Background: an optimization exercise with open tools, aiming at small area. Do not read the settings as production practice. Where RTL was checked, it was by simulation tests only, not by an equivalence proof against the original. Some runs may be left out. An edit can pass the tests and still lose a function that they never use. No functional check of the RTL was part of run 2. Power and IR drop assume default switching activity.

### flow/config.mk
export PLATFORM = sky130hd
export DESIGN_NAME = c7bifu
export DESIGN_NICKNAME = c7bifu
export VERILOG_FILES = /design/flow/design.v
export SDC_FILE = /design/flow/constraint.sdc
export NUM_CORES = 4
export LEC_CHECK = 0
export CAP_MARGIN = 20
export CORE_MARGIN = 2
export CORE_UTILIZATION = 40
export SLEW_MARGIN = 20
### flow/constraint.sdc
create_clock -name core_clock -period 12.0 [get_ports {clk}]
set_input_delay 2.4000 -clock core_clock [delete_from_list [all_inputs] [get_ports {clk}]]
set_output_delay 2.4000 -clock core_clock [all_outputs]
set_load 0.01 [all_outputs]
### flow/design.v
module c7bifu_imd(
   input  [31:0]                        inst,
   input  [60-1:0]  op,
   output [31:0]                        imm_shifted,
   output [31:0]                  alu_c,
   output [31:0]                  br_offs
   );
   wire [ 4:0] port0_i5  = inst[14:10];
   wire [ 5:0] port0_i6  = inst[15:10];
   wire [11:0] port0_i12 = inst[21:10];
   wire [13:0] port0_i14 = inst[23:10];
   wire [15:0] port0_i16 = inst[25:10];
   wire [19:0] port0_i20 = inst[24: 5];
   wire [31:0] port0_i5_u  = {27'b0,port0_i5};
   wire [31:0] port0_i6_u  = {26'b0,port0_i6};
   wire [31:0] port0_i12_u = {20'b0,port0_i12};
   wire [31:0] port0_i12_s = {{20{port0_i12[11]}},port0_i12};
   wire [31:0] port0_i14_s = {{18{port0_i14[13]}},port0_i14};
   wire [31:0] port0_i16_s = {{16{port0_i16[15]}},port0_i16};
   wire [31:0] port0_i20_s = {{12{port0_i20[19]}},port0_i20};
   wire [31:0] port0_i5_i = op[6] ? port0_i6_u : port0_i5_u;
   wire [31:0] port0_i12_i = op[12] ? port0_i12_u : port0_i12_s;
   wire [31:0] port0_imm = op[8 ] ? port0_i5_i  :
	       op[9] ? port0_i12_i :
	       op[39] ? port0_i14_s :
	       op[10] ? port0_i16_s :
	       op[11] ? port0_i20_s :
	       32'b0;
   assign imm_shifted = op[38:36] == 3'b001  ? {port0_imm[29:0], 2'b0} :
				  op[38:36] == 3'b010 ? {port0_imm[19:0],12'b0} :
				  op[38:36] == 3'b011 ? {port0_imm[15:0],16'b0} :
				  op[38:36] == 3'b100 ? {port0_imm[13:0],18'b0} :
				  port0_imm; 
   assign alu_c = (op[33:28] == 6'd6 || op[33:28] == 6'd7) ? {31'd0,!op[12]} :
			(op[22] || op[33:28] == 6'd1) ? {29'd0,inst[17:15]} :
			(op[33:28] == 6'd9 || op[33:28] == 6'd10) ? {20'd0,inst[21:10]} :
			(op[33:28] == 6'd21) ? port0_imm :
			port0_imm;
   wire [15:0] port0_offset16 = inst[25:10];
   wire [20:0] port0_offset21 = {inst[4:0],inst[25:10]};
   wire [25:0] port0_offset26 = {inst[9:0],inst[25:10]};
   wire [31:0] port0_offset = op[20    ] ? {{14{port0_offset16[15]}},port0_offset16,2'b0} :
	                      op[7] ? {{ 4{port0_offset26[25]}},port0_offset26,2'b0} :
	                                                          {{ 9{port0_offset21[20]}},port0_offset21,2'b0} ;
   assign br_offs = port0_offset;
endmodule  
module decoder (
    input  [31:0] inst,
    output [60-1:0] res
);
wire [5:0] op_func = inst[31:26];
wire [4:0] op_rd   = inst[ 4: 0];
wire [4:0] op_rj   = inst[ 9: 5];
wire [4:0] op_rk   = inst[14:10];
wire [4:0] op_sa   = inst[19:15];
wire [5:0] op_def  = inst[25:20];
wire op_clo_w      = op_func == 6'b000000 && op_def == 6'b000000 && op_sa == 5'b00000 && op_rk == 5'b00100;
wire op_clz_w      = op_func == 6'b000000 && op_def == 6'b000000 && op_sa == 5'b00000 && op_rk == 5'b00101;
wire op_cto_w      = op_func == 6'b000000 && op_def == 6'b000000 && op_sa == 5'b00000 && op_rk == 5'b00110;
wire op_ctz_w      = op_func == 6'b000000 && op_def == 6'b000000 && op_sa == 5'b00000 && op_rk == 5'b00111;
wire op_clo_d      = op_func == 6'b000000 && op_def == 6'b000000 && op_sa == 5'b00000 && op_rk == 5'b01000;
wire op_clz_d      = op_func == 6'b000000 && op_def == 6'b000000 && op_sa == 5'b00000 && op_rk == 5'b01001;
wire op_cto_d      = op_func == 6'b000000 && op_def == 6'b000000 && op_sa == 5'b00000 && op_rk == 5'b01010;
wire op_ctz_d      = op_func == 6'b000000 && op_def == 6'b000000 && op_sa == 5'b00000 && op_rk == 5'b01011;
wire op_revb_2h    = op_func == 6'b000000 && op_def == 6'b000000 && op_sa == 5'b00000 && op_rk == 5'b01100;
wire op_revb_4h    = op_func == 6'b000000 && op_def == 6'b000000 && op_sa == 5'b00000 && op_rk == 5'b01101;
wire op_revb_2w    = op_func == 6'b000000 && op_def == 6'b000000 && op_sa == 5'b00000 && op_rk == 5'b01110;
wire op_revb_d     = op_func == 6'b000000 && op_def == 6'b000000 && op_sa == 5'b00000 && op_rk == 5'b01111;
wire op_revh_2w    = op_func == 6'b000000 && op_def == 6'b000000 && op_sa == 5'b00000 && op_rk == 5'b10000;
wire op_revh_d     = op_func == 6'b000000 && op_def == 6'b000000 && op_sa == 5'b00000 && op_rk == 5'b10001;
wire op_bitrev_4b  = op_func == 6'b000000 && op_def == 6'b000000 && op_sa == 5'b00000 && op_rk == 5'b10010;
wire op_bitrev_8b  = op_func == 6'b000000 && op_def == 6'b000000 && op_sa == 5'b00000 && op_rk == 5'b10011;
wire op_bitrev_w   = op_func == 6'b000000 && op_def == 6'b000000 && op_sa == 5'b00000 && op_rk == 5'b10100;
wire op_bitrev_d   = op_func == 6'b000000 && op_def == 6'b000000 && op_sa == 5'b00000 && op_rk == 5'b10101;
wire op_ext_w_h    = op_func == 6'b000000 && op_def == 6'b000000 && op_sa == 5'b00000 && op_rk == 5'b10110;
wire op_ext_w_b    = op_func == 6'b000000 && op_def == 6'b000000 && op_sa == 5'b00000 && op_rk == 5'b10111;
wire op_rdtimel_w  = op_func == 6'b000000 && op_def == 6'b000000 && op_sa == 5'b00000 && op_rk == 5'b11000;
wire op_rdtimeh_w  = op_func == 6'b000000 && op_def == 6'b000000 && op_sa == 5'b00000 && op_rk == 5'b11001;
wire op_rdtime_d   = op_func == 6'b000000 && op_def == 6'b000000 && op_sa == 5'b00000 && op_rk == 5'b11010;
wire op_cpucfg     = op_func == 6'b000000 && op_def == 6'b000000 && op_sa == 5'b00000 && op_rk == 5'b11011;
wire op_asrtle_d   = op_func == 6'b000000 && op_def == 6'b000000 && op_sa == 5'b00010                       && op_rd == 5'b00000;
wire op_asrtgt_d   = op_func == 6'b000000 && op_def == 6'b000000 && op_sa == 5'b00011                       && op_rd == 5'b00000;
wire op_alsl_w     = op_func == 6'b000000 && op_def == 6'b000000 && op_sa[4:2] == 3'b010;
wire op_alsl_wu    = op_func == 6'b000000 && op_def == 6'b000000 && op_sa[4:2] == 3'b011;
wire op_bytepick_w = op_func == 6'b000000 && op_def == 6'b000000 && op_sa[4:2] == 3'b100;
wire op_bytepick_d = op_func == 6'b000000 && op_def == 6'b000000 && op_sa[4:3] == 2'b11;
wire op_add_w      = op_func == 6'b000000 && op_def == 6'b000001 && op_sa == 5'b00000;
wire op_add_d      = op_func == 6'b000000 && op_def == 6'b000001 && op_sa == 5'b00001;
wire op_sub_w      = op_func == 6'b000000 && op_def == 6'b000001 && op_sa == 5'b00010;
wire op_sub_d      = op_func == 6'b000000 && op_def == 6'b000001 && op_sa == 5'b00011;
wire op_slt        = op_func == 6'b000000 && op_def == 6'b000001 && op_sa == 5'b00100;
wire op_sltu       = op_func == 6'b000000 && op_def == 6'b000001 && op_sa == 5'b00101;
wire op_maskeqz    = op_func == 6'b000000 && op_def == 6'b000001 && op_sa == 5'b00110;
wire op_masknez    = op_func == 6'b000000 && op_def == 6'b000001 && op_sa == 5'b00111;
wire op_nor        = op_func == 6'b000000 && op_def == 6'b000001 && op_sa == 5'b01000;
wire op_and        = op_func == 6'b000000 && op_def == 6'b000001 && op_sa == 5'b01001;
wire op_or         = op_func == 6'b000000 && op_def == 6'b000001 && op_sa == 5'b01010;
wire op_xor        = op_func == 6'b000000 && op_def == 6'b000001 && op_sa == 5'b01011;
wire op_orn        = op_func == 6'b000000 && op_def == 6'b000001 && op_sa == 5'b01100;
wire op_andn       = op_func == 6'b000000 && op_def == 6'b000001 && op_sa == 5'b01101;
wire op_sll_w      = op_func == 6'b000000 && op_def == 6'b000001 && op_sa == 5'b01110;
wire op_srl_w      = op_func == 6'b000000 && op_def == 6'b000001 && op_sa == 5'b01111;
wire op_sra_w      = op_func == 6'b000000 && op_def == 6'b000001 && op_sa == 5'b10000;
wire op_sll_d      = op_func == 6'b000000 && op_def == 6'b000001 && op_sa == 5'b10001;
wire op_srl_d      = op_func == 6'b000000 && op_def == 6'b000001 && op_sa == 5'b10010;
wire op_sra_d      = op_func == 6'b000000 && op_def == 6'b000001 && op_sa == 5'b10011;
wire op_rotr_w     = op_func == 6'b000000 && op_def == 6'b000001 && op_sa == 5'b10110;
wire op_rotr_d     = op_func == 6'b000000 && op_def == 6'b000001 && op_sa == 5'b10111;
wire op_mul_w      = op_func == 6'b000000 && op_def == 6'b000001 && op_sa == 5'b11000;
wire op_mulh_w     = op_func == 6'b000000 && op_def == 6'b000001 && op_sa == 5'b11001;
wire op_mulh_wu    = op_func == 6'b000000 && op_def == 6'b000001 && op_sa == 5'b11010;
wire op_mul_d      = op_func == 6'b000000 && op_def == 6'b000001 && op_sa == 5'b11011;
wire op_mulh_d     = op_func == 6'b000000 && op_def == 6'b000001 && op_sa == 5'b11100;
wire op_mulh_du    = op_func == 6'b000000 && op_def == 6'b000001 && op_sa == 5'b11101;
wire op_mulw_d_w   = op_func == 6'b000000 && op_def == 6'b000001 && op_sa == 5'b11110;
wire op_mulw_d_wu  = op_func == 6'b000000 && op_def == 6'b000001 && op_sa == 5'b11111;
wire op_div_w      = op_func == 6'b000000 && op_def == 6'b000010 && op_sa == 5'b00000;
wire op_mod_w      = op_func == 6'b000000 && op_def == 6'b000010 && op_sa == 5'b00001;
wire op_div_wu     = op_func == 6'b000000 && op_def == 6'b000010 && op_sa == 5'b00010;
wire op_mod_wu     = op_func == 6'b000000 && op_def == 6'b000010 && op_sa == 5'b00011;
wire op_div_d      = op_func == 6'b000000 && op_def == 6'b000010 && op_sa == 5'b00100;
wire op_mod_d      = op_func == 6'b000000 && op_def == 6'b000010 && op_sa == 5'b00101;
wire op_div_du     = op_func == 6'b000000 && op_def == 6'b000010 && op_sa == 5'b00110;
wire op_mod_du     = op_func == 6'b000000 && op_def == 6'b000010 && op_sa == 5'b00111;
wire op_crc_w_b_w  = op_func == 6'b000000 && op_def == 6'b000010 && op_sa == 5'b01000;
wire op_crc_w_h_w  = op_func == 6'b000000 && op_def == 6'b000010 && op_sa == 5'b01001;
wire op_crc_w_w_w  = op_func == 6'b000000 && op_def == 6'b000010 && op_sa == 5'b01010;
wire op_crc_w_d_w  = op_func == 6'b000000 && op_def == 6'b000010 && op_sa == 5'b01011;
wire op_crcc_w_b_w = op_func == 6'b000000 && op_def == 6'b000010 && op_sa == 5'b01100;
wire op_crcc_w_h_w = op_func == 6'b000000 && op_def == 6'b000010 && op_sa == 5'b01101;
wire op_crcc_w_w_w = op_func == 6'b000000 && op_def == 6'b000010 && op_sa == 5'b01110;
wire op_crcc_w_d_w = op_func == 6'b000000 && op_def == 6'b000010 && op_sa == 5'b01111;
wire op_break      = op_func == 6'b000000 && op_def == 6'b000010 && op_sa == 5'b10100;
wire op_syscall    = op_func == 6'b000000 && op_def == 6'b000010 && op_sa == 5'b10110;
wire op_alsl_d     = op_func == 6'b000000 && op_def == 6'b000010 && op_sa[4:2] == 3'b110;
wire op_slli_w     = op_func == 6'b000000 && op_def == 6'b000100 && op_sa == 5'b00001;
wire op_slli_d     = op_func == 6'b000000 && op_def == 6'b000100 && op_sa[4:1] == 4'b0001;
wire op_srli_w     = op_func == 6'b000000 && op_def == 6'b000100 && op_sa == 5'b01001;
wire op_srli_d     = op_func == 6'b000000 && op_def == 6'b000100 && op_sa[4:1] == 4'b0101;
wire op_srai_w     = op_func == 6'b000000 && op_def == 6'b000100 && op_sa == 5'b10001;
wire op_srai_d     = op_func == 6'b000000 && op_def == 6'b000100 && op_sa[4:1] == 4'b1001;
wire op_rotri_w    = op_func == 6'b000000 && op_def == 6'b000100 && op_sa == 5'b11001;
wire op_rotri_d    = op_func == 6'b000000 && op_def == 6'b000100 && op_sa[4:1] == 4'b1101;
wire op_bstrins_w  = op_func == 6'b000000 && op_def[5:1] == 5'b00011 && op_sa[0] == 1'b0;
wire op_bstrpick_w = op_func == 6'b000000 && op_def[5:1] == 5'b00011 && op_sa[0] == 1'b1;
wire op_bstrins_d  = op_func == 6'b000000 && op_def[5:2] == 4'b0010;
wire op_bstrpick_d = op_func == 6'b000000 && op_def[5:2] == 4'b0011;
wire op_slti       = op_func == 6'b000000 && op_def[5:2] == 4'b1000;
wire op_sltui      = op_func == 6'b000000 && op_def[5:2] == 4'b1001;
wire op_addi_w     = op_func == 6'b000000 && op_def[5:2] == 4'b1010;
wire op_addi_d     = op_func == 6'b000000 && op_def[5:2] == 4'b1011;
wire op_lu52i_d    = op_func == 6'b000000 && op_def[5:2] == 4'b1100;
wire op_andi       = op_func == 6'b000000 && op_def[5:2] == 4'b1101;
wire op_ori        = op_func == 6'b000000 && op_def[5:2] == 4'b1110;
wire op_xori       = op_func == 6'b000000 && op_def[5:2] == 4'b1111;
wire op_addu16i_d  = op_func == 6'b000100;
wire op_lu12i_w    = op_func == 6'b000101 && op_def[5] == 1'b0;
wire op_lu32i_d    = op_func == 6'b000101 && op_def[5] == 1'b1;
wire op_pcaddi     = op_func == 6'b000110 && op_def[5] == 1'b0;
wire op_pcalau12i  = op_func == 6'b000110 && op_def[5] == 1'b1;
wire op_pcaddu12i  = op_func == 6'b000111 && op_def[5] == 1'b0;
wire op_pcaddu18i  = op_func == 6'b000111 && op_def[5] == 1'b1;
wire op_csrrd      = op_func == 6'b000001 && op_def[5:4] == 2'b00                                           && op_rj == 5'b00000;
wire op_csrwr      = op_func == 6'b000001 && op_def[5:4] == 2'b00                                           && op_rj == 5'b00001;
wire op_csrxchg    = op_func == 6'b000001 && op_def[5:4] == 2'b00                                           && (op_rj != 5'b00001 && op_rj != 5'b00000);
wire op_cache      = op_func == 6'b000001 && op_def[5:2] == 4'b1000;
wire op_iocsrrd_b  = op_func == 6'b000001 && op_def == 6'b100100 && op_sa == 5'b10000 && op_rk == 5'b00000;
wire op_iocsrrd_h  = op_func == 6'b000001 && op_def == 6'b100100 && op_sa == 5'b10000 && op_rk == 5'b00001;
wire op_iocsrrd_w  = op_func == 6'b000001 && op_def == 6'b100100 && op_sa == 5'b10000 && op_rk == 5'b00010;
wire op_iocsrrd_d  = op_func == 6'b000001 && op_def == 6'b100100 && op_sa == 5'b10000 && op_rk == 5'b00011;
wire op_iocsrwr_b  = op_func == 6'b000001 && op_def == 6'b100100 && op_sa == 5'b10000 && op_rk == 5'b00100;
wire op_iocsrwr_h  = op_func == 6'b000001 && op_def == 6'b100100 && op_sa == 5'b10000 && op_rk == 5'b00101;
wire op_iocsrwr_w  = op_func == 6'b000001 && op_def == 6'b100100 && op_sa == 5'b10000 && op_rk == 5'b00110;
wire op_iocsrwr_d  = op_func == 6'b000001 && op_def == 6'b100100 && op_sa == 5'b10000 && op_rk == 5'b00111;
wire op_tlbinv     = op_func == 6'b000001 && op_def == 6'b100100 && op_sa == 5'b10000 && op_rk == 5'b01000 && op_rj == 5'b00000 && op_rd == 5'b00000;
wire op_gtlbinv    = op_func == 6'b000001 && op_def == 6'b100100 && op_sa == 5'b10000 && op_rk == 5'b01000 && op_rj == 5'b00000 && op_rd == 5'b00001;
wire op_tlbflush   = op_func == 6'b000001 && op_def == 6'b100100 && op_sa == 5'b10000 && op_rk == 5'b01001 && op_rj == 5'b00000 && op_rd == 5'b00000;
wire op_gtlbflush  = op_func == 6'b000001 && op_def == 6'b100100 && op_sa == 5'b10000 && op_rk == 5'b01001 && op_rj == 5'b00000 && op_rd == 5'b00001;
wire op_tlbp       = op_func == 6'b000001 && op_def == 6'b100100 && op_sa == 5'b10000 && op_rk == 5'b01010 && op_rj == 5'b00000 && op_rd == 5'b00000;
wire op_gtlbp      = op_func == 6'b000001 && op_def == 6'b100100 && op_sa == 5'b10000 && op_rk == 5'b01010 && op_rj == 5'b00000 && op_rd == 5'b00001;
wire op_tlbr       = op_func == 6'b000001 && op_def == 6'b100100 && op_sa == 5'b10000 && op_rk == 5'b01011 && op_rj == 5'b00000 && op_rd == 5'b00000;
wire op_gtlbr      = op_func == 6'b000001 && op_def == 6'b100100 && op_sa == 5'b10000 && op_rk == 5'b01011 && op_rj == 5'b00000 && op_rd == 5'b00001;
wire op_tlbwi      = op_func == 6'b000001 && op_def == 6'b100100 && op_sa == 5'b10000 && op_rk == 5'b01100 && op_rj == 5'b00000 && op_rd == 5'b00000;
wire op_gtlbwi     = op_func == 6'b000001 && op_def == 6'b100100 && op_sa == 5'b10000 && op_rk == 5'b01100 && op_rj == 5'b00000 && op_rd == 5'b00001;
wire op_tlbwr      = op_func == 6'b000001 && op_def == 6'b100100 && op_sa == 5'b10000 && op_rk == 5'b01101 && op_rj == 5'b00000 && op_rd == 5'b00000;
wire op_gtlbwr     = op_func == 6'b000001 && op_def == 6'b100100 && op_sa == 5'b10000 && op_rk == 5'b01101 && op_rj == 5'b00000 && op_rd == 5'b00001;
wire op_eret       = op_func == 6'b000001 && op_def == 6'b100100 && op_sa == 5'b10000 && op_rk == 5'b01110 && op_rj == 5'b00000 && op_rd == 5'b00000;
wire op_wait       = op_func == 6'b000001 && op_def == 6'b100100 && op_sa == 5'b10001;
wire op_invtlb     = op_func == 6'b000001 && op_def == 6'b100100 && op_sa == 5'b10011;
wire op_ll_w        = op_func == 6'b001000 && op_def[5:4] == 2'b00;
wire op_sc_w        = op_func == 6'b001000 && op_def[5:4] == 2'b01;
wire op_ll_d        = op_func == 6'b001000 && op_def[5:4] == 2'b10;
wire op_sc_d        = op_func == 6'b001000 && op_def[5:4] == 2'b11;
wire op_ldptr_w     = op_func == 6'b001001 && op_def[5:4] == 2'b00;
wire op_stptr_w     = op_func == 6'b001001 && op_def[5:4] == 2'b01;
wire op_ldptr_d     = op_func == 6'b001001 && op_def[5:4] == 2'b10;
wire op_stptr_d     = op_func == 6'b001001 && op_def[5:4] == 2'b11;
wire op_ld_b        = op_func == 6'b001010 && op_def[5:2] == 4'b0000;
wire op_ld_h        = op_func == 6'b001010 && op_def[5:2] == 4'b0001;
wire op_ld_w        = op_func == 6'b001010 && op_def[5:2] == 4'b0010;
wire op_ld_d        = op_func == 6'b001010 && op_def[5:2] == 4'b0011;
wire op_st_b        = op_func == 6'b001010 && op_def[5:2] == 4'b0100;
wire op_st_h        = op_func == 6'b001010 && op_def[5:2] == 4'b0101;
wire op_st_w        = op_func == 6'b001010 && op_def[5:2] == 4'b0110;
wire op_st_d        = op_func == 6'b001010 && op_def[5:2] == 4'b0111;
wire op_ld_bu       = op_func == 6'b001010 && op_def[5:2] == 4'b1000;
wire op_ld_hu       = op_func == 6'b001010 && op_def[5:2] == 4'b1001;
wire op_ld_wu       = op_func == 6'b001010 && op_def[5:2] == 4'b1010;
wire op_preld       = op_func == 6'b001010 && op_def[5:2] == 4'b1011;
wire op_ldx_b       = op_func == 6'b001110 && op_def == 6'b000000 && op_sa == 5'b00000;
wire op_ldx_h       = op_func == 6'b001110 && op_def == 6'b000000 && op_sa == 5'b01000;
wire op_ldx_w       = op_func == 6'b001110 && op_def == 6'b000000 && op_sa == 5'b10000;
wire op_ldx_d       = op_func == 6'b001110 && op_def == 6'b000000 && op_sa == 5'b11000;
wire op_stx_b       = op_func == 6'b001110 && op_def == 6'b000001 && op_sa == 5'b00000;
wire op_stx_h       = op_func == 6'b001110 && op_def == 6'b000001 && op_sa == 5'b01000;
wire op_stx_w       = op_func == 6'b001110 && op_def == 6'b000001 && op_sa == 5'b10000;
wire op_stx_d       = op_func == 6'b001110 && op_def == 6'b000001 && op_sa == 5'b11000;
wire op_ldx_bu      = op_func == 6'b001110 && op_def == 6'b000010 && op_sa == 5'b00000;
wire op_ldx_hu      = op_func == 6'b001110 && op_def == 6'b000010 && op_sa == 5'b01000;
wire op_ldx_wu      = op_func == 6'b001110 && op_def == 6'b000010 && op_sa == 5'b10000;
wire op_preldx      = op_func == 6'b001110 && op_def == 6'b000010 && op_sa == 5'b11000;
wire op_amswap_w    = op_func == 6'b001110 && op_def == 6'b000110 && op_sa == 5'b00000;
wire op_amswap_d    = op_func == 6'b001110 && op_def == 6'b000110 && op_sa == 5'b00001;
wire op_amadd_w     = op_func == 6'b001110 && op_def == 6'b000110 && op_sa == 5'b00010;
wire op_amadd_d     = op_func == 6'b001110 && op_def == 6'b000110 && op_sa == 5'b00011;
wire op_amand_w     = op_func == 6'b001110 && op_def == 6'b000110 && op_sa == 5'b00100;
wire op_amand_d     = op_func == 6'b001110 && op_def == 6'b000110 && op_sa == 5'b00101;
wire op_amor_w      = op_func == 6'b001110 && op_def == 6'b000110 && op_sa == 5'b00110;
wire op_amor_d      = op_func == 6'b001110 && op_def == 6'b000110 && op_sa == 5'b00111;
wire op_amxor_w     = op_func == 6'b001110 && op_def == 6'b000110 && op_sa == 5'b01000;
wire op_amxor_d     = op_func == 6'b001110 && op_def == 6'b000110 && op_sa == 5'b01001;
wire op_ammax_w     = op_func == 6'b001110 && op_def == 6'b000110 && op_sa == 5'b01010;
wire op_ammax_d     = op_func == 6'b001110 && op_def == 6'b000110 && op_sa == 5'b01011;
wire op_ammin_w     = op_func == 6'b001110 && op_def == 6'b000110 && op_sa == 5'b01100;
wire op_ammin_d     = op_func == 6'b001110 && op_def == 6'b000110 && op_sa == 5'b01101;
wire op_ammax_wu    = op_func == 6'b001110 && op_def == 6'b000110 && op_sa == 5'b01110;
wire op_ammax_du    = op_func == 6'b001110 && op_def == 6'b000110 && op_sa == 5'b01111;
wire op_ammin_wu    = op_func == 6'b001110 && op_def == 6'b000110 && op_sa == 5'b10000;
wire op_ammin_du    = op_func == 6'b001110 && op_def == 6'b000110 && op_sa == 5'b10001;
wire op_amswap_db_w = op_func == 6'b001110 && op_def == 6'b000110 && op_sa == 5'b10010;
wire op_amswap_db_d = op_func == 6'b001110 && op_def == 6'b000110 && op_sa == 5'b10011;
wire op_amadd_db_w  = op_func == 6'b001110 && op_def == 6'b000110 && op_sa == 5'b10100;
wire op_amadd_db_d  = op_func == 6'b001110 && op_def == 6'b000110 && op_sa == 5'b10101;
wire op_amand_db_w  = op_func == 6'b001110 && op_def == 6'b000110 && op_sa == 5'b10110;
wire op_amand_db_d  = op_func == 6'b001110 && op_def == 6'b000110 && op_sa == 5'b10111;
wire op_amor_db_w   = op_func == 6'b001110 && op_def == 6'b000110 && op_sa == 5'b11000;
wire op_amor_db_d   = op_func == 6'b001110 && op_def == 6'b000110 && op_sa == 5'b11001;
wire op_amxor_db_w  = op_func == 6'b001110 && op_def == 6'b000110 && op_sa == 5'b11010;
wire op_amxor_db_d  = op_func == 6'b001110 && op_def == 6'b000110 && op_sa == 5'b11011;
wire op_ammax_db_w  = op_func == 6'b001110 && op_def == 6'b000110 && op_sa == 5'b11100;
wire op_ammax_db_d  = op_func == 6'b001110 && op_def == 6'b000110 && op_sa == 5'b11101;
wire op_ammin_db_w  = op_func == 6'b001110 && op_def == 6'b000110 && op_sa == 5'b11110;
wire op_ammin_db_d  = op_func == 6'b001110 && op_def == 6'b000110 && op_sa == 5'b11111;
wire op_ammax_db_wu = op_func == 6'b001110 && op_def == 6'b000111 && op_sa == 5'b00000;
wire op_ammax_db_du = op_func == 6'b001110 && op_def == 6'b000111 && op_sa == 5'b00001;
wire op_ammin_db_wu = op_func == 6'b001110 && op_def == 6'b000111 && op_sa == 5'b00010;
wire op_ammin_db_du = op_func == 6'b001110 && op_def == 6'b000111 && op_sa == 5'b00011;
wire op_dbar        = op_func == 6'b001110 && op_def == 6'b000111 && op_sa == 5'b00100;
wire op_ibar        = op_func == 6'b001110 && op_def == 6'b000111 && op_sa == 5'b00101;
wire op_ldgt_b      = op_func == 6'b001110 && op_def == 6'b000111 && op_sa == 5'b10000;
wire op_ldgt_h      = op_func == 6'b001110 && op_def == 6'b000111 && op_sa == 5'b10001;
wire op_ldgt_w      = op_func == 6'b001110 && op_def == 6'b000111 && op_sa == 5'b10010;
wire op_ldgt_d      = op_func == 6'b001110 && op_def == 6'b000111 && op_sa == 5'b10011;
wire op_ldle_b      = op_func == 6'b001110 && op_def == 6'b000111 && op_sa == 5'b10100;
wire op_ldle_h      = op_func == 6'b001110 && op_def == 6'b000111 && op_sa == 5'b10101;
wire op_ldle_w      = op_func == 6'b001110 && op_def == 6'b000111 && op_sa == 5'b10110;
wire op_ldle_d      = op_func == 6'b001110 && op_def == 6'b000111 && op_sa == 5'b10111;
wire op_stgt_b      = op_func == 6'b001110 && op_def == 6'b000111 && op_sa == 5'b11000;
wire op_stgt_h      = op_func == 6'b001110 && op_def == 6'b000111 && op_sa == 5'b11001;
wire op_stgt_w      = op_func == 6'b001110 && op_def == 6'b000111 && op_sa == 5'b11010;
wire op_stgt_d      = op_func == 6'b001110 && op_def == 6'b000111 && op_sa == 5'b11011;
wire op_stle_b      = op_func == 6'b001110 && op_def == 6'b000111 && op_sa == 5'b11100;
wire op_stle_h      = op_func == 6'b001110 && op_def == 6'b000111 && op_sa == 5'b11101;
wire op_stle_w      = op_func == 6'b001110 && op_def == 6'b000111 && op_sa == 5'b11110;
wire op_stle_d      = op_func == 6'b001110 && op_def == 6'b000111 && op_sa == 5'b11111;
wire op_beqz       = op_func == 6'b010000;
wire op_bnez       = op_func == 6'b010001;
wire op_bceqz      = op_func == 6'b010010 && op_rj[4:3] == 2'b00;
wire op_bcnez      = op_func == 6'b010010 && op_rj[4:3] == 2'b01;
wire op_jiscr0     = op_func == 6'b010010 && op_rj == 5'b10000;
wire op_jiscr1     = op_func == 6'b010010 && op_rj == 5'b11000;
wire op_jirl       = op_func == 6'b010011;
wire op_b          = op_func == 6'b010100;
wire op_bl         = op_func == 6'b010101;
wire op_beq        = op_func == 6'b010110;
wire op_bne        = op_func == 6'b010111;
wire op_blt        = op_func == 6'b011000;
wire op_bge        = op_func == 6'b011001;
wire op_bltu       = op_func == 6'b011010;
wire op_bgeu       = op_func == 6'b011011;
wire op_fld_s      = op_func == 6'b001010 && op_def[5:2] == 4'b1100;
wire op_fst_s      = op_func == 6'b001010 && op_def[5:2] == 4'b1101;
wire op_fld_d      = op_func == 6'b001010 && op_def[5:2] == 4'b1110;
wire op_fst_d      = op_func == 6'b001010 && op_def[5:2] == 4'b1111;
wire op_fadd_s       = op_func == 6'b000000 && op_def == 6'b010000 && op_sa == 5'b00001;
wire op_fadd_d       = op_func == 6'b000000 && op_def == 6'b010000 && op_sa == 5'b00010;
wire op_fsub_s       = op_func == 6'b000000 && op_def == 6'b010000 && op_sa == 5'b00101;
wire op_fsub_d       = op_func == 6'b000000 && op_def == 6'b010000 && op_sa == 5'b00110;
wire op_fmul_s       = op_func == 6'b000000 && op_def == 6'b010000 && op_sa == 5'b01001;
wire op_fmul_d       = op_func == 6'b000000 && op_def == 6'b010000 && op_sa == 5'b01010;
wire op_fdiv_s       = op_func == 6'b000000 && op_def == 6'b010000 && op_sa == 5'b01101;
wire op_fdiv_d       = op_func == 6'b000000 && op_def == 6'b010000 && op_sa == 5'b01110;
wire op_fmax_s       = op_func == 6'b000000 && op_def == 6'b010000 && op_sa == 5'b10001;
wire op_fmax_d       = op_func == 6'b000000 && op_def == 6'b010000 && op_sa == 5'b10010;
wire op_fmin_s       = op_func == 6'b000000 && op_def == 6'b010000 && op_sa == 5'b10101;
wire op_fmin_d       = op_func == 6'b000000 && op_def == 6'b010000 && op_sa == 5'b10110;
wire op_fmaxa_s      = op_func == 6'b000000 && op_def == 6'b010000 && op_sa == 5'b11001;
wire op_fmaxa_d      = op_func == 6'b000000 && op_def == 6'b010000 && op_sa == 5'b11010;
wire op_fmina_s      = op_func == 6'b000000 && op_def == 6'b010000 && op_sa == 5'b11101;
wire op_fmina_d      = op_func == 6'b000000 && op_def == 6'b010000 && op_sa == 5'b11110;
wire op_fscaleb_s    = op_func == 6'b000000 && op_def == 6'b010001 && op_sa == 5'b00001;
wire op_fscaleb_d    = op_func == 6'b000000 && op_def == 6'b010001 && op_sa == 5'b00010;
wire op_fcopysign_s  = op_func == 6'b000000 && op_def == 6'b010001 && op_sa == 5'b00101;
wire op_fcopysign_d  = op_func == 6'b000000 && op_def == 6'b010001 && op_sa == 5'b00110;
wire op_fabs_s       = op_func == 6'b000000 && op_def == 6'b010001 && op_sa == 5'b01000 && op_rk == 5'b00001;
wire op_fabs_d       = op_func == 6'b000000 && op_def == 6'b010001 && op_sa == 5'b01000 && op_rk == 5'b00010;
wire op_neg_s        = op_func == 6'b000000 && op_def == 6'b010001 && op_sa == 5'b01000 && op_rk == 5'b00101;
wire op_neg_d        = op_func == 6'b000000 && op_def == 6'b010001 && op_sa == 5'b01000 && op_rk == 5'b00110;
wire op_flogb_s      = op_func == 6'b000000 && op_def == 6'b010001 && op_sa == 5'b01000 && op_rk == 5'b01001;
wire op_flogb_d      = op_func == 6'b000000 && op_def == 6'b010001 && op_sa == 5'b01000 && op_rk == 5'b01010;
wire op_fclass_s     = op_func == 6'b000000 && op_def == 6'b010001 && op_sa == 5'b01000 && op_rk == 5'b01101;
wire op_fclass_d     = op_func == 6'b000000 && op_def == 6'b010001 && op_sa == 5'b01000 && op_rk == 5'b01110;
wire op_fsqrt_s      = op_func == 6'b000000 && op_def == 6'b010001 && op_sa == 5'b01000 && op_rk == 5'b10001;
wire op_fsqrt_d      = op_func == 6'b000000 && op_def == 6'b010001 && op_sa == 5'b01000 && op_rk == 5'b10010;
wire op_frecip_s     = op_func == 6'b000000 && op_def == 6'b010001 && op_sa == 5'b01000 && op_rk == 5'b10101;
wire op_frecip_d     = op_func == 6'b000000 && op_def == 6'b010001 && op_sa == 5'b01000 && op_rk == 5'b10110;
wire op_frsqrt_s     = op_func == 6'b000000 && op_def == 6'b010001 && op_sa == 5'b01000 && op_rk == 5'b11001;
wire op_frsqrt_d     = op_func == 6'b000000 && op_def == 6'b010001 && op_sa == 5'b01000 && op_rk == 5'b11010;
wire op_fmov_s       = op_func == 6'b000000 && op_def == 6'b010001 && op_sa == 5'b01001 && op_rk == 5'b00101;
wire op_fmov_d       = op_func == 6'b000000 && op_def == 6'b010001 && op_sa == 5'b01001 && op_rk == 5'b00110;
wire op_movgr2fr_w   = op_func == 6'b000000 && op_def == 6'b010001 && op_sa == 5'b01001 && op_rk == 5'b01001;
wire op_movgr2fr_d   = op_func == 6'b000000 && op_def == 6'b010001 && op_sa == 5'b01001 && op_rk == 5'b01010;
wire op_movgr2frh_w  = op_func == 6'b000000 && op_def == 6'b010001 && op_sa == 5'b01001 && op_rk == 5'b01011;
wire op_movfr2gr_s   = op_func == 6'b000000 && op_def == 6'b010001 && op_sa == 5'b01001 && op_rk == 5'b01101;
wire op_movfr2gr_d   = op_func == 6'b000000 && op_def == 6'b010001 && op_sa == 5'b01001 && op_rk == 5'b01110;
wire op_movfrh2gr_s  = op_func == 6'b000000 && op_def == 6'b010001 && op_sa == 5'b01001 && op_rk == 5'b01111;
wire op_movgr2fcsr   = op_func == 6'b000000 && op_def == 6'b010001 && op_sa == 5'b01001 && op_rk == 5'b10000;
wire op_movfcsr2gr   = op_func == 6'b000000 && op_def == 6'b010001 && op_sa == 5'b01001 && op_rk == 5'b10010;
wire op_movfr2cf     = op_func == 6'b000000 && op_def == 6'b010001 && op_sa == 5'b01001 && op_rk == 5'b10100 && op_rd[4:3] == 2'b0;
wire op_movcf2fr     = op_func == 6'b000000 && op_def == 6'b010001 && op_sa == 5'b01001 && op_rk == 5'b10101 && op_rj[4:3] == 2'b0;
wire op_movgr2cf     = op_func == 6'b000000 && op_def == 6'b010001 && op_sa == 5'b01001 && op_rk == 5'b10110 && op_rd[4:3] == 2'b0;
wire op_movcf2gr     = op_func == 6'b000000 && op_def == 6'b010001 && op_sa == 5'b01001 && op_rk == 5'b10111 && op_rj[4:3] == 2'b0;
wire op_fcvt_s_d     = op_func == 6'b000000 && op_def == 6'b010001 && op_sa == 5'b10010 && op_rk == 5'b00110;
wire op_fcvt_d_s     = op_func == 6'b000000 && op_def == 6'b010001 && op_sa == 5'b10010 && op_rk == 5'b01001;
wire op_ftintrm_w_s  = op_func == 6'b000000 && op_def == 6'b010001 && op_sa == 5'b10100 && op_rk == 5'b00001;
wire op_ftintrm_w_d  = op_func == 6'b000000 && op_def == 6'b010001 && op_sa == 5'b10100 && op_rk == 5'b00010;
wire op_ftintrp_w_s  = op_func == 6'b000000 && op_def == 6'b010001 && op_sa == 5'b10100 && op_rk == 5'b10001;
wire op_ftintrp_w_d  = op_func == 6'b000000 && op_def == 6'b010001 && op_sa == 5'b10100 && op_rk == 5'b10010;
wire op_ftintrz_w_s  = op_func == 6'b000000 && op_def == 6'b010001 && op_sa == 5'b10101 && op_rk == 5'b00001;
wire op_ftintrz_w_d  = op_func == 6'b000000 && op_def == 6'b010001 && op_sa == 5'b10101 && op_rk == 5'b00010;
wire op_ftintrne_w_s = op_func == 6'b000000 && op_def == 6'b010001 && op_sa == 5'b10101 && op_rk == 5'b10001;
wire op_ftintrne_w_d = op_func == 6'b000000 && op_def == 6'b010001 && op_sa == 5'b10101 && op_rk == 5'b10010;
wire op_ftint_w_s    = op_func == 6'b000000 && op_def == 6'b010001 && op_sa == 5'b10110 && op_rk == 5'b00001;
wire op_ftint_w_d    = op_func == 6'b000000 && op_def == 6'b010001 && op_sa == 5'b10110 && op_rk == 5'b00010;
wire op_ffint_s_w    = op_func == 6'b000000 && op_def == 6'b010001 && op_sa == 5'b11010 && op_rk == 5'b00100;
wire op_ffint_d_w    = op_func == 6'b000000 && op_def == 6'b010001 && op_sa == 5'b11010 && op_rk == 5'b01000;
wire op_frint_s      = op_func == 6'b000000 && op_def == 6'b010001 && op_sa == 5'b11100 && op_rk == 5'b10001;
wire op_frint_d      = op_func == 6'b000000 && op_def == 6'b010001 && op_sa == 5'b11100 && op_rk == 5'b10010;
wire op_fmadd_s     = op_func == 6'b000010 && op_def == 6'b000001;
wire op_fmadd_d     = op_func == 6'b000010 && op_def == 6'b000010;
wire op_fmsub_s     = op_func == 6'b000010 && op_def == 6'b000101;
wire op_fmsub_d     = op_func == 6'b000010 && op_def == 6'b000110;
wire op_fnmadd_s    = op_func == 6'b000010 && op_def == 6'b001001;
wire op_fnmadd_d    = op_func == 6'b000010 && op_def == 6'b001010;
wire op_fnmsub_s    = op_func == 6'b000010 && op_def == 6'b001101;
wire op_fnmsub_d    = op_func == 6'b000010 && op_def == 6'b001110;
wire op_fcmp_cond_s = op_func == 6'b000011 && op_def == 6'b000001 && op_rd[4:3] == 2'b00;
wire op_fcmp_cond_d = op_func == 6'b000011 && op_def == 6'b000010 && op_rd[4:3] == 2'b00;
wire op_fsel        = op_func == 6'b000011 && op_def == 6'b010000 && op_sa[4:3] == 2'b00;
wire rd2rj = op_lu32i_d;
wire gr_wen = op_clo_w || op_clz_w || op_cto_w || op_ctz_w  || op_clo_d  || op_clz_d || op_cto_d || op_ctz_d || op_revb_2h || op_revb_4h || op_revb_2w || op_revb_d || 
              op_revh_2w || op_revh_d || op_bitrev_4b || op_bitrev_8b || op_bitrev_w || op_bitrev_d || op_ext_w_h || op_ext_w_b || op_rdtimel_w || op_rdtimeh_w || 
              op_rdtime_d || op_cpucfg || op_asrtle_d || op_asrtgt_d || op_alsl_w || op_alsl_wu || op_bytepick_w || op_bytepick_d || op_add_w || op_add_d || op_sub_w || 
              op_sub_d || op_slt || op_sltu || op_maskeqz || op_masknez  || op_nor || op_and || op_or || op_xor || op_orn || op_andn || op_sll_w || op_srl_w || op_sra_w || 
              op_sll_d || op_srl_d || op_sra_d || op_rotr_w || op_rotr_d || op_mul_w || op_mulh_w  || op_mulh_wu || op_mul_d || op_mulh_d || op_mulh_du || op_mulw_d_w || 
              op_mulw_d_wu || op_div_w || op_mod_w || op_div_wu || op_mod_wu || op_div_d || op_mod_d || op_div_du || op_mod_du || op_crc_w_b_w || op_crc_w_h_w || 
              op_crc_w_w_w || op_crc_w_d_w || op_crcc_w_b_w || op_crcc_w_h_w || op_crcc_w_w_w || op_crcc_w_d_w || op_crcc_w_d_w || 
              op_alsl_d || op_slli_w || op_slli_d || op_srli_w || op_srli_d || op_srai_w || op_srai_d || op_rotri_w || op_rotri_d || op_bstrins_w || op_bstrpick_w || 
              op_bstrins_d || op_bstrpick_d ||  
              op_slti || op_sltui || op_addi_w || op_addi_d || op_lu52i_d || op_andi || op_ori || op_xori ||  
              op_addu16i_d || op_lu12i_w || op_lu32i_d || op_pcaddi || op_pcalau12i || op_pcaddu12i || op_pcaddu18i ||  
              op_csrrd || op_csrxchg || op_csrwr || 
              op_ll_w || op_ll_d || op_ldptr_d || op_ldptr_w || op_ld_b || op_ld_h || op_ld_w || op_ld_d || op_ld_bu || op_ld_hu || op_ld_wu || op_ldx_b || op_ldx_h || 
              op_ldx_w || op_ldx_d || op_ldx_bu || op_ldx_hu || op_ldx_wu || op_sc_w || op_sc_d || 
              op_ldgt_b || op_ldgt_h || op_ldgt_w || op_ldgt_d || op_ldle_b || op_ldle_h || op_ldle_w || op_ldle_d ||  
              op_iocsrrd_b || op_iocsrrd_h || op_iocsrrd_w || op_iocsrrd_d ||  
              op_jirl || op_bl ||  
              op_movfr2gr_s || op_movfr2gr_d || op_movfrh2gr_s || op_movfcsr2gr || op_movcf2gr;  
wire rj_read = op_clo_w || op_clz_w || op_cto_w || op_ctz_w  || op_clo_d  || op_clz_d || op_cto_d || op_ctz_d || op_revb_2h || op_revb_4h || op_revb_2w || op_revb_d || 
              op_revh_2w || op_revh_d || op_bitrev_4b || op_bitrev_8b || op_bitrev_w || op_bitrev_d || op_ext_w_h || op_ext_w_b || op_rdtimel_w || op_rdtimeh_w || 
              op_rdtime_d || op_cpucfg || op_asrtle_d || op_asrtgt_d || op_alsl_w || op_alsl_wu || op_bytepick_w || op_bytepick_d || op_add_w || op_add_d || op_sub_w || 
              op_sub_d || op_slt || op_sltu || op_maskeqz || op_masknez  || op_nor || op_and || op_or || op_xor || op_orn || op_andn || op_sll_w || op_srl_w || op_sra_w || 
              op_sll_d || op_srl_d || op_sra_d || op_rotr_w || op_rotr_d || op_mul_w || op_mulh_w  || op_mulh_wu || op_mul_d || op_mulh_d || op_mulh_du || op_mulw_d_w || 
              op_mulw_d_wu || op_div_w || op_mod_w || op_div_wu || op_mod_wu || op_div_d || op_mod_d || op_div_du || op_mod_du || op_crc_w_b_w || op_crc_w_h_w || 
              op_crc_w_w_w || op_crc_w_d_w || op_crcc_w_b_w || op_crcc_w_h_w || op_crcc_w_w_w || op_crcc_w_d_w || op_crcc_w_d_w ||
              op_alsl_d || op_slli_w || op_slli_d || op_srli_w || op_srli_d || op_srai_w || op_srai_d || op_rotri_w || op_rotri_d || op_bstrins_w || op_bstrpick_w || 
              op_bstrins_d || op_bstrpick_d ||  
              op_slti || op_sltui || op_addi_w || op_addi_d || op_lu52i_d || op_andi || op_ori || op_xori ||  
              op_addu16i_d ||  
              rd2rj ||
              op_csrxchg ||
              op_invtlb || op_cache ||
              op_ll_w || op_sc_w || op_ll_d || op_sc_d || op_ldptr_w || op_stptr_w || op_ldptr_d || op_stptr_d || op_ld_b || op_ld_h || op_ld_w || op_ld_d || op_st_b || 
              op_st_h || op_st_w || op_st_d || op_ld_bu || op_ld_hu || op_ld_wu || op_preld || op_ldx_b || op_ldx_h || op_ldx_w || op_ldx_d || op_stx_b || op_stx_h || op_stx_w || op_stx_d || 
              op_ldx_bu || op_ldx_hu || op_ldx_wu || op_preldx || op_amswap_w || op_amswap_d || op_amadd_w || op_amadd_d || op_amand_w || op_amand_d || op_amor_w ||
              op_amor_d || op_amxor_w || op_amxor_d || op_ammax_w || op_ammax_d || op_ammin_w || op_ammin_d || op_ammax_wu || op_ammax_du || op_ammin_wu || op_ammin_du || 
              op_amswap_db_w || op_amswap_db_d || op_amadd_db_w || op_amadd_db_d || op_amand_db_w || op_amand_db_d || op_amor_db_w || op_amor_db_d || op_amxor_db_w || 
              op_amxor_db_d || op_ammax_db_w || op_ammax_db_d || op_ammin_db_w || op_ammin_db_d || op_ammax_db_wu || op_ammax_db_du || op_ammin_db_wu || op_ammin_db_du || 
              op_ldgt_b || op_ldgt_h || op_ldgt_w || op_ldgt_d || op_ldle_b || op_ldle_h || op_ldle_w || op_ldle_d || op_stgt_b || op_stgt_h || 
              op_stgt_w || op_stgt_d || op_stle_b || op_stle_h || op_stle_w || op_stle_d ||  
              op_iocsrrd_b || op_iocsrrd_h || op_iocsrrd_w || op_iocsrrd_w || op_iocsrwr_b || op_iocsrwr_h || op_iocsrwr_w || op_iocsrwr_d ||  
              op_beqz || op_bnez || op_jirl || op_beq || op_bne || op_blt || op_bge || op_bltu || op_bgeu ||  
              op_movgr2fr_w || op_movgr2fr_d || op_movgr2frh_w || op_movgr2fcsr || op_movgr2cf;
wire rk_read = op_asrtle_d || op_asrtgt_d || op_alsl_w || op_alsl_wu || op_bytepick_w || op_bytepick_d || op_add_w || op_add_d || op_sub_w || 
              op_sub_d || op_slt || op_sltu || op_maskeqz || op_masknez  || op_nor || op_and || op_or || op_xor || op_orn || op_andn || op_sll_w || op_srl_w || op_sra_w || 
              op_sll_d || op_srl_d || op_sra_d || op_rotr_w || op_rotr_d || op_mul_w || op_mulh_w  || op_mulh_wu || op_mul_d || op_mulh_d || op_mulh_du || op_mulw_d_w || 
              op_mulw_d_wu || op_div_w || op_mod_w || op_div_wu || op_mod_wu || op_div_d || op_mod_d || op_div_du || op_mod_du || op_crc_w_b_w || op_crc_w_h_w || 
              op_crc_w_w_w || op_crc_w_d_w || op_crcc_w_b_w || op_crcc_w_h_w || op_crcc_w_w_w || op_crcc_w_d_w || op_crcc_w_d_w || op_alsl_d || 
              op_ldx_b || op_ldx_h || op_ldx_w || op_ldx_d || op_ldx_bu || op_ldx_hu || op_ldx_wu || op_stx_b || op_stx_h || op_stx_w || op_stx_d ||
              op_ldgt_b || op_ldgt_h || op_ldgt_w || op_ldgt_d || op_ldle_b || op_ldle_h || op_ldle_w || op_ldle_d || 
              op_stgt_b || op_stgt_h || op_stgt_w || op_stgt_d || op_stle_b || op_stle_h || op_stle_w || op_stle_d ||
              op_preldx || op_invtlb ||
              op_amswap_w || op_amswap_d || op_amadd_w || op_amadd_d || op_amand_w || op_amand_d || op_amor_w || op_amor_d || 
              op_amxor_w || op_amxor_d || op_ammax_w || op_ammax_d || op_ammin_w || op_ammin_d || op_ammax_wu || op_ammax_du || 
              op_ammin_wu || op_ammin_du || op_amswap_db_w || op_amswap_db_d || op_amadd_db_w || op_amadd_db_d || op_amand_db_w || 
              op_amand_db_d || op_amor_db_w || op_amor_db_d || op_amxor_db_w || op_amxor_db_d || op_ammax_db_w || op_ammax_db_d || 
              op_ammin_db_w || op_ammin_db_d || op_ammax_db_wu || op_ammax_db_du || op_ammin_db_wu || op_ammin_db_du; 
wire rd_write = op_clo_w || op_clz_w || op_cto_w || op_ctz_w  || op_clo_d  || op_clz_d || op_cto_d || op_ctz_d || op_revb_2h || op_revb_4h || op_revb_2w || op_revb_d || 
              op_revh_2w || op_revh_d || op_bitrev_4b || op_bitrev_8b || op_bitrev_w || op_bitrev_d || op_ext_w_h || op_ext_w_b || op_rdtimel_w || op_rdtimeh_w || 
              op_rdtime_d || op_cpucfg || op_alsl_w || op_alsl_wu || op_bytepick_w || op_bytepick_d || op_add_w || op_add_d || op_sub_w || 
              op_sub_d || op_slt || op_sltu || op_maskeqz || op_masknez  || op_nor || op_and || op_or || op_xor || op_orn || op_andn || op_sll_w || op_srl_w || op_sra_w || 
              op_sll_d || op_srl_d || op_sra_d || op_rotr_w || op_rotr_d || op_mul_w || op_mulh_w  || op_mulh_wu || op_mul_d || op_mulh_d || op_mulh_du || op_mulw_d_w || 
              op_mulw_d_wu || op_div_w || op_mod_w || op_div_wu || op_mod_wu || op_div_d || op_mod_d || op_div_du || op_mod_du || op_crc_w_b_w || op_crc_w_h_w || 
              op_crc_w_w_w || op_crc_w_d_w || op_crcc_w_b_w || op_crcc_w_h_w || op_crcc_w_w_w || op_crcc_w_d_w || op_crcc_w_d_w ||
              op_alsl_d || op_slli_w || op_slli_d || op_srli_w || op_srli_d || op_srai_w || op_srai_d || op_rotri_w || op_rotri_d || op_bstrins_w || op_bstrpick_w || 
              op_bstrins_d || op_bstrpick_d ||  
              op_csrxchg || op_csrwr ||
              op_slti || op_sltui || op_addi_w || op_addi_d || op_lu52i_d || op_andi || op_ori || op_xori ||  
              op_addu16i_d || op_lu12i_w || op_lu32i_d || op_pcaddi || op_pcalau12i || op_pcaddu12i || op_pcaddu18i ||  
              op_ll_w || op_sc_w || op_ll_d || op_sc_d || op_ldptr_w || op_stptr_w || op_ldptr_d || op_stptr_d || op_ld_b || op_ld_h || op_ld_w || op_ld_d || 
              op_ld_bu || op_ld_hu || op_ld_wu || op_ldx_b || op_ldx_h || op_ldx_w || op_ldx_d ||
              op_ldx_bu || op_ldx_hu || op_ldx_wu || op_amswap_w || op_amswap_d || op_amadd_w || op_amadd_d || op_amand_w || op_amand_d || op_amor_w ||
              op_amor_d || op_amxor_w || op_amxor_d || op_ammax_w || op_ammax_d || op_ammin_w || op_ammin_d || op_ammax_wu || op_ammax_du || op_ammin_wu || op_ammin_du || 
              op_amswap_db_w || op_amswap_db_d || op_amadd_db_w || op_amadd_db_d || op_amand_db_w || op_amand_db_d || op_amor_db_w || op_amor_db_d || op_amxor_db_w || 
              op_amxor_db_d || op_ammax_db_w || op_ammax_db_d || op_ammin_db_w || op_ammin_db_d || op_ammax_db_wu || op_ammax_db_du || op_ammin_db_wu || op_ammin_db_du || 
              op_ldgt_b || op_ldgt_h || op_ldgt_w || op_ldgt_d || op_ldle_b || op_ldle_h || op_ldle_w || op_ldle_d || op_stgt_b || op_stgt_h || 
              op_stgt_w || op_stgt_d || op_stle_b || op_stle_h || op_stle_w || op_stle_d ||  
              op_iocsrrd_b || op_iocsrrd_h || op_iocsrrd_w || op_iocsrrd_w ||  
              op_movfr2gr_s || op_movfr2gr_d || op_movfrh2gr_s || op_movfcsr2gr || op_movcf2gr;  
  wire mul_related = op_mul_d || op_mul_w || op_mulh_d || op_mulh_du || op_mulh_w || op_mulh_wu || op_mulw_d_w || op_mulw_d_w || op_mulw_d_wu;
  wire div_related = op_div_d || op_div_du || op_div_w || op_div_wu || op_mod_d || op_mod_du || op_mod_w || op_mod_wu;
  wire high_target = op_mulh_d || op_mulh_du || op_mulh_w || op_mulh_wu || op_div_d || op_div_du || op_div_w || op_div_wu ||  
                     op_b || op_bl ||  
                     op_cto_d || op_cto_w || op_ctz_d || op_ctz_w ||  
                     op_rdtimeh_w;
  wire double_word =  op_clo_d || op_clz_d || op_cto_d || op_ctz_d || op_revb_d || op_revh_d || op_bitrev_d || op_rdtime_d || 
                      op_asrtle_d || op_asrtgt_d || op_bytepick_d ||op_add_d || op_sub_d || op_sll_d || op_srl_d || op_sra_d || 
                      op_rotr_d || op_mul_d || op_mulh_d || op_mulh_du || op_mulw_d_w || op_mulw_d_wu || op_div_d || op_div_du || 
                      op_mod_d || op_mod_du || op_alsl_d || op_slli_d || op_srli_d || op_srai_d || op_rotri_d || op_bstrins_d ||
                      op_bstrpick_d || op_revb_4h || op_bitrev_8b ||  
                      op_addi_d || op_lu52i_d ||  
                      op_addu16i_d || op_lu32i_d || op_pcaddu18i || op_pcalau12i || op_pcaddu12i || op_pcaddi ||  
                      op_ll_d || op_sc_d || op_ldptr_d || op_stptr_d || op_ld_d || op_st_d || op_ldx_d || op_stx_d || op_amswap_d || 
                      op_iocsrrd_d || op_iocsrwr_d ||
                      op_rdtime_d; 
  wire rd_read = op_jirl || op_beq || op_bne || op_blt || op_bge || op_bltu || op_bgeu ||
                op_bstrins_d || op_bstrins_w ||
                op_csrxchg || op_csrwr ||
                op_sc_w || op_sc_d || op_stptr_w || op_stptr_d || op_st_b || op_st_h || op_st_w || op_st_d || op_stx_b || op_stx_h || op_stx_w || op_stx_d || 
                op_amswap_w || op_amswap_d || op_amadd_w || op_amadd_d || op_amand_w || op_amand_d || op_amor_w ||
                op_amor_d || op_amxor_w || op_amxor_d || op_ammax_w || op_ammax_d || op_ammin_w || op_ammin_d || op_ammax_wu || op_ammax_du || op_ammin_wu || op_ammin_du || 
                op_amswap_db_w || op_amswap_db_d || op_amadd_db_w || op_amadd_db_d || op_amand_db_w || op_amand_db_d || op_amor_db_w || op_amor_db_d || op_amxor_db_w || 
                op_amxor_db_d || op_ammax_db_w || op_ammax_db_d || op_ammin_db_w || op_ammin_db_d || op_ammax_db_wu || op_ammax_db_du || op_ammin_db_wu || op_ammin_db_du || 
                op_ldgt_b || op_ldgt_h || op_ldgt_w || op_ldgt_d || op_ldle_b || op_ldle_h || op_ldle_w || op_ldle_d || op_stgt_b || op_stgt_h || 
                op_stgt_w || op_stgt_d || op_stle_b || op_stle_h || op_stle_w || op_stle_d ||  
                op_iocsrwr_b || op_iocsrwr_h || op_iocsrwr_w || op_iocsrwr_d;
  wire i5 = op_slli_w || op_srli_w || op_srai_w || op_rotri_w || op_slli_d || op_srli_d || op_srai_d || op_rotri_d;
  wire i12 = op_slti || op_sltui || op_addi_w || op_addi_d || op_lu52i_d || op_andi || op_ori || op_xori ||  
             op_ld_b || op_ld_h || op_ld_w || op_ld_d || op_st_b || op_st_h || op_st_w || op_st_d || op_ld_bu || op_ld_hu || 
             op_ld_wu || op_preld || op_cache ||  
             op_fld_d || op_fst_d ;
  wire i14 = op_ll_w || op_sc_w || op_ll_d || op_sc_d || op_ldptr_w || op_stptr_w || op_ldptr_d || op_stptr_d;
  wire i16 = op_addu16i_d;
  wire i20 = op_lu12i_w || op_lu32i_d || op_pcaddi || op_pcalau12i || op_pcaddu12i || op_pcaddu18i;
  wire lui = op_lu12i_w; 
  wire unsign = op_mulh_du || op_mulh_wu || op_mulw_d_wu || op_div_du || op_div_wu || op_mod_du || op_mod_wu || 
                op_slli_w || op_slli_d || op_srli_w || op_srli_d || op_srai_w || op_srai_d || op_rotri_w || op_rotri_d ||  
                op_andi || op_ori || op_xori || op_clz_d || op_clz_w || op_ctz_d || op_ctz_w || 
                op_bltu || op_bgeu;  
  wire lsu_related =op_ll_w || op_sc_w || op_ll_d || op_sc_d || op_ldptr_w || op_stptr_w || op_ldptr_d || op_stptr_d || op_ld_b || op_ld_h || op_ld_w || op_ld_d || op_st_b || 
                    op_st_h || op_st_w || op_st_d || op_ld_bu || op_ld_hu || op_ld_wu || op_preld || op_ldx_h || op_ldx_w || op_ldx_d || op_ldx_b || op_stx_b || op_stx_h || op_stx_w || op_stx_d || 
                    op_ldx_bu || op_ldx_hu || op_ldx_wu || op_preldx || op_amswap_w || op_amswap_d || op_amadd_w || op_amadd_d || op_amand_w || op_amand_d || op_amor_w ||
                    op_amor_d || op_amxor_w || op_amxor_d || op_ammax_w || op_ammax_d || op_ammin_w || op_ammin_d || op_ammax_wu || op_ammax_du || op_ammin_wu || op_ammin_du || 
                    op_amswap_db_w || op_amswap_db_d || op_amadd_db_w || op_amadd_db_d || op_amand_db_w || op_amand_db_d || op_amor_db_w || op_amor_db_d || op_amxor_db_w || 
                    op_amxor_db_d || op_ammax_db_w || op_ammax_db_d || op_ammin_db_w || op_ammin_db_d || op_ammax_db_wu || op_ammax_db_du || op_ammin_db_wu || op_ammin_db_du || 
                    op_dbar || op_ibar || op_ldgt_b || op_ldgt_h || op_ldgt_w || op_ldgt_d || op_ldle_b || op_ldle_h || op_ldle_w || op_ldle_d || op_stgt_b || op_stgt_h || 
                    op_stgt_w || op_stgt_d || op_stle_b || op_stle_h || op_stle_w || op_stle_d ||  
                    op_iocsrrd_b || op_iocsrrd_h || op_iocsrrd_w || op_iocsrrd_w || op_iocsrwr_b || op_iocsrwr_h || op_iocsrwr_w || op_iocsrwr_d ||  
                    op_fld_d || op_fst_d || 
                    op_invtlb ||  
                    op_cache ;  
  wire bru_related = op_beqz || op_bnez || op_bceqz || op_bcnez || op_jiscr0 || op_jiscr1 || op_jirl || op_b || op_bl || op_beq || op_bne || op_blt || op_bge ||
                     op_bltu || op_bgeu;
  wire csr_related = op_csrrd || op_csrwr || op_csrxchg || op_cpucfg || op_rdtime_d || op_rdtimeh_w || op_rdtimel_w;
  wire csr_write = op_csrwr || op_csrxchg;
  wire csr_read = op_csrrd || csr_write;
  wire csr_xchg = op_csrxchg;
  wire cache_related = op_cache;
  wire tlb_related = op_tlbflush  || op_tlbinv  || op_tlbp  || op_tlbr  || op_tlbwi  || op_tlbwr ||
                     op_gtlbflush || op_gtlbinv || op_gtlbp || op_gtlbr || op_gtlbwi || op_gtlbwr||
                     op_invtlb;
  wire pc_related = op_pcaddi || op_pcaddu12i || op_pcaddu18i || op_pcalau12i;
  wire lsu_st = op_sc_w || op_sc_d || op_stptr_w || op_stptr_d || op_st_b || op_st_h || op_st_w || op_st_d || op_stx_b || op_stx_h || op_stx_w || op_stx_d || 
                op_stgt_b || op_stgt_h || op_stgt_w || op_stgt_d || op_stle_b || op_stle_h || op_stle_w || op_stle_d || 
                op_iocsrwr_b || op_iocsrwr_h || op_iocsrwr_w || op_iocsrwr_d || 
                op_amswap_w || op_amswap_d || op_amadd_w || op_amadd_d || op_amand_w || op_amand_d || op_amor_w || op_amor_d || 
                op_amxor_w || op_amxor_d || op_ammax_w || op_ammax_d || op_ammin_w || op_ammin_d || op_ammax_wu || op_ammax_du || 
                op_ammin_wu || op_ammin_du || op_amswap_db_w || op_amswap_db_d || op_amadd_db_w || op_amadd_db_d || op_amand_db_w || 
                op_amand_db_d || op_amor_db_w || op_amor_db_d || op_amxor_db_w || op_amxor_db_d || op_ammax_db_w || op_ammax_db_d || 
                op_ammin_db_w || op_ammin_db_d || op_ammax_db_wu || op_ammax_db_du || op_ammin_db_wu || op_ammin_db_du;
  wire [7-1:0] lsu_code = op_ld_b                 ? 7'd24      :
                                       op_ld_h                 ? 7'd27      :
                                       (op_ld_w || op_ldptr_w) ? 7'd29      :
                                       (op_ld_d || op_ldptr_d) ? 7'd26      :
                                       op_st_b                 ? 7'd49      :
                                       op_st_h                 ? 7'd51      :
                                       (op_st_w || op_stptr_w) ? 7'd52      :
                                       (op_st_d || op_stptr_d) ? 7'd50      :
                                       op_stx_b                ? 7'd45     :
                                       op_stx_h                ? 7'd47     :
                                       op_stx_w                ? 7'd48     :
                                       op_stx_d                ? 7'd46     :
                                       op_ld_bu                ? 7'd25     :
                                       op_ld_hu                ? 7'd28     :
                                       op_ld_wu                ? 7'd30     :
                                       op_ldx_bu               ? 7'd18    :
                                       op_ldx_hu               ? 7'd21    :
                                       op_ldx_wu               ? 7'd23    :
                                       op_ldx_b                ? 7'd17     :
                                       op_ldx_h                ? 7'd20     :
                                       op_ldx_w                ? 7'd22     :
                                       op_ldx_d                ? 7'd19     :
                                       op_ldgt_b               ? 7'd9    :
                                       op_ldgt_h               ? 7'd11    :
                                       op_ldgt_w               ? 7'd12    :
                                       op_ldgt_d               ? 7'd10    :
                                       op_ldle_b               ? 7'd13    :
                                       op_ldle_h               ? 7'd15    :
                                       op_ldle_w               ? 7'd16    :
                                       op_ldle_d               ? 7'd14    :
                                       op_stgt_b               ? 7'd37    :
                                       op_stgt_h               ? 7'd39    :
                                       op_stgt_w               ? 7'd40    :
                                       op_stgt_d               ? 7'd38    :
                                       op_stle_b               ? 7'd41    :
                                       op_stle_h               ? 7'd43    :
                                       op_stle_w               ? 7'd44    :
                                       op_stle_d               ? 7'd42    :
                                       op_preld                ? 7'd33     :
                                       op_preldx               ? 7'd34    :
                                       op_iocsrrd_b            ? 7'd1 :
                                       op_iocsrrd_h            ? 7'd3 :
                                       op_iocsrrd_w            ? 7'd4 :
                                       op_iocsrrd_w            ? 7'd2 :
                                       op_iocsrwr_b            ? 7'd5 :
                                       op_iocsrwr_h            ? 7'd7 :
                                       op_iocsrwr_w            ? 7'd8 :
                                       op_iocsrwr_d            ? 7'd6 :
                                       op_ll_w                 ? 7'd32      :
                                       op_ll_d                 ? 7'd31      :
                                       op_sc_w                 ? 7'd36      :
                                       op_sc_d                 ? 7'd35      :
                                                                 7'd0      ;
  wire [4-1:0] mdu_code = op_mul_w     ? 4'b0000     :
                                             op_mulh_w    ? 4'b0001    :
                                             op_mulh_wu   ? 4'b0010   :
                                             op_mul_d     ? 4'b0011     :
                                             op_mulh_d    ? 4'b0100    :
                                             op_mulh_du   ? 4'b0101   :
                                             op_mulw_d_w  ? 4'b0110  :
                                             op_mulw_d_wu ? 4'b0111 :
                                             op_div_w     ? 4'b1000     :
                                             op_mod_w     ? 4'b1001     :
                                             op_div_wu    ? 4'b1010    :
                                             op_mod_wu    ? 4'b1011    :
                                             op_div_d     ? 4'b1100     :
                                             op_mod_d     ? 4'b1101     :
                                             op_div_du    ? 4'b1110    :
                                                            4'b1111    ;
  wire [6-1:0] alu_code = (op_add_w || op_add_d || op_addi_w || op_addi_d || op_addu16i_d || op_pcaddi || 
                                            op_pcaddu12i || op_pcaddu18i) ? 6'd0 :
                                            op_pcalau12i ? 6'd19 :
                                            (op_sub_w || op_sub_d) ? 6'd31 :
                                            (op_and || op_andi) ? 6'd2 :
                                            (op_andn) ? 6'd3 :
                                            (op_orn) ? 6'd18 :
                                            (op_or || op_ori) ? 6'd17 :
                                            (op_xor || op_xori) ? 6'd33 :
                                            (op_nor) ? 6'd16 :
                                            (op_slt || op_slti) ? 6'd27 :
                                            (op_sltu || op_sltui) ? 6'd28 :
                                            (op_sll_w || op_sll_d || op_slli_d || op_slli_w) ? 6'd26 :
                                            (op_srl_w || op_srl_d || op_srli_d || op_srli_w) ? 6'd30 :
                                            (op_sra_w || op_sra_d || op_srai_d || op_srai_w) ? 6'd29 :
                                            (op_rotr_w || op_rotr_d || op_rotri_w || op_rotri_d) ? 6'd21 :
                                            (op_clo_w || op_clz_w ||op_clo_d || op_clz_d) ? 6'd6 :
                                            (op_bitrev_4b || op_bitrev_8b) ? 6'd5 :
                                            (op_bitrev_w || op_bitrev_d) ? 6'd4 :
                                            (op_bstrpick_w || op_bstrpick_d) ? 6'd9 :
                                            (op_bstrins_w || op_bstrins_d) ? 6'd10 :
                                            op_ext_w_b ? 6'd22 :
                                            op_ext_w_h ? 6'd23 :
                                            (op_revb_2h || op_revb_4h) ? 6'd32 :
                                            (op_revb_2w || op_revb_d) ? 6'd20 :
                                            (op_maskeqz) ? 6'd25 :
                                            (op_masknez) ? 6'd24 :
                                            (op_alsl_w || op_alsl_d) ? 6'd11 :
                                            (op_alsl_wu) ? 6'd12 :
                                            (op_bytepick_w || op_bytepick_d) ? 6'd1 :
                                            (op_cto_w || op_ctz_w || op_cto_d || op_ctz_d) ? 6'd7 :
                                            (op_revh_d || op_revh_2w) ? 6'd8 :
                                            op_lu52i_d ? 6'd15 :
                                            op_lu12i_w ? 6'd13 :
                                            6'd14;  
wire [4-1:0] bru_code = (op_beqz || op_bceqz) ? 4'd3 :
                                           (op_bnez || op_bcnez) ? 4'd10 :
                                           (op_blt) ? 4'd7 :
                                           (op_bge) ? 4'd4 :
                                           (op_jirl || op_jiscr0 || op_jiscr1) ? 4'd6 :
                                           (op_beq) ? 4'd2 :
                                           (op_bne) ? 4'd9 :
                                           (op_bltu)? 4'd8:
                                           (op_bgeu)? 4'd5:
                                           (op_bl  )? 4'd1 :
                                           4'd0;
wire [4-1:0] tlb_code = op_tlbflush  ? 4'b0000  :
                                           op_tlbinv    ? 4'b0001    :
                                           op_tlbp      ? 4'b0010      :
                                           op_tlbr      ? 4'b0011      :
                                           op_tlbwi     ? 4'b0100     :
                                           op_tlbwr     ? 4'b0101     :
                                           op_gtlbflush ? 4'b0110 :
                                           op_gtlbinv   ? 4'b0111   :
                                           op_gtlbp     ? 4'b1000     :
                                           op_gtlbr     ? 4'b1001     :
                                           op_gtlbwi    ? 4'b1010    :
                                           op_gtlbwr    ? 4'b1011    :
                                           op_invtlb    ? 4'b1100    :
                                                          4'b0;
wire sa = op_alsl_d || op_bytepick_d || op_bytepick_w || op_alsl_w || op_alsl_wu;
wire msbd = op_bstrins_w || op_bstrpick_d || op_bstrins_d || op_bstrpick_w;
wire cpucfg = op_cpucfg;
wire syscall = op_syscall;
wire eret = op_eret;
wire rdtime = op_rdtimel_w || op_rdtimeh_w || op_rdtime_d;
wire [2:0] imm_shift =  (op_pcaddi || op_ll_d || op_ll_w || op_sc_d || op_sc_w || op_ldptr_d || 
                         op_ldptr_w || op_stptr_d || op_stptr_w || bru_related) ? 3'b001 :
                        (op_lu12i_w || op_pcaddu12i || op_pcalau12i) ? 3'b010 :
                        (op_addu16i_d) ? 3'b011 :
                        (op_pcaddu18i) ? 3'b100 :
                        (op_lu32i_d)   ? 3'b101 :
                        (op_lu52i_d)   ? 3'b110 :
                                         3'b000  ;
wire triple_read = op_stx_b || op_stx_d || op_stx_h || op_stx_w || op_stgt_b || op_stgt_h || op_stgt_w || op_stgt_d || op_stle_b || op_stle_h || op_stle_w || op_stle_d;
wire double_read = op_preldx || op_ldx_b || op_ldx_h || op_ldx_w || op_ldx_d || op_ldx_bu || op_ldx_hu || op_ldx_wu || op_ldgt_b || op_ldgt_h || op_ldgt_w || op_ldgt_d || op_ldle_b || op_ldle_h || op_ldle_w || op_ldle_d ||
                   op_amswap_w || op_amswap_d || op_amadd_w || op_amadd_d || op_amand_w || op_amand_d || op_amor_w ||
                   op_amor_d || op_amxor_w || op_amxor_d || op_ammax_w || op_ammax_d || op_ammin_w || op_ammin_d || op_ammax_wu || op_ammax_du || op_ammin_wu || op_ammin_du || 
                   op_amswap_db_w || op_amswap_db_d || op_amadd_db_w || op_amadd_db_d || op_amand_db_w || op_amand_db_d || op_amor_db_w || op_amor_db_d || op_amxor_db_w || 
                   op_amxor_db_d || op_ammax_db_w || op_ammax_db_d || op_ammin_db_w || op_ammin_db_d || op_ammax_db_wu || op_ammax_db_du || op_ammin_db_wu || op_ammin_db_du;
wire float    = op_fmadd_s || op_fmadd_d || op_fmsub_s || op_fld_d || op_fst_d || 
                op_fadd_s || op_fadd_d || op_fsub_s || 
                op_movgr2fr_w || op_movgr2fr_d || op_movgr2frh_w || op_movfr2gr_s || op_movfr2gr_d || op_movfrh2gr_s || op_movgr2fcsr || op_movfcsr2gr ||
                op_movfr2cf || op_movcf2fr || op_movgr2cf ||  
                op_bceqz || op_bcnez; 
wire fr_wen   = op_fmadd_s || op_fmadd_d || op_fmsub_s || op_fld_d ||
                op_fadd_s || op_fadd_d || op_fsub_s ||  
                op_movgr2fr_w || op_movgr2fr_d || op_movgr2frh_w || op_movcf2fr;
wire fk_read  = op_fadd_s || op_fadd_d || op_fsub_s;
wire fj_read  = op_fadd_s || op_fadd_d || op_fsub_s || op_movfr2gr_s || op_movfr2gr_d || op_movfrh2gr_s || op_movfr2cf;
wire fd_write = op_fadd_s || op_fadd_d || op_fsub_s || op_movgr2fr_w || op_movgr2fr_d || op_movgr2frh_w || op_movcf2fr;
wire ff_exchange = op_movgr2fr_w || op_movgr2fr_d || op_movgr2frh_w || op_movfr2gr_s || op_movfr2gr_d || op_movfrh2gr_s;
wire valid = op_rdtimel_w || op_rdtimeh_w || op_add_w     || op_sub_w   || op_slt    || op_sltu    || op_nor    || op_and     || op_or      || op_xor     || 
             op_sll_w     || op_srl_w     || op_sra_w     || op_mul_w   || op_mulh_w || op_mulh_wu || op_div_w  || op_mod_w   || op_div_wu  || op_mod_wu  ||
             op_break     || op_syscall   || op_slli_w    || op_srli_w  || op_srai_w || 
             op_fadd_s       || op_fadd_d       || op_fsub_s     || op_fsub_d      || op_fmul_s      || op_fmul_d      || op_fdiv_s      || op_fdiv_d      || op_fmax_s      || 
             op_fmax_d       || op_fmin_s       || op_fmin_d     || op_fmaxa_s     || op_fmaxa_d     || op_fmina_s     || op_fmina_d     || op_fscaleb_s   || op_fscaleb_d   || 
             op_fcopysign_s  || op_fcopysign_d  || op_fabs_s     || op_fabs_d      || op_neg_s       || op_neg_d       || op_flogb_s     || op_flogb_d     || op_fclass_s    ||
             op_fclass_d     || op_fsqrt_s      || op_fsqrt_d    || op_frecip_s    || op_frecip_d    || op_frsqrt_s    || op_frsqrt_d    || op_fmov_s      || op_fmov_d      ||
             op_movgr2fr_w   || op_movgr2frh_w  || op_movfr2gr_s || op_movfrh2gr_s || op_movgr2fcsr  || op_movfcsr2gr  || op_movfr2cf    || op_movcf2fr    || op_movgr2cf    ||
             op_movcf2gr     || op_fcvt_s_d     || op_fcvt_d_s   || op_ftintrm_w_s || op_ftintrm_w_d || op_ftintrp_w_s || op_ftintrp_w_d || op_ftintrz_w_s || op_ftintrz_w_d ||
             op_ftintrne_w_s || op_ftintrne_w_d || op_ftint_w_s  || op_ftint_w_d   || op_ffint_s_w   || op_ffint_d_w   || op_frint_s     || op_frint_d     || 
             op_slti || op_sltui || op_addi_w || op_andi  || op_ori  || op_xori || op_csrrd  || op_csrwr   || op_csrxchg || op_cache   || 
             op_tlbp || op_tlbr  || op_tlbwi  || op_tlbwr || op_eret || op_wait || op_tlbinv || op_invtlb  ||
             op_fmadd_s     || op_fmadd_d     || op_fmsub_s || op_fmsub_d || op_fnmadd_s || op_fnmadd_d || op_fnmsub_s || op_fnmsub_d ||
             op_fcmp_cond_s || op_fcmp_cond_d || op_fsel    ||
             op_lu12i_w || op_pcaddu12i || op_ll_w  || op_sc_w  || op_ld_b  || op_ld_h  || op_ld_w  || op_st_b  || op_st_h  ||
             op_st_w    || op_ld_bu     || op_ld_wu || op_ld_hu || op_preld || op_fld_s || op_fst_s || op_fld_d || op_fst_d ||
             op_dbar    || op_ibar      || op_bceqz || op_bcnez || op_jirl  || op_b     || op_bl    || op_beq   || op_bne   ||
             op_blt     || op_bge       || op_bltu  || op_bgeu  || op_bnez  || op_beqz ;
assign res[0        ] = gr_wen;
assign res[1       ] = rj_read;
assign res[2       ] = rk_read;
assign res[3      ] = rd_write || fd_write;
assign res[4   ] = mul_related;
assign res[5   ] = div_related;
assign res[6   ] = double_word;
assign res[7   ] = high_target;
assign res[8            ] = i5;
assign res[9           ] = i12;
assign res[39           ] = i14;
assign res[10           ] = i16;
assign res[11           ] = i20;
assign res[12        ] = unsign;
assign res[13   ] = lsu_related;
assign res[14   ] = bru_related;
assign res[15   ] = csr_related;
assign res[16     ] = csr_write;
assign res[17 ] = cache_related;
assign res[18   ] = tlb_related;
assign res[19    ] = pc_related;
assign res[20       ] = rd_read;
assign res[21        ] = lsu_st;
assign res[22            ] = sa;
assign res[23          ] = msbd;
assign res[25         ] = op_break;
assign res[24        ] = cpucfg;
assign res[26       ] = syscall;
assign res[27          ] = eret;
assign res[34:28       ] = (mul_related || div_related) ? {3'b0,mdu_code} :
                                     (lsu_related && !op_invtlb ) ?       lsu_code  :
                                     bru_related                  ? {3'b0,bru_code} :
                                     tlb_related                  ? {3'b0,tlb_code} :
                                                                    {1'b0,alu_code} ;
assign res[35           ] = lui;
assign res[38:36     ] = imm_shift;
assign res[56         ] = rd2rj;
assign res[40      ] = csr_read;
assign res[41      ] = csr_xchg;
assign res[42   ] = triple_read;
assign res[43   ] = double_read;
assign res[54          ] = op_dbar ||
                                     op_amswap_db_w || op_amswap_db_d || op_amadd_db_w || op_amadd_db_d || op_amand_db_w || op_amand_db_d || op_amor_db_w || op_amor_db_d || op_amxor_db_w || 
                                     op_amxor_db_d || op_ammax_db_w || op_ammax_db_d || op_ammin_db_w || op_ammin_db_d || op_ammax_db_wu || op_ammax_db_du || op_ammin_db_wu || op_ammin_db_du;
assign res[55          ] = op_ibar;
assign res[44         ] = float;
assign res[45        ] = fr_wen;
assign res[46       ] = fj_read;
assign res[47       ] = fk_read;
assign res[48       ] = 1'b0; 
assign res[50:49   ] = {1'b0,ff_exchange};
assign res[53:51     ] = 3'b0;  
assign res[57           ] = !valid || (op_invtlb && ((op_rd != 5'h0) && (op_rd != 5'h1) && (op_rd != 5'h2) && (op_rd != 5'h3) && (op_rd != 5'h4) && (op_rd != 5'h5) && (op_rd != 5'h6)));
assign res[58        ] = rdtime;
assign res[59          ] = op_wait;
endmodule
module c7bifu_dec (
   input              stall,
   input              inst_vld_d,
   input  [31:0]      inst_d,
   output             ifu_exu_vld_d,
   output [4:0]       ifu_exu_rs1_d,
   output [4:0]       ifu_exu_rs2_d,
   output [4:0]       ifu_exu_rd_d,
   output             ifu_exu_wen_d,
   output [31:0]      ifu_exu_imm_shifted_d,
   output             ifu_exu_alu_vld_d,
   output [5:0]       ifu_exu_alu_op_d,
   output             ifu_exu_alu_a_pc_d,
   output [31:0]      ifu_exu_alu_c_d,
   output             ifu_exu_alu_double_word_d,
   output             ifu_exu_alu_b_imm_d,
   output             ifu_exu_lsu_vld_d,
   output [6:0]       ifu_exu_lsu_op_d,
   output             ifu_exu_lsu_double_read_d,
   output             ifu_exu_bru_vld_d,
   output [3:0]       ifu_exu_bru_op_d,
   output [31:0]      ifu_exu_bru_offset_d,
   output             ifu_exu_mul_vld_d,
   output             ifu_exu_mul_signed_d,
   output             ifu_exu_mul_double_d,
   output             ifu_exu_mul_hi_d,
   output             ifu_exu_mul_short_d,
   output             ifu_exu_csr_vld_d,
   output [13:0]      ifu_exu_csr_raddr_d,
   output             ifu_exu_csr_xchg_d,
   output             ifu_exu_csr_wen_d,
   output [13:0]      ifu_exu_csr_waddr_d,
   output             ifu_exu_ertn_vld_d,
   output             dec_exc_vld_d,
   output [5:0]       dec_exc_code_d
);
   wire [60-1:0] op_d;
   wire [31:0] alu_c_d;
   wire [31:0] imm_shifted_d;
   wire [31:0] br_offs_d;
   decoder u_decoder(
      .inst                            (inst_d),
      .res                             (op_d)
   );
   c7bifu_imd u_imd(
      .inst                            (inst_d),
      .op                              (op_d),
      .imm_shifted                     (imm_shifted_d),
      .alu_c                           (alu_c_d),
      .br_offs                         (br_offs_d)
      );
   assign dec_exc_vld_d = (op_d[26] | op_d[25 ] | op_d[57]) & ifu_exu_vld_d;  
   assign dec_exc_code_d =  
                           op_d[26] ? 6'h0b :
                           op_d[25  ] ? 6'h0c :
                           op_d[57    ] ? 6'h0d :
                                              6'd0;
   wire alu_dispatch_d = ~op_d[13] && ~op_d[14] && ~op_d[4] && ~op_d[5] && ~op_d[15]
                         && ~op_d[27] && ~op_d[26] && ~op_d[25] && ~op_d[57];
   wire lsu_dispatch_d = op_d[13];
   wire bru_dispatch_d = op_d[14];
   wire mul_dispatch_d = op_d[4];
   wire none_dispatch_d = (op_d[15] || op_d[18] || op_d[17]);
   wire ertn_dispatch_d = op_d[27];
   assign ifu_exu_rs1_d = op_d[56  ] ? inst_d[ 4: 0] : inst_d[ 9: 5];
   assign ifu_exu_rs2_d = op_d[20] ? inst_d[ 4: 0] : inst_d[14:10];
   assign ifu_exu_wen_d = op_d[0];
   assign ifu_exu_rd_d = (op_d[14] && (op_d[31:28] == 4'd1)) ? 5'd1 : inst_d[ 4: 0];
   assign ifu_exu_imm_shifted_d = imm_shifted_d;
   assign ifu_exu_alu_vld_d = alu_dispatch_d & ifu_exu_vld_d;
   assign ifu_exu_alu_op_d = op_d[33:28];  
   assign ifu_exu_alu_a_pc_d = op_d[19];
   assign ifu_exu_alu_c_d = alu_c_d;
   assign ifu_exu_alu_double_word_d = op_d[6];
   assign ifu_exu_alu_b_imm_d = (op_d[8] || op_d[9] || op_d[10] || op_d[11]) & alu_dispatch_d;
   assign ifu_exu_lsu_vld_d = lsu_dispatch_d & ifu_exu_vld_d; 
   assign ifu_exu_lsu_op_d = op_d[34:28];
   assign ifu_exu_lsu_double_read_d = op_d[43] & lsu_dispatch_d;
   assign ifu_exu_bru_vld_d = bru_dispatch_d & ifu_exu_vld_d;
   assign ifu_exu_bru_op_d = op_d[31:28];
   assign ifu_exu_bru_offset_d = br_offs_d;
   assign ifu_exu_mul_vld_d = mul_dispatch_d & ifu_exu_vld_d;
   wire [4-1:0] mul_op_d = op_d[31:28];
   assign ifu_exu_mul_signed_d = mul_op_d == 4'b0000    ||
                                 mul_op_d == 4'b0001   ||
                                 mul_op_d == 4'b0011    ||
                                 mul_op_d == 4'b0100   ||
                                 mul_op_d == 4'b0110 ;
   assign ifu_exu_mul_double_d = mul_op_d == 4'b0011    ||
                                 mul_op_d == 4'b0100   ||
                                 mul_op_d == 4'b0101  ;
   assign ifu_exu_mul_hi_d     = mul_op_d == 4'b0001   ||
                                 mul_op_d == 4'b0010  ||
                                 mul_op_d == 4'b0100   ||
                                 mul_op_d == 4'b0101  ;
   assign ifu_exu_mul_short_d  = mul_op_d == 4'b0000    ||
                                 mul_op_d == 4'b0001   ||
                                 mul_op_d == 4'b0010  ;
   assign ifu_exu_csr_vld_d = none_dispatch_d & ifu_exu_vld_d;
   assign ifu_exu_csr_raddr_d = inst_d[23:10];
   assign ifu_exu_csr_xchg_d = op_d[41];
   assign ifu_exu_csr_wen_d = (op_d[41] | op_d[16]) & ifu_exu_csr_vld_d;
   assign ifu_exu_csr_waddr_d = inst_d[23:10];
   assign ifu_exu_ertn_vld_d = ertn_dispatch_d & ifu_exu_vld_d;
   assign ifu_exu_vld_d = inst_vld_d && ~stall;
endmodule
module c7bifu (
   input              clk,
   input              resetn,
   output [31:0]      ifu_icu_addr_ic1,
   output             ifu_icu_req_ic1,
   input              icu_ifu_ack_ic1,
   input              icu_ifu_data_valid_ic2,
   input  [63:0]      icu_ifu_data_ic2,
   input              exu_ifu_except,
   input  [31:0]      exu_ifu_isr_addr,
   input              exu_ifu_branch,
   input  [31:0]      exu_ifu_brn_addr,
   input              exu_ifu_ertn,
   input  [31:0]      exu_ifu_ert_addr,
   input              exu_ifu_stall,
   output             ifu_exu_vld_d,
   output [31:0]      ifu_exu_pc_d,
   output [4:0]       ifu_exu_rs1_d,
   output [4:0]       ifu_exu_rs2_d,
   output [4:0]       ifu_exu_rd_d,
   output             ifu_exu_wen_d,
   output [31:0]      ifu_exu_imm_shifted_d,
   output             ifu_exu_alu_vld_d,
   output [5:0]       ifu_exu_alu_op_d,  
   output             ifu_exu_alu_a_pc_d, 
   output [31:0]      ifu_exu_alu_c_d,
   output             ifu_exu_alu_double_word_d,
   output             ifu_exu_alu_b_imm_d,
   output             ifu_exu_lsu_vld_d,
   output [6:0]       ifu_exu_lsu_op_d,  
   output             ifu_exu_lsu_double_read_d,
   output             ifu_exu_bru_vld_d,
   output [3:0]       ifu_exu_bru_op_d,  
   output [31:0]      ifu_exu_bru_offset_d,
   output             ifu_exu_mul_vld_d,
   output             ifu_exu_mul_signed_d,
   output             ifu_exu_mul_double_d,
   output             ifu_exu_mul_hi_d,
   output             ifu_exu_mul_short_d,
   output             ifu_exu_csr_vld_d,
   output [13:0]      ifu_exu_csr_raddr_d,  
   output             ifu_exu_csr_xchg_d,
   output             ifu_exu_csr_wen_d,
   output [13:0]      ifu_exu_csr_waddr_d,  
   output             ifu_exu_ertn_vld_d,
   output             ifu_exu_exc_vld_d,
   output [5:0]       ifu_exu_exc_code_d
);
   wire flush = exu_ifu_except | exu_ifu_branch | exu_ifu_ertn;
   wire stall = exu_ifu_stall;
   reg  req_q;          
   reg  d_stall_q;      
   reg  cancel_q;       
   reg  rsync_q;        
   wire iq_full;
   wire init     = ~rsync_q;
   wire stall_pf = req_q | (d_stall_q & ~flush) | iq_full;
   wire pf_inc   = ~stall_pf & ~flush & ~init;
   wire icu_req  = ((~req_q & ~d_stall_q) | flush) & ~iq_full;
   always @(posedge clk) begin
      if (!resetn) begin
         req_q     <= 1'b0;
         d_stall_q <= 1'b0;
         cancel_q  <= 1'b0;
         rsync_q   <= 1'b0;
      end else begin
         req_q     <= ~icu_ifu_ack_ic1 & (icu_req | req_q);
         d_stall_q <= (d_stall_q & ~icu_ifu_data_valid_ic2) | icu_ifu_ack_ic1;
         if (icu_ifu_data_valid_ic2)
            cancel_q <= 1'b0;
         else if (flush)
            cancel_q <= d_stall_q;
         rsync_q   <= 1'b1;
      end
   end
   assign ifu_icu_req_ic1 = req_q;
   reg  [31:2] pf_q;
   wire [31:2] tgt = {30{exu_ifu_branch}} & exu_ifu_brn_addr[31:2] |
                     {30{exu_ifu_except}} & exu_ifu_isr_addr[31:2] |
                     {30{exu_ifu_ertn}}   & exu_ifu_ert_addr[31:2];
   wire [31:3] pf_q_inc = pf_q[31:3] + 29'd1;
   wire [31:2] pf_in = init     ? (30'h07000000 | tgt) :
                       flush    ? tgt :
                       stall_pf ? pf_q : {pf_q_inc, pf_q[2]};
   always @(posedge clk)
      pf_q <= pf_in;
   assign ifu_icu_addr_ic1 = {pf_in, 2'b00};
   wire data_vld = icu_ifu_data_valid_ic2 & ~cancel_q;
   reg  [1:0]  wr_q;        
   reg  [2:0]  rd_q;        
   reg         skip_q;      
   reg         fv_q;        
   reg  [63:0] blk0, blk1;
   reg  [1:0]  age0, age1;
   wire [2:0] count = {wr_q, 1'b0} - rd_q;
   assign iq_full   = (count > 3'd2);
   wire iq_empty    = (count == 3'd0);
   wire stall_iq;
   wire wr_en   = data_vld & ~iq_full;
   wire rd_en   = ~stall_iq & ~iq_empty & ~flush;
   wire skip_wr = wr_en & skip_q & stall_pf;
   always @(posedge clk or negedge resetn) begin
      if (!resetn) begin
         wr_q   <= 2'b0;
         rd_q   <= 3'b0;
         skip_q <= 1'b0;
         fv_q   <= 1'b0;
      end else if (flush) begin
         wr_q   <= 2'b0;
         rd_q   <= 3'b0;
         skip_q <= pf_in[2];
         fv_q   <= 1'b0;
      end else begin
         if (wr_en)
            wr_q <= wr_q + 2'd1;
         if (rd_en | skip_wr)
            rd_q <= rd_q + 3'd1;
         if (~stall_pf | wr_en)
            skip_q <= 1'b0;
         fv_q <= rd_en;
      end
   end
   always @(posedge clk) begin
      if (wr_en & ~wr_q[0]) blk0 <= icu_ifu_data_ic2;
      if (wr_en &  wr_q[0]) blk1 <= icu_ifu_data_ic2;
      age0 <= (wr_en & ~wr_q[0]) ? 2'd0 : age0 + {1'b0, pf_inc};
      age1 <= (wr_en &  wr_q[0]) ? 2'd0 : age1 + {1'b0, pf_inc};
   end
   wire [1:0]  fp     = rd_q[1:0] - 2'd1;
   wire [63:0] f_blk  = fp[1] ? blk1 : blk0;
   wire [31:0] f_inst = fp[0] ? f_blk[63:32] : f_blk[31:0];
   wire [1:0]  f_age  = fp[1] ? age1 : age0;
   reg  [31:0] inst_d;
   reg         half_d;
   reg  [1:0]  age_d;
   reg         vld_d;
   wire        reg_en = ~stall | flush;
   always @(posedge clk) begin
      if (!resetn)
         vld_d <= 1'b0;
      else if (reg_en)
         vld_d <= fv_q & ~flush;
   end
   always @(posedge clk) begin
      if (reg_en) begin
         inst_d <= f_inst;
         half_d <= fp[0];
         age_d  <= f_age + {1'b0, pf_inc};
      end else begin
         age_d  <= age_d + {1'b0, pf_inc};
      end
   end
   assign ifu_exu_pc_d = {pf_q[31:3] - {27'd0, age_d}, half_d, 2'b00};
   assign stall_iq = stall | ifu_exu_csr_vld_d | ifu_exu_lsu_vld_d;
   wire       dec_exc_vld_d;
   wire [5:0] dec_exc_code_d;
   c7bifu_dec u_dec (
      .stall                           (stall),
      .inst_vld_d                      (vld_d),
      .inst_d                          (inst_d),
      .ifu_exu_vld_d                   (ifu_exu_vld_d),
      .ifu_exu_rs1_d                   (ifu_exu_rs1_d),
      .ifu_exu_rs2_d                   (ifu_exu_rs2_d),
      .ifu_exu_rd_d                    (ifu_exu_rd_d),
      .ifu_exu_wen_d                   (ifu_exu_wen_d),
      .ifu_exu_imm_shifted_d           (ifu_exu_imm_shifted_d),
      .ifu_exu_alu_vld_d               (ifu_exu_alu_vld_d),
      .ifu_exu_alu_op_d                (ifu_exu_alu_op_d),
      .ifu_exu_alu_a_pc_d              (ifu_exu_alu_a_pc_d),
      .ifu_exu_alu_c_d                 (ifu_exu_alu_c_d),
      .ifu_exu_alu_double_word_d       (ifu_exu_alu_double_word_d),
      .ifu_exu_alu_b_imm_d             (ifu_exu_alu_b_imm_d),
      .ifu_exu_lsu_vld_d               (ifu_exu_lsu_vld_d),
      .ifu_exu_lsu_op_d                (ifu_exu_lsu_op_d),
      .ifu_exu_lsu_double_read_d       (ifu_exu_lsu_double_read_d),
      .ifu_exu_bru_vld_d               (ifu_exu_bru_vld_d),
      .ifu_exu_bru_op_d                (ifu_exu_bru_op_d),
      .ifu_exu_bru_offset_d            (ifu_exu_bru_offset_d),
      .ifu_exu_mul_vld_d               (ifu_exu_mul_vld_d),
      .ifu_exu_mul_signed_d            (ifu_exu_mul_signed_d),
      .ifu_exu_mul_double_d            (ifu_exu_mul_double_d),
      .ifu_exu_mul_hi_d                (ifu_exu_mul_hi_d),
      .ifu_exu_mul_short_d             (ifu_exu_mul_short_d),
      .ifu_exu_csr_vld_d               (ifu_exu_csr_vld_d),
      .ifu_exu_csr_raddr_d             (ifu_exu_csr_raddr_d),
      .ifu_exu_csr_xchg_d              (ifu_exu_csr_xchg_d),
      .ifu_exu_csr_wen_d               (ifu_exu_csr_wen_d),
      .ifu_exu_csr_waddr_d             (ifu_exu_csr_waddr_d),
      .ifu_exu_ertn_vld_d              (ifu_exu_ertn_vld_d),
      .dec_exc_vld_d                   (dec_exc_vld_d),
      .dec_exc_code_d                  (dec_exc_code_d)
   );
   assign ifu_exu_exc_vld_d = dec_exc_vld_d;
   assign ifu_exu_exc_code_d = dec_exc_code_d;
endmodule
### flow/run.sh
#!/bin/bash
# synth_recipe.tcl (not shown) runs the flow's synth.tcl, then flattens the netlist and writes it again
# the make line also repeats each setting of config.mk as NAME=value (left out here)
make -C /OpenROAD-flow-scripts/flow DESIGN_CONFIG=/design/flow/config.mk WORK_HOME=/design/flow/orfs CLKGATE_MAP_FILE= SYNTH_SCRIPT=/design/flow/synth_recipe.tcl finish
==> flow_metrics.py, run 1 <==
metrics = {
    "finish": {
        "layout_common_cells": "clkdlybuf4s50_1 (398), edfxtp_1 (161), nor2_1 (143), nand2_1 (109), o21ai_0 (96)",
        "nNetsFinal": 2018,
        "top_regs": "blk0 (64), blk1 (64), inst_d (32)",
        "syn2layout_area_growth_pct": 31.5,
        "fill_cells": 3332,
        "antennaDiodeCount": 0,
        "final_common_cell": "clkdlybuf4s50_1",
        "layout-drive-gt1-share_pct": 8.31,
    },
    "pwr": {
        "clkPwrFrac_pct": 36.1,
        "p_leak_nw": 6.63,
        "p_comb_mw": 0.410,
        "pg_clk_mw": 0.720,
        "switching_power_mw": 0.531,
        "p_per_area_nw_per_um2": 104,
        "intPower_mw": 1.46,
        "seq_power_share_pct": 43.3,
        "pg_seq_mw": 0.863,
        "ir_worst_vdd_mv": 0.119,
        "finalPower_mw": 1.99,
        "pwr-share-comb_pct": 20.6,
        "swShare_pct": 26.6,
        "top_power_group": "registers",
    },
    "timing": {
        "clock.fmax_mhz": 110,
        "finalSetupViolCount": 0,
        "clock-skew-final_ns": 0.0277,
        "fin_tns_setup_ns": 0,
        "rsz0062_at_grt": "no",
        "worst_slew_pin_slew_ns": 1.17,
        "min_period_ns": 9.09,
        "hold_viol_final": 0,
        "relSlewSlack_pct": 22.0,
        "period_share_pct": 75.7,
        "report.final.slew_viol_count": 0,
    },
    "yosys": {
        "synth_xor_area_share_pct": 4.11,
        "synth-edff-count": 161,
        "yosys_register_bits": 209,
        "synth_fa_ha_area_share_pct": 1.27,
        "synthSimpleGateAreaFrac_pct": 20.3,
        "synth_compound_area_share_pct": 19.7,
        "async_reset_ff_share_pct": 3.35,
        "yosys_most_used_dff": "edfxtp_1",
        "muxShareOfSynthArea_pct": 5.95,
        "synthesis.area_um2": 14600,
        "synth_top_family_by_area": "simple AND/OR/NAND/NOR gates",
        "syn_area_per_cell_um2": 9.24,
        "ys_seq_area_share_pct": 40.0,
        "yosysWarnings": 1,
        "synth_cell_type_count": 93,
        "postSynthCellCount": 1579,
    },
    "hold_path": {
        "min_path_cells": 1,
        "hold_end": "pf_q[27]$_DFF_P_",
        "hold_class": "register to register",
        "min_from": "rsync_q$_DFF_P_",
    },
    "run": {
        "cap_violations": 0,
    },
    "setup_path": {
        "cp-end-kind": "output port",
        "reg2reg_from": "inst_d[24]$_DFFE_PN_",
        "critPathArrivalTime_ns": 6.69,
        "critPathMaxStageDelay_ns": 0.64,
        "cp_max_fo": 33,
        "critPathSlowestCell": "or4b_1",
        "reg2reg_slack_ns": 7.16,
        "cp_cell_sequence": "clkdlybuf4s50_1 > buf_4 > nor4b_1 > or4b_1 > nor2_1 > nand4_1 > nor3_1 > nand4_1 > nor2_1 > nand3_1 > xor2_1 > o2111ai_1 > clkdlybuf4s50_1",
        "cp.required_ns": 9.60,
        "crit_path_start_kind": "input pin",
        "r2r_end": "rd_q[2]$_DFFE_PN0P_",
        "path_class": "input pin to output port",
        "r2r_cells": 11,
    },
    "die": {
        "rows": 69,
        "die_w_um": 195,
        "die_area_um2": 38000,
        "die_h_um": 195,
        "start_util_pct": 40.8,
        "io_pins": 414,
        "core_region_area_um2": 35700,
    },
    "routing": {
        "dr_wl_met3_mm": 6.36,
        "wl_met2_mm": 27.5,
        "wl_met1_mm": 25.9,
        "drt_iter0_markers": 1861,
        "routedWlPerCell_um": 27.1,
        "via_count": 14600,
        "totalWireLength_mm": 62.8,
        "first_pass_iters": 10,
        "top_layer": "met5",
        "vias_per_cell": 6.30,
        "ant_nets": 0,
        "drc": 0,
    },
    "grt": {
        "grtUsageMet1_pct": 44.0,
        "grtUsageTotal_pct": 31.9,
        "grt_pass1_vias": 14100,
        "grt.overflow.total": 0,
        "grt_pass1_wl_mm": 92.5,
        "antenna_found_initial": 2,
        "busiest_layer": "met2",
        "met3_usage_pct": 7.24,
        "grt_max_degree": 67,
        "gr-usage-met2_pct": 48.4,
    },
    "clock_network": {
        "clk_latency_ns": 0.52,
        "cts_tree": "yes",
        "cts.htree.levels": 1,
        "cts_setup_buffers": 0,
        "clk_path_buf_depth": 3,
        "cts_resized": 0,
        "hold_buffers": 0,
        "path_clk_slew_ns": 0.06,
    },
    "placed_design": {
        "io_buffers": 398,
        "post-dp-hpwl_mm": 46.6,
        "gp_congestion": 1.06,
    },
    "outcome": {
        "status": "complete, no violations",
    },
}
-- run 1: worst max-delay path by stage --
stage,startpoint,end,slack [ns],cells past startpoint
floorplan,exu_ifu_except,ifu_icu_addr_ic1[26],4.72,12
CTS,exu_ifu_except,ifu_icu_addr_ic1[26],2.97,13
finish,exu_ifu_except,ifu_icu_addr_ic1[26],2.91,13
global route,exu_ifu_except,ifu_icu_addr_ic1[26],2.53,13
global placement,exu_ifu_except,ifu_icu_addr_ic1[26],3.04,13
detailed placement,exu_ifu_except,ifu_icu_addr_ic1[26],2.99,13
-- run 1: cell usage after synthesis, drive strengths merged (12+ instances only) --
cell / instances / area share, %
or3: 19 / 0.81
and2: 12 / 0.51
nand3: 46 / 1.6
nor2b: 29 / 1.2
nand2: 110 / 2.8
o21ai: 98 / 3.5
a22oi: 22 / 1.1
nand4: 29 / 1.3
a31oi: 18 / 0.87
edfxtp: 161 / 33
and3: 16 / 0.69
o31ai: 17 / 0.87
o22ai: 24 / 1.0
xnor2: 24 / 1.4
inv: 40 / 1.0
nor2: 145 / 3.7
a211oi: 12 / 0.62
nand2b: 28 / 1.2
xor2: 41 / 2.5
buf: 107 / 4.9
a222oi: 27 / 1.9
mux4: 32 / 4.9
clkbuf: 104 / 2.7
dfxtp: 41 / 5.6
nor3: 54 / 1.9
nor4: 32 / 1.6
a21oi: 81 / 2.8
-- run 1: critical path: cells and delay by family --
family	cells	cell delay, ns
and+or+nand+nor	8	2.45
AOI/OAI and AO/OA	1	0.25
buffers and inverters	3	1.40
xor gates and xnor gates	1	0.16
-- run 1: layout make-up --
cell class,count,area (µm²),area share [%]
Multi-Input combinational cell,1125,7570,39.5
Sequential cell,209,5830,30.4
Timing Repair Buffer,437,4280,22.3
Clock buffer,27,591,3.08
Tap cell,461,577,3.01
Clock inverter,14,179,0.933
Inverter,42,158,0.822
-- run 1: per-stage QoR --
stage / hold WS [ns] / cell area (µm²) / util, % / worst slack (ns) / instances
after floorplan: 0.475 / 14600 / - / 4.72 / 1587
after global placement: 0.465 / 18400 / 51.5 / 3.04 / 2274
after detailed placement: 0.466 / 18400 / 51.5 / 2.99 / 2274
after CTS: 0.489 / 19200 / 53.6 / 2.97 / 2315
after global routing: 0.526 / 19200 / 53.7 / 2.53 / 2315
final: 0.494 / 19200 / 53.7 / 2.91 / 2315
### Pin placement, run 1

Scale: 2 px per µm. Pins as bars across the die edge, other pins in grey.
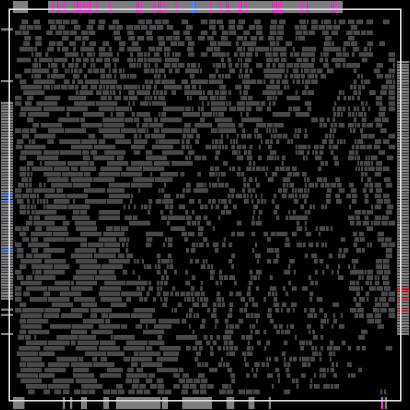
Red shows `ifu_exu_bru_op_d`, pins 4, direction output, edge right. Blue shows `ifu_exu_rs1_d`, pins 5, direction output, edge 3 left, 2 top. Magenta shows `ifu_icu_addr_ic1`, pins 32, direction output, edge 31 top, 1 bottom.
All pins by edge: 168 top, 101 right, 78 left, 67 bottom.

### Met4 routing, run 1

Scale: 2 px per µm. Supply wires on this layer in grey.
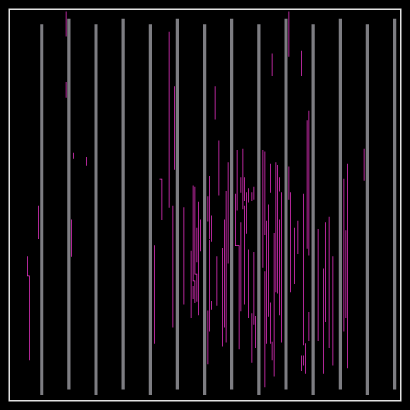
The layer holds 4.9% of the routed length. 74 nets have wire on it.

### Clock tree after CTS, run 1

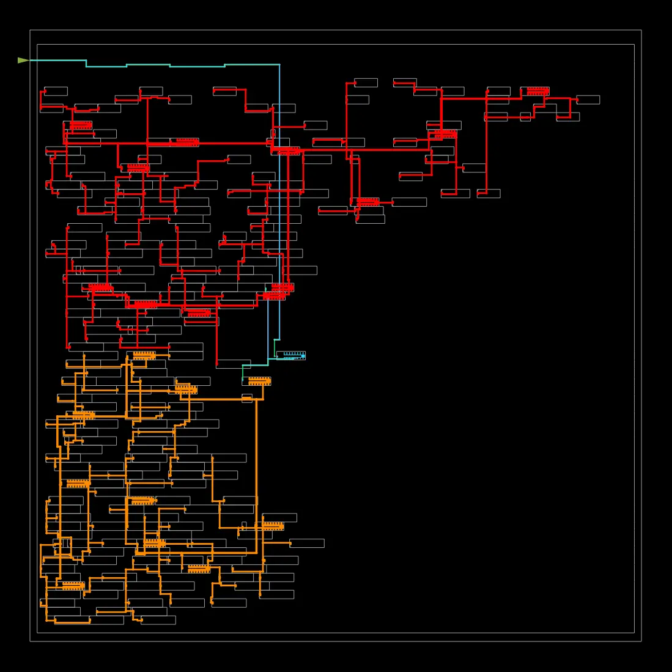
seq_cells: 209
clock sink count: 209
CTS root buffer: clkbuf_16
CTS buffer count: 23

--- run 2 (diff from run 1) ---
--- a/flow/design.v
+++ b/flow/design.v
@@ -1 +1,286 @@
+module dffe_ns (din, en, clk, q);
+   parameter SIZE = 1;
+   input  [SIZE-1:0] din;
+   input             en;
+   input             clk;
+   output [SIZE-1:0] q;
+   reg    [SIZE-1:0] q;
+   always @(posedge clk)
+      q[SIZE-1:0] <= en ? din[SIZE-1:0] : q[SIZE-1:0];
+endmodule
+module dffrl_ns (din, clk, rst_l, q);
+   parameter SIZE = 1;
+   input  [SIZE-1:0] din;
+   input             clk;
+   input             rst_l;
+   output [SIZE-1:0] q;
+   reg    [SIZE-1:0] q;
+   always @(posedge clk)
+      q[SIZE-1:0] <= rst_l ? din[SIZE-1:0] : {SIZE{1'b0}};
+endmodule
+module dffrle_ns (din, rst_l, en, clk, q);
+   parameter SIZE = 1;
+   input  [SIZE-1:0] din;
+   input             en;
+   input             clk;
+   input             rst_l;
+   output [SIZE-1:0] q;
+   reg    [SIZE-1:0] q;
+   always @(posedge clk)
+      q[SIZE-1:0] <= rst_l ? (en ? din[SIZE-1:0] : q[SIZE-1:0]) : {SIZE{1'b0}};
+endmodule
+module c7bifu_fcl (
+   input              clk,
+   input              resetn,
+   output             ifu_icu_req_ic1,
+   input              icu_ifu_ack_ic1,
+   input              icu_ifu_data_valid_ic2,
+   input              exu_ifu_except,
+   input              exu_ifu_branch,
+   input              exu_ifu_ertn,
+   input              exu_ifu_stall,
+   output             pf_addr_sel_init,
+   output             pf_addr_sel_old,
+   output             pf_addr_sel_inc,
+   output             pf_addr_sel_brn,
+   output             pf_addr_sel_isr,
+   output             pf_addr_sel_ert,
+   output             pf_addr_en,
+   output             icu_data_vld,
+   output             stall,
+   output             flush,
+   input              iq_full
+);
+   wire addr_stall;
+   wire data_stall;
+   wire stall_pf;
+   wire stall_f;
+   wire icu_req;
+   wire icu_req_in;
+   wire icu_req_q;
+   wire d_stall_in;
+   wire d_stall_q;
+   wire except;
+   wire branch;
+   wire ertn;
+   wire data_cancel_in;
+   wire data_cancel_q;
+   wire data_cancel_en;
+   wire resetn_sync_q;
+   assign flush = except | branch | ertn;
+   assign addr_stall = icu_req_q; 
+   assign stall_pf = addr_stall | stall_f | iq_full;
+   assign stall_f = data_stall & ~flush;
+   assign icu_req = (( ~icu_req_q & ~d_stall_q) | flush)
+		    & ~iq_full
+		    ;  
+   assign icu_req_in = (~icu_ifu_ack_ic1) & (icu_req | icu_req_q);
+   dffrl_ns #(1) icu_req_reg (
+      .din (icu_req_in),
+      .clk (clk),
+      .rst_l (resetn),
+      .q   (icu_req_q));
+   assign ifu_icu_req_ic1 = icu_req_q;
+   assign d_stall_in = (d_stall_q & ~icu_ifu_data_valid_ic2) | icu_ifu_ack_ic1;
+   dffrl_ns #(1) d_stall_reg (
+      .din (d_stall_in),
+      .clk (clk),
+      .rst_l (resetn),
+      .q   (d_stall_q));
+   assign data_stall = d_stall_q;
+   assign except = exu_ifu_except;
+   assign branch = exu_ifu_branch;
+   assign ertn = exu_ifu_ertn;
+   assign pf_addr_sel_init = ~resetn_sync_q;
+   assign pf_addr_sel_old = stall_pf & ~pf_addr_sel_init & ~pf_addr_sel_brn & ~pf_addr_sel_isr & ~pf_addr_sel_ert;
+   assign pf_addr_sel_inc = ~stall_pf & ~flush & ~pf_addr_sel_init;
+   assign pf_addr_sel_brn = branch;
+   assign pf_addr_sel_isr = except;
+   assign pf_addr_sel_ert = ertn;
+   assign pf_addr_en = ~stall_pf | flush;
+   assign data_cancel_in = (data_stall & flush) & ~icu_ifu_data_valid_ic2;
+   assign data_cancel_en = flush | icu_ifu_data_valid_ic2;
+   assign icu_data_vld = icu_ifu_data_valid_ic2 & ~data_cancel_q;
+   assign stall = exu_ifu_stall;
+   dffrl_ns #(1) reset_sync_reg (
+      .din (1'b1),
+      .clk (clk),
+      .rst_l (resetn),
+      .q   (resetn_sync_q));
+   dffrle_ns #(1) data_cancel_reg (
+      .din (data_cancel_in),
+      .clk (clk),
+      .rst_l (resetn),
+      .en (data_cancel_en),
+      .q   (data_cancel_q));
+endmodule
+module c7bifu_iq (
+    input              clk,
+    input              resetn,
+    input  [31:0]      data_addr,
+    input  [63:0]      data,
+    input              data_vld,
+    input  [31:0]      start_addr,
+    input              stall,
+    input              flush,
+    output             iq_full,
+    output [31:0]      inst_addr,
+    output [31:0]      inst,
+    output             inst_vld
+);
+parameter DEPTH_BYTES = 128;
+parameter DEPTH_WORDS = 4;
+parameter WORD_BYTES = 4;
+localparam PTR_WIDTH = 2;   
+localparam COUNTER_WIDTH = PTR_WIDTH + 1;   
+reg [31:0] queue_addr [0:DEPTH_WORDS-1];
+reg [31:0] queue_data [0:DEPTH_WORDS-1];
+reg [PTR_WIDTH:0] wr_ptr;      
+reg [PTR_WIDTH:0] rd_ptr;      
+reg [PTR_WIDTH:0] entry_count;
+reg skip_first_half;
+reg [31:0] expected_addr;
+wire wr_en;
+wire rd_en;
+wire queue_full;
+wire queue_empty;
+wire [PTR_WIDTH-1:0] wr_ptr_idx;
+wire [PTR_WIDTH-1:0] rd_ptr_idx;
+always @(posedge clk or negedge resetn) begin
+    if (!resetn) begin
+        skip_first_half <= 1'b0;
+        expected_addr <= 32'b0;
+    end else if (flush) begin
+        skip_first_half <= start_addr[2];
+        expected_addr <= {start_addr[31:3], 3'b000};
+    end else if (wr_en && skip_first_half && (data_addr == expected_addr)) begin
+        skip_first_half <= 1'b0;
+    end
+end
+wire [PTR_WIDTH:0] free_slots;
+assign free_slots = DEPTH_WORDS - entry_count;
+assign queue_full = (free_slots < 2);
+assign queue_empty = (entry_count == 0);
+assign iq_full = queue_full;
+assign wr_en = data_vld && !queue_full;
+assign rd_en = !stall && !queue_empty && !flush;
+always @(posedge clk or negedge resetn) begin
+    if (!resetn) begin
+        entry_count <= {(PTR_WIDTH+1){1'b0}};
+    end else if (flush) begin
+        entry_count <= {(PTR_WIDTH+1){1'b0}};
+    end else begin
+        case ({wr_en, rd_en})
+            2'b01:   entry_count <= entry_count - 1'b1;
+            2'b10:   begin
+                if (skip_first_half && (data_addr == expected_addr)) begin
+                    entry_count <= entry_count + 1'b1;
+                end else begin
+                    entry_count <= entry_count + 2'b10;
+                end
+            end
+            2'b11:   begin
+                if (skip_first_half && (data_addr == expected_addr)) begin
+                    entry_count <= entry_count;   
+                end else begin
+                    entry_count <= entry_count + 1'b1;   
+                end
+            end
+            default: entry_count <= entry_count;
+        endcase
+    end
+end
+assign wr_ptr_idx = wr_ptr[PTR_WIDTH-1:0];
+assign rd_ptr_idx = rd_ptr[PTR_WIDTH-1:0];
+always @(posedge clk or negedge resetn) begin
+    if (!resetn) begin
+        wr_ptr <= {(PTR_WIDTH+1){1'b0}};
+        rd_ptr <= {(PTR_WIDTH+1){1'b0}};
+    end else if (flush) begin
+        wr_ptr <= {(PTR_WIDTH+1){1'b0}};
+        rd_ptr <= {(PTR_WIDTH+1){1'b0}};
+    end else begin
+        if (wr_en) begin
+            if (skip_first_half && (data_addr == expected_addr)) begin
+                wr_ptr <= wr_ptr + 1'b1;
+            end else begin
+                wr_ptr <= wr_ptr + 2'b10;   
+            end
+        end
+        if (rd_en) begin
+            rd_ptr <= rd_ptr + 1'b1;
+        end
+    end
+end
+integer i;
+always @(posedge clk or negedge resetn) begin
+    if (!resetn) begin
+        for (i = 0; i < DEPTH_WORDS; i = i + 1) begin
+            queue_addr[i] <= 32'b0;
+            queue_data[i] <= 32'b0;
+        end
+    end else if (flush) begin
+        for (i = 0; i < DEPTH_WORDS; i = i + 1) begin
+            queue_addr[i] <= 32'b0;
+            queue_data[i] <= 32'b0;
+        end
+    end else if (wr_en) begin
+        if (skip_first_half && (data_addr == expected_addr)) begin
+            queue_addr[wr_ptr_idx] <= expected_addr + 32'h4;
+            queue_data[wr_ptr_idx] <= data[63:32];
+        end else begin
+            queue_addr[wr_ptr_idx] <= data_addr;
+            queue_data[wr_ptr_idx] <= data[31:0];
+            if (DEPTH_WORDS == 4) begin
+                case (wr_ptr_idx)
+                    2'b00: begin
+                        queue_addr[2'b01] <= data_addr + 32'h4;
+                        queue_data[2'b01] <= data[63:32];
+                    end
+                    2'b01: begin
+                        queue_addr[2'b10] <= data_addr + 32'h4;
+                        queue_data[2'b10] <= data[63:32];
+                    end
+                    2'b10: begin
+                        queue_addr[2'b11] <= data_addr + 32'h4;
+                        queue_data[2'b11] <= data[63:32];
+                    end
+                    2'b11: begin
+                        queue_addr[2'b00] <= data_addr + 32'h4;
+                        queue_data[2'b00] <= data[63:32];
+                    end
+                endcase
+            end else begin
+                queue_addr[(wr_ptr_idx + 1) % DEPTH_WORDS] <= data_addr + 32'h4;
+                queue_data[(wr_ptr_idx + 1) % DEPTH_WORDS] <= data[63:32];
+            end
+        end
+    end
+end
+reg [31:0] inst_addr_reg;
+reg [31:0] inst_reg;
+reg inst_vld_reg;
+always @(posedge clk or negedge resetn) begin
+    if (!resetn) begin
+        inst_addr_reg <= 32'b0;
+        inst_reg <= 32'b0;
+        inst_vld_reg <= 1'b0;
+    end else if (flush) begin
+        inst_addr_reg <= 32'b0;
+        inst_reg <= 32'b0;
+        inst_vld_reg <= 1'b0;
+    end else begin
+        if (rd_en) begin
+            inst_addr_reg <= queue_addr[rd_ptr_idx];
+            inst_reg <= queue_data[rd_ptr_idx];
+            inst_vld_reg <= 1'b1;
+        end else begin
+            inst_vld_reg <= 1'b0;
+        end
+    end
+end
+assign inst_addr = inst_addr_reg;
+assign inst = inst_reg;
+assign inst_vld = inst_vld_reg;
+endmodule
 module c7bifu_imd(
@@ -756,6 +1041,11 @@
 module c7bifu_dec (
+   input              clk,
+   input              resetn,
    input              stall,
-   input              inst_vld_d,
-   input  [31:0]      inst_d,
+   input              flush,
+   input              inst_vld_f,
+   input  [31:0]      inst_addr_f,
+   input  [31:0]      inst_f,
    output             ifu_exu_vld_d,
+   output [31:0]      ifu_exu_pc_d,
    output [4:0]       ifu_exu_rs1_d,
@@ -791,2 +1081,4 @@
 );
+   wire [31:0] inst_d;
+   wire        inst_vld_d;
    wire [60-1:0] op_d;
@@ -859,2 +1151,22 @@
    assign ifu_exu_ertn_vld_d = ertn_dispatch_d & ifu_exu_vld_d;
+   wire reg_en = ~stall | flush;
+   dffe_ns #(32) ifu_exu_pc_reg (
+      .din   (inst_addr_f & {32{~flush}}),
+      .en    (reg_en),
+      .clk   (clk),
+      .q     (ifu_exu_pc_d)
+   );
+   dffe_ns #(32) inst_reg (
+      .din   (inst_f & {32{~flush}}),
+      .en    (reg_en),
+      .clk   (clk),
+      .q     (inst_d)
+   );
+   dffrle_ns #(1) inst_vld_reg (
+      .din   (inst_vld_f & ~flush),
+      .rst_l (resetn),
+      .en    (reg_en),
+      .clk   (clk),
+      .q     (inst_vld_d)
+   );
    assign ifu_exu_vld_d = inst_vld_d && ~stall;
@@ -909,115 +1221,79 @@
 );
-   wire flush = exu_ifu_except | exu_ifu_branch | exu_ifu_ertn;
-   wire stall = exu_ifu_stall;
-   reg  req_q;          
-   reg  d_stall_q;      
-   reg  cancel_q;       
-   reg  rsync_q;        
-   wire iq_full;
-   wire init     = ~rsync_q;
-   wire stall_pf = req_q | (d_stall_q & ~flush) | iq_full;
-   wire pf_inc   = ~stall_pf & ~flush & ~init;
-   wire icu_req  = ((~req_q & ~d_stall_q) | flush) & ~iq_full;
-   always @(posedge clk) begin
-      if (!resetn) begin
-         req_q     <= 1'b0;
-         d_stall_q <= 1'b0;
-         cancel_q  <= 1'b0;
-         rsync_q   <= 1'b0;
-      end else begin
-         req_q     <= ~icu_ifu_ack_ic1 & (icu_req | req_q);
-         d_stall_q <= (d_stall_q & ~icu_ifu_data_valid_ic2) | icu_ifu_ack_ic1;
-         if (icu_ifu_data_valid_ic2)
-            cancel_q <= 1'b0;
-         else if (flush)
-            cancel_q <= d_stall_q;
-         rsync_q   <= 1'b1;
-      end
-   end
-   assign ifu_icu_req_ic1 = req_q;
-   reg  [31:2] pf_q;
-   wire [31:2] tgt = {30{exu_ifu_branch}} & exu_ifu_brn_addr[31:2] |
-                     {30{exu_ifu_except}} & exu_ifu_isr_addr[31:2] |
-                     {30{exu_ifu_ertn}}   & exu_ifu_ert_addr[31:2];
-   wire [31:3] pf_q_inc = pf_q[31:3] + 29'd1;
-   wire [31:2] pf_in = init     ? (30'h07000000 | tgt) :
-                       flush    ? tgt :
-                       stall_pf ? pf_q : {pf_q_inc, pf_q[2]};
-   always @(posedge clk)
-      pf_q <= pf_in;
-   assign ifu_icu_addr_ic1 = {pf_in, 2'b00};
-   wire data_vld = icu_ifu_data_valid_ic2 & ~cancel_q;
-   reg  [1:0]  wr_q;        
-   reg  [2:0]  rd_q;        
-   reg         skip_q;      
-   reg         fv_q;        
-   reg  [63:0] blk0, blk1;
-   reg  [1:0]  age0, age1;
-   wire [2:0] count = {wr_q, 1'b0} - rd_q;
-   assign iq_full   = (count > 3'd2);
-   wire iq_empty    = (count == 3'd0);
+   wire [31:0] pf_addr_in;
+   wire [31:0] pf_addr_q;
+   wire [31:0] pf_addr_inc;
+   wire pf_addr_sel_init;
+   wire pf_addr_sel_old;
+   wire pf_addr_sel_inc;
+   wire pf_addr_sel_brn;
+   wire pf_addr_sel_isr;
+   wire pf_addr_sel_ert;
+   wire pf_addr_en;
+   wire icu_data_vld;
+   wire [31:0] inst_addr_f;
+   wire [31:0] inst_f;
+   wire        inst_vld_f;
+   wire stall;
    wire stall_iq;
-   wire wr_en   = data_vld & ~iq_full;
-   wire rd_en   = ~stall_iq & ~iq_empty & ~flush;
-   wire skip_wr = wr_en & skip_q & stall_pf;
-   always @(posedge clk or negedge resetn) begin
-      if (!resetn) begin
-         wr_q   <= 2'b0;
-         rd_q   <= 3'b0;
-         skip_q <= 1'b0;
-         fv_q   <= 1'b0;
-      end else if (flush) begin
-         wr_q   <= 2'b0;
-         rd_q   <= 3'b0;
-         skip_q <= pf_in[2];
-         fv_q   <= 1'b0;
-      end else begin
-         if (wr_en)
-            wr_q <= wr_q + 2'd1;
-         if (rd_en | skip_wr)
-            rd_q <= rd_q + 3'd1;
-         if (~stall_pf | wr_en)
-            skip_q <= 1'b0;
-         fv_q <= rd_en;
-      end
-   end
-   always @(posedge clk) begin
-      if (wr_en & ~wr_q[0]) blk0 <= icu_ifu_data_ic2;
-      if (wr_en &  wr_q[0]) blk1 <= icu_ifu_data_ic2;
-      age0 <= (wr_en & ~wr_q[0]) ? 2'd0 : age0 + {1'b0, pf_inc};
-      age1 <= (wr_en &  wr_q[0]) ? 2'd0 : age1 + {1'b0, pf_inc};
-   end
-   wire [1:0]  fp     = rd_q[1:0] - 2'd1;
-   wire [63:0] f_blk  = fp[1] ? blk1 : blk0;
-   wire [31:0] f_inst = fp[0] ? f_blk[63:32] : f_blk[31:0];
-   wire [1:0]  f_age  = fp[1] ? age1 : age0;
-   reg  [31:0] inst_d;
-   reg         half_d;
-   reg  [1:0]  age_d;
-   reg         vld_d;
-   wire        reg_en = ~stall | flush;
-   always @(posedge clk) begin
-      if (!resetn)
-         vld_d <= 1'b0;
-      else if (reg_en)
-         vld_d <= fv_q & ~flush;
-   end
-   always @(posedge clk) begin
-      if (reg_en) begin
-         inst_d <= f_inst;
-         half_d <= fp[0];
-         age_d  <= f_age + {1'b0, pf_inc};
-      end else begin
-         age_d  <= age_d + {1'b0, pf_inc};
-      end
-   end
-   assign ifu_exu_pc_d = {pf_q[31:3] - {27'd0, age_d}, half_d, 2'b00};
-   assign stall_iq = stall | ifu_exu_csr_vld_d | ifu_exu_lsu_vld_d;
-   wire       dec_exc_vld_d;
+   wire stall_dec;
+   wire flush;
+   wire iq_full;
+   wire dec_exc_vld_d;
    wire [5:0] dec_exc_code_d;
-   c7bifu_dec u_dec (
+   assign stall_dec = stall;
+   assign stall_iq = stall | ifu_exu_csr_vld_d | ifu_exu_lsu_vld_d; 
+   c7bifu_fcl u_fcl (
+      .clk                             (clk),
+      .resetn                          (resetn),
+      .ifu_icu_req_ic1                 (ifu_icu_req_ic1),
+      .icu_ifu_ack_ic1                 (icu_ifu_ack_ic1),
+      .icu_ifu_data_valid_ic2          (icu_ifu_data_valid_ic2),
+      .exu_ifu_except                  (exu_ifu_except),
+      .exu_ifu_branch                  (exu_ifu_branch),
+      .exu_ifu_ertn                    (exu_ifu_ertn),
+      .exu_ifu_stall                   (exu_ifu_stall),
+      .pf_addr_sel_init                (pf_addr_sel_init),
+      .pf_addr_sel_old                 (pf_addr_sel_old),
+      .pf_addr_sel_inc                 (pf_addr_sel_inc),
+      .pf_addr_sel_brn                 (pf_addr_sel_brn),
+      .pf_addr_sel_isr                 (pf_addr_sel_isr),
+      .pf_addr_sel_ert                 (pf_addr_sel_ert),
+      .pf_addr_en                      (pf_addr_en),
+      .icu_data_vld                    (icu_data_vld),
       .stall                           (stall),
-      .inst_vld_d                      (vld_d),
-      .inst_d                          (inst_d),
+      .flush                           (flush),
+      .iq_full                         (iq_full)
+   );
+   assign pf_addr_inc = pf_addr_q + 4'h8;
+   assign pf_addr_in = {32{pf_addr_sel_init}} & 32'h1c000000     |
+                       {32{pf_addr_sel_old}}  & pf_addr_q        |
+                       {32{pf_addr_sel_inc}}  & pf_addr_inc      |      
+                       {32{pf_addr_sel_brn}}  & exu_ifu_brn_addr |
+                       {32{pf_addr_sel_isr}}  & exu_ifu_isr_addr |
+                       {32{pf_addr_sel_ert}}  & exu_ifu_ert_addr;		      
+   assign ifu_icu_addr_ic1 = pf_addr_in;
+   c7bifu_iq u_iq (
+      .clk                             (clk),
+      .resetn                          (resetn),
+      .data_addr                       ({ifu_icu_addr_ic1[31:3], 3'b0}),
+      .data                            (icu_ifu_data_ic2),
+      .data_vld                        (icu_data_vld),
+      .start_addr                      (ifu_icu_addr_ic1),
+      .stall                           (stall_iq),
+      .flush                           (flush),
+      .iq_full                         (iq_full),
+      .inst_addr                       (inst_addr_f),
+      .inst                            (inst_f),
+      .inst_vld                        (inst_vld_f)
+   );
+   c7bifu_dec u_dec (
+      .clk                             (clk),
+      .resetn                          (resetn),
+      .stall                           (stall_dec),
+      .flush                           (flush),
+      .inst_vld_f                      (inst_vld_f),
+      .inst_addr_f                     (inst_addr_f),
+      .inst_f                          (inst_f),
       .ifu_exu_vld_d                   (ifu_exu_vld_d),
+      .ifu_exu_pc_d                    (ifu_exu_pc_d),
       .ifu_exu_rs1_d                   (ifu_exu_rs1_d),
@@ -1053,4 +1329,9 @@
    );
-   assign ifu_exu_exc_vld_d = dec_exc_vld_d;
+   assign ifu_exu_exc_vld_d = dec_exc_vld_d;  
    assign ifu_exu_exc_code_d = dec_exc_code_d;
+   dffe_ns #(32) pf_addr_reg (
+      .din (pf_addr_in),
+      .en  (pf_addr_en),
+      .clk (clk),
+      .q   (pf_addr_q));
 endmodule
### Met4 routing, run 2

Scale: 2 px per µm. Supply wires on this layer in grey.
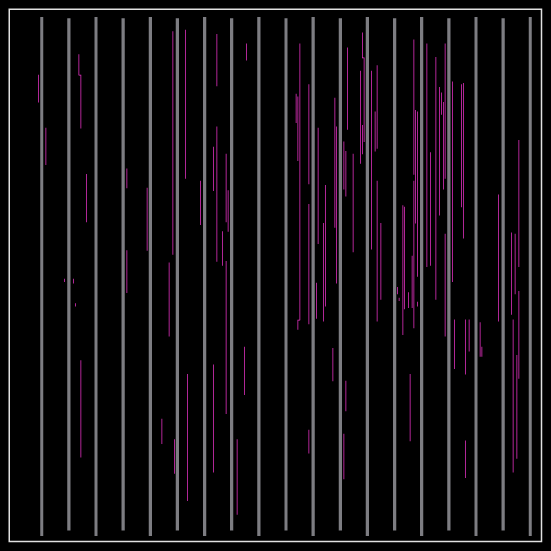
71 nets have wire on it. The layer holds 3.2% of the routed length. The wires run mostly vertical. The layer carries 3840 µm of wire.

### Zoomed window, run 2

Region (108, 55) to (158, 105) µm. Cells in grey, sequential cells in the stronger grey; small squares are vias.
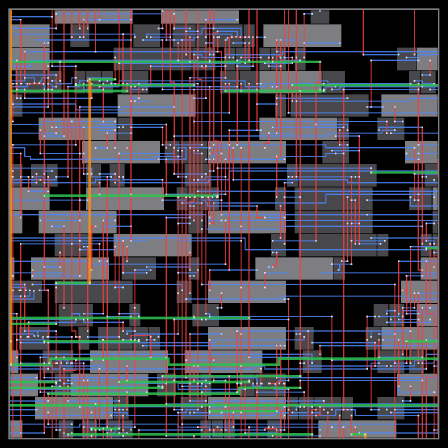
Blue shows metal 1. Orange shows metal 4. Green shows metal 3. Red shows metal 2.
Netlist names of flops here include `u_iq.queue_addr` (24), `u_iq.rd_ptr` (2). Sequential cells in the window: 29. Most frequent: dfrtp_1 (28), nand2_1 (21), o21ai_0 (14). 126 logic cells have their middle in the window.

### Sequential cells coloured by instance or generate block, run 2

Scale: 3 px per µm. Other sequential cells in the stronger grey, the rest of the logic in the fainter grey.
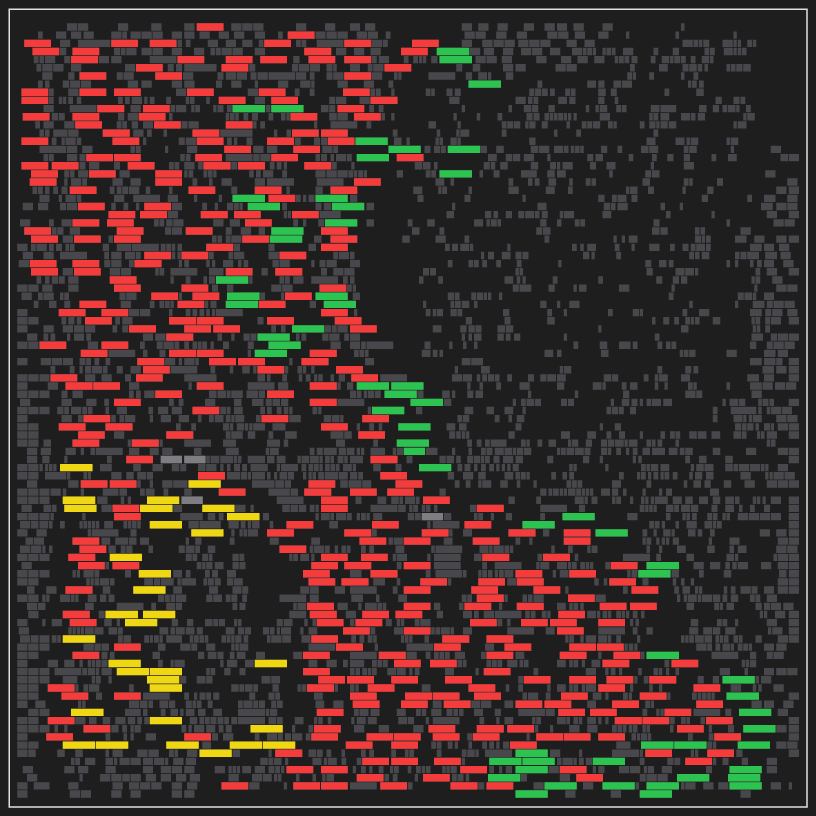
Red shows `u_iq`, sequential cells 348, where all over the die. Yellow shows `pf_addr_reg`, sequential cells 32, where lower left. Green shows `u_dec`, sequential cells 63.
Another 4 sequential cells are not coloured.

==> flow_metrics.py, run 2 <==
metrics = {
    "die": {
        "rows": 95,
        "die_h_um": 265,
        "die_area_um2": 70500,
        "start_util_pct": 40.6,
        "core_region_area_um2": 67400,
        "io_pins": 414,
        "die_w_um": 265,
    },
    "yosys": {
        "synth_cell_type_count": 96,
        "synth_top_cell_area_share_pct": 31.9,
        "async_reset_ff_share_pct": 77.9,
        "ys_seq_area_share_pct": 42.5,
        "yosysTopAreaCell": "dfrtp_1",
        "yosys_register_bits": 447,
        "yosys_most_used_dff": "dfrtp_1",
        "synthTopCellsByCount": "nand2_1 (436), dfrtp_1 (348), o21ai_0 (263), a21oi_1 (231), clkbuf_1 (205)",
        "synth-edff-count": 94,
        "postSynthCellCount": 3121,
        "yosysWarnings": 6,
        "synth_most_common_cell": "nand2_1",
        "synthTopCellsByArea": "dfrtp_1 (32%), edfxtp_1 (10%), nand2_1 (6.0%), o21ai_0 (4.8%), a21oi_1 (4.2%)",
        "synthesis.area_um2": 27300,
        "syn_area_per_cell_um2": 8.76,
    },
    "grt": {
        "grt.overflow.total": 0,
        "grt_pass1_vias": 26100,
        "antenna_found_initial": 3,
        "grt_pass1_wl_mm": 176,
        "grt_max_degree": 194,
        "grtUsageTotal_pct": 33.0,
    },
    "clock_network": {
        "cts_buffers": 50,
        "clk_path_buf_depth": 3,
        "path_clk_slew_ns": 0.06,
        "cts_resized": 0,
        "cts_tree": "yes",
        "cts_sinks": 447,
        "hold_buffers": 0,
        "cts_setup_buffers": 0,
        "cts.htree.levels": 2,
        "cts_root_buffer": "clkbuf_16",
        "clk_latency_ns": 0.61,
    },
    "finish": {
        "syn2layout_area_growth_pct": 21.8,
        "stdcell_count": 4229,
        "finish.utilization_pct": 49.4,
        "top_register": "u_iq.queue_data",
        "nNetsFinal": 3497,
        "final_common_cell": "nand2_1",
        "layout_common_cells": "nand2_1 (435), clkdlybuf4s50_1 (405), dfrtp_1 (348), o21ai_0 (263), a21oi_1 (230)",
        "largest_reg_flops": 128,
        "antennaDiodeCount": 0,
        "fill_cells": 6333,
        "top_regs": "u_iq.queue_data (128), u_iq.queue_addr (120)",
        "layout-drive-gt1-share_pct": 6.82,
        "stdcell_area_um2": 33300,
    },
    "timing": {
        "rsz0062_at_grt": "no",
        "fin_tns_setup_ns": 0,
        "worst_slew_pin_slew_ns": 1.11,
        "min_period_ns": 8.81,
        "finalSetupViolCount": 0,
        "clock-skew-final_ns": 0.0279,
        "clock.fmax_mhz": 114,
        "hold_slack_ns": 0.493,
        "hold_viol_final": 0,
        "report.final.slew_viol_count": 0,
        "setup_ws_ns": 3.19,
        "relSlewSlack_pct": 25.6,
        "period_share_pct": 73.4,
    },
    "placed_design": {
        "placed_area_um2": 31600,
        "dp_cells": 4135,
        "io_buffers": 406,
        "post-dp-hpwl_mm": 82.5,
        "place_ws_ns": 3.58,
        "gp_congestion": 1.05,
    },
    "setup_path": {
        "cp.required_ns": 9.60,
        "crit_path_start_kind": "register",
        "cp-end-kind": "output port",
        "critPathArrivalTime_ns": 6.41,
        "cp_max_fo": 42,
        "path_class": "register to output port",
    },
    "routing": {
        "first_pass_iters": 9,
        "vias_per_cell": 6.37,
        "drc": 0,
        "totalWireLength_mm": 119,
        "routedWlPerCell_um": 28.2,
        "ant_nets": 0,
        "drt_iter0_markers": 3018,
        "via_count": 26900,
    },
    "outcome": {
        "status": "complete, no violations",
    },
    "pwr": {
        "p_leak_nw": 13.5,
        "ir_worst_vdd_mv": 0.0920,
        "p_per_area_nw_per_um2": 113,
        "finalPower_mw": 3.76,
    },
    "hold_path": {
        "hold_class": "register to register",
    },
    "run": {
        "cap_violations": 0,
    },
}
-- run 2: final timing paths --
kind | start | end | slack [ns] | depth (start not counted)
max | u_dec.inst_reg.q[25]$_DFFE_PP_ | ifu_exu_alu_b_imm_d | 3.19 | 13
min | u_iq.queue_addr[3][21]$_DFFE_PN0P_ | u_iq.queue_addr[3][21]$_DFFE_PN0P_ | 0.49 | 1
max reg2reg | u_iq.entry_count[1]$_DFFE_PN0P_ | u_iq.queue_data[3][24]$_DFFE_PN0P_ | 5.26 | 15
min reg2reg | u_iq.queue_addr[3][21]$_DFFE_PN0P_ | u_iq.queue_addr[3][21]$_DFFE_PN0P_ | 0.49 | 1
max in group asynchronous | resetn | u_iq.inst_addr_reg[3]$_DFFE_PN0P_ | 8.66 | 2
min in group asynchronous | resetn | u_iq.expected_addr[10]$_DFFE_PN0N_ | 1.84 | 1
-- run 2: kinds of logic after synthesis --
logic type      synth area share [%]
mux                             3.54
compound gates                  23.7
buf+inv                         6.65
xor+xnor                        1.44
fa+ha+maj                      0.677
other cells                   0.0137
simple gates                    21.4
flops                           42.5
-- run 2: where the power goes --
group	internal (mW)	switching, mW
Sequential	1.59	0.0397
Clock	0.919	0.642
Combinational	0.214	0.358
Total	2.72	1.04
-- run 2: area by class of cell --
type                            instances  area, µm²  area share [%]
Multi-Input combinational cell       2297      14100            42.4
Sequential cell                       447      11600            34.9
Timing Repair Buffer                  477       4630            13.9
Clock buffer                           71       1430            4.30
Tap cell                              873       1090            3.28
Clock inverter                         22        238           0.714
Inverter                               42        158           0.474
-- run 2: critical path, cell delays in order, from the launching register on --
cell             delay [ns]
edfxtp_1               0.34
buf_4                  0.42
nor4bb_1               0.88
nand4_1                0.33
nor4_1                 0.39
buf_4                  0.23
nand2_1                0.15
a211o_1                0.31
o21ai_0                0.31
nor4_1                 0.18
a21oi_1                0.29
o21ai_0                0.38
a2111oi_0              0.90
clkdlybuf4s50_1        0.69
-- run 2: metal layers --
layer / routed length (µm) / track usage, % / vias up / share of wire, %
li1: - / - / 11900 / -
met1: 51400 / 46.3 / 13400 / 43
met2: 53900 / 51.7 / 1498 / 45
met3: 9940 / 5.71 / 198 / 8.3
met4: 3840 / 10.6 / 6 / 3.2
met5: 46 / 0 / - / 0.039
--- run 3: outline of the changes from run 2 ---
flow/design.v: 1337 -> 4449 lines; modules unchanged: 2
  c7bifu_dec: edited, 133 -> 3499 lines
  c7bifu: edited, 164 -> 195 lines
  removed: dffe_ns, dffrl_ns, dffrle_ns, c7bifu_fcl, c7bifu_iq
==> module c7bifu as of run 3 <==
module c7bifu (
   input              clk,
   input              resetn,
   output [31:0]      ifu_icu_addr_ic1,
   output             ifu_icu_req_ic1,
   input              icu_ifu_ack_ic1,
   input              icu_ifu_data_valid_ic2,
   input  [63:0]      icu_ifu_data_ic2,
   input              exu_ifu_except,
   input  [31:0]      exu_ifu_isr_addr,
   input              exu_ifu_branch,
   input  [31:0]      exu_ifu_brn_addr,
   input              exu_ifu_ertn,
   input  [31:0]      exu_ifu_ert_addr,
   input              exu_ifu_stall,
   output             ifu_exu_vld_d,
   output [31:0]      ifu_exu_pc_d,
   output [4:0]       ifu_exu_rs1_d,
   output [4:0]       ifu_exu_rs2_d,
   output [4:0]       ifu_exu_rd_d,
   output             ifu_exu_wen_d,
   output [31:0]      ifu_exu_imm_shifted_d,
   output             ifu_exu_alu_vld_d,
   output [5:0]       ifu_exu_alu_op_d,  
   output             ifu_exu_alu_a_pc_d, 
   output [31:0]      ifu_exu_alu_c_d,
   output             ifu_exu_alu_double_word_d,
   output             ifu_exu_alu_b_imm_d,
   output             ifu_exu_lsu_vld_d,
   output [6:0]       ifu_exu_lsu_op_d,  
   output             ifu_exu_lsu_double_read_d,
   output             ifu_exu_bru_vld_d,
   output [3:0]       ifu_exu_bru_op_d,  
   output [31:0]      ifu_exu_bru_offset_d,
   output             ifu_exu_mul_vld_d,
   output             ifu_exu_mul_signed_d,
   output             ifu_exu_mul_double_d,
   output             ifu_exu_mul_hi_d,
   output             ifu_exu_mul_short_d,
   output             ifu_exu_csr_vld_d,
   output [13:0]      ifu_exu_csr_raddr_d,  
   output             ifu_exu_csr_xchg_d,
   output             ifu_exu_csr_wen_d,
   output [13:0]      ifu_exu_csr_waddr_d,  
   output             ifu_exu_ertn_vld_d,
   output             ifu_exu_exc_vld_d,
   output [5:0]       ifu_exu_exc_code_d
);
   wire flush = exu_ifu_except | exu_ifu_branch | exu_ifu_ertn;
   wire stall = exu_ifu_stall;
   reg  req_q;          
   reg  d_stall_q;      
   reg  cancel_q;       
   reg  rsync_q;        
   wire iq_full;
   wire init     = ~rsync_q;
   wire stall_pf = req_q | (d_stall_q & ~flush) | iq_full;
   wire pf_inc   = ~stall_pf & ~flush & ~init;
   wire icu_req  = ((~req_q & ~d_stall_q) | flush) & ~iq_full;
   always @(posedge clk) begin
      if (!resetn) begin
         req_q     <= 1'b0;
         d_stall_q <= 1'b0;
         cancel_q  <= 1'b0;
         rsync_q   <= 1'b0;
      end else begin
         req_q     <= ~icu_ifu_ack_ic1 & (icu_req | req_q);
         d_stall_q <= (d_stall_q & ~icu_ifu_data_valid_ic2) | icu_ifu_ack_ic1;
         if (icu_ifu_data_valid_ic2)
            cancel_q <= 1'b0;
         else if (flush)
            cancel_q <= d_stall_q;
         rsync_q   <= 1'b1;
      end
   end
   assign ifu_icu_req_ic1 = req_q;
   reg  [31:2] pf_q;
   wire [31:2] tgt = {30{exu_ifu_branch}} & exu_ifu_brn_addr[31:2] |
                     {30{exu_ifu_except}} & exu_ifu_isr_addr[31:2] |
                     {30{exu_ifu_ertn}}   & exu_ifu_ert_addr[31:2];
   wire [31:3] pf_q_inc = pf_q[31:3] + 29'd1;
   wire [31:2] pf_in = init     ? (30'h07000000 | tgt) :
                       flush    ? tgt :
                       stall_pf ? pf_q : {pf_q_inc, pf_q[2]};
   always @(posedge clk)
      pf_q <= pf_in;
   assign ifu_icu_addr_ic1 = {pf_in, 2'b00};
   wire data_vld = icu_ifu_data_valid_ic2 & ~cancel_q;
   reg  [1:0]  wr_q;        
   reg  [2:0]  rd_q;        
   reg         skip_q;      
   reg         fv_q;        
   reg  [63:0] blk0, blk1;
   reg  [1:0]  age0, age1;
   wire [2:0] count = {wr_q, 1'b0} - rd_q;
   assign iq_full   = (count > 3'd2);
   wire iq_empty    = (count == 3'd0);
   wire stall_iq;
   wire wr_en   = data_vld & ~iq_full;
   wire rd_en   = ~stall_iq & ~iq_empty & ~flush;
   wire skip_wr = wr_en & skip_q & stall_pf;
   always @(posedge clk or negedge resetn) begin
      if (!resetn) begin
         wr_q   <= 2'b0;
         rd_q   <= 3'b0;
         skip_q <= 1'b0;
         fv_q   <= 1'b0;
      end else if (flush) begin
         wr_q   <= 2'b0;
         rd_q   <= 3'b0;
         skip_q <= pf_in[2];
         fv_q   <= 1'b0;
      end else begin
         if (wr_en)
            wr_q <= wr_q + 2'd1;
         if (rd_en | skip_wr)
            rd_q <= rd_q + 3'd1;
         if (~stall_pf | wr_en)
            skip_q <= 1'b0;
         fv_q <= rd_en;
      end
   end
   always @(posedge clk) begin
      if (wr_en & ~wr_q[0]) blk0 <= icu_ifu_data_ic2;
      if (wr_en &  wr_q[0]) blk1 <= icu_ifu_data_ic2;
      age0 <= (wr_en & ~wr_q[0]) ? 2'd0 : age0 + {1'b0, pf_inc};
      age1 <= (wr_en &  wr_q[0]) ? 2'd0 : age1 + {1'b0, pf_inc};
   end
   wire [1:0]  fp     = rd_q[1:0] - 2'd1;
   wire [63:0] f_blk  = fp[1] ? blk1 : blk0;
   wire [31:0] f_inst = fp[0] ? f_blk[63:32] : f_blk[31:0];
   wire [1:0]  f_age  = fp[1] ? age1 : age0;
   reg  [31:0] inst_d;
   reg         half_d;
   reg  [1:0]  age_d;
   reg         vld_d;
   wire        reg_en = ~stall | flush;
   always @(posedge clk) begin
      if (!resetn)
         vld_d <= 1'b0;
      else if (reg_en)
         vld_d <= fv_q & ~flush;
   end
   always @(posedge clk) begin
      if (reg_en) begin
         inst_d <= f_inst;
         half_d <= fp[0];
         age_d  <= f_age + {1'b0, pf_inc};
      end else begin
         age_d  <= age_d + {1'b0, pf_inc};
      end
   end
   assign ifu_exu_pc_d = {pf_q[31:3] - {27'd0, age_d}, half_d, 2'b00};
   assign stall_iq = stall | ifu_exu_csr_vld_d | ifu_exu_lsu_vld_d;
   wire       dec_exc_vld_d;
   wire [5:0] dec_exc_code_d;
   c7bifu_dec u_dec (
      .stall                           (stall),
      .inst_vld_d                      (vld_d),
      .inst_d                          (inst_d),
      .ifu_exu_vld_d                   (ifu_exu_vld_d),
      .ifu_exu_rs1_d                   (ifu_exu_rs1_d),
      .ifu_exu_rs2_d                   (ifu_exu_rs2_d),
      .ifu_exu_rd_d                    (ifu_exu_rd_d),
      .ifu_exu_wen_d                   (ifu_exu_wen_d),
      .ifu_exu_imm_shifted_d           (ifu_exu_imm_shifted_d),
      .ifu_exu_alu_vld_d               (ifu_exu_alu_vld_d),
      .ifu_exu_alu_op_d                (ifu_exu_alu_op_d),
      .ifu_exu_alu_a_pc_d              (ifu_exu_alu_a_pc_d),
      .ifu_exu_alu_c_d                 (ifu_exu_alu_c_d),
      .ifu_exu_alu_double_word_d       (ifu_exu_alu_double_word_d),
      .ifu_exu_alu_b_imm_d             (ifu_exu_alu_b_imm_d),
      .ifu_exu_lsu_vld_d               (ifu_exu_lsu_vld_d),
      .ifu_exu_lsu_op_d                (ifu_exu_lsu_op_d),
      .ifu_exu_lsu_double_read_d       (ifu_exu_lsu_double_read_d),
      .ifu_exu_bru_vld_d               (ifu_exu_bru_vld_d),
      .ifu_exu_bru_op_d                (ifu_exu_bru_op_d),
      .ifu_exu_bru_offset_d            (ifu_exu_bru_offset_d),
      .ifu_exu_mul_vld_d               (ifu_exu_mul_vld_d),
      .ifu_exu_mul_signed_d            (ifu_exu_mul_signed_d),
      .ifu_exu_mul_double_d            (ifu_exu_mul_double_d),
      .ifu_exu_mul_hi_d                (ifu_exu_mul_hi_d),
      .ifu_exu_mul_short_d             (ifu_exu_mul_short_d),
      .ifu_exu_csr_vld_d               (ifu_exu_csr_vld_d),
      .ifu_exu_csr_raddr_d             (ifu_exu_csr_raddr_d),
      .ifu_exu_csr_xchg_d              (ifu_exu_csr_xchg_d),
      .ifu_exu_csr_wen_d               (ifu_exu_csr_wen_d),
      .ifu_exu_csr_waddr_d             (ifu_exu_csr_waddr_d),
      .ifu_exu_ertn_vld_d              (ifu_exu_ertn_vld_d),
      .dec_exc_vld_d                   (dec_exc_vld_d),
      .dec_exc_code_d                  (dec_exc_code_d)
   );
   assign ifu_exu_exc_vld_d = dec_exc_vld_d;
   assign ifu_exu_exc_code_d = dec_exc_code_d;
endmodule
==> flow/flow/run.sh (new file) <==
#!/bin/bash
# Standard layout, except that the port buffers use the smallest buffer cell.
set -euo pipefail
export BUFFER_PORTS_ARGS="-buffer_cell sky130_fd_sc_hd__buf_1"
bash standard.sh > standard.log 2>&1
==> flow/standard.sh (new file) <==
#!/bin/bash
# synth_recipe.tcl (not shown) runs the flow's synth.tcl, then flattens the netlist and writes it again
# the make line also repeats each setting of config.mk as NAME=value (left out here)
make -C /OpenROAD-flow-scripts/flow DESIGN_CONFIG=/design/flow/config.mk WORK_HOME=/design/flow/orfs CLKGATE_MAP_FILE= SYNTH_SCRIPT=/design/flow/synth_recipe.tcl "${@:-finish}"
removed: flow/run.sh
### Clock tree after CTS, run 3

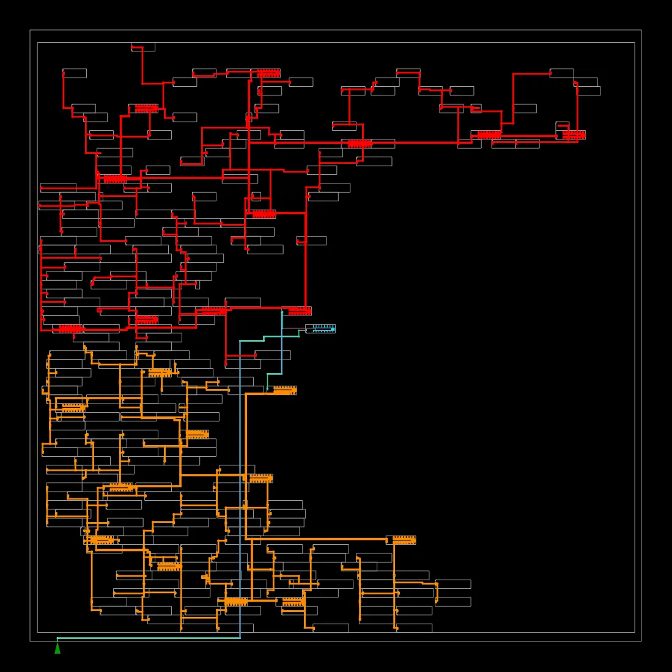
H-Tree Depth: 1

### Zoomed window, run 3

Region (69, 32) to (119, 82) µm. Cells in grey, sequential cells in the stronger grey; small squares are vias.
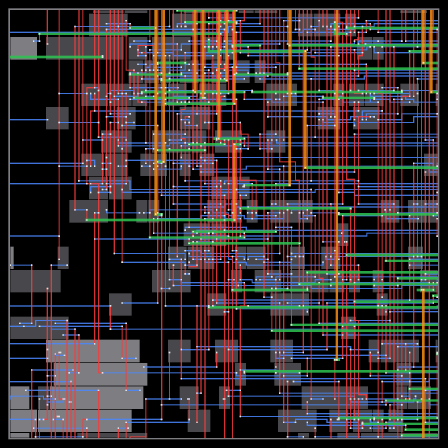
Orange shows metal 4. Red shows metal 2. Green shows metal 3. Blue shows metal 1.
Netlist names of flops here include `blk0` (2). 112 logic cells have their middle in the window. Most frequent: nor2_1 (13), nand2_1 (9), ha_1 (9). Sequential cells in the window: 4.

### Met4 routing, run 3

Scale: 2 px per µm. Supply wires on this layer in grey.
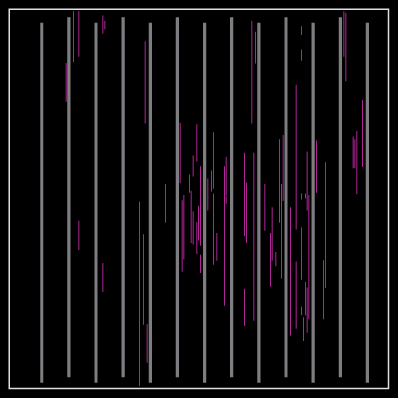
The layer carries 1840 µm of wire. The wires run mostly vertical. The longest straight run is 91.8 µm. The layer holds 3.5% of the routed length.

==> flow_metrics.py, run 3 <==
metrics = {
    "outcome": {
        "status": "complete, no violations",
    },
    "setup_path": {
        "endpoint": "ifu_exu_alu_c_d[7]",
        "startpoint": "inst_d[22]$_DFFE_PN_",
        "r2r_end": "pf_q[31]$_DFF_P_",
        "r2r_cells": 11,
        "cp-end-kind": "output port",
        "cp.required_ns": 9.60,
        "path_class": "register to output port",
    },
    "yosys": {
        "yosysWarnings": 1,
        "yosys_register_bits": 209,
        "postSynthCellCount": 1369,
        "synth_most_common_cell": "edfxtp_1",
        "synthTopCellsByArea": "edfxtp_1 (35%), dfxtp_1 (6.0%), mux4_2 (5.3%), buf_4 (4.5%), ha_1 (3.1%)",
        "synth_cell_type_count": 87,
        "synth_top_cell_area_share_pct": 35.4,
        "syn_area_per_cell_um2": 9.98,
        "yosys_most_used_dff": "edfxtp_1",
        "ys_seq_area_share_pct": 42.7,
    },
    "finish": {
        "finish.utilization_pct": 47.0,
        "layout_common_cells": "buf_1 (398), edfxtp_1 (161), nand2_1 (106), nor2_1 (102)",
        "stdcell_count": 2134,
        "nNetsFinal": 1875,
        "top_regs": "blk0 (64), blk1 (64), inst_d (32)",
        "syn2layout_area_growth_pct": 15.7,
    },
    "pwr": {
        "switching_power_mw": 0.508,
        "clkPwrFrac_pct": 36.6,
        "intPower_mw": 1.32,
        "swShare_pct": 27.7,
        "ir_worst_vdd_mv": 0.131,
    },
    "placed_design": {
        "gp_congestion": 0.985,
        "dp_cells": 2093,
        "post-dp-hpwl_mm": 39.3,
    },
    "clock_network": {
        "cts_setup_buffers": 0,
        "clk_latency_ns": 0.51,
        "cts_sinks": 209,
        "cts_buffers": 23,
        "clk_path_buf_depth": 3,
        "hold_buffers": 0,
        "cts_resized": 0,
        "cts_tree": "yes",
    },
    "die": {
        "rows": 67,
        "core_region_area_um2": 33600,
        "start_util_pct": 40.6,
        "io_pins": 414,
        "die_h_um": 189,
    },
    "routing": {
        "totalWireLength_mm": 53.2,
        "ant_nets": 0,
        "vias_per_cell": 6.08,
        "routedWlPerCell_um": 24.9,
        "drt_iter0_markers": 1864,
        "via_count": 13000,
    },
    "grt": {
        "grt_pass1_vias": 12000,
        "grt.overflow.total": 0,
        "grtUsageTotal_pct": 28.8,
        "grt_max_degree": 67,
    },
    "timing": {
        "fin_tns_setup_ns": 0,
        "min_period_ns": 8.55,
        "relSlewSlack_pct": 32.5,
        "clock.fmax_mhz": 117,
        "worst_slew_pin_slew_ns": 1.01,
        "setup_ws_ns": 3.45,
        "finalSetupViolCount": 0,
    },
    "hold_path": {
        "min_path_cells": 2,
        "min_from": "pf_q[2]$_DFF_P_",
    },
}
## run 3: changes by cell type after synthesis, sizes merged, moves of 41 or more
cell / change
dfrtp: -341
a221o: -65
edfxtp: +67
mux2i: -65
nor2: -76
a21oi: -173
a222oi: -56
nand3: -65
clkbuf: -127
buf: -44
o21ai: -206
a22o: -41
nand2: -328
and2: -137
## run 3: area by class of cell
type | count | area, µm² | share of cell area [%]
multi-input combinational | 951 | 6730 | 42.6
sequential | 209 | 5830 | 36.9
timing repair buffer | 439 | 1800 | 11.4
clock buffer | 26 | 587 | 3.71
tap | 448 | 561 | 3.54
inverter | 47 | 176 | 1.12
clock inverter | 14 | 124 | 0.783
## run 3: layer usage
layer  up-vias  share of wire, %  GRT usage [%]
met5         -                 0              0
met4         0               3.5           9.31
met3       147                11           5.81
met2       859                44           43.2
met1      6249                42           41.7
li1       5728                 -              -
## run 3: critical path, stage by stage (launching register included)
cell and delay [ns]:
edfxtp_1 0.33, buf_4 0.25, inv_1 0.26, ha_1 0.27, buf_4 0.22, and4b_1 0.27
nand4_1 0.38, o21ai_0 0.21, nor4_1 0.79, a31oi_1 0.17, o21ai_0 0.34, o21ai_0 0.26
inv_1 0.17, ha_1 0.25, nor3_1 0.44, nor4b_4 0.49, or2_2 0.24, a22o_1 0.13
buf_1 0.15
## run 3: power groups by stage
stage / clock, mW / combinational, mW / sequential (mW)
CTS: 0.690 / 0.295 / 0.860
floorplan: 0 / 0.191 / 0.862
global route: 0.721 / 0.324 / 0.866
detailed placement: 0 / 0.294 / 0.875
global placement: 0 / 0.292 / 0.873
finish: 0.670 / 0.299 / 0.861
## run 3: logic make-up after synthesis
| logic type | Yosys count | synth area share, % |
|---|---|---|
| AND/OR/NAND/NOR | 458 | 17.2 |
| multiplexers | 51 | 6.77 |
| adder cells (fa/ha/maj) | 36 | 3.41 |
| XOR/XNOR | 64 | 4.21 |
| buffers and inverters | 217 | 8.34 |
| other | 1 | 0.0274 |
| AO/OA/AOI/OAI | 333 | 17.4 |
| flip-flops | 209 | 42.7 |
## run 3: stage by stage
stage          cell area (µm²)  hold WS, ns  power [mW]
5_1_grt                  15800        0.503        1.91
3_5_place_dp             15100        0.478        1.17
2_1_floorplan            13700        0.483        1.05
3_3_place_gp             15100        0.472        1.17
6_report                 15800        0.493        1.83
4_1_cts                  15800        0.489        1.85
--- run 4 (diff from run 3) ---
==> flow/run.sh (new file) <==
#!/bin/bash
# synth_recipe.tcl (not shown) runs the flow's synth.tcl, then flattens the netlist and writes it again
# the make line also repeats each setting of config.mk as NAME=value (left out here)
make -C /OpenROAD-flow-scripts/flow DESIGN_CONFIG=/design/flow/config.mk WORK_HOME=/design/flow/orfs CLKGATE_MAP_FILE= SYNTH_SCRIPT=/design/flow/synth_recipe.tcl finish
removed: flow/flow/run.sh
removed: flow/standard.sh
### Met4 routing, run 4

Scale: 2 px per µm. Supply wires on this layer in grey.
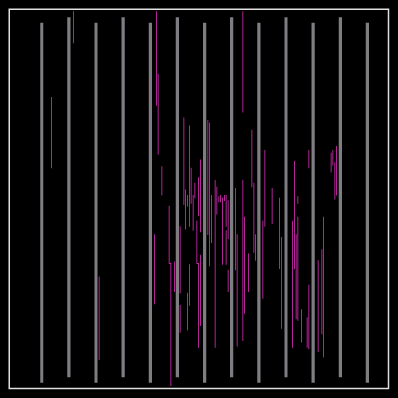
Post-Route WL: 56.0 mm
via count: 12900

### Placed standard cells, run 4

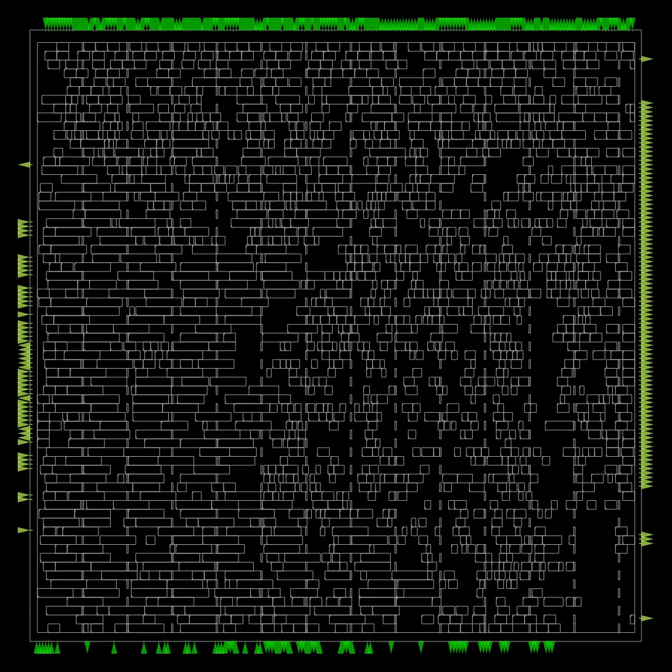
well tap count: 448
core area: 33600 µm²
Rows: 67
Filler cells: 3039
Util after Layout: 54.5%

### Pin placement, run 4

Scale: 2 px per µm. Pins as bars across the die edge, other pins in grey.
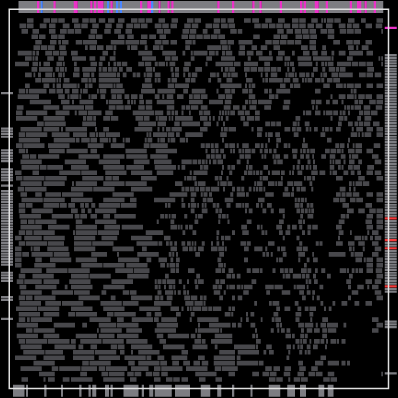
Blue shows `ifu_exu_rs1_d`, pins 5, direction output, edge top. Magenta shows `ifu_icu_addr_ic1`, pins 32, direction output, edge 31 top, 1 right. Red shows `ifu_exu_bru_op_d`, pins 4, direction output, edge right.
All pins by edge: 198 top, 93 right, 72 bottom, 51 left.

==> flow_metrics.py, run 4 <==
metrics = {
    "outcome": {
        "status": "complete, no violations",
    },
    "yosys": {
        "synthTopCellsByArea": "edfxtp_1 (35%), dfxtp_1 (6.0%), mux4_2 (5.3%), buf_4 (4.5%), ha_1 (3.1%)",
        "yosys_most_used_dff": "edfxtp_1",
        "postSynthCellCount": 1369,
        "syn_area_per_cell_um2": 9.98,
        "synthTopCellsByCount": "edfxtp_1 (161), nand2_1 (108), nor2_1 (102), buf_4 (82), clkbuf_1 (79)",
        "synth_top_cell_area_share_pct": 35.4,
        "yosysWarnings": 1,
        "yosysTopAreaCell": "edfxtp_1",
        "ys_seq_area_share_pct": 42.7,
        "synth_most_common_cell": "edfxtp_1",
        "synth_cell_type_count": 87,
        "synth-edff-count": 161,
        "synthesis.area_um2": 13700,
        "async_reset_ff_share_pct": 3.35,
        "yosys_register_bits": 209,
    },
    "setup_path": {
        "path_class": "register to output port",
        "critPathArrivalTime_ns": 7.01,
        "crit_path_start_kind": "register",
        "cp.required_ns": 9.60,
        "cp_max_fo": 22,
        "cp-end-kind": "output port",
    },
    "finish": {
        "antennaDiodeCount": 0,
        "final_common_cell": "clkdlybuf4s50_1",
        "nNetsFinal": 1873,
        "syn2layout_area_growth_pct": 34.0,
        "stdcell_area_um2": 18300,
        "top_regs": "blk0 (64), blk1 (64), inst_d (32)",
        "layout_common_cells": "clkdlybuf4s50_1 (398), edfxtp_1 (161), nand2_1 (106), nor2_1 (102)",
        "layout-drive-gt1-share_pct": 8.43,
        "stdcell_count": 2133,
    },
    "timing": {
        "min_period_ns": 9.41,
        "setup_ws_ns": 2.59,
        "fin_tns_setup_ns": 0,
        "hold_slack_ns": 0.490,
        "rsz0062_at_grt": "no",
        "clock-skew-final_ns": 0.00658,
        "report.final.slew_viol_count": 0,
        "worst_slew_pin_slew_ns": 1.01,
        "clock.fmax_mhz": 106,
        "hold_viol_final": 0,
        "finalSetupViolCount": 0,
        "relSlewSlack_pct": 32.2,
        "period_share_pct": 78.4,
    },
    "grt": {
        "grt.overflow.total": 0,
        "grt_pass1_vias": 12300,
        "grt_max_degree": 67,
        "grt_pass1_wl_mm": 81.7,
        "antenna_found_initial": 0,
        "grtUsageTotal_pct": 30.2,
    },
    "routing": {
        "vias_per_cell": 6.04,
        "first_pass_iters": 6,
        "routedWlPerCell_um": 26.2,
        "drc": 0,
        "ant_nets": 0,
        "drt_iter0_markers": 1755,
    },
    "clock_network": {
        "cts_buffers": 23,
        "cts_tree": "yes",
        "clk_path_buf_depth": 3,
        "path_clk_slew_ns": 0.06,
        "cts.htree.levels": 1,
        "cts_sinks": 209,
        "cts_resized": 0,
        "hold_buffers": 0,
        "clk_latency_ns": 0.50,
        "cts_setup_buffers": 0,
        "cts_root_buffer": "clkbuf_16",
    },
    "die": {
        "die_w_um": 189,
        "die_h_um": 189,
        "die_area_um2": 35700,
        "io_pins": 414,
        "start_util_pct": 40.6,
    },
    "pwr": {
        "finalPower_mw": 1.93,
        "p_leak_nw": 6.55,
        "ir_worst_vdd_mv": 0.139,
        "p_per_area_nw_per_um2": 105,
    },
    "run": {
        "cap_violations": 0,
    },
    "placed_design": {
        "placed_area_um2": 17600,
        "gp_congestion": 1.00,
        "dp_cells": 2092,
        "place_ws_ns": 2.76,
        "post-dp-hpwl_mm": 41.4,
        "io_buffers": 398,
    },
    "hold_path": {
        "hold_class": "register to register",
    },
}
[run 4: final timing paths]
path | start | endpoint | slack (ns) | cells past startpoint
worst max register to register | rd_q[0]$_DFFE_PN0P_ | pf_q[31]$_DFF_P_ | 7.50 | 11
worst min register to register | pf_q[2]$_DFF_P_ | pf_q[2]$_DFF_P_ | 0.49 | 2
max in group asynchronous | resetn | rd_q[0]$_DFFE_PN0P_ | 9.37 | 1
min in group asynchronous | resetn | skip_q$_DFFE_PN0P_ | 2.25 | 1
worst min-delay path | pf_q[2]$_DFF_P_ | pf_q[2]$_DFF_P_ | 0.49 | 2
worst max-delay path | inst_d[22]$_DFFE_PN_ | ifu_exu_alu_c_d[8] | 2.59 | 17
[run 4: layout make-up]
type / count / area [µm²]
fillers: 3039 / 15300
well taps: 448 / 561
clock buffers: 28 / 594
clock inverters: 13 / 121
multi-input cells: 951 / 6750
inverters: 47 / 176
flip-flops and latches: 209 / 5830
repair buffers: 437 / 4280
[run 4: power by group]
group | internal, mW | switching, mW
clock | 0.395 | 0.275
sequential | 0.825 | 0.0367
combinational | 0.198 | 0.199
total | 1.42 | 0.512
[run 4: kinds of logic (layout without fill, tap and decap cells)]
group                      after synthesis  in the layout  synth area share, %
xor gates and xnor gates                64             64                 4.21
and+or+nand+nor                        458            458                 17.2
other                                    1              9               0.0274
adders and majority gates               36             36                 3.41
muxes                                   51             51                 6.77
AOI/OAI and AO/OA                      333            333                 17.4
DFF                                    209            209                 42.7
buffers and inverters                  217            525                 8.34
[run 4: per-layer routing]
layer	vias up	routed length [µm]	global-route usage [%]
met1	6250	23800	42.4
met3	149	5190	6.26
met4	0	2140	9.95
li1	5748	-	-
met5	-	0	0
met2	728	24800	46.6
[run 4: worst max-delay path, stage by stage (launching register included)]
cell,delay (ns)
edfxtp_1,0.85
inv_1,0.40
ha_1,0.31
buf_4,0.23
and4b_1,0.26
nand4_1,0.39
o21ai_0,0.23
nor4_1,0.81
a31oi_1,0.16
o21ai_0,0.27
o21ai_0,0.25
inv_1,0.19
ha_1,0.26
nor3_1,0.43
nor4b_4,0.51
or2_2,0.24
a22o_1,0.16
clkdlybuf4s50_1,0.53
--- run 5 (diff from run 4) ---
==> flow/flow/run.sh (new file) <==
#!/bin/bash
# Standard layout, except: port buffers use the smallest buffer cell, and the
# clock tree uses small clock buffers and no dummy loads.
set -euo pipefail
export BUFFER_PORTS_ARGS="-buffer_cell sky130_fd_sc_hd__buf_1"
export CTS_ARGS="-sink_clustering_enable -repair_clock_nets -buf_list {sky130_fd_sc_hd__clkbuf_4 sky130_fd_sc_hd__clkbuf_8} -dont_use_dummy_load"
bash standard.sh > standard.log 2>&1
==> flow/standard.sh (new file) <==
#!/bin/bash
# synth_recipe.tcl (not shown) runs the flow's synth.tcl, then flattens the netlist and writes it again
# the make line also repeats each setting of config.mk as NAME=value (left out here)
make -C /OpenROAD-flow-scripts/flow DESIGN_CONFIG=/design/flow/config.mk WORK_HOME=/design/flow/orfs CLKGATE_MAP_FILE= SYNTH_SCRIPT=/design/flow/synth_recipe.tcl "${@:-finish}"
removed: flow/run.sh
### Placed standard cells, run 5

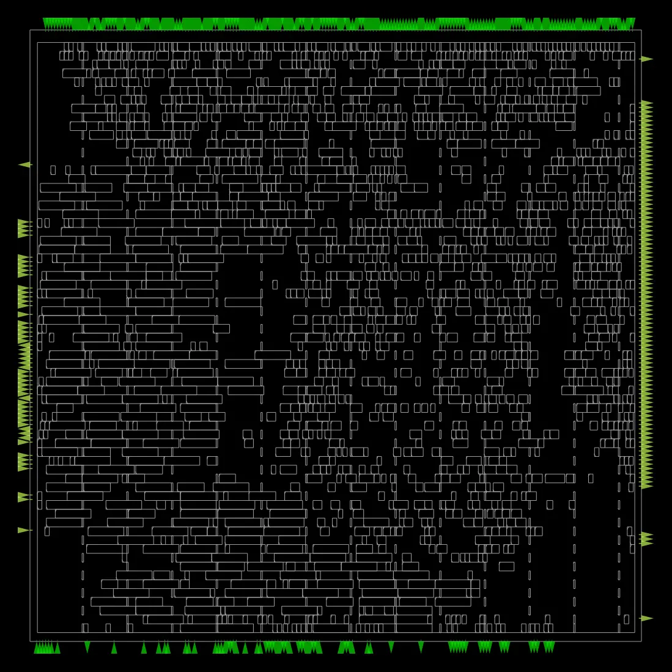
Finished Layout Cells: 2131
fraction of area in registers: 37.4%

### Zoomed window, run 5

Region (69, 32) to (119, 82) µm. Cells in grey, sequential cells in the stronger grey; small squares are vias.
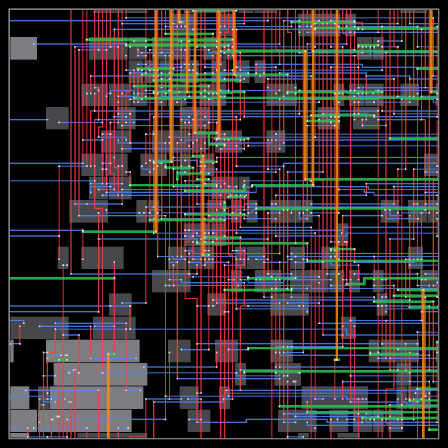
Red shows metal 2. Green shows metal 3. Orange shows metal 4. Blue shows metal 1.
Most frequent: nor2_1 (13), nand2_1 (9), ha_1 (9). Sequential cells in the window: 4. 112 logic cells have their middle in the window. Netlist names of flops here include `blk0` (2).

### Clock tree after CTS, run 5

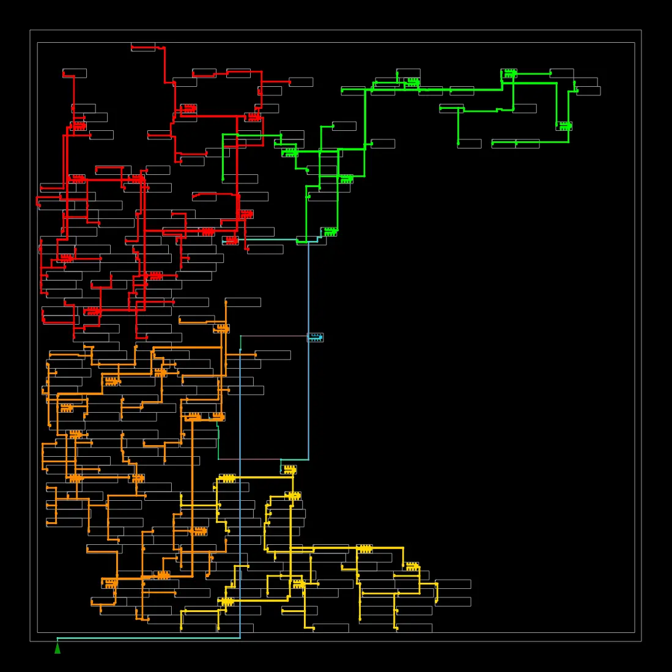
CTS buffer count: 37
H-Tree Depth: 2
CTS root buffer: clkbuf_8

==> flow_metrics.py, run 5 <==
metrics = {
    "outcome": {
        "status": "complete, no violations",
    },
    "pwr": {
        "p_per_area_nw_per_um2": 108,
        "finalPower_mw": 1.68,
        "ir_worst_vdd_mv": 0.0908,
        "p_leak_nw": 5.43,
    },
    "routing": {
        "totalWireLength_mm": 53.3,
        "routedWlPerCell_um": 25.0,
        "drc": 0,
        "vias_per_cell": 6.12,
        "via_count": 13000,
        "drt_iter0_markers": 1869,
        "first_pass_iters": 7,
        "ant_nets": 0,
    },
    "yosys": {
        "syn_area_per_cell_um2": 9.98,
        "yosysTopAreaCell": "edfxtp_1",
        "postSynthCellCount": 1369,
        "async_reset_ff_share_pct": 3.35,
        "synth_cell_type_count": 87,
        "synth_most_common_cell": "edfxtp_1",
        "yosys_most_used_dff": "edfxtp_1",
        "synth-edff-count": 161,
        "yosysWarnings": 1,
        "synthesis.area_um2": 13700,
        "yosys_register_bits": 209,
        "synthTopCellsByCount": "edfxtp_1 (161), nand2_1 (108), nor2_1 (102), buf_4 (82), clkbuf_1 (79)",
        "synth_top_cell_area_share_pct": 35.4,
        "ys_seq_area_share_pct": 42.7,
        "synthTopCellsByArea": "edfxtp_1 (35%), dfxtp_1 (6.0%), mux4_2 (5.3%), buf_4 (4.5%), ha_1 (3.1%)",
    },
    "timing": {
        "min_period_ns": 8.54,
        "clock.fmax_mhz": 117,
        "clock-skew-final_ns": 0.0728,
        "setup_ws_ns": 3.46,
        "period_share_pct": 71.2,
        "hold_slack_ns": 0.493,
        "rsz0062_at_grt": "no",
        "finalSetupViolCount": 0,
        "hold_viol_final": 0,
        "fin_tns_setup_ns": 0,
        "relSlewSlack_pct": 33.0,
        "report.final.slew_viol_count": 0,
        "worst_slew_pin_slew_ns": 1.00,
    },
    "placed_design": {
        "io_buffers": 398,
        "placed_area_um2": 15100,
        "gp_congestion": 0.985,
        "dp_cells": 2093,
        "place_ws_ns": 3.64,
        "post-dp-hpwl_mm": 39.3,
    },
    "grt": {
        "antenna_found_initial": 0,
        "grt_pass1_wl_mm": 78.2,
        "grtUsageTotal_pct": 29.0,
        "grt_pass1_vias": 12000,
        "grt_max_degree": 67,
        "grt.overflow.total": 0,
    },
    "finish": {
        "finish.utilization_pct": 46.4,
        "layout_common_cells": "buf_1 (398), edfxtp_1 (161), nand2_1 (106), nor2_1 (102)",
        "top_regs": "blk0 (64), blk1 (64), inst_d (32)",
        "fill_cells": 3307,
        "stdcell_area_um2": 15600,
        "antennaDiodeCount": 0,
        "final_common_cell": "buf_1",
        "syn2layout_area_growth_pct": 14.2,
        "layout-drive-gt1-share_pct": 8.62,
        "nNetsFinal": 1889,
    },
    "die": {
        "io_pins": 414,
        "die_w_um": 189,
        "start_util_pct": 40.6,
        "die_area_um2": 35700,
        "rows": 67,
        "core_region_area_um2": 33600,
        "die_h_um": 189,
    },
    "clock_network": {
        "cts_tree": "yes",
        "hold_buffers": 0,
        "cts_resized": 0,
        "clk_path_buf_depth": 3,
        "cts_setup_buffers": 0,
        "clk_latency_ns": 0.54,
        "cts_sinks": 209,
        "path_clk_slew_ns": 0.05,
    },
    "setup_path": {
        "cp-end-kind": "output port",
        "crit_path_start_kind": "register",
        "cp_max_fo": 22,
        "cp.required_ns": 9.60,
        "path_class": "register to output port",
        "critPathArrivalTime_ns": 6.14,
    },
    "run": {
        "cap_violations": 0,
    },
    "hold_path": {
        "hold_class": "register to register",
    },
}
run 5: cell counts after synthesis:
No cell type changed its count.
run 5: report_power, final:
| group | switching [mW] | internal [mW] |
|---|---|---|
| Clock | 0.249 | 0.271 |
| Sequential | 0.0359 | 0.826 |
| Combinational | 0.195 | 0.104 |
run 5: logic make-up (layout without fill, tap and decap cells):
kind of cell	Yosys count	after routing	synth area share (%)
simple gates	458	458	17.2
other cells	1	9	0.0274
mux	51	51	6.77
buf+inv	217	523	8.34
flops	209	209	42.7
xor+xnor	64	64	4.21
fa+ha+maj	36	36	3.41
compound gates	333	333	17.4
run 5: per-layer routing:
layer | GRT usage, % | part of all wire (%) | up-vias
li1 | - | - | 5747
met1 | 41.5 | 42 | 6252
met2 | 43.2 | 44 | 914
met3 | 6.28 | 11 | 133
met4 | 10.3 | 3.5 | 0
met5 | 0 | 0 | -
run 5: final timing paths:
kind,slack [ns],cells after the start,to,from
max,3.46,18,ifu_exu_alu_c_d[7],inst_d[22]$_DFFE_PN_
min,0.49,2,pf_q[2]$_DFF_P_,pf_q[2]$_DFF_P_
max in group asynchronous,9.65,1,rd_q[0]$_DFFE_PN0P_,resetn
min reg2reg,0.49,2,pf_q[2]$_DFF_P_,pf_q[2]$_DFF_P_
min in group asynchronous,1.87,1,rd_q[1]$_DFFE_PN0P_,resetn
max reg2reg,7.57,11,pf_q[31]$_DFF_P_,rd_q[0]$_DFFE_PN0P_
run 5: cell type report:
cell class / count / area (µm²) / area share [%]
Sequential cell: 209 / 5830 / 37.4
Multi-Input combinational cell: 951 / 6730 / 43.1
Tap cell: 448 / 561 / 3.59
Inverter: 47 / 176 / 1.13
Clock buffer: 37 / 509 / 3.26
Timing Repair Buffer: 439 / 1800 / 11.5
run 5: critical path, stage by stage (launching register included):
cell	delay, ns
edfxtp_1	0.33
buf_4	0.26
inv_1	0.26
ha_1	0.27
buf_4	0.22
and4b_1	0.27
nand4_1	0.38
o21ai_0	0.21
nor4_1	0.79
a31oi_1	0.17
o21ai_0	0.34
o21ai_0	0.27
inv_1	0.18
ha_1	0.26
nor3_1	0.44
nor4b_4	0.49
or2_2	0.24
a22o_1	0.13
buf_1	0.15
--- run 6 (diff from run 5) ---
==> flow/flow/run.sh (replaced) <==
#!/bin/bash
# Layout flow: the standard synthesis, then an area-oriented re-mapping of
# the combinational logic (registers untouched), then the standard layout with
# the smallest buffer cell on the ports and a clock tree of small buffers.
set -euo pipefail
RES=orfs/results/sky130hd/c7bifu/base
LIB=$FLOW_HOME/platforms/sky130hd/lib/sky130_fd_sc_hd__tt_025C_1v80.lib

bash standard.sh synth > synth.log 2>&1

cp $RES/1_2_yosys.v $RES/1_2_yosys.std.v
DONT_USE=$(grep -oE 'cell \("sky130_fd_sc_hd__(lpflow|probe)[a-z0-9_]*' $LIB | sed 's/cell ("/-dont_use /' | tr '\n' ' ')
sed -e "s#@LIB@#$LIB#g" -e "s#@DONT_USE@#$DONT_USE#g" -e "s#@IN@#$RES/1_2_yosys.std.v#g" \
    -e "s#@OUT@#$RES/1_2_yosys.v#g" -e "s#@ABC@#flow/remap.abc#g" flow/remap.ys.in > remap.ys
yosys -l remap.log -q remap.ys > /dev/null

export BUFFER_PORTS_ARGS="-buffer_cell sky130_fd_sc_hd__buf_1"
export CTS_ARGS="-sink_clustering_enable -repair_clock_nets -buf_list {sky130_fd_sc_hd__clkbuf_8} -sink_clustering_size 18 -sink_clustering_max_diameter 80 -dont_use_dummy_load"
bash standard.sh > layout.log 2>&1
==> flow/flow/remap.abc (new file) <==
strash
&get -n
&deepsyn -T 120
&put
&get -n
&st
&dch
&nf -R 1000
&put
==> flow/flow/remap.ys.in (new file) <==
# Re-map the combinational cells of the standard synthesis for area.
# Registers (and the tie cell) stay as they are, with their names.
read_liberty -ignore_miss_func -overwrite @LIB@
read_verilog @IN@
hierarchy -top c7bifu
blackbox sky130_fd_sc_hd__dfrtp_1 sky130_fd_sc_hd__dfxtp_1 sky130_fd_sc_hd__edfxtp_1 sky130_fd_sc_hd__conb_1
flatten
opt_clean
abc -liberty @LIB@ @DONT_USE@ -script @ABC@
opt_clean -purge
hilomap -singleton -hicell sky130_fd_sc_hd__conb_1 HI -locell sky130_fd_sc_hd__conb_1 LO
insbuf -buf sky130_fd_sc_hd__buf_4 A X
splitnets
opt_clean -purge
stat -liberty @LIB@
write_verilog -noattr -nohex -nodec @OUT@
--- a/flow/config.mk
+++ b/flow/config.mk
@@ -10,2 +10,3 @@
 export CORE_UTILIZATION = 40
+export GPL_TIMING_DRIVEN = 0
 export SLEW_MARGIN = 20
### Selected gate families, run 6

Scale: 4 px per µm.
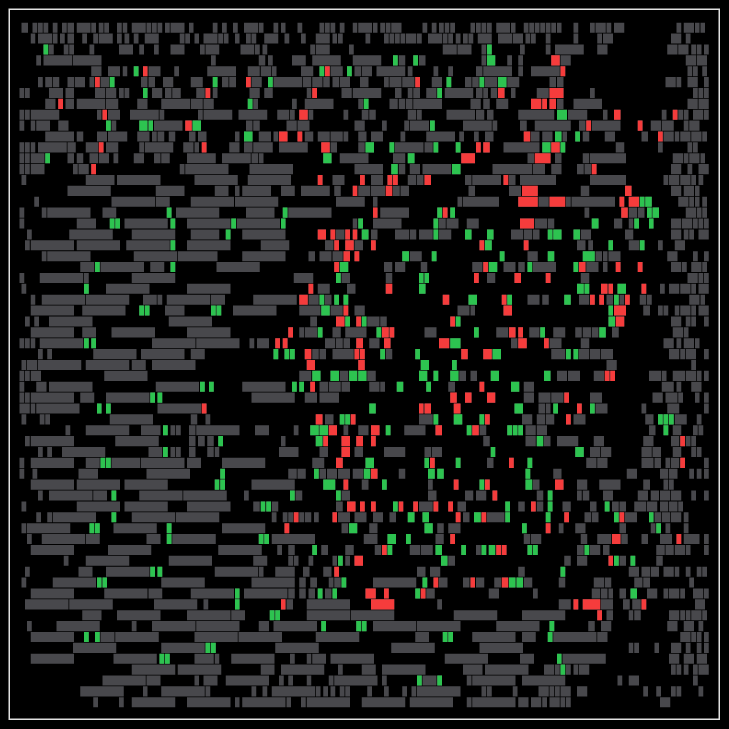
Red shows nor cells, cells 184, most used nor2_1. Green shows nand cells, cells 264, most used nand2_1, where all over the die.

### Placed standard cells, run 6

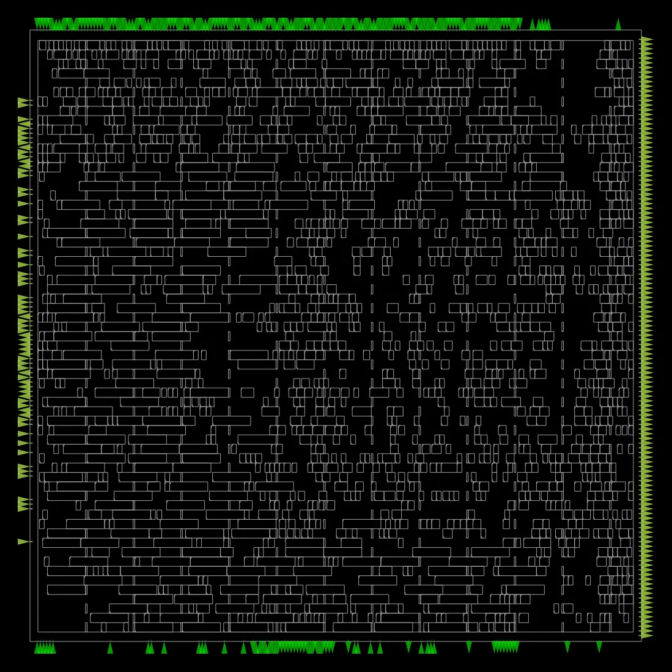
Rows: 63
Filler cells: 2911
Finished Layout Cells: 2092

### Pin placement, run 6

Scale: 3 px per µm. Pins as bars across the die edge, other pins in grey.
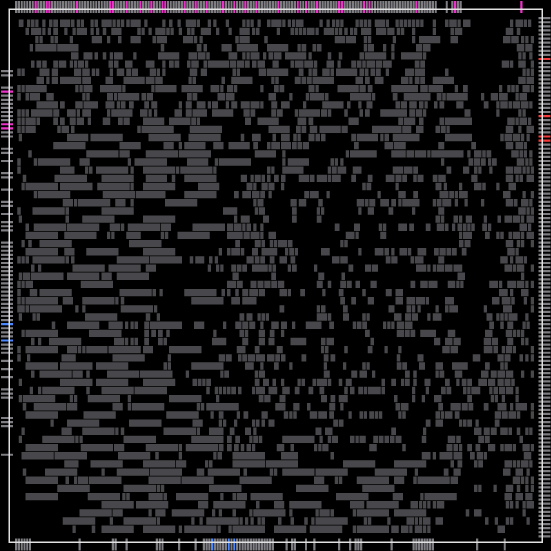
Magenta shows `ifu_icu_addr_ic1`, pins 32, direction output, edge 29 top, 3 left. Blue shows `ifu_exu_rs1_d`, pins 5, direction output, edge 3 bottom, 2 left. Red shows `ifu_exu_bru_op_d`, pins 4, direction output, edge right.
All pins by edge: 159 top, 128 right, 65 left, 62 bottom.

==> flow_metrics.py, run 6 <==
metrics = {
    "outcome": {
        "status": "complete, no violations",
    },
    "timing": {
        "worst_slew_pin_slew_ns": 1.16,
        "clock.fmax_mhz": 105,
        "rsz0062_at_grt": "no",
        "relSlewSlack_pct": 22.4,
        "period_share_pct": 79.0,
        "clock-skew-final_ns": 0.0319,
        "finalSetupViolCount": 0,
        "report.final.slew_viol_count": 0,
        "hold_viol_final": 0,
        "min_period_ns": 9.49,
        "fin_tns_setup_ns": 0,
    },
    "pwr": {
        "p_leak_nw": 5.05,
        "ir_worst_vdd_mv": 0.0823,
        "p_per_area_nw_per_um2": 95.8,
    },
    "yosys": {
        "syn_area_per_cell_um2": 9.49,
        "yosysWarnings": 1,
        "postSynthCellCount": 1264,
        "synthesis.area_um2": 12000,
    },
    "hold_path": {
        "min_from": "pf_q[2]$_DFF_P_",
        "hold_class": "register to register",
    },
    "clock_network": {
        "cts_tree": "yes",
        "cts_setup_buffers": 0,
        "cts_resized": 0,
        "clk_latency_ns": 0.52,
        "cts.htree.levels": 1,
        "cts_sinks": 209,
        "cts_root_buffer": "clkbuf_8",
        "cts_buffers": 15,
        "hold_buffers": 0,
        "path_clk_slew_ns": 0.12,
        "clk_path_buf_depth": 3,
    },
    "finish": {
        "final_common_cell": "buf_1",
        "nNetsFinal": 1872,
        "top_regs": "blk0 (64), blk1 (64), inst_d (32)",
        "antennaDiodeCount": 0,
        "syn2layout_area_growth_pct": 21.7,
        "finish.utilization_pct": 49.4,
        "layout_common_cells": "buf_1 (395), nand2_1 (190), edfxtp_1 (161), nor2_1 (113), a21oi_1 (83)",
        "layout-drive-gt1-share_pct": 7.64,
        "stdcell_area_um2": 14600,
    },
    "setup_path": {
        "path_delay_family": "simple AND/OR/NAND/NOR gates",
        "crit_buf_inv": 1,
        "crit_path_start_kind": "register",
        "startpoint": "rd_q[1]$_DFFE_PN0P_",
        "reg2reg_from": "rd_q[1]$_DFFE_PN0P_",
        "timing.critical_path.mode_cell": "and3_1",
        "critPathArrivalTime_ns": 7.09,
        "critPathMaxStageDelay_ns": 0.54,
        "cp.required_ns": 9.60,
        "cp_max_fo": 11,
        "cp-end-kind": "output port",
        "critPathSlowestCell": "nor3_2",
        "path_class": "register to output port",
    },
    "die": {
        "die_h_um": 177,
        "io_pins": 414,
        "die_area_um2": 31400,
        "die_w_um": 177,
        "start_util_pct": 40.6,
        "core_region_area_um2": 29600,
    },
    "placed_design": {
        "io_buffers": 398,
        "post-dp-hpwl_mm": 35.3,
        "gp_congestion": 0.964,
    },
    "run": {
        "cap_violations": 0,
    },
    "grt": {
        "grtUsageTotal_pct": 28.2,
        "grt_max_degree": 42,
        "antenna_found_initial": 0,
        "grt_pass1_vias": 11100,
        "grt_pass1_wl_mm": 67.4,
    },
    "routing": {
        "via_count": 12500,
        "first_pass_iters": 8,
        "vias_per_cell": 5.97,
        "drt_iter0_markers": 1559,
        "ant_nets": 0,
        "routedWlPerCell_um": 22.5,
        "totalWireLength_mm": 47.2,
    },
}
-- run 6: changes by cell type in the layout (fill, tap and decap cells not counted), moves of 22 or more --
cell / before / now
xor2_1: 40 / 18
clkbuf_8: 37 / 15
clkinv_1: 0 / 30
mux4_2: 32 / 0
ha_1: 33 / 0
inv_1: 45 / 0
a222oi_1: 28 / 61
nand2_1: 106 / 190
buf_4: 40 / 80
a21oi_1: 59 / 83
-- run 6: layout make-up --
cell class	instances	area, µm²
sequential	209	5830
inverter	30	113
tap	390	488
clock buffer	15	206
timing repair buffer	415	1800
fill	2911	15000
buffer	80	601
multi-input combinational	953	5560
-- run 6: worst paths after layout --
kind	slack, ns	cells past startpoint	to
max reg2reg	5.50	24	pf_q[31]$_DFF_P_
max in group asynchronous	9.73	1	rd_q[0]$_DFFE_PN0P_
min	0.47	2	pf_q[2]$_DFF_P_
min in group asynchronous	1.85	1	rd_q[2]$_DFFE_PN0P_
min reg2reg	0.47	2	pf_q[2]$_DFF_P_
max	2.51	25	ifu_icu_addr_ic1[31]
-- run 6: per-stage QoR --
| step | hold WS (ns) | setup slack, ns | power (mW) | cells |
|---|---|---|---|---|
| after floorplan | 0.453 | 4.02 | 0.978 | 1272 |
| after global placement | 0.435 | 3.00 | 1.08 | 2060 |
| after detailed placement | 0.448 | 2.84 | 1.08 | 2076 |
| after CTS | 0.471 | 2.25 | 1.41 | 2091 |
| after global routing | 0.496 | 1.69 | 1.46 | 2092 |
| final | 0.466 | 2.51 | 1.40 | 2092 |
-- run 6: power breakdown --
part	total, mW	switching [mW]	internal, mW
clock	0.329	0.215	0.114
combinational	0.218	0.133	0.0843
sequential	0.852	0.0349	0.817
total	1.40	0.383	1.01
-- run 6: per-layer routing --
| layer | GRT usage (%) | wire, µm | up-vias |
|---|---|---|---|
| met5 | 0 | 0 | - |
| met3 | 5.09 | 4660 | 95 |
| met1 | 39.5 | 19800 | 5886 |
| li1 | - | - | 5722 |
| met4 | 11.3 | 1820 | 0 |
| met2 | 43.0 | 20900 | 781 |
--- run 7 (diff from run 6) ---
--- a/flow/config.mk
+++ b/flow/config.mk
@@ -9,4 +9,3 @@
 export CORE_MARGIN = 2
-export CORE_UTILIZATION = 40
-export GPL_TIMING_DRIVEN = 0
+export CORE_UTILIZATION = 60
 export SLEW_MARGIN = 20
### Zoomed window, run 7

Region (48, 19) to (98, 69) µm. Cells in grey, sequential cells in the stronger grey; small squares are vias.
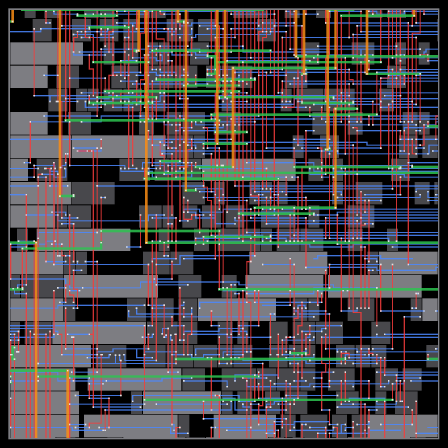

### Pin placement, run 7

Scale: 3 px per µm. Pins as bars across the die edge, other pins in grey.
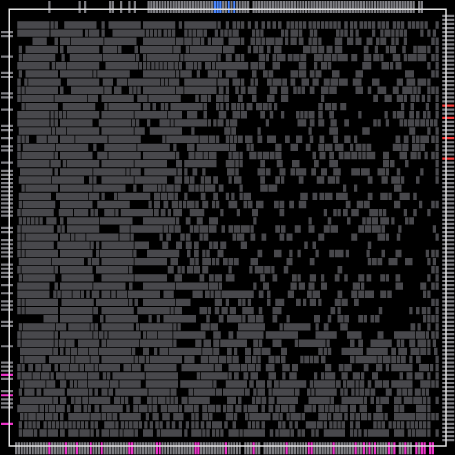
Die Width: 145 µm
Die Span Y: 145 µm
Buffers on Ports: 398

### Clock tree after CTS, run 7

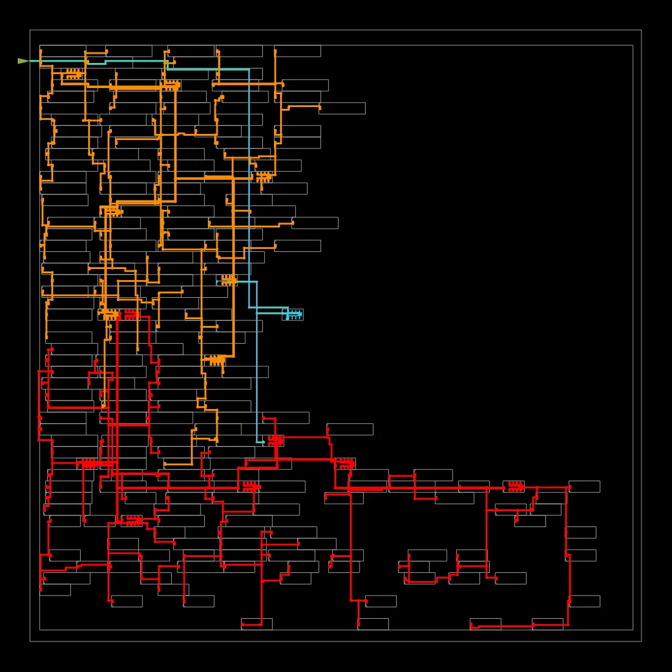
CTS buffer count: 15
H-Tree Depth: 1

==> flow_metrics.py, run 7 <==
metrics = {
    "outcome": {
        "status": "complete, no violations",
    },
    "placed_design": {
        "place_ws_ns": 3.55,
        "dp_cells": 1857,
        "post-dp-hpwl_mm": 30.4,
        "gp_congestion": 0.970,
        "placed_area_um2": 13400,
    },
    "setup_path": {
        "path_delay_family": "simple AND/OR/NAND/NOR gates",
        "r2r_cells": 24,
        "cp_max_fo": 11,
        "cp_cell_sequence": "nor4_1 > and2_0 > nand2_1 > or3_1 > nor4_1 > buf_4 > nand2_1 > or3_1 > nand4_1 > or3_1 > o21ai_0 > a221oi_1 > o21ai_0 > buf_4 > xnor2_1 > nand2_1 > nor3_1 > or2_0 > a22o_1 > buf_1",
        "critPathMaxStageDelay_ns": 0.78,
        "cp-end-kind": "output port",
        "critPathSlowestCell": "nor4_1",
        "crit_path_start_kind": "register",
        "reg2reg_slack_ns": 5.89,
        "reg2reg_from": "rd_q[1]$_DFFE_PN0P_",
        "crit_buf_inv": 3,
        "r2r_end": "pf_q[31]$_DFF_P_",
        "cp.required_ns": 9.60,
        "path_class": "register to output port",
        "critPathArrivalTime_ns": 6.84,
    },
    "timing": {
        "hold_viol_final": 0,
        "setup_ws_ns": 2.76,
        "fin_tns_setup_ns": 0,
        "min_period_ns": 9.24,
        "rsz0062_at_grt": "no",
        "clock-skew-final_ns": 0.0144,
        "clock.fmax_mhz": 108,
        "worst_slew_pin_slew_ns": 1.06,
        "finalSetupViolCount": 0,
        "relSlewSlack_pct": 29.6,
        "period_share_pct": 77.0,
        "report.final.slew_viol_count": 0,
    },
    "finish": {
        "top_regs": "blk0 (64), blk1 (64), inst_d (32)",
        "antennaDiodeCount": 0,
        "final_common_cell": "buf_1",
        "seq_area_um2": 5830,
        "layout_common_cells": "buf_1 (398), nand2_1 (175), edfxtp_1 (161), nor2_1 (101), o21ai_0 (74)",
        "nNetsFinal": 1777,
        "fill_cells": 1510,
        "multiInputGateArea_um2": 5480,
        "stdcell_count": 1872,
        "syn2layout_area_growth_pct": 14.3,
        "layout-drive-gt1-share_pct": 3.24,
        "stdcell_area_um2": 13700,
    },
    "hold_path": {
        "hold_end": "pf_q[2]$_DFF_P_",
        "hold_class": "register to register",
        "min_from": "pf_q[2]$_DFF_P_",
        "min_path_cells": 2,
    },
    "die": {
        "core_region_area_um2": 19500,
        "start_util_pct": 61.1,
        "io_pins": 414,
        "die_area_um2": 21000,
        "rows": 51,
    },
    "grt": {
        "grt_pass1_vias": 11600,
        "antenna_found_initial": 0,
        "grt_pass1_wl_mm": 65.5,
        "grt.overflow.total": 0,
        "grt_max_degree": 68,
        "grtUsageTotal_pct": 39.1,
    },
    "routing": {
        "first_pass_iters": 10,
        "ant_nets": 0,
        "drc": 0,
        "vias_per_cell": 6.68,
        "drt_iter0_markers": 1881,
        "via_count": 12500,
        "totalWireLength_mm": 43.2,
        "routedWlPerCell_um": 23.1,
    },
    "pwr": {
        "p_leak_nw": 4.76,
        "p_per_area_nw_per_um2": 105,
        "ir_worst_vdd_mv": 0.128,
    },
    "yosys": {
        "postSynthCellCount": 1235,
        "syn_area_per_cell_um2": 9.67,
        "yosysWarnings": 1,
        "synthesis.area_um2": 11900,
    },
    "clock_network": {
        "cts_setup_buffers": 0,
        "clk_path_buf_depth": 3,
        "path_clk_slew_ns": 0.11,
        "hold_buffers": 0,
        "cts_tree": "yes",
        "cts_root_buffer": "clkbuf_8",
        "cts_sinks": 209,
        "cts_resized": 0,
        "clk_latency_ns": 0.49,
    },
    "run": {
        "cap_violations": 0,
    },
}
run 7: stage by stage:
step / utilization (%) / hold WS, ns / total power, mW
2_1_floorplan: - / 0.453 / 1.02
3_3_place_gp: 68.9 / 0.455 / 1.10
3_5_place_dp: 68.9 / 0.467 / 1.11
4_1_cts: 69.9 / 0.491 / 1.42
6_report: 69.9 / 0.489 / 1.43
5_1_grt: 69.9 / 0.515 / 1.47
run 7: worst max path at each step:
stage          slack [ns]                    to  cells past startpoint                  from
2_1_floorplan        4.40  ifu_icu_addr_ic1[31]                     23   rd_q[1]$_DFFE_PN0P_
3_3_place_gp         3.67    ifu_exu_alu_c_d[8]                     20  inst_d[29]$_DFFE_PN_
3_5_place_dp         3.55  ifu_icu_addr_ic1[31]                     25   rd_q[1]$_DFFE_PN0P_
4_1_cts              3.00  ifu_icu_addr_ic1[31]                     25   rd_q[1]$_DFFE_PN0P_
5_1_grt              2.35   ifu_exu_alu_c_d[11]                     20  inst_d[29]$_DFFE_PN_
6_report             2.76   ifu_exu_alu_c_d[10]                     20  inst_d[29]$_DFFE_PN_
run 7: layout make-up:
class                   instances  area share, %
clock buffers                  15           1.51
inverters                      21          0.577
multi-input cells             933           40.1
flip-flops and latches        209           42.7
well taps                     265           2.43
repair buffers                429           12.6
run 7: metal layers:
layer / share of wire [%] / track usage (%)
met5: 0 / 0
met1: 37 / 50.8
met3: 11 / 7.70
met4: 4.2 / 15.3
met2: 48 / 64.9
run 7: where the power goes:
group | switching (mW) | total (mW) | internal [mW]
logic | 0.164 | 0.252 | 0.0881
clock network | 0.207 | 0.320 | 0.114
registers | 0.0343 | 0.855 | 0.821
total | 0.404 | 1.43 | 1.02
run 7: worst register-to-register path: cells and delay by family, from the launching register on:
kind                      cells  cell delay, ns
and+or+nand+nor              19            4.57
AOI/OAI and AO/OA             3            0.65
DFF                           1            0.46
xor gates and xnor gates      1            0.14
buffers and inverters         1            0.19
--- run 8 (diff from run 7) ---
--- a/flow/config.mk
+++ b/flow/config.mk
@@ -7,5 +7,5 @@
 export LEC_CHECK = 0
-export CAP_MARGIN = 20
+export CAP_MARGIN = 5
 export CORE_MARGIN = 2
-export CORE_UTILIZATION = 60
-export SLEW_MARGIN = 20
+export CORE_UTILIZATION = 40
+export SLEW_MARGIN = 5
### Zoomed window, run 8

Region (64, 28) to (114, 78) µm. Cells in grey, sequential cells in the stronger grey; small squares are vias.
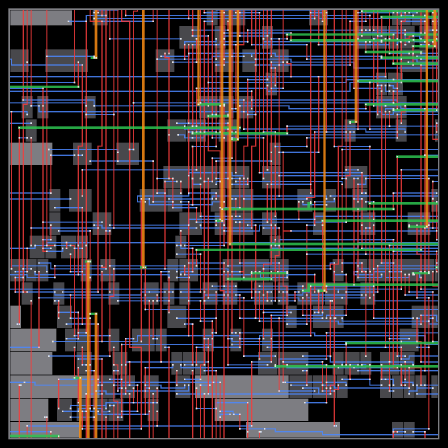
Green shows metal 3. Orange shows metal 4. Blue shows metal 1. Red shows metal 2.
Sequential cells in the window: 6. Netlist names of flops here include `inst_d` (5), `blk0` (1). Most frequent: nor2_1 (22), nand2_1 (18), o21ai_0 (15). 148 logic cells have their middle in the window.

### Selected gate families, run 8

Scale: 4 px per µm.
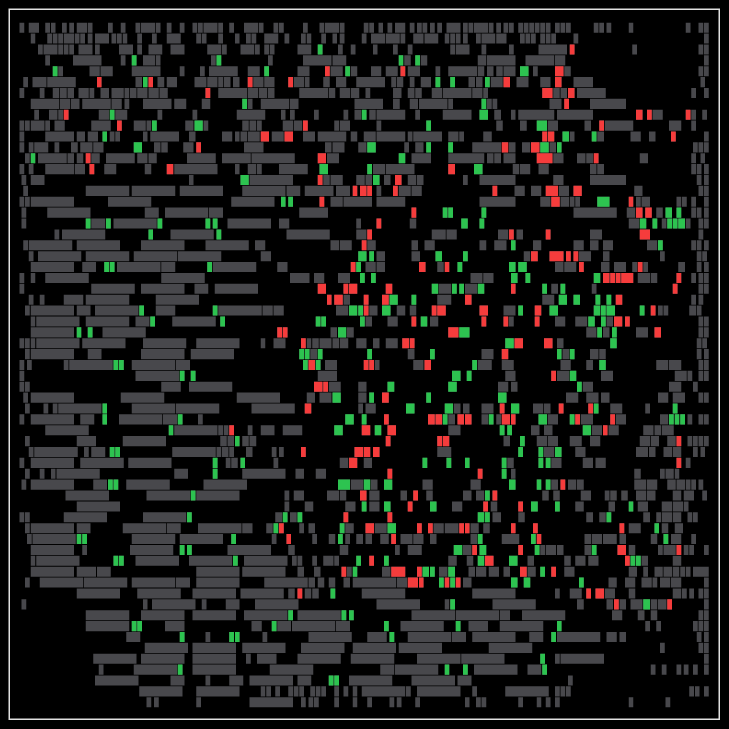
commonest non-fill, non-tap cell in the layout: buf_1
fraction of area in multi-input gates: 39.6%
Finished Layout Cells: 2028

### Clock tree after CTS, run 8

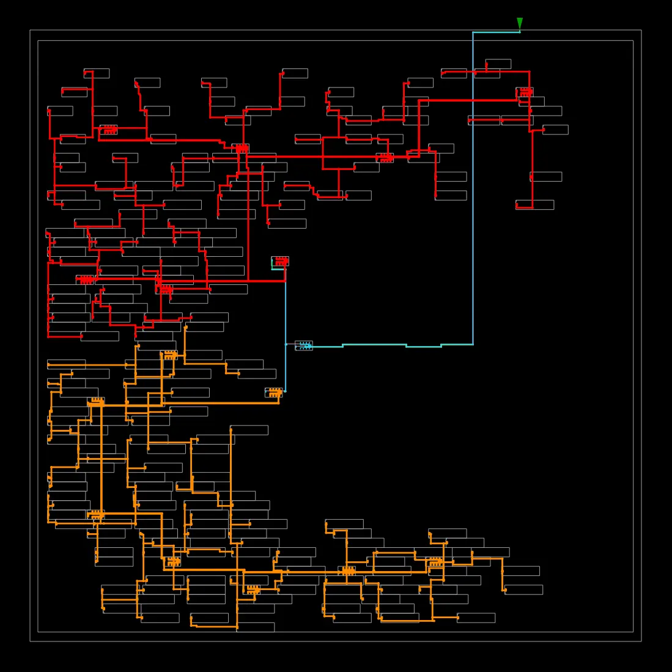
CTS buffer count: 16

==> flow_metrics.py, run 8 <==
metrics = {
    "outcome": {
        "status": "complete, no violations",
    },
    "setup_path": {
        "timing.critical_path.mode_cell": "and3_1",
        "critPathMaxStageDelay_ns": 0.46,
        "cp-end-kind": "output port",
        "cp.required_ns": 9.60,
        "cp_max_fo": 11,
        "critPathSlowestCell": "dfrtp_1",
        "critPathArrivalTime_ns": 6.83,
        "crit_path_start_kind": "register",
        "path_class": "register to output port",
    },
    "timing": {
        "rsz0062_at_grt": "no",
        "finalSetupViolCount": 0,
        "relSlewSlack_pct": 20.6,
        "hold_viol_final": 0,
        "hold_slack_ns": 0.468,
        "min_period_ns": 9.23,
        "period_share_pct": 76.9,
        "clock.fmax_mhz": 108,
        "worst_slew_pin_slew_ns": 1.18,
        "fin_tns_setup_ns": 0,
        "clock-skew-final_ns": 0.0437,
        "report.final.slew_viol_count": 0,
    },
    "finish": {
        "top_regs": "blk0 (64), blk1 (64), inst_d (32)",
        "layout-drive-gt1-share_pct": 3.36,
        "syn2layout_area_growth_pct": 15.8,
        "nNetsFinal": 1808,
        "layout_common_cells": "buf_1 (398), nand2_1 (190), edfxtp_1 (161), nor2_1 (114), a21oi_1 (83)",
        "antennaDiodeCount": 0,
    },
    "yosys": {
        "postSynthCellCount": 1264,
        "syn_area_per_cell_um2": 9.49,
        "synthesis.area_um2": 12000,
        "yosysWarnings": 1,
    },
    "die": {
        "die_w_um": 177,
        "start_util_pct": 40.6,
        "core_region_area_um2": 29600,
        "die_h_um": 177,
        "die_area_um2": 31400,
        "rows": 63,
        "io_pins": 414,
    },
    "clock_network": {
        "cts.htree.levels": 1,
        "path_clk_slew_ns": 0.11,
        "cts_resized": 0,
        "cts_setup_buffers": 0,
        "cts_sinks": 209,
        "cts_tree": "yes",
        "cts_root_buffer": "clkbuf_8",
        "clk_path_buf_depth": 3,
        "clk_latency_ns": 0.52,
        "hold_buffers": 0,
    },
    "routing": {
        "ant_nets": 0,
        "vias_per_cell": 6.00,
        "drc": 0,
        "via_count": 12200,
        "routedWlPerCell_um": 22.5,
        "totalWireLength_mm": 45.6,
        "drt_iter0_markers": 1407,
        "first_pass_iters": 7,
    },
    "pwr": {
        "p_per_area_nw_per_um2": 99.7,
        "ir_worst_vdd_mv": 0.109,
        "p_leak_nw": 4.66,
    },
    "grt": {
        "grt.overflow.total": 0,
        "antenna_found_initial": 0,
        "grt_max_degree": 70,
        "grt_pass1_wl_mm": 66.8,
        "grt_pass1_vias": 10900,
        "grtUsageTotal_pct": 27.8,
    },
    "run": {
        "cap_violations": 0,
    },
    "placed_design": {
        "gp_congestion": 0.983,
        "io_buffers": 398,
        "post-dp-hpwl_mm": 33.1,
    },
    "hold_path": {
        "hold_class": "register to register",
    },
}
[run 8: final timing paths]
path,from,endpoint,slack (ns),cells past startpoint
worst max-delay path,rd_q[1]$_DFFE_PN0P_,ifu_icu_addr_ic1[31],2.77,26
worst min-delay path,pf_q[2]$_DFF_P_,pf_q[2]$_DFF_P_,0.47,2
worst max register to register,rd_q[1]$_DFFE_PN0P_,pf_q[31]$_DFF_P_,5.74,25
worst min register to register,pf_q[2]$_DFF_P_,pf_q[2]$_DFF_P_,0.47,2
max in group asynchronous,resetn,rd_q[1]$_DFFE_PN0P_,9.71,1
min in group asynchronous,resetn,rd_q[2]$_DFFE_PN0P_,1.86,1
[run 8: layer usage]
layer / vias to the layer above / GRT usage (%) / share of wire (%)
met4: 0 / 9.02 / 3.1
met3: 80 / 3.95 / 9.2
li1: 5594 / - / -
met5: - / 0 / 0
met1: 5787 / 39.9 / 43
met2: 715 / 43.0 / 45
[run 8: final cells by class]
class / count / area (µm²)
Clock buffer: 16 / 220
Multi-Input combinational cell: 953 / 5500
Timing Repair Buffer: 430 / 1730
Fill cell: 2955 / 15700
Inverter: 30 / 113
Sequential cell: 209 / 5830
Tap cell: 390 / 488
[run 8: critical path: cells and delay by family (launching register included)]
family                 cells  cell delay, ns
AO/OA/AOI/OAI              3            0.65
XOR/XNOR                   1            0.14
buffers and inverters      2            0.39
flip-flops                 1            0.46
AND/OR/NAND/NOR           20            4.70
[run 8: report_power, final]
group          switching, mW  internal, mW  total [mW]
sequential            0.0269         0.817       0.844
combinational          0.137        0.0723       0.209
clock                  0.210         0.121       0.330
[run 8: through the flow]
step / utilization [%] / total power [mW] / cells / instance area, µm² / setup WS, ns
5_1_grt: 47.0 / 1.45 / 2028 / 13900 / 2.15
3_5_place_dp: 46.2 / 1.07 / 2012 / 13700 / 3.47
4_1_cts: 47.0 / 1.40 / 2028 / 13900 / 2.88
2_1_floorplan: - / 0.978 / 1272 / 12000 / 4.02
6_report: 47.0 / 1.38 / 2028 / 13900 / 2.77
3_3_place_gp: 46.2 / 1.07 / 2012 / 13700 / 3.63
--- run 9 (diff from run 8) ---
--- a/flow/design.v
+++ b/flow/design.v
@@ -4347,3 +4347,3 @@
    reg  [63:0] blk0, blk1;
-   reg  [1:0]  age0, age1;
+   reg         age0, age1;    
    wire [2:0] count = {wr_q, 1'b0} - rd_q;
@@ -4379,4 +4379,4 @@
       if (wr_en &  wr_q[0]) blk1 <= icu_ifu_data_ic2;
-      age0 <= (wr_en & ~wr_q[0]) ? 2'd0 : age0 + {1'b0, pf_inc};
-      age1 <= (wr_en &  wr_q[0]) ? 2'd0 : age1 + {1'b0, pf_inc};
+      age0 <= ~(wr_en & ~wr_q[0]) & (age0 | pf_inc);
+      age1 <= ~(wr_en &  wr_q[0]) & (age1 | pf_inc);
    end
@@ -4385,3 +4385,3 @@
    wire [31:0] f_inst = fp[0] ? f_blk[63:32] : f_blk[31:0];
-   wire [1:0]  f_age  = fp[1] ? age1 : age0;
+   wire        f_age  = fp[1] ? age1 : age0;
    reg  [31:0] inst_d;
@@ -4401,3 +4401,3 @@
          half_d <= fp[0];
-         age_d  <= f_age + {1'b0, pf_inc};
+         age_d  <= {1'b0, f_age} + {1'b0, pf_inc};
       end else begin
--- a/flow/config.mk
+++ b/flow/config.mk
@@ -9,3 +9,3 @@
 export CORE_MARGIN = 2
-export CORE_UTILIZATION = 40
+export CORE_UTILIZATION = 60
 export SLEW_MARGIN = 5
### Selected gate families, run 9

Scale: 4 px per µm.
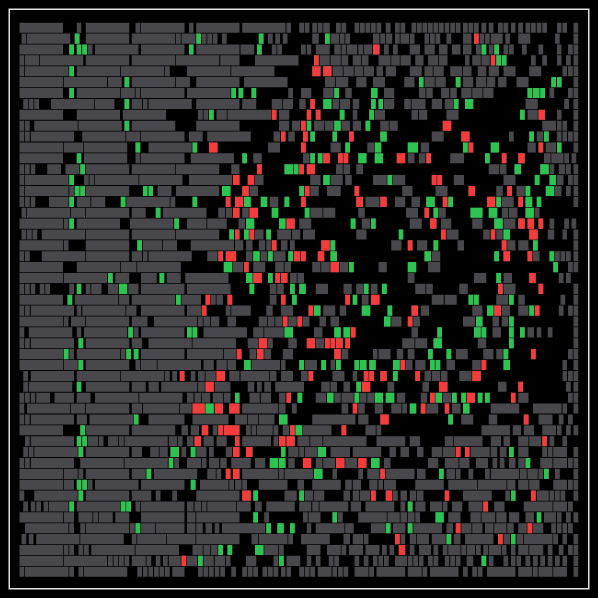
Red shows nor cells, cells 162, most used nor2_1. Green shows nand cells, cells 252, most used nand2_1, where all over the die.

### Zoomed window, run 9

Region (47, 18) to (97, 68) µm. Cells in grey, sequential cells in the stronger grey; small squares are vias.
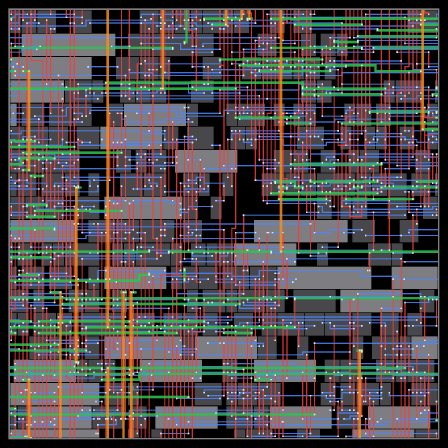
Green shows metal 3. Orange shows metal 4. Blue shows metal 1. Red shows metal 2.
Netlist names of flops here include `pf_q` (6), `inst_d` (4), `age_d` (2). 228 logic cells have their middle in the window. Sequential cells in the window: 24. Most frequent: a21oi_1 (24), buf_1 (20), nor2_1 (19).

### Pin placement, run 9

Scale: 3 px per µm. Pins as bars across the die edge, other pins in grey.
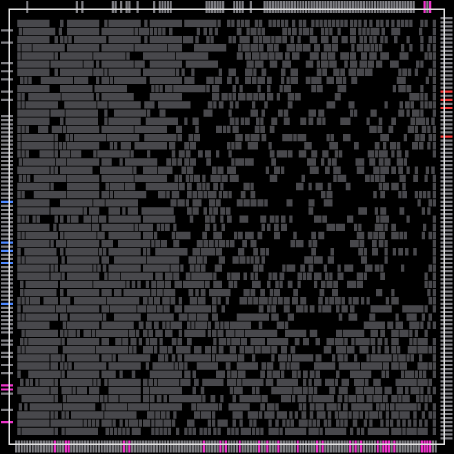
Die Width: 145 µm
Die Span Y: 145 µm

==> flow_metrics.py, run 9 <==
metrics = {
    "grt": {
        "grt_max_degree": 50,
        "grt.overflow.total": 0,
        "grtUsageTotal_pct": 41.8,
        "grt_pass1_vias": 11300,
        "antenna_found_initial": 1,
    },
    "setup_path": {
        "cp_max_fo": 8,
        "critPathSlowestCell": "nor3_1",
        "cp-end-kind": "output port",
        "reg2reg_slack_ns": 5.59,
        "cp.required_ns": 9.60,
        "timing.critical_path.mode_cell": "and3_1",
        "crit_path_start_kind": "register",
        "critPathMaxStageDelay_ns": 0.54,
    },
    "clock_network": {
        "cts_resized": 0,
        "cts_setup_buffers": 0,
        "cts_sinks": 207,
        "cts_root_buffer": "clkbuf_8",
        "clk_path_buf_depth": 3,
        "path_clk_slew_ns": 0.11,
        "cts_buffers": 16,
        "cts.htree.levels": 1,
    },
    "routing": {
        "drc": 0,
        "wl_met1_mm": 16.5,
        "drt_iter0_markers": 2155,
        "totalWireLength_mm": 44.9,
        "wl_met2_mm": 20.1,
        "top_layer": "met5",
        "vias_per_cell": 6.78,
        "via_count": 12600,
        "routedWlPerCell_um": 24.2,
        "ant_nets": 0,
    },
    "finish": {
        "nNetsFinal": 1763,
        "finish.utilization_pct": 69.8,
        "stdcell_area_um2": 13500,
        "final_common_cell": "buf_1",
        "layout_common_cells": "buf_1 (398), nand2_1 (181), edfxtp_1 (161), nor2_1 (94), a21oi_1 (75)",
        "layout-drive-gt1-share_pct": 3.08,
    },
    "placed_design": {
        "gp_congestion": 1.06,
        "placed_area_um2": 13300,
        "io_buffers": 398,
    },
    "die": {
        "io_pins": 414,
        "start_util_pct": 61.1,
        "die_area_um2": 20900,
        "rows": 51,
    },
    "timing": {
        "hold_slack_ns": 0.450,
        "report.final.slew_viol_count": 0,
        "clock.fmax_mhz": 106,
        "relSlewSlack_pct": 23.8,
        "hold_viol_final": 0,
        "worst_slew_pin_slew_ns": 1.14,
        "min_period_ns": 9.41,
        "fin_tns_setup_ns": 0,
        "clock-skew-final_ns": 0.0939,
    },
    "outcome": {
        "status": "complete, no violations",
    },
    "yosys": {
        "yosysWarnings": 1,
        "syn_area_per_cell_um2": 9.68,
    },
    "pwr": {
        "p_leak_nw": 4.76,
        "finalPower_mw": 1.40,
        "p_per_area_nw_per_um2": 103,
    },
    "run": {
        "cap_violations": 0,
    },
}
run 9: cell type report:
class / count / area [µm²]
Fill cell: 1523 / 5850
Inverter: 20 / 75.1
Timing Repair Buffer: 425 / 1700
Clock buffer: 16 / 220
Multi-Input combinational cell: 925 / 5430
Tap cell: 265 / 332
Sequential cell: 207 / 5790
run 9: routing by layer:
layer | GRT usage [%] | vias to the layer above
li1 | - | 5440
met1 | 57.4 | 5823
met2 | 64.7 | 1145
met3 | 11.2 | 185
met4 | 14.4 | 2
met5 | 0 | -
run 9: critical path: cells and delay by family (launching register included):
family	cells	cell delay, ns
XOR/XNOR	1	0.14
AO/OA/AOI/OAI	3	0.64
AND/OR/NAND/NOR	19	5.07
flip-flops	1	0.47
buffers and inverters	1	0.19
run 9: report_power, final:
part	switching, mW	total [mW]	internal, mW
Combinational	0.158	0.233	0.0750
Clock	0.203	0.323	0.120
Sequential	0.0304	0.840	0.810
Total	0.391	1.40	1.00
run 9: final timing paths:
check                      cells after the start                 from              endpoint
hold / removal                                 2         age0$_DFF_P_          age0$_DFF_P_
setup reg to reg                              23  rd_q[1]$_DFFE_PN0P_      pf_q[31]$_DFF_P_
setup / recovery                              24  rd_q[1]$_DFFE_PN0P_  ifu_icu_addr_ic1[31]
hold reg to reg                                2         age0$_DFF_P_          age0$_DFF_P_
max in group asynchronous                      1               resetn   rd_q[1]$_DFFE_PN0P_
min in group asynchronous                      1               resetn   wr_q[0]$_DFFE_PN0P_
run 9: metrics by stage:
step | cells | worst slack, ns
after global placement | 1842 | 3.64
after CTS | 1858 | 2.75
after detailed placement | 1842 | 3.31
after global routing | 1858 | 2.03
final | 1858 | 2.59
after floorplan | 1232 | 4.36
--- run 10 (diff from run 9) ---
==> flow/flow/remap.abc (replaced) <==
strash
&get -n
&deepsyn -T 240 -S 7
&put
&get -n
&st
&dch
&nf -R 1000
&put
### Placed standard cells, run 10

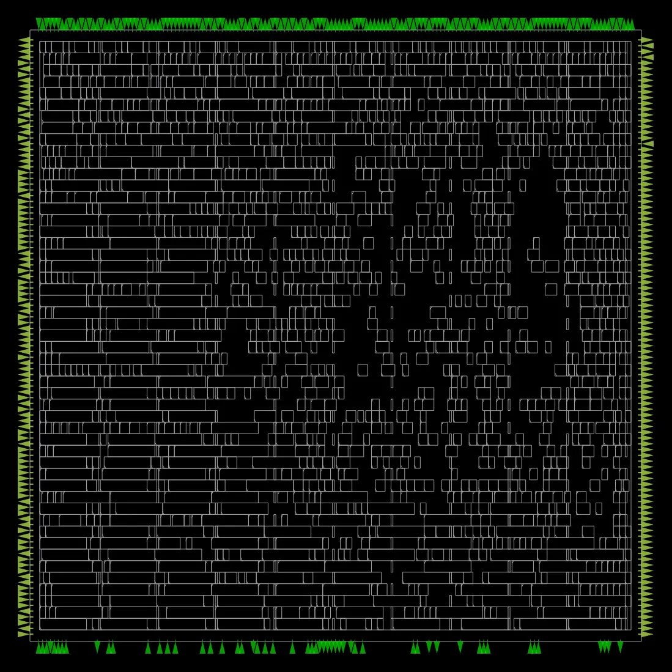
Finished Layout Cells: 1882
core area: 19300 µm²
Rows: 51

### Zoomed window, run 10

Region (47, 18) to (97, 68) µm. Cells in grey, sequential cells in the stronger grey; small squares are vias.
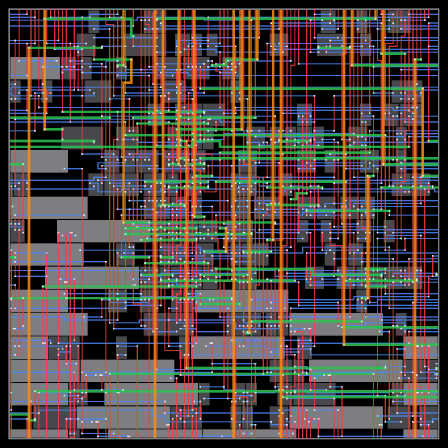
Blue shows metal 1. Red shows metal 2. Green shows metal 3. Orange shows metal 4.
Most frequent: nor2_1 (28), edfxtp_1 (18), nand2_1 (16). 156 logic cells have their middle in the window. Netlist names of flops here include `blk0` (7), `inst_d` (7), `blk1` (4). Sequential cells in the window: 18.

### Pin placement, run 10

Scale: 3 px per µm. Pins as bars across the die edge, other pins in grey.
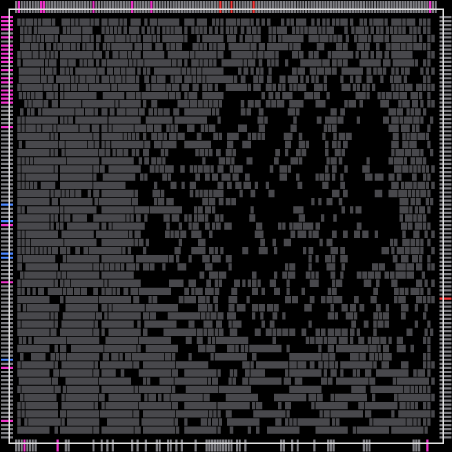
Magenta shows `ifu_icu_addr_ic1`, pins 32, direction output, edge 22 left, 7 top, 3 bottom. Red shows `ifu_exu_bru_op_d`, pins 4, direction output, edge 3 top, 1 right. Blue shows `ifu_exu_rs1_d`, pins 5, direction output, edge left.

==> flow_metrics.py, run 10 <==
metrics = {
    "outcome": {
        "status": "complete, no violations",
    },
    "grt": {
        "grt_max_degree": 69,
        "antenna_found_initial": 3,
        "grt_pass1_vias": 11800,
        "grt.overflow.total": 0,
        "grtUsageTotal_pct": 47.4,
        "grt_pass1_wl_mm": 72.3,
    },
    "hold_path": {
        "min_path_cells": 2,
        "hold_class": "register to register",
        "min_from": "pf_q[2]$_DFF_P_",
        "hold_end": "pf_q[2]$_DFF_P_",
    },
    "timing": {
        "fin_tns_setup_ns": 0,
        "worst_slew_pin_slew_ns": 1.24,
        "clock-skew-final_ns": 0.0378,
        "min_period_ns": 10.03,
        "rsz0062_at_grt": "no",
        "relSlewSlack_pct": 16.4,
        "hold_viol_final": 0,
        "clock.fmax_mhz": 99.7,
        "period_share_pct": 83.6,
        "report.final.slew_viol_count": 0,
        "finalSetupViolCount": 0,
    },
    "clock_network": {
        "cts_root_buffer": "clkbuf_8",
        "cts_setup_buffers": 0,
        "cts_sinks": 207,
        "path_clk_slew_ns": 0.12,
        "cts_tree": "yes",
        "cts_resized": 0,
        "clk_path_buf_depth": 3,
        "cts.htree.levels": 1,
        "cts_buffers": 15,
        "hold_buffers": 0,
        "clk_latency_ns": 0.52,
    },
    "setup_path": {
        "startpoint": "rd_q[1]$_DFFE_PN0P_",
        "r2r_end": "pf_q[31]$_DFF_P_",
        "cp-end-kind": "output port",
        "critPathArrivalTime_ns": 7.63,
        "cp_max_fo": 10,
        "cp.required_ns": 9.60,
        "reg2reg_slack_ns": 5.21,
        "reg2reg_from": "rd_q[1]$_DFFE_PN0P_",
        "endpoint": "ifu_icu_addr_ic1[31]",
        "crit_path_start_kind": "register",
        "path_class": "register to output port",
        "r2r_cells": 24,
    },
    "routing": {
        "drt_iter0_markers": 2108,
        "routedWlPerCell_um": 27.1,
        "ant_nets": 0,
        "first_pass_iters": 11,
        "vias_per_cell": 6.98,
        "drc": 0,
        "via_count": 13100,
        "totalWireLength_mm": 51.1,
    },
    "finish": {
        "fill_cells": 1450,
        "top_regs": "blk0 (64), blk1 (64), inst_d (32)",
        "final_common_cell": "buf_1",
        "layout_common_cells": "buf_1 (398), edfxtp_1 (161), nor2_1 (153), nand2_1 (138), o22ai_1 (92)",
        "layout-drive-gt1-share_pct": 2.97,
        "finish.utilization_pct": 69.8,
        "syn2layout_area_growth_pct": 14.5,
        "nNetsFinal": 1784,
    },
    "placed_design": {
        "io_buffers": 398,
        "post-dp-hpwl_mm": 36.8,
        "gp_congestion": 1.05,
    },
    "pwr": {
        "ir_worst_vdd_mv": 0.133,
        "p_per_area_nw_per_um2": 102,
        "p_leak_nw": 4.59,
    },
    "yosys": {
        "syn_area_per_cell_um2": 9.48,
        "synthesis.area_um2": 11800,
        "yosysWarnings": 1,
        "postSynthCellCount": 1243,
    },
    "run": {
        "cap_violations": 0,
    },
    "die": {
        "die_area_um2": 20800,
        "io_pins": 414,
        "die_h_um": 144,
        "start_util_pct": 60.9,
        "die_w_um": 144,
    },
}
==> run 10: cell count changes in the layout (fill, tap and decap cells not counted), moves of 6 or more <==
cell      change
nand4_1       +7
o22ai_1      +66
a222oi_1     -32
nand2_1      -43
nor2_1       +59
nand3_1      -12
o31ai_1       +6
==> run 10: worst max-delay path, stage by stage, from the launching register on <==
cell      delay, ns
dfrtp_1        0.48
nand2b_1       0.20
a211oi_1       0.35
a21oi_1        0.15
nor3_1         0.45
and3_1         0.29
and2_0         0.31
and3_1         0.27
and2_0         0.29
and3_1         0.26
and2_0         0.29
and3_1         0.32
and2_0         0.29
and3_1         0.25
and2_0         0.27
and3_1         0.26
and2_0         0.28
and3_1         0.25
and2_0         0.25
and3_1         0.25
and3_1         0.27
and3_1         0.24
nand2_1        0.09
xor2_1         0.15
o21ai_0        0.18
buf_1          0.43
==> run 10: final cells by class <==
cell class / instances / area [µm²] / area share (%)
Sequential cell: 207 / 5790 / 42.9
Multi-Input combinational cell: 947 / 5370 / 39.8
Timing Repair Buffer: 428 / 1720 / 12.7
Tap cell: 265 / 332 / 2.46
Clock buffer: 15 / 206 / 1.53
Inverter: 17 / 63.8 / 0.473
Antenna cell: 3 / 7.51 / 0.0557
==> run 10: report_power, final <==
part	switching (mW)	internal (mW)	leakage, nW	total, mW
sequential	0.0297	0.807	1.96	0.837
clock	0.216	0.114	0.108	0.330
combinational	0.143	0.0639	2.52	0.207
total	0.388	0.985	4.59	1.37
==> run 10: metrics by stage <==
stage	setup WS [ns]	hold slack, ns	instance area (µm²)	power [mW]	instances
final	1.97	0.497	13500	1.37	1882
after global routing	1.54	0.513	13500	1.40	1882
after CTS	2.35	0.495	13500	1.36	1879
after detailed placement	3.00	0.472	13300	1.04	1864
after global placement	3.53	0.442	13300	1.03	1864
after floorplan	4.33	0.433	11800	0.952	1251
==> run 10: layer usage <==
metal  routed length (µm)  global-route usage [%]  up-vias
li1                     -                       -     5502
met1                16900                    58.3     6035
met2                22600                    72.8     1324
met3                 7750                    16.2      282
met4                 3840                    28.0        0
met5                    0                       0        -
--- run 11 (diff from run 10) ---
--- a/flow/config.mk
+++ b/flow/config.mk
@@ -9,3 +9,3 @@
 export CORE_MARGIN = 2
-export CORE_UTILIZATION = 60
+export CORE_UTILIZATION = 66
 export SLEW_MARGIN = 5
### Clock tree after CTS, run 11

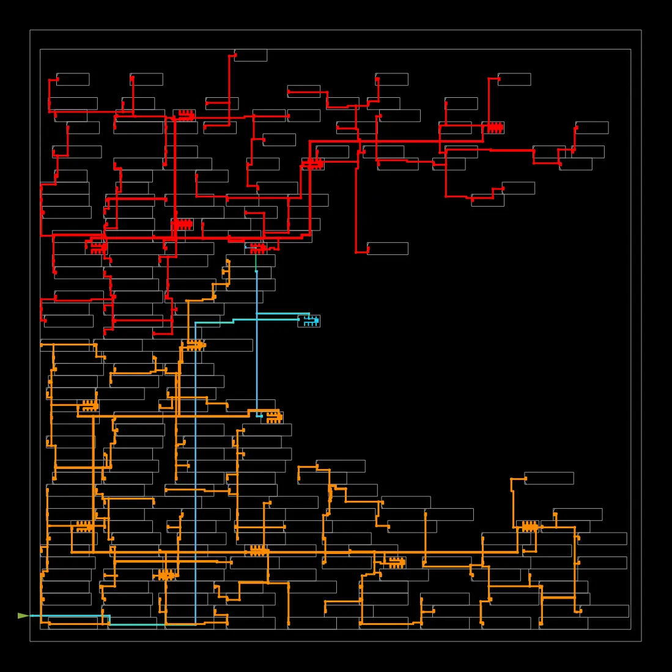
clock sink count: 207
CTS buffer count: 15
seq_cells: 207

### Met4 routing, run 11

Scale: 3 px per µm. Supply wires on this layer in grey.
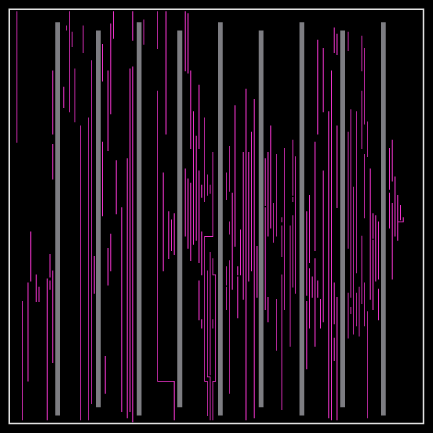
The layer carries 4280 µm of wire. The wires run mostly vertical. 127 nets have wire on it. The layer holds 8.8% of the routed length.

### Selected gate families, run 11

Scale: 4 px per µm.
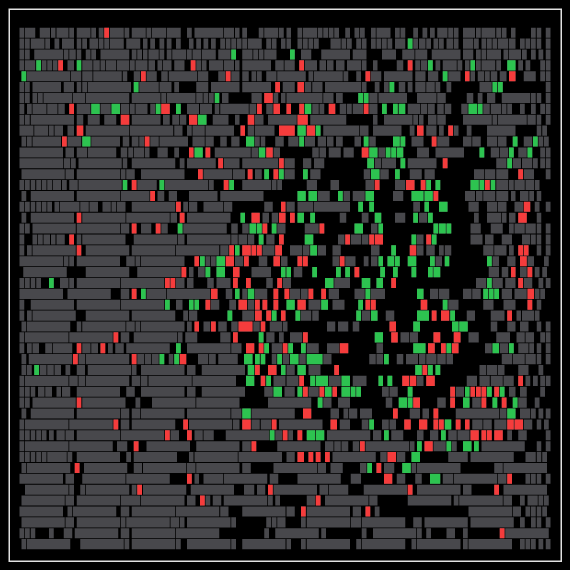
fraction of area in multi-input gates: 40.0%
Finished Layout Cells: 1840

==> flow_metrics.py, run 11 <==
metrics = {
    "finish": {
        "stdcell_area_um2": 13400,
        "layout-drive-gt1-share_pct": 2.85,
        "final_common_cell": "buf_1",
        "nNetsFinal": 1782,
        "layout_common_cells": "buf_1 (398), edfxtp_1 (161), nor2_1 (153), nand2_1 (138), o22ai_1 (92)",
        "top_regs": "blk0 (64), blk1 (64), inst_d (32)",
        "syn2layout_area_growth_pct": 13.9,
        "finish.utilization_pct": 77.3,
    },
    "placed_design": {
        "place_ws_ns": 3.08,
        "gp_congestion": 1.19,
        "post-dp-hpwl_mm": 34.5,
        "io_buffers": 398,
        "dp_cells": 1822,
        "placed_area_um2": 13200,
    },
    "grt": {
        "grt_pass1_wl_mm": 70.1,
        "grt_max_degree": 69,
        "grtUsageTotal_pct": 50.6,
        "grt.overflow.total": 0,
        "antenna_found_initial": 3,
        "grt_pass1_vias": 11900,
    },
    "pwr": {
        "finalPower_mw": 1.37,
        "pwr-share-comb_pct": 15.2,
        "switching_power_mw": 0.383,
        "clkPwrFrac_pct": 23.6,
        "intPower_mw": 0.984,
        "p_per_area_nw_per_um2": 102,
        "seq_power_share_pct": 61.1,
        "p_leak_nw": 4.58,
        "swShare_pct": 28.0,
        "ir_worst_vdd_mv": 0.109,
    },
    "timing": {
        "relSlewSlack_pct": 21.1,
        "min_period_ns": 9.90,
        "hold_viol_final": 0,
        "rsz0062_at_grt": "no",
        "hold_slack_ns": 0.486,
        "worst_slew_pin_slew_ns": 1.17,
        "finalSetupViolCount": 0,
        "clock-skew-final_ns": 0.0481,
        "report.final.slew_viol_count": 0,
        "period_share_pct": 82.5,
        "setup_ws_ns": 2.10,
        "fin_tns_setup_ns": 0,
        "clock.fmax_mhz": 101,
    },
    "hold_path": {
        "hold_class": "register to register",
    },
    "clock_network": {
        "path_clk_slew_ns": 0.11,
        "cts.htree.levels": 1,
        "cts_resized": 0,
        "cts_setup_buffers": 0,
        "clk_latency_ns": 0.53,
        "cts_tree": "yes",
        "cts_root_buffer": "clkbuf_8",
        "clk_path_buf_depth": 3,
        "hold_buffers": 0,
    },
    "outcome": {
        "status": "complete, no violations",
    },
    "routing": {
        "vias_per_cell": 7.19,
        "totalWireLength_mm": 48.6,
        "first_pass_iters": 17,
        "ant_nets": 0,
        "drc": 0,
        "routedWlPerCell_um": 26.4,
        "via_count": 13200,
        "drt_iter0_markers": 2358,
    },
    "die": {
        "die_h_um": 138,
        "die_w_um": 138,
        "io_pins": 414,
        "rows": 48,
        "core_region_area_um2": 17400,
        "die_area_um2": 18900,
        "start_util_pct": 67.9,
    },
    "yosys": {
        "syn_area_per_cell_um2": 9.48,
        "synthesis.area_um2": 11800,
        "yosysWarnings": 1,
        "postSynthCellCount": 1243,
    },
    "setup_path": {
        "path_class": "register to output port",
        "crit_buf_inv": 1,
        "cp-end-kind": "output port",
        "critPathMaxStageDelay_ns": 0.49,
        "critPathSlowestCell": "dfrtp_1",
        "critPathArrivalTime_ns": 7.50,
        "cp.required_ns": 9.60,
        "path_delay_family": "simple AND/OR/NAND/NOR gates",
        "timing.critical_path.mode_cell": "and3_1",
        "cp_max_fo": 10,
        "crit_path_start_kind": "register",
    },
    "run": {
        "cap_violations": 0,
    },
}
run 11: power groups by stage:
stage | clock network (mW) | logic [mW] | registers (mW)
6_report | 0.323 | 0.208 | 0.836
5_1_grt | 0.338 | 0.220 | 0.840
4_1_cts | 0.318 | 0.196 | 0.834
3_5_place_dp | 0 | 0.195 | 0.850
3_3_place_gp | 0 | 0.188 | 0.846
2_1_floorplan | 0 | 0.106 | 0.846
run 11: layout make-up:
class	instances	area, µm²
fill	1226	3940
multi-input combinational	947	5370
sequential	207	5790
antenna	3	7.51
tap	225	282
clock buffer	15	206
timing repair buffer	426	1700
inverter	17	63.8
run 11: worst register-to-register path: cells and delay by family, from the launching register on:
family          cells  cell delay [ns]
simple gates       20             5.21
xor+xnor            1             0.14
compound gates      3             0.74
flops               1             0.49
run 11: final timing paths:
path | start | end | slack, ns | cells past startpoint
worst max-delay path | rd_q[1]$_DFFE_PN0P_ | ifu_icu_addr_ic1[31] | 2.10 | 25
worst min-delay path | age1$_DFF_P_ | age1$_DFF_P_ | 0.49 | 2
worst max register to register | rd_q[1]$_DFFE_PN0P_ | pf_q[31]$_DFF_P_ | 5.31 | 24
worst min register to register | age1$_DFF_P_ | age1$_DFF_P_ | 0.49 | 2
max in group asynchronous | resetn | wr_q[1]$_DFFE_PN0P_ | 9.74 | 1
min in group asynchronous | resetn | rd_q[0]$_DFFE_PN0P_ | 1.87 | 1
run 11: layer usage:
metal / part of all wire (%) / up-vias / global-route usage [%]
met5: 0 / - / 0
met2: 43 / 1449 / 75.3
met4: 8.8 / 0 / 32.7
met3: 17 / 320 / 19.9
met1: 31 / 5960 / 61.2
li1: - / 5501 / -
--- run 12 (diff from run 11) ---
--- a/flow/flow/run.sh
+++ b/flow/flow/run.sh
@@ -17,3 +17,3 @@
 export BUFFER_PORTS_ARGS="-buffer_cell sky130_fd_sc_hd__buf_1"
-export CTS_ARGS="-sink_clustering_enable -repair_clock_nets -buf_list {sky130_fd_sc_hd__clkbuf_8} -sink_clustering_size 18 -sink_clustering_max_diameter 80 -dont_use_dummy_load"
+export CTS_ARGS="-sink_clustering_enable -repair_clock_nets -buf_list {sky130_fd_sc_hd__clkbuf_16} -sink_clustering_size 36 -sink_clustering_max_diameter 60 -dont_use_dummy_load"
 bash standard.sh > layout.log 2>&1
==> flow/flow/remap.abc (replaced) <==
strash
&get -n
&deepsyn -T 120
&put
&get -n
&st
&dch
&nf -R 1000
&put
--- a/flow/config.mk
+++ b/flow/config.mk
@@ -9,3 +9,3 @@
 export CORE_MARGIN = 2
-export CORE_UTILIZATION = 66
+export CORE_UTILIZATION = 60
 export SLEW_MARGIN = 5
### Placed standard cells, run 12

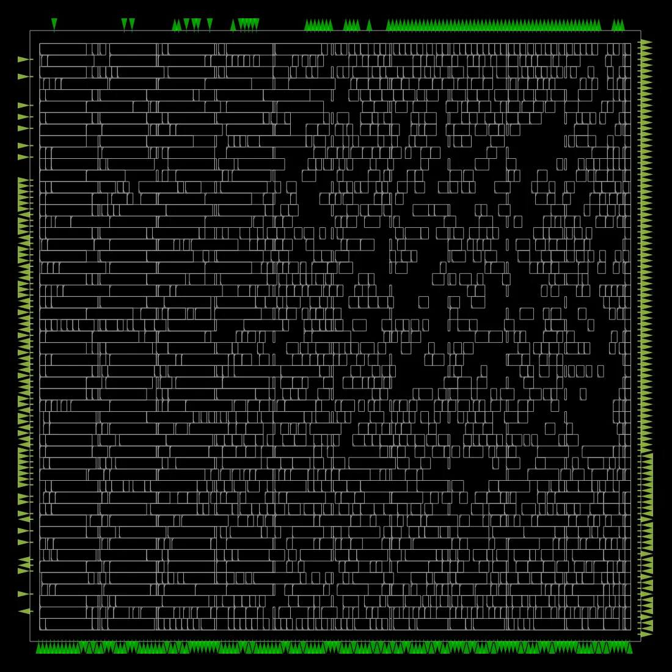
Util after Layout: 70.6%
fraction of area in registers: 42.3%
well tap count: 265
Finished Layout Cells: 1857
core area: 19400 µm²

### Clock tree after CTS, run 12

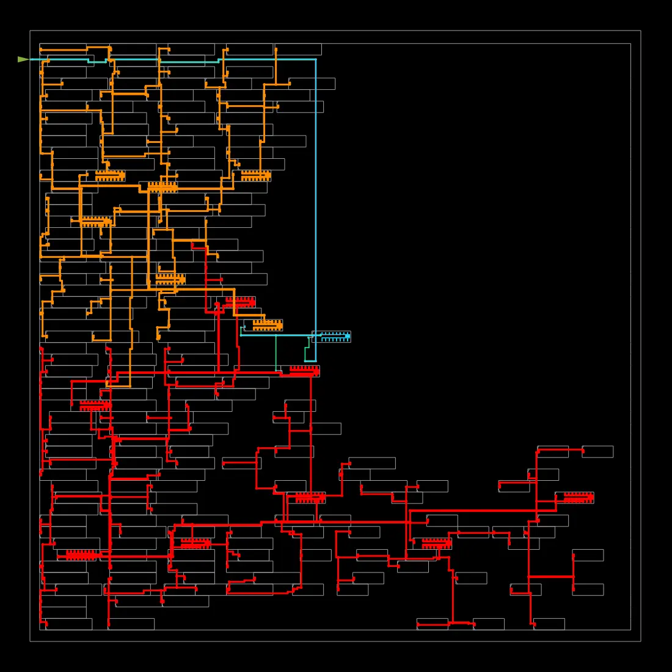
CTS root buffer: clkbuf_16

### Zoomed window, run 12

Region (47, 18) to (97, 68) µm. Cells in grey, sequential cells in the stronger grey; small squares are vias.
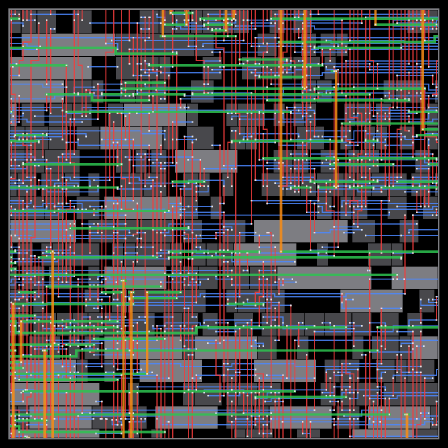
Green shows metal 3. Blue shows metal 1. Red shows metal 2. Orange shows metal 4.
Sequential cells in the window: 24. Netlist names of flops here include `pf_q` (6), `inst_d` (4), `age_d` (2). 225 logic cells have their middle in the window. Most frequent: a21oi_1 (24), buf_1 (20), nor2_1 (18).

==> flow_metrics.py, run 12 <==
metrics = {
    "routing": {
        "first_pass_iters": 13,
        "totalWireLength_mm": 45.2,
        "top_layer": "met4",
        "drc": 0,
        "drt_iter0_markers": 2375,
        "via_count": 12700,
        "wl_met1_mm": 15.9,
        "routedWlPerCell_um": 24.3,
        "dr_wl_met3_mm": 7.30,
        "vias_per_cell": 6.82,
        "wl_met2_mm": 20.1,
        "ant_nets": 0,
    },
    "clock_network": {
        "cts.htree.levels": 1,
        "path_clk_slew_ns": 0.10,
        "clk_latency_ns": 0.50,
        "cts_sinks": 207,
        "cts_resized": 0,
        "cts_buffers": 15,
        "cts_tree": "yes",
        "cts_setup_buffers": 0,
        "clk_path_buf_depth": 3,
        "hold_buffers": 0,
    },
    "finish": {
        "fill_cells": 1490,
        "syn2layout_area_growth_pct": 15.6,
        "nNetsFinal": 1762,
        "antennaDiodeCount": 0,
        "final_common_cell": "buf_1",
        "layout_common_cells": "buf_1 (398), nand2_1 (181), edfxtp_1 (161), nor2_1 (94), a21oi_1 (75)",
        "layout-drive-gt1-share_pct": 3.02,
        "top_regs": "blk0 (64), blk1 (64), inst_d (32)",
        "stdcell_area_um2": 13700,
    },
    "setup_path": {
        "crit_path_start_kind": "register",
        "cp.required_ns": 9.60,
        "cp_max_fo": 8,
        "path_delay_family": "simple AND/OR/NAND/NOR gates",
        "critPathSlowestCell": "nor3_1",
        "timing.critical_path.mode_cell": "and3_1",
        "cp-end-kind": "output port",
        "critPathMaxStageDelay_ns": 0.53,
        "critPathArrivalTime_ns": 7.01,
        "cp_cell_sequence": "nand2b_1 > a211oi_1 > a21oi_1 > nor3_1 > and4_1 > and3_1 > and2_0 > and3_1 > and2_0 > and3_1 > and2_0 > and3_1 > and2_0 > and3_1 > and2_0 > and3_1 > and2_0 > and3_1 > and3_1 > and3_1 > nand2_1 > xor2_1 > o21ai_0 > buf_1",
        "crit_buf_inv": 1,
        "path_class": "register to output port",
    },
    "timing": {
        "report.final.slew_viol_count": 0,
        "finalSetupViolCount": 0,
        "rsz0062_at_grt": "no",
        "clock-skew-final_ns": 0.0700,
        "fin_tns_setup_ns": 0,
        "min_period_ns": 9.41,
        "hold_viol_final": 0,
        "period_share_pct": 78.4,
        "clock.fmax_mhz": 106,
        "worst_slew_pin_slew_ns": 1.18,
        "relSlewSlack_pct": 21.0,
    },
    "grt": {
        "grtUsageTotal_pct": 42.2,
        "antenna_found_initial": 1,
        "grt_pass1_wl_mm": 66.0,
        "grt_max_degree": 50,
        "grt_pass1_vias": 11300,
        "grt.overflow.total": 0,
    },
    "die": {
        "die_w_um": 145,
        "die_h_um": 145,
        "rows": 51,
        "die_area_um2": 20900,
        "start_util_pct": 61.1,
        "io_pins": 414,
    },
    "placed_design": {
        "io_buffers": 398,
        "gp_congestion": 1.06,
        "placed_area_um2": 13300,
        "post-dp-hpwl_mm": 32.4,
    },
    "pwr": {
        "ir_worst_vdd_mv": 0.168,
        "p_leak_nw": 4.83,
        "p_per_area_nw_per_um2": 111,
    },
    "yosys": {
        "synthesis.area_um2": 11800,
        "yosysWarnings": 1,
        "syn_area_per_cell_um2": 9.68,
        "postSynthCellCount": 1224,
    },
    "run": {
        "cap_violations": 0,
    },
    "hold_path": {
        "hold_class": "register to register",
    },
    "outcome": {
        "status": "complete, no violations",
    },
}
==> run 12: cell types whose count changed in the layout (fill, tap and decap cells not counted), sizes merged, moves of 7 or more <==
cell | previous run | this run
nand3 | 26 | 38
nor2 | 154 | 97
a222oi | 27 | 59
o22ai | 92 | 26
nand2 | 139 | 182
nand4 | 12 | 5
==> run 12: metal layers <==
metal / GRT usage, % / vias up
met5: 0 / -
met4: 14.3 / 0
met3: 11.3 / 201
met2: 65.1 / 1247
met1: 58.1 / 5770
li1: - / 5445
==> run 12: worst paths after layout <==
path                                     start                    to  slack [ns]  cells after the start
min in group asynchronous               resetn   wr_q[1]$_DFFE_PN0P_        1.87                      1
setup reg to reg           rd_q[1]$_DFFE_PN0P_      pf_q[31]$_DFF_P_        5.57                     23
max in group asynchronous               resetn    skip_q$_DFFE_PN0P_        9.71                      1
hold reg to reg                   age0$_DFF_P_          age0$_DFF_P_        0.44                      2
hold / removal                    age0$_DFF_P_          age0$_DFF_P_        0.44                      2
setup / recovery           rd_q[1]$_DFFE_PN0P_  ifu_icu_addr_ic1[31]        2.59                     24
==> run 12: worst min-delay path: stages (launching register included) <==
cell and delay (ns):
dfxtp_1 0.30, clkinv_1 0.05, a21oi_1 0.05
==> run 12: area by class of cell <==
| type | instances | area [µm²] | area share, % |
|---|---|---|---|
| clock buffers | 15 | 375 | 2.74 |
| inverters | 20 | 75.1 | 0.548 |
| multi-input cells | 925 | 5430 | 39.6 |
| flip-flops and latches | 207 | 5790 | 42.3 |
| well taps | 265 | 332 | 2.42 |
| repair buffers | 425 | 1700 | 12.4 |
==> run 12: per-stage QoR <==
step / setup slack (ns) / utilization [%] / power [mW] / hold slack [ns] / std cells
5_1_grt: 2.06 / 70.6 / 1.56 / 0.467 / 1857
4_1_cts: 2.74 / 70.6 / 1.51 / 0.444 / 1857
2_1_floorplan: 4.36 / - / 0.981 / 0.416 / 1232
3_3_place_gp: 3.64 / 68.7 / 1.07 / 0.425 / 1842
6_report: 2.59 / 70.6 / 1.52 / 0.444 / 1857
3_5_place_dp: 3.31 / 68.7 / 1.08 / 0.434 / 1842
==> run 12: power by group <==
part | switching, mW | internal, mW | total [mW]
registers | 0.0304 | 0.810 | 0.840
logic | 0.158 | 0.0750 | 0.233
clock network | 0.223 | 0.222 | 0.445
--- run 13 (diff from run 12) ---
--- a/flow/flow/run.sh
+++ b/flow/flow/run.sh
@@ -17,3 +17,3 @@
 export BUFFER_PORTS_ARGS="-buffer_cell sky130_fd_sc_hd__buf_1"
-export CTS_ARGS="-sink_clustering_enable -repair_clock_nets -buf_list {sky130_fd_sc_hd__clkbuf_16} -sink_clustering_size 36 -sink_clustering_max_diameter 60 -dont_use_dummy_load"
+export CTS_ARGS="-sink_clustering_enable -repair_clock_nets -buf_list {sky130_fd_sc_hd__clkbuf_8} -sink_clustering_size 20 -sink_clustering_max_diameter 50 -dont_use_dummy_load"
 bash standard.sh > layout.log 2>&1
==> flow/flow/remap.abc (replaced) <==
strash
&get -n
&deepsyn -T 240 -S 7
&put
&get -n
&st
&dch
&nf -R 1000
&put
### Zoomed window, run 13

Region (47, 18) to (97, 68) µm. Cells in grey, sequential cells in the stronger grey; small squares are vias.
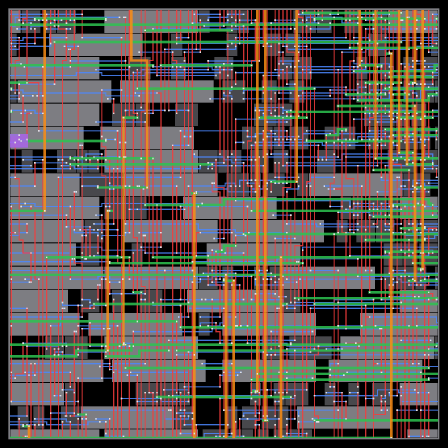
Purple shows metal 5. Blue shows metal 1. Orange shows metal 4. Green shows metal 3. Red shows metal 2.
159 logic cells have their middle in the window. Most frequent: edfxtp_1 (38), nor2_1 (19), nand2_1 (19). Sequential cells in the window: 38. Netlist names of flops here include `blk0` (13), `inst_d` (13), `blk1` (12).

### Clock tree after CTS, run 13

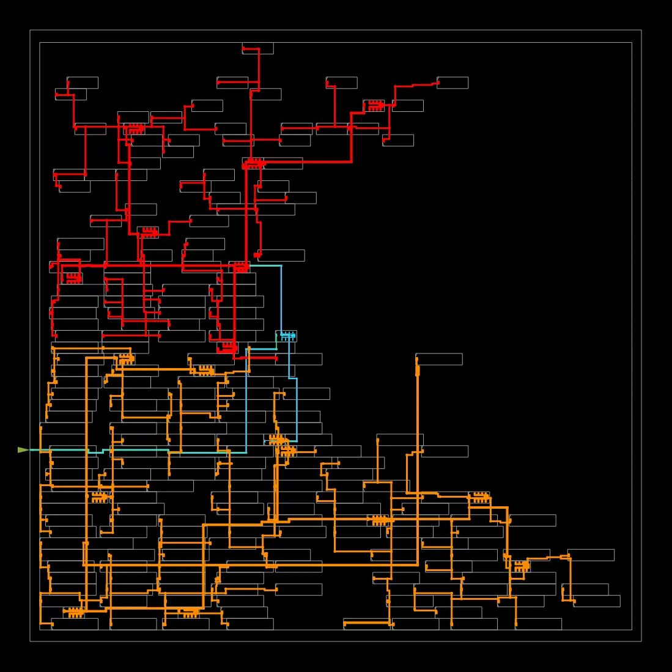
CTS root buffer: clkbuf_8
CTS buffer count: 18

### Pin placement, run 13

Scale: 3 px per µm. Pins as bars across the die edge, other pins in grey.
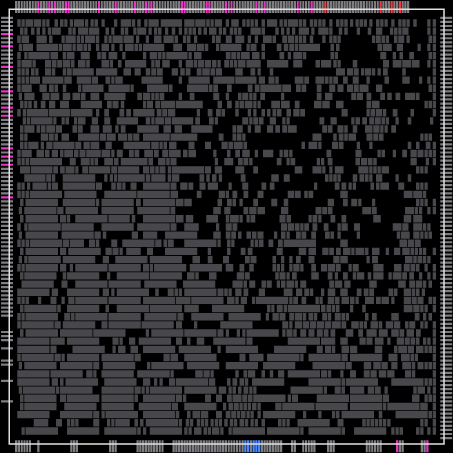
Magenta shows `ifu_icu_addr_ic1`, pins 32, direction output, edge 20 top, 10 left, 2 bottom. Blue shows `ifu_exu_rs1_d`, pins 5, direction output, edge bottom. Red shows `ifu_exu_bru_op_d`, pins 4, direction output, edge top.

==> flow_metrics.py, run 13 <==
metrics = {
    "outcome": {
        "status": "complete, no violations",
    },
    "setup_path": {
        "reg2reg_slack_ns": 5.74,
        "startpoint": "rd_q[1]$_DFFE_PN0P_",
        "crit_path_start_kind": "register",
        "timing.critical_path.mode_cell": "and3_1",
        "reg2reg_from": "rd_q[1]$_DFFE_PN0P_",
        "cp_max_fo": 10,
        "path_delay_family": "simple AND/OR/NAND/NOR gates",
        "cp.required_ns": 9.60,
        "cp_cell_sequence": "nand2b_1 > a211oi_1 > a21oi_1 > nor3_1 > and4_1 > and3_1 > and2_0 > and3_1 > and2_0 > and3_1 > and2_0 > and3_1 > and2_0 > and3_1 > and2_0 > and3_1 > and2_0 > and3_1 > and3_1 > and3_1 > nand2_1 > xor2_1 > o21ai_0 > buf_1",
        "critPathSlowestCell": "nor3_1",
        "crit_buf_inv": 1,
        "critPathMaxStageDelay_ns": 0.53,
        "critPathArrivalTime_ns": 6.80,
        "path_class": "register to output port",
        "cp-end-kind": "output port",
    },
    "finish": {
        "final_common_cell": "buf_1",
        "layout-drive-gt1-share_pct": 3.32,
        "syn2layout_area_growth_pct": 14.9,
        "top_regs": "blk0 (64), blk1 (64), inst_d (32)",
        "layout_common_cells": "buf_1 (398), edfxtp_1 (161), nor2_1 (140), nand2_1 (121), o21ai_0 (90)",
        "nNetsFinal": 1797,
        "finish.utilization_pct": 70.1,
    },
    "pwr": {
        "ir_worst_vdd_mv": 0.150,
        "p_leak_nw": 4.65,
        "finalPower_mw": 1.42,
        "swShare_pct": 28.0,
        "clkPwrFrac_pct": 24.7,
        "p_per_area_nw_per_um2": 104,
        "intPower_mw": 1.02,
        "seq_power_share_pct": 59.1,
        "switching_power_mw": 0.397,
        "pwr-share-comb_pct": 16.3,
    },
    "grt": {
        "antenna_found_initial": 2,
        "grtUsageMet1_pct": 50.6,
        "grtUsageTotal_pct": 39.3,
        "gr-usage-met2_pct": 62.5,
        "grt_pass1_vias": 11300,
        "grt_pass1_wl_mm": 62.4,
        "busiest_layer": "met2",
        "grt_max_degree": 69,
        "grt.overflow.total": 0,
        "met3_usage_pct": 8.68,
    },
    "routing": {
        "vias_per_cell": 6.63,
        "ant_nets": 0,
        "first_pass_iters": 9,
        "via_count": 12600,
        "drc": 0,
        "totalWireLength_mm": 42.9,
        "routedWlPerCell_um": 22.7,
        "drt_iter0_markers": 1675,
    },
    "clock_network": {
        "cts_setup_buffers": 0,
        "cts.htree.levels": 1,
        "hold_buffers": 0,
        "clk_latency_ns": 0.55,
        "cts_tree": "yes",
        "cts_sinks": 207,
        "cts_resized": 0,
        "clk_path_buf_depth": 3,
        "path_clk_slew_ns": 0.07,
    },
    "timing": {
        "clock.fmax_mhz": 109,
        "fin_tns_setup_ns": 0,
        "worst_slew_pin_slew_ns": 1.05,
        "period_share_pct": 76.7,
        "report.final.slew_viol_count": 0,
        "hold_viol_final": 0,
        "clock-skew-final_ns": 0.0815,
        "finalSetupViolCount": 0,
        "setup_ws_ns": 2.80,
        "relSlewSlack_pct": 29.4,
        "min_period_ns": 9.20,
        "rsz0062_at_grt": "no",
    },
    "run": {
        "cap_violations": 0,
    },
    "yosys": {
        "synthesis.area_um2": 11800,
        "postSynthCellCount": 1250,
        "yosysWarnings": 1,
        "syn_area_per_cell_um2": 9.46,
    },
    "die": {
        "io_pins": 414,
        "die_w_um": 144,
        "rows": 51,
        "core_region_area_um2": 19400,
        "die_area_um2": 20800,
        "start_util_pct": 61.0,
        "die_h_um": 144,
    },
    "placed_design": {
        "post-dp-hpwl_mm": 30.5,
        "gp_congestion": 1.08,
        "io_buffers": 398,
        "place_ws_ns": 3.44,
    },
    "hold_path": {
        "min_from": "age0$_DFF_P_",
        "hold_class": "register to register",
    },
}
==> run 13: stage by stage <==
step | hold slack, ns | instances | instance area (µm²)
final | 0.456 | 1893 | 13600
after global routing | 0.498 | 1893 | 13600
after detailed placement | 0.446 | 1874 | 13300
after global placement | 0.427 | 1874 | 13300
after floorplan | 0.421 | 1258 | 11900
after CTS | 0.456 | 1892 | 13600
==> run 13: cell type report <==
class | instances | area, µm²
Inverter | 28 | 105
Clock buffer | 18 | 248
Timing Repair Buffer | 431 | 1740
Multi-Input combinational cell | 943 | 5370
Fill cell | 1588 | 5810
Sequential cell | 207 | 5790
Tap cell | 265 | 332
Antenna cell | 1 | 2.50
==> run 13: power groups by stage <==
stage / Sequential, mW / Combinational (mW) / Clock (mW)
after CTS: 0.836 / 0.225 / 0.349
after floorplan: 0.852 / 0.130 / 0
after global placement: 0.849 / 0.220 / 0
after detailed placement: 0.852 / 0.223 / 0
final: 0.837 / 0.231 / 0.349
after global routing: 0.841 / 0.250 / 0.373
==> run 13: worst reg2reg max path: stages, from the launching register on <==
cell and delay [ns]:
dfrtp_1 0.46, nand2b_1 0.21, a211oi_1 0.35, a21oi_1 0.14, nor3_1 0.53, and4_1 0.36
and3_1 0.22, and2_0 0.25, and3_1 0.24, and2_0 0.27, and3_1 0.23, and2_0 0.26
and3_1 0.25, and2_0 0.27, and3_1 0.25, and2_0 0.24, and3_1 0.23, and2_0 0.24
and3_1 0.23, and3_1 0.25, and3_1 0.24, nand2_1 0.08, xor2_1 0.14, o21ai_0 0.19
==> run 13: final timing paths <==
| path | end | cells past startpoint |
|---|---|---|
| min in group asynchronous | skip_q$_DFFE_PN0P_ | 1 |
| setup / recovery | ifu_icu_addr_ic1[31] | 24 |
| hold reg to reg | age0$_DFF_P_ | 2 |
| setup reg to reg | pf_q[31]$_DFF_P_ | 23 |
| hold / removal | age0$_DFF_P_ | 2 |
| max in group asynchronous | rd_q[0]$_DFFE_PN0P_ | 1 |
==> run 13: layer usage <==
layer / vias up / wire, µm
met3: 209 / 5430
met5: - / 13
met4: 2 / 2640
met1: 5794 / 15300
met2: 995 / 19500
li1: 5553 / -

[afterwards: timing with drivers on the ports]
The results above use ideal ports. As a check the final layouts listed here were re-extracted and re-timed, cells and wires unchanged. Step 1, drivers: a clkbuf_16 drives clk and a buf_2 each remaining input, both assumed. Step 2, shift: input delay + t, output delay - t, t = (earliest + latest rising clock arrival at the registers) / 2. This alone moves slack from input paths to output paths. Slacks: no drivers / after step 1 / after step 2; pairs: no drivers / after step 1.
run | t (ns) | setup slack, ns | worst setup path at the end
run 1 | 0.559 | 2.914 / 2.883 / 2.883 | input to output
run 2 | 0.657 | 3.192 / 3.128 / 3.502 | input to register
run 3 | 0.546 | 3.447 / 3.399 / 3.499 | input to output
run 4 | 0.544 | 2.593 / 2.544 / 2.655 | input to output
run 5 | 0.543 | 3.459 / 3.416 / 3.471 | input to output
run 6 | 0.551 | 2.514 / 2.465 / 3.016 | register to output
run 7 | 0.529 | 2.755 / 2.713 / 3.242 | register to output
run 8 | 0.543 | 2.772 / 2.724 / 3.267 | register to output
run 9 | 0.508 | 2.589 / 2.545 / 3.053 | register to output
run 10 | 0.546 | 1.970 / 1.931 / 2.477 | register to output
run 11 | 0.544 | 2.102 / 2.059 / 2.603 | register to output
run 12 | 0.517 | 2.594 / 2.545 / 3.062 | register to output
run 13 | 0.535 | 2.796 / 2.763 / 3.298 | register to output
After both steps setup and hold are still met in every run listed. The setup slack of run 1, which loses most, moves by -0.031 ns with the drivers and by -0.031 ns with both steps.
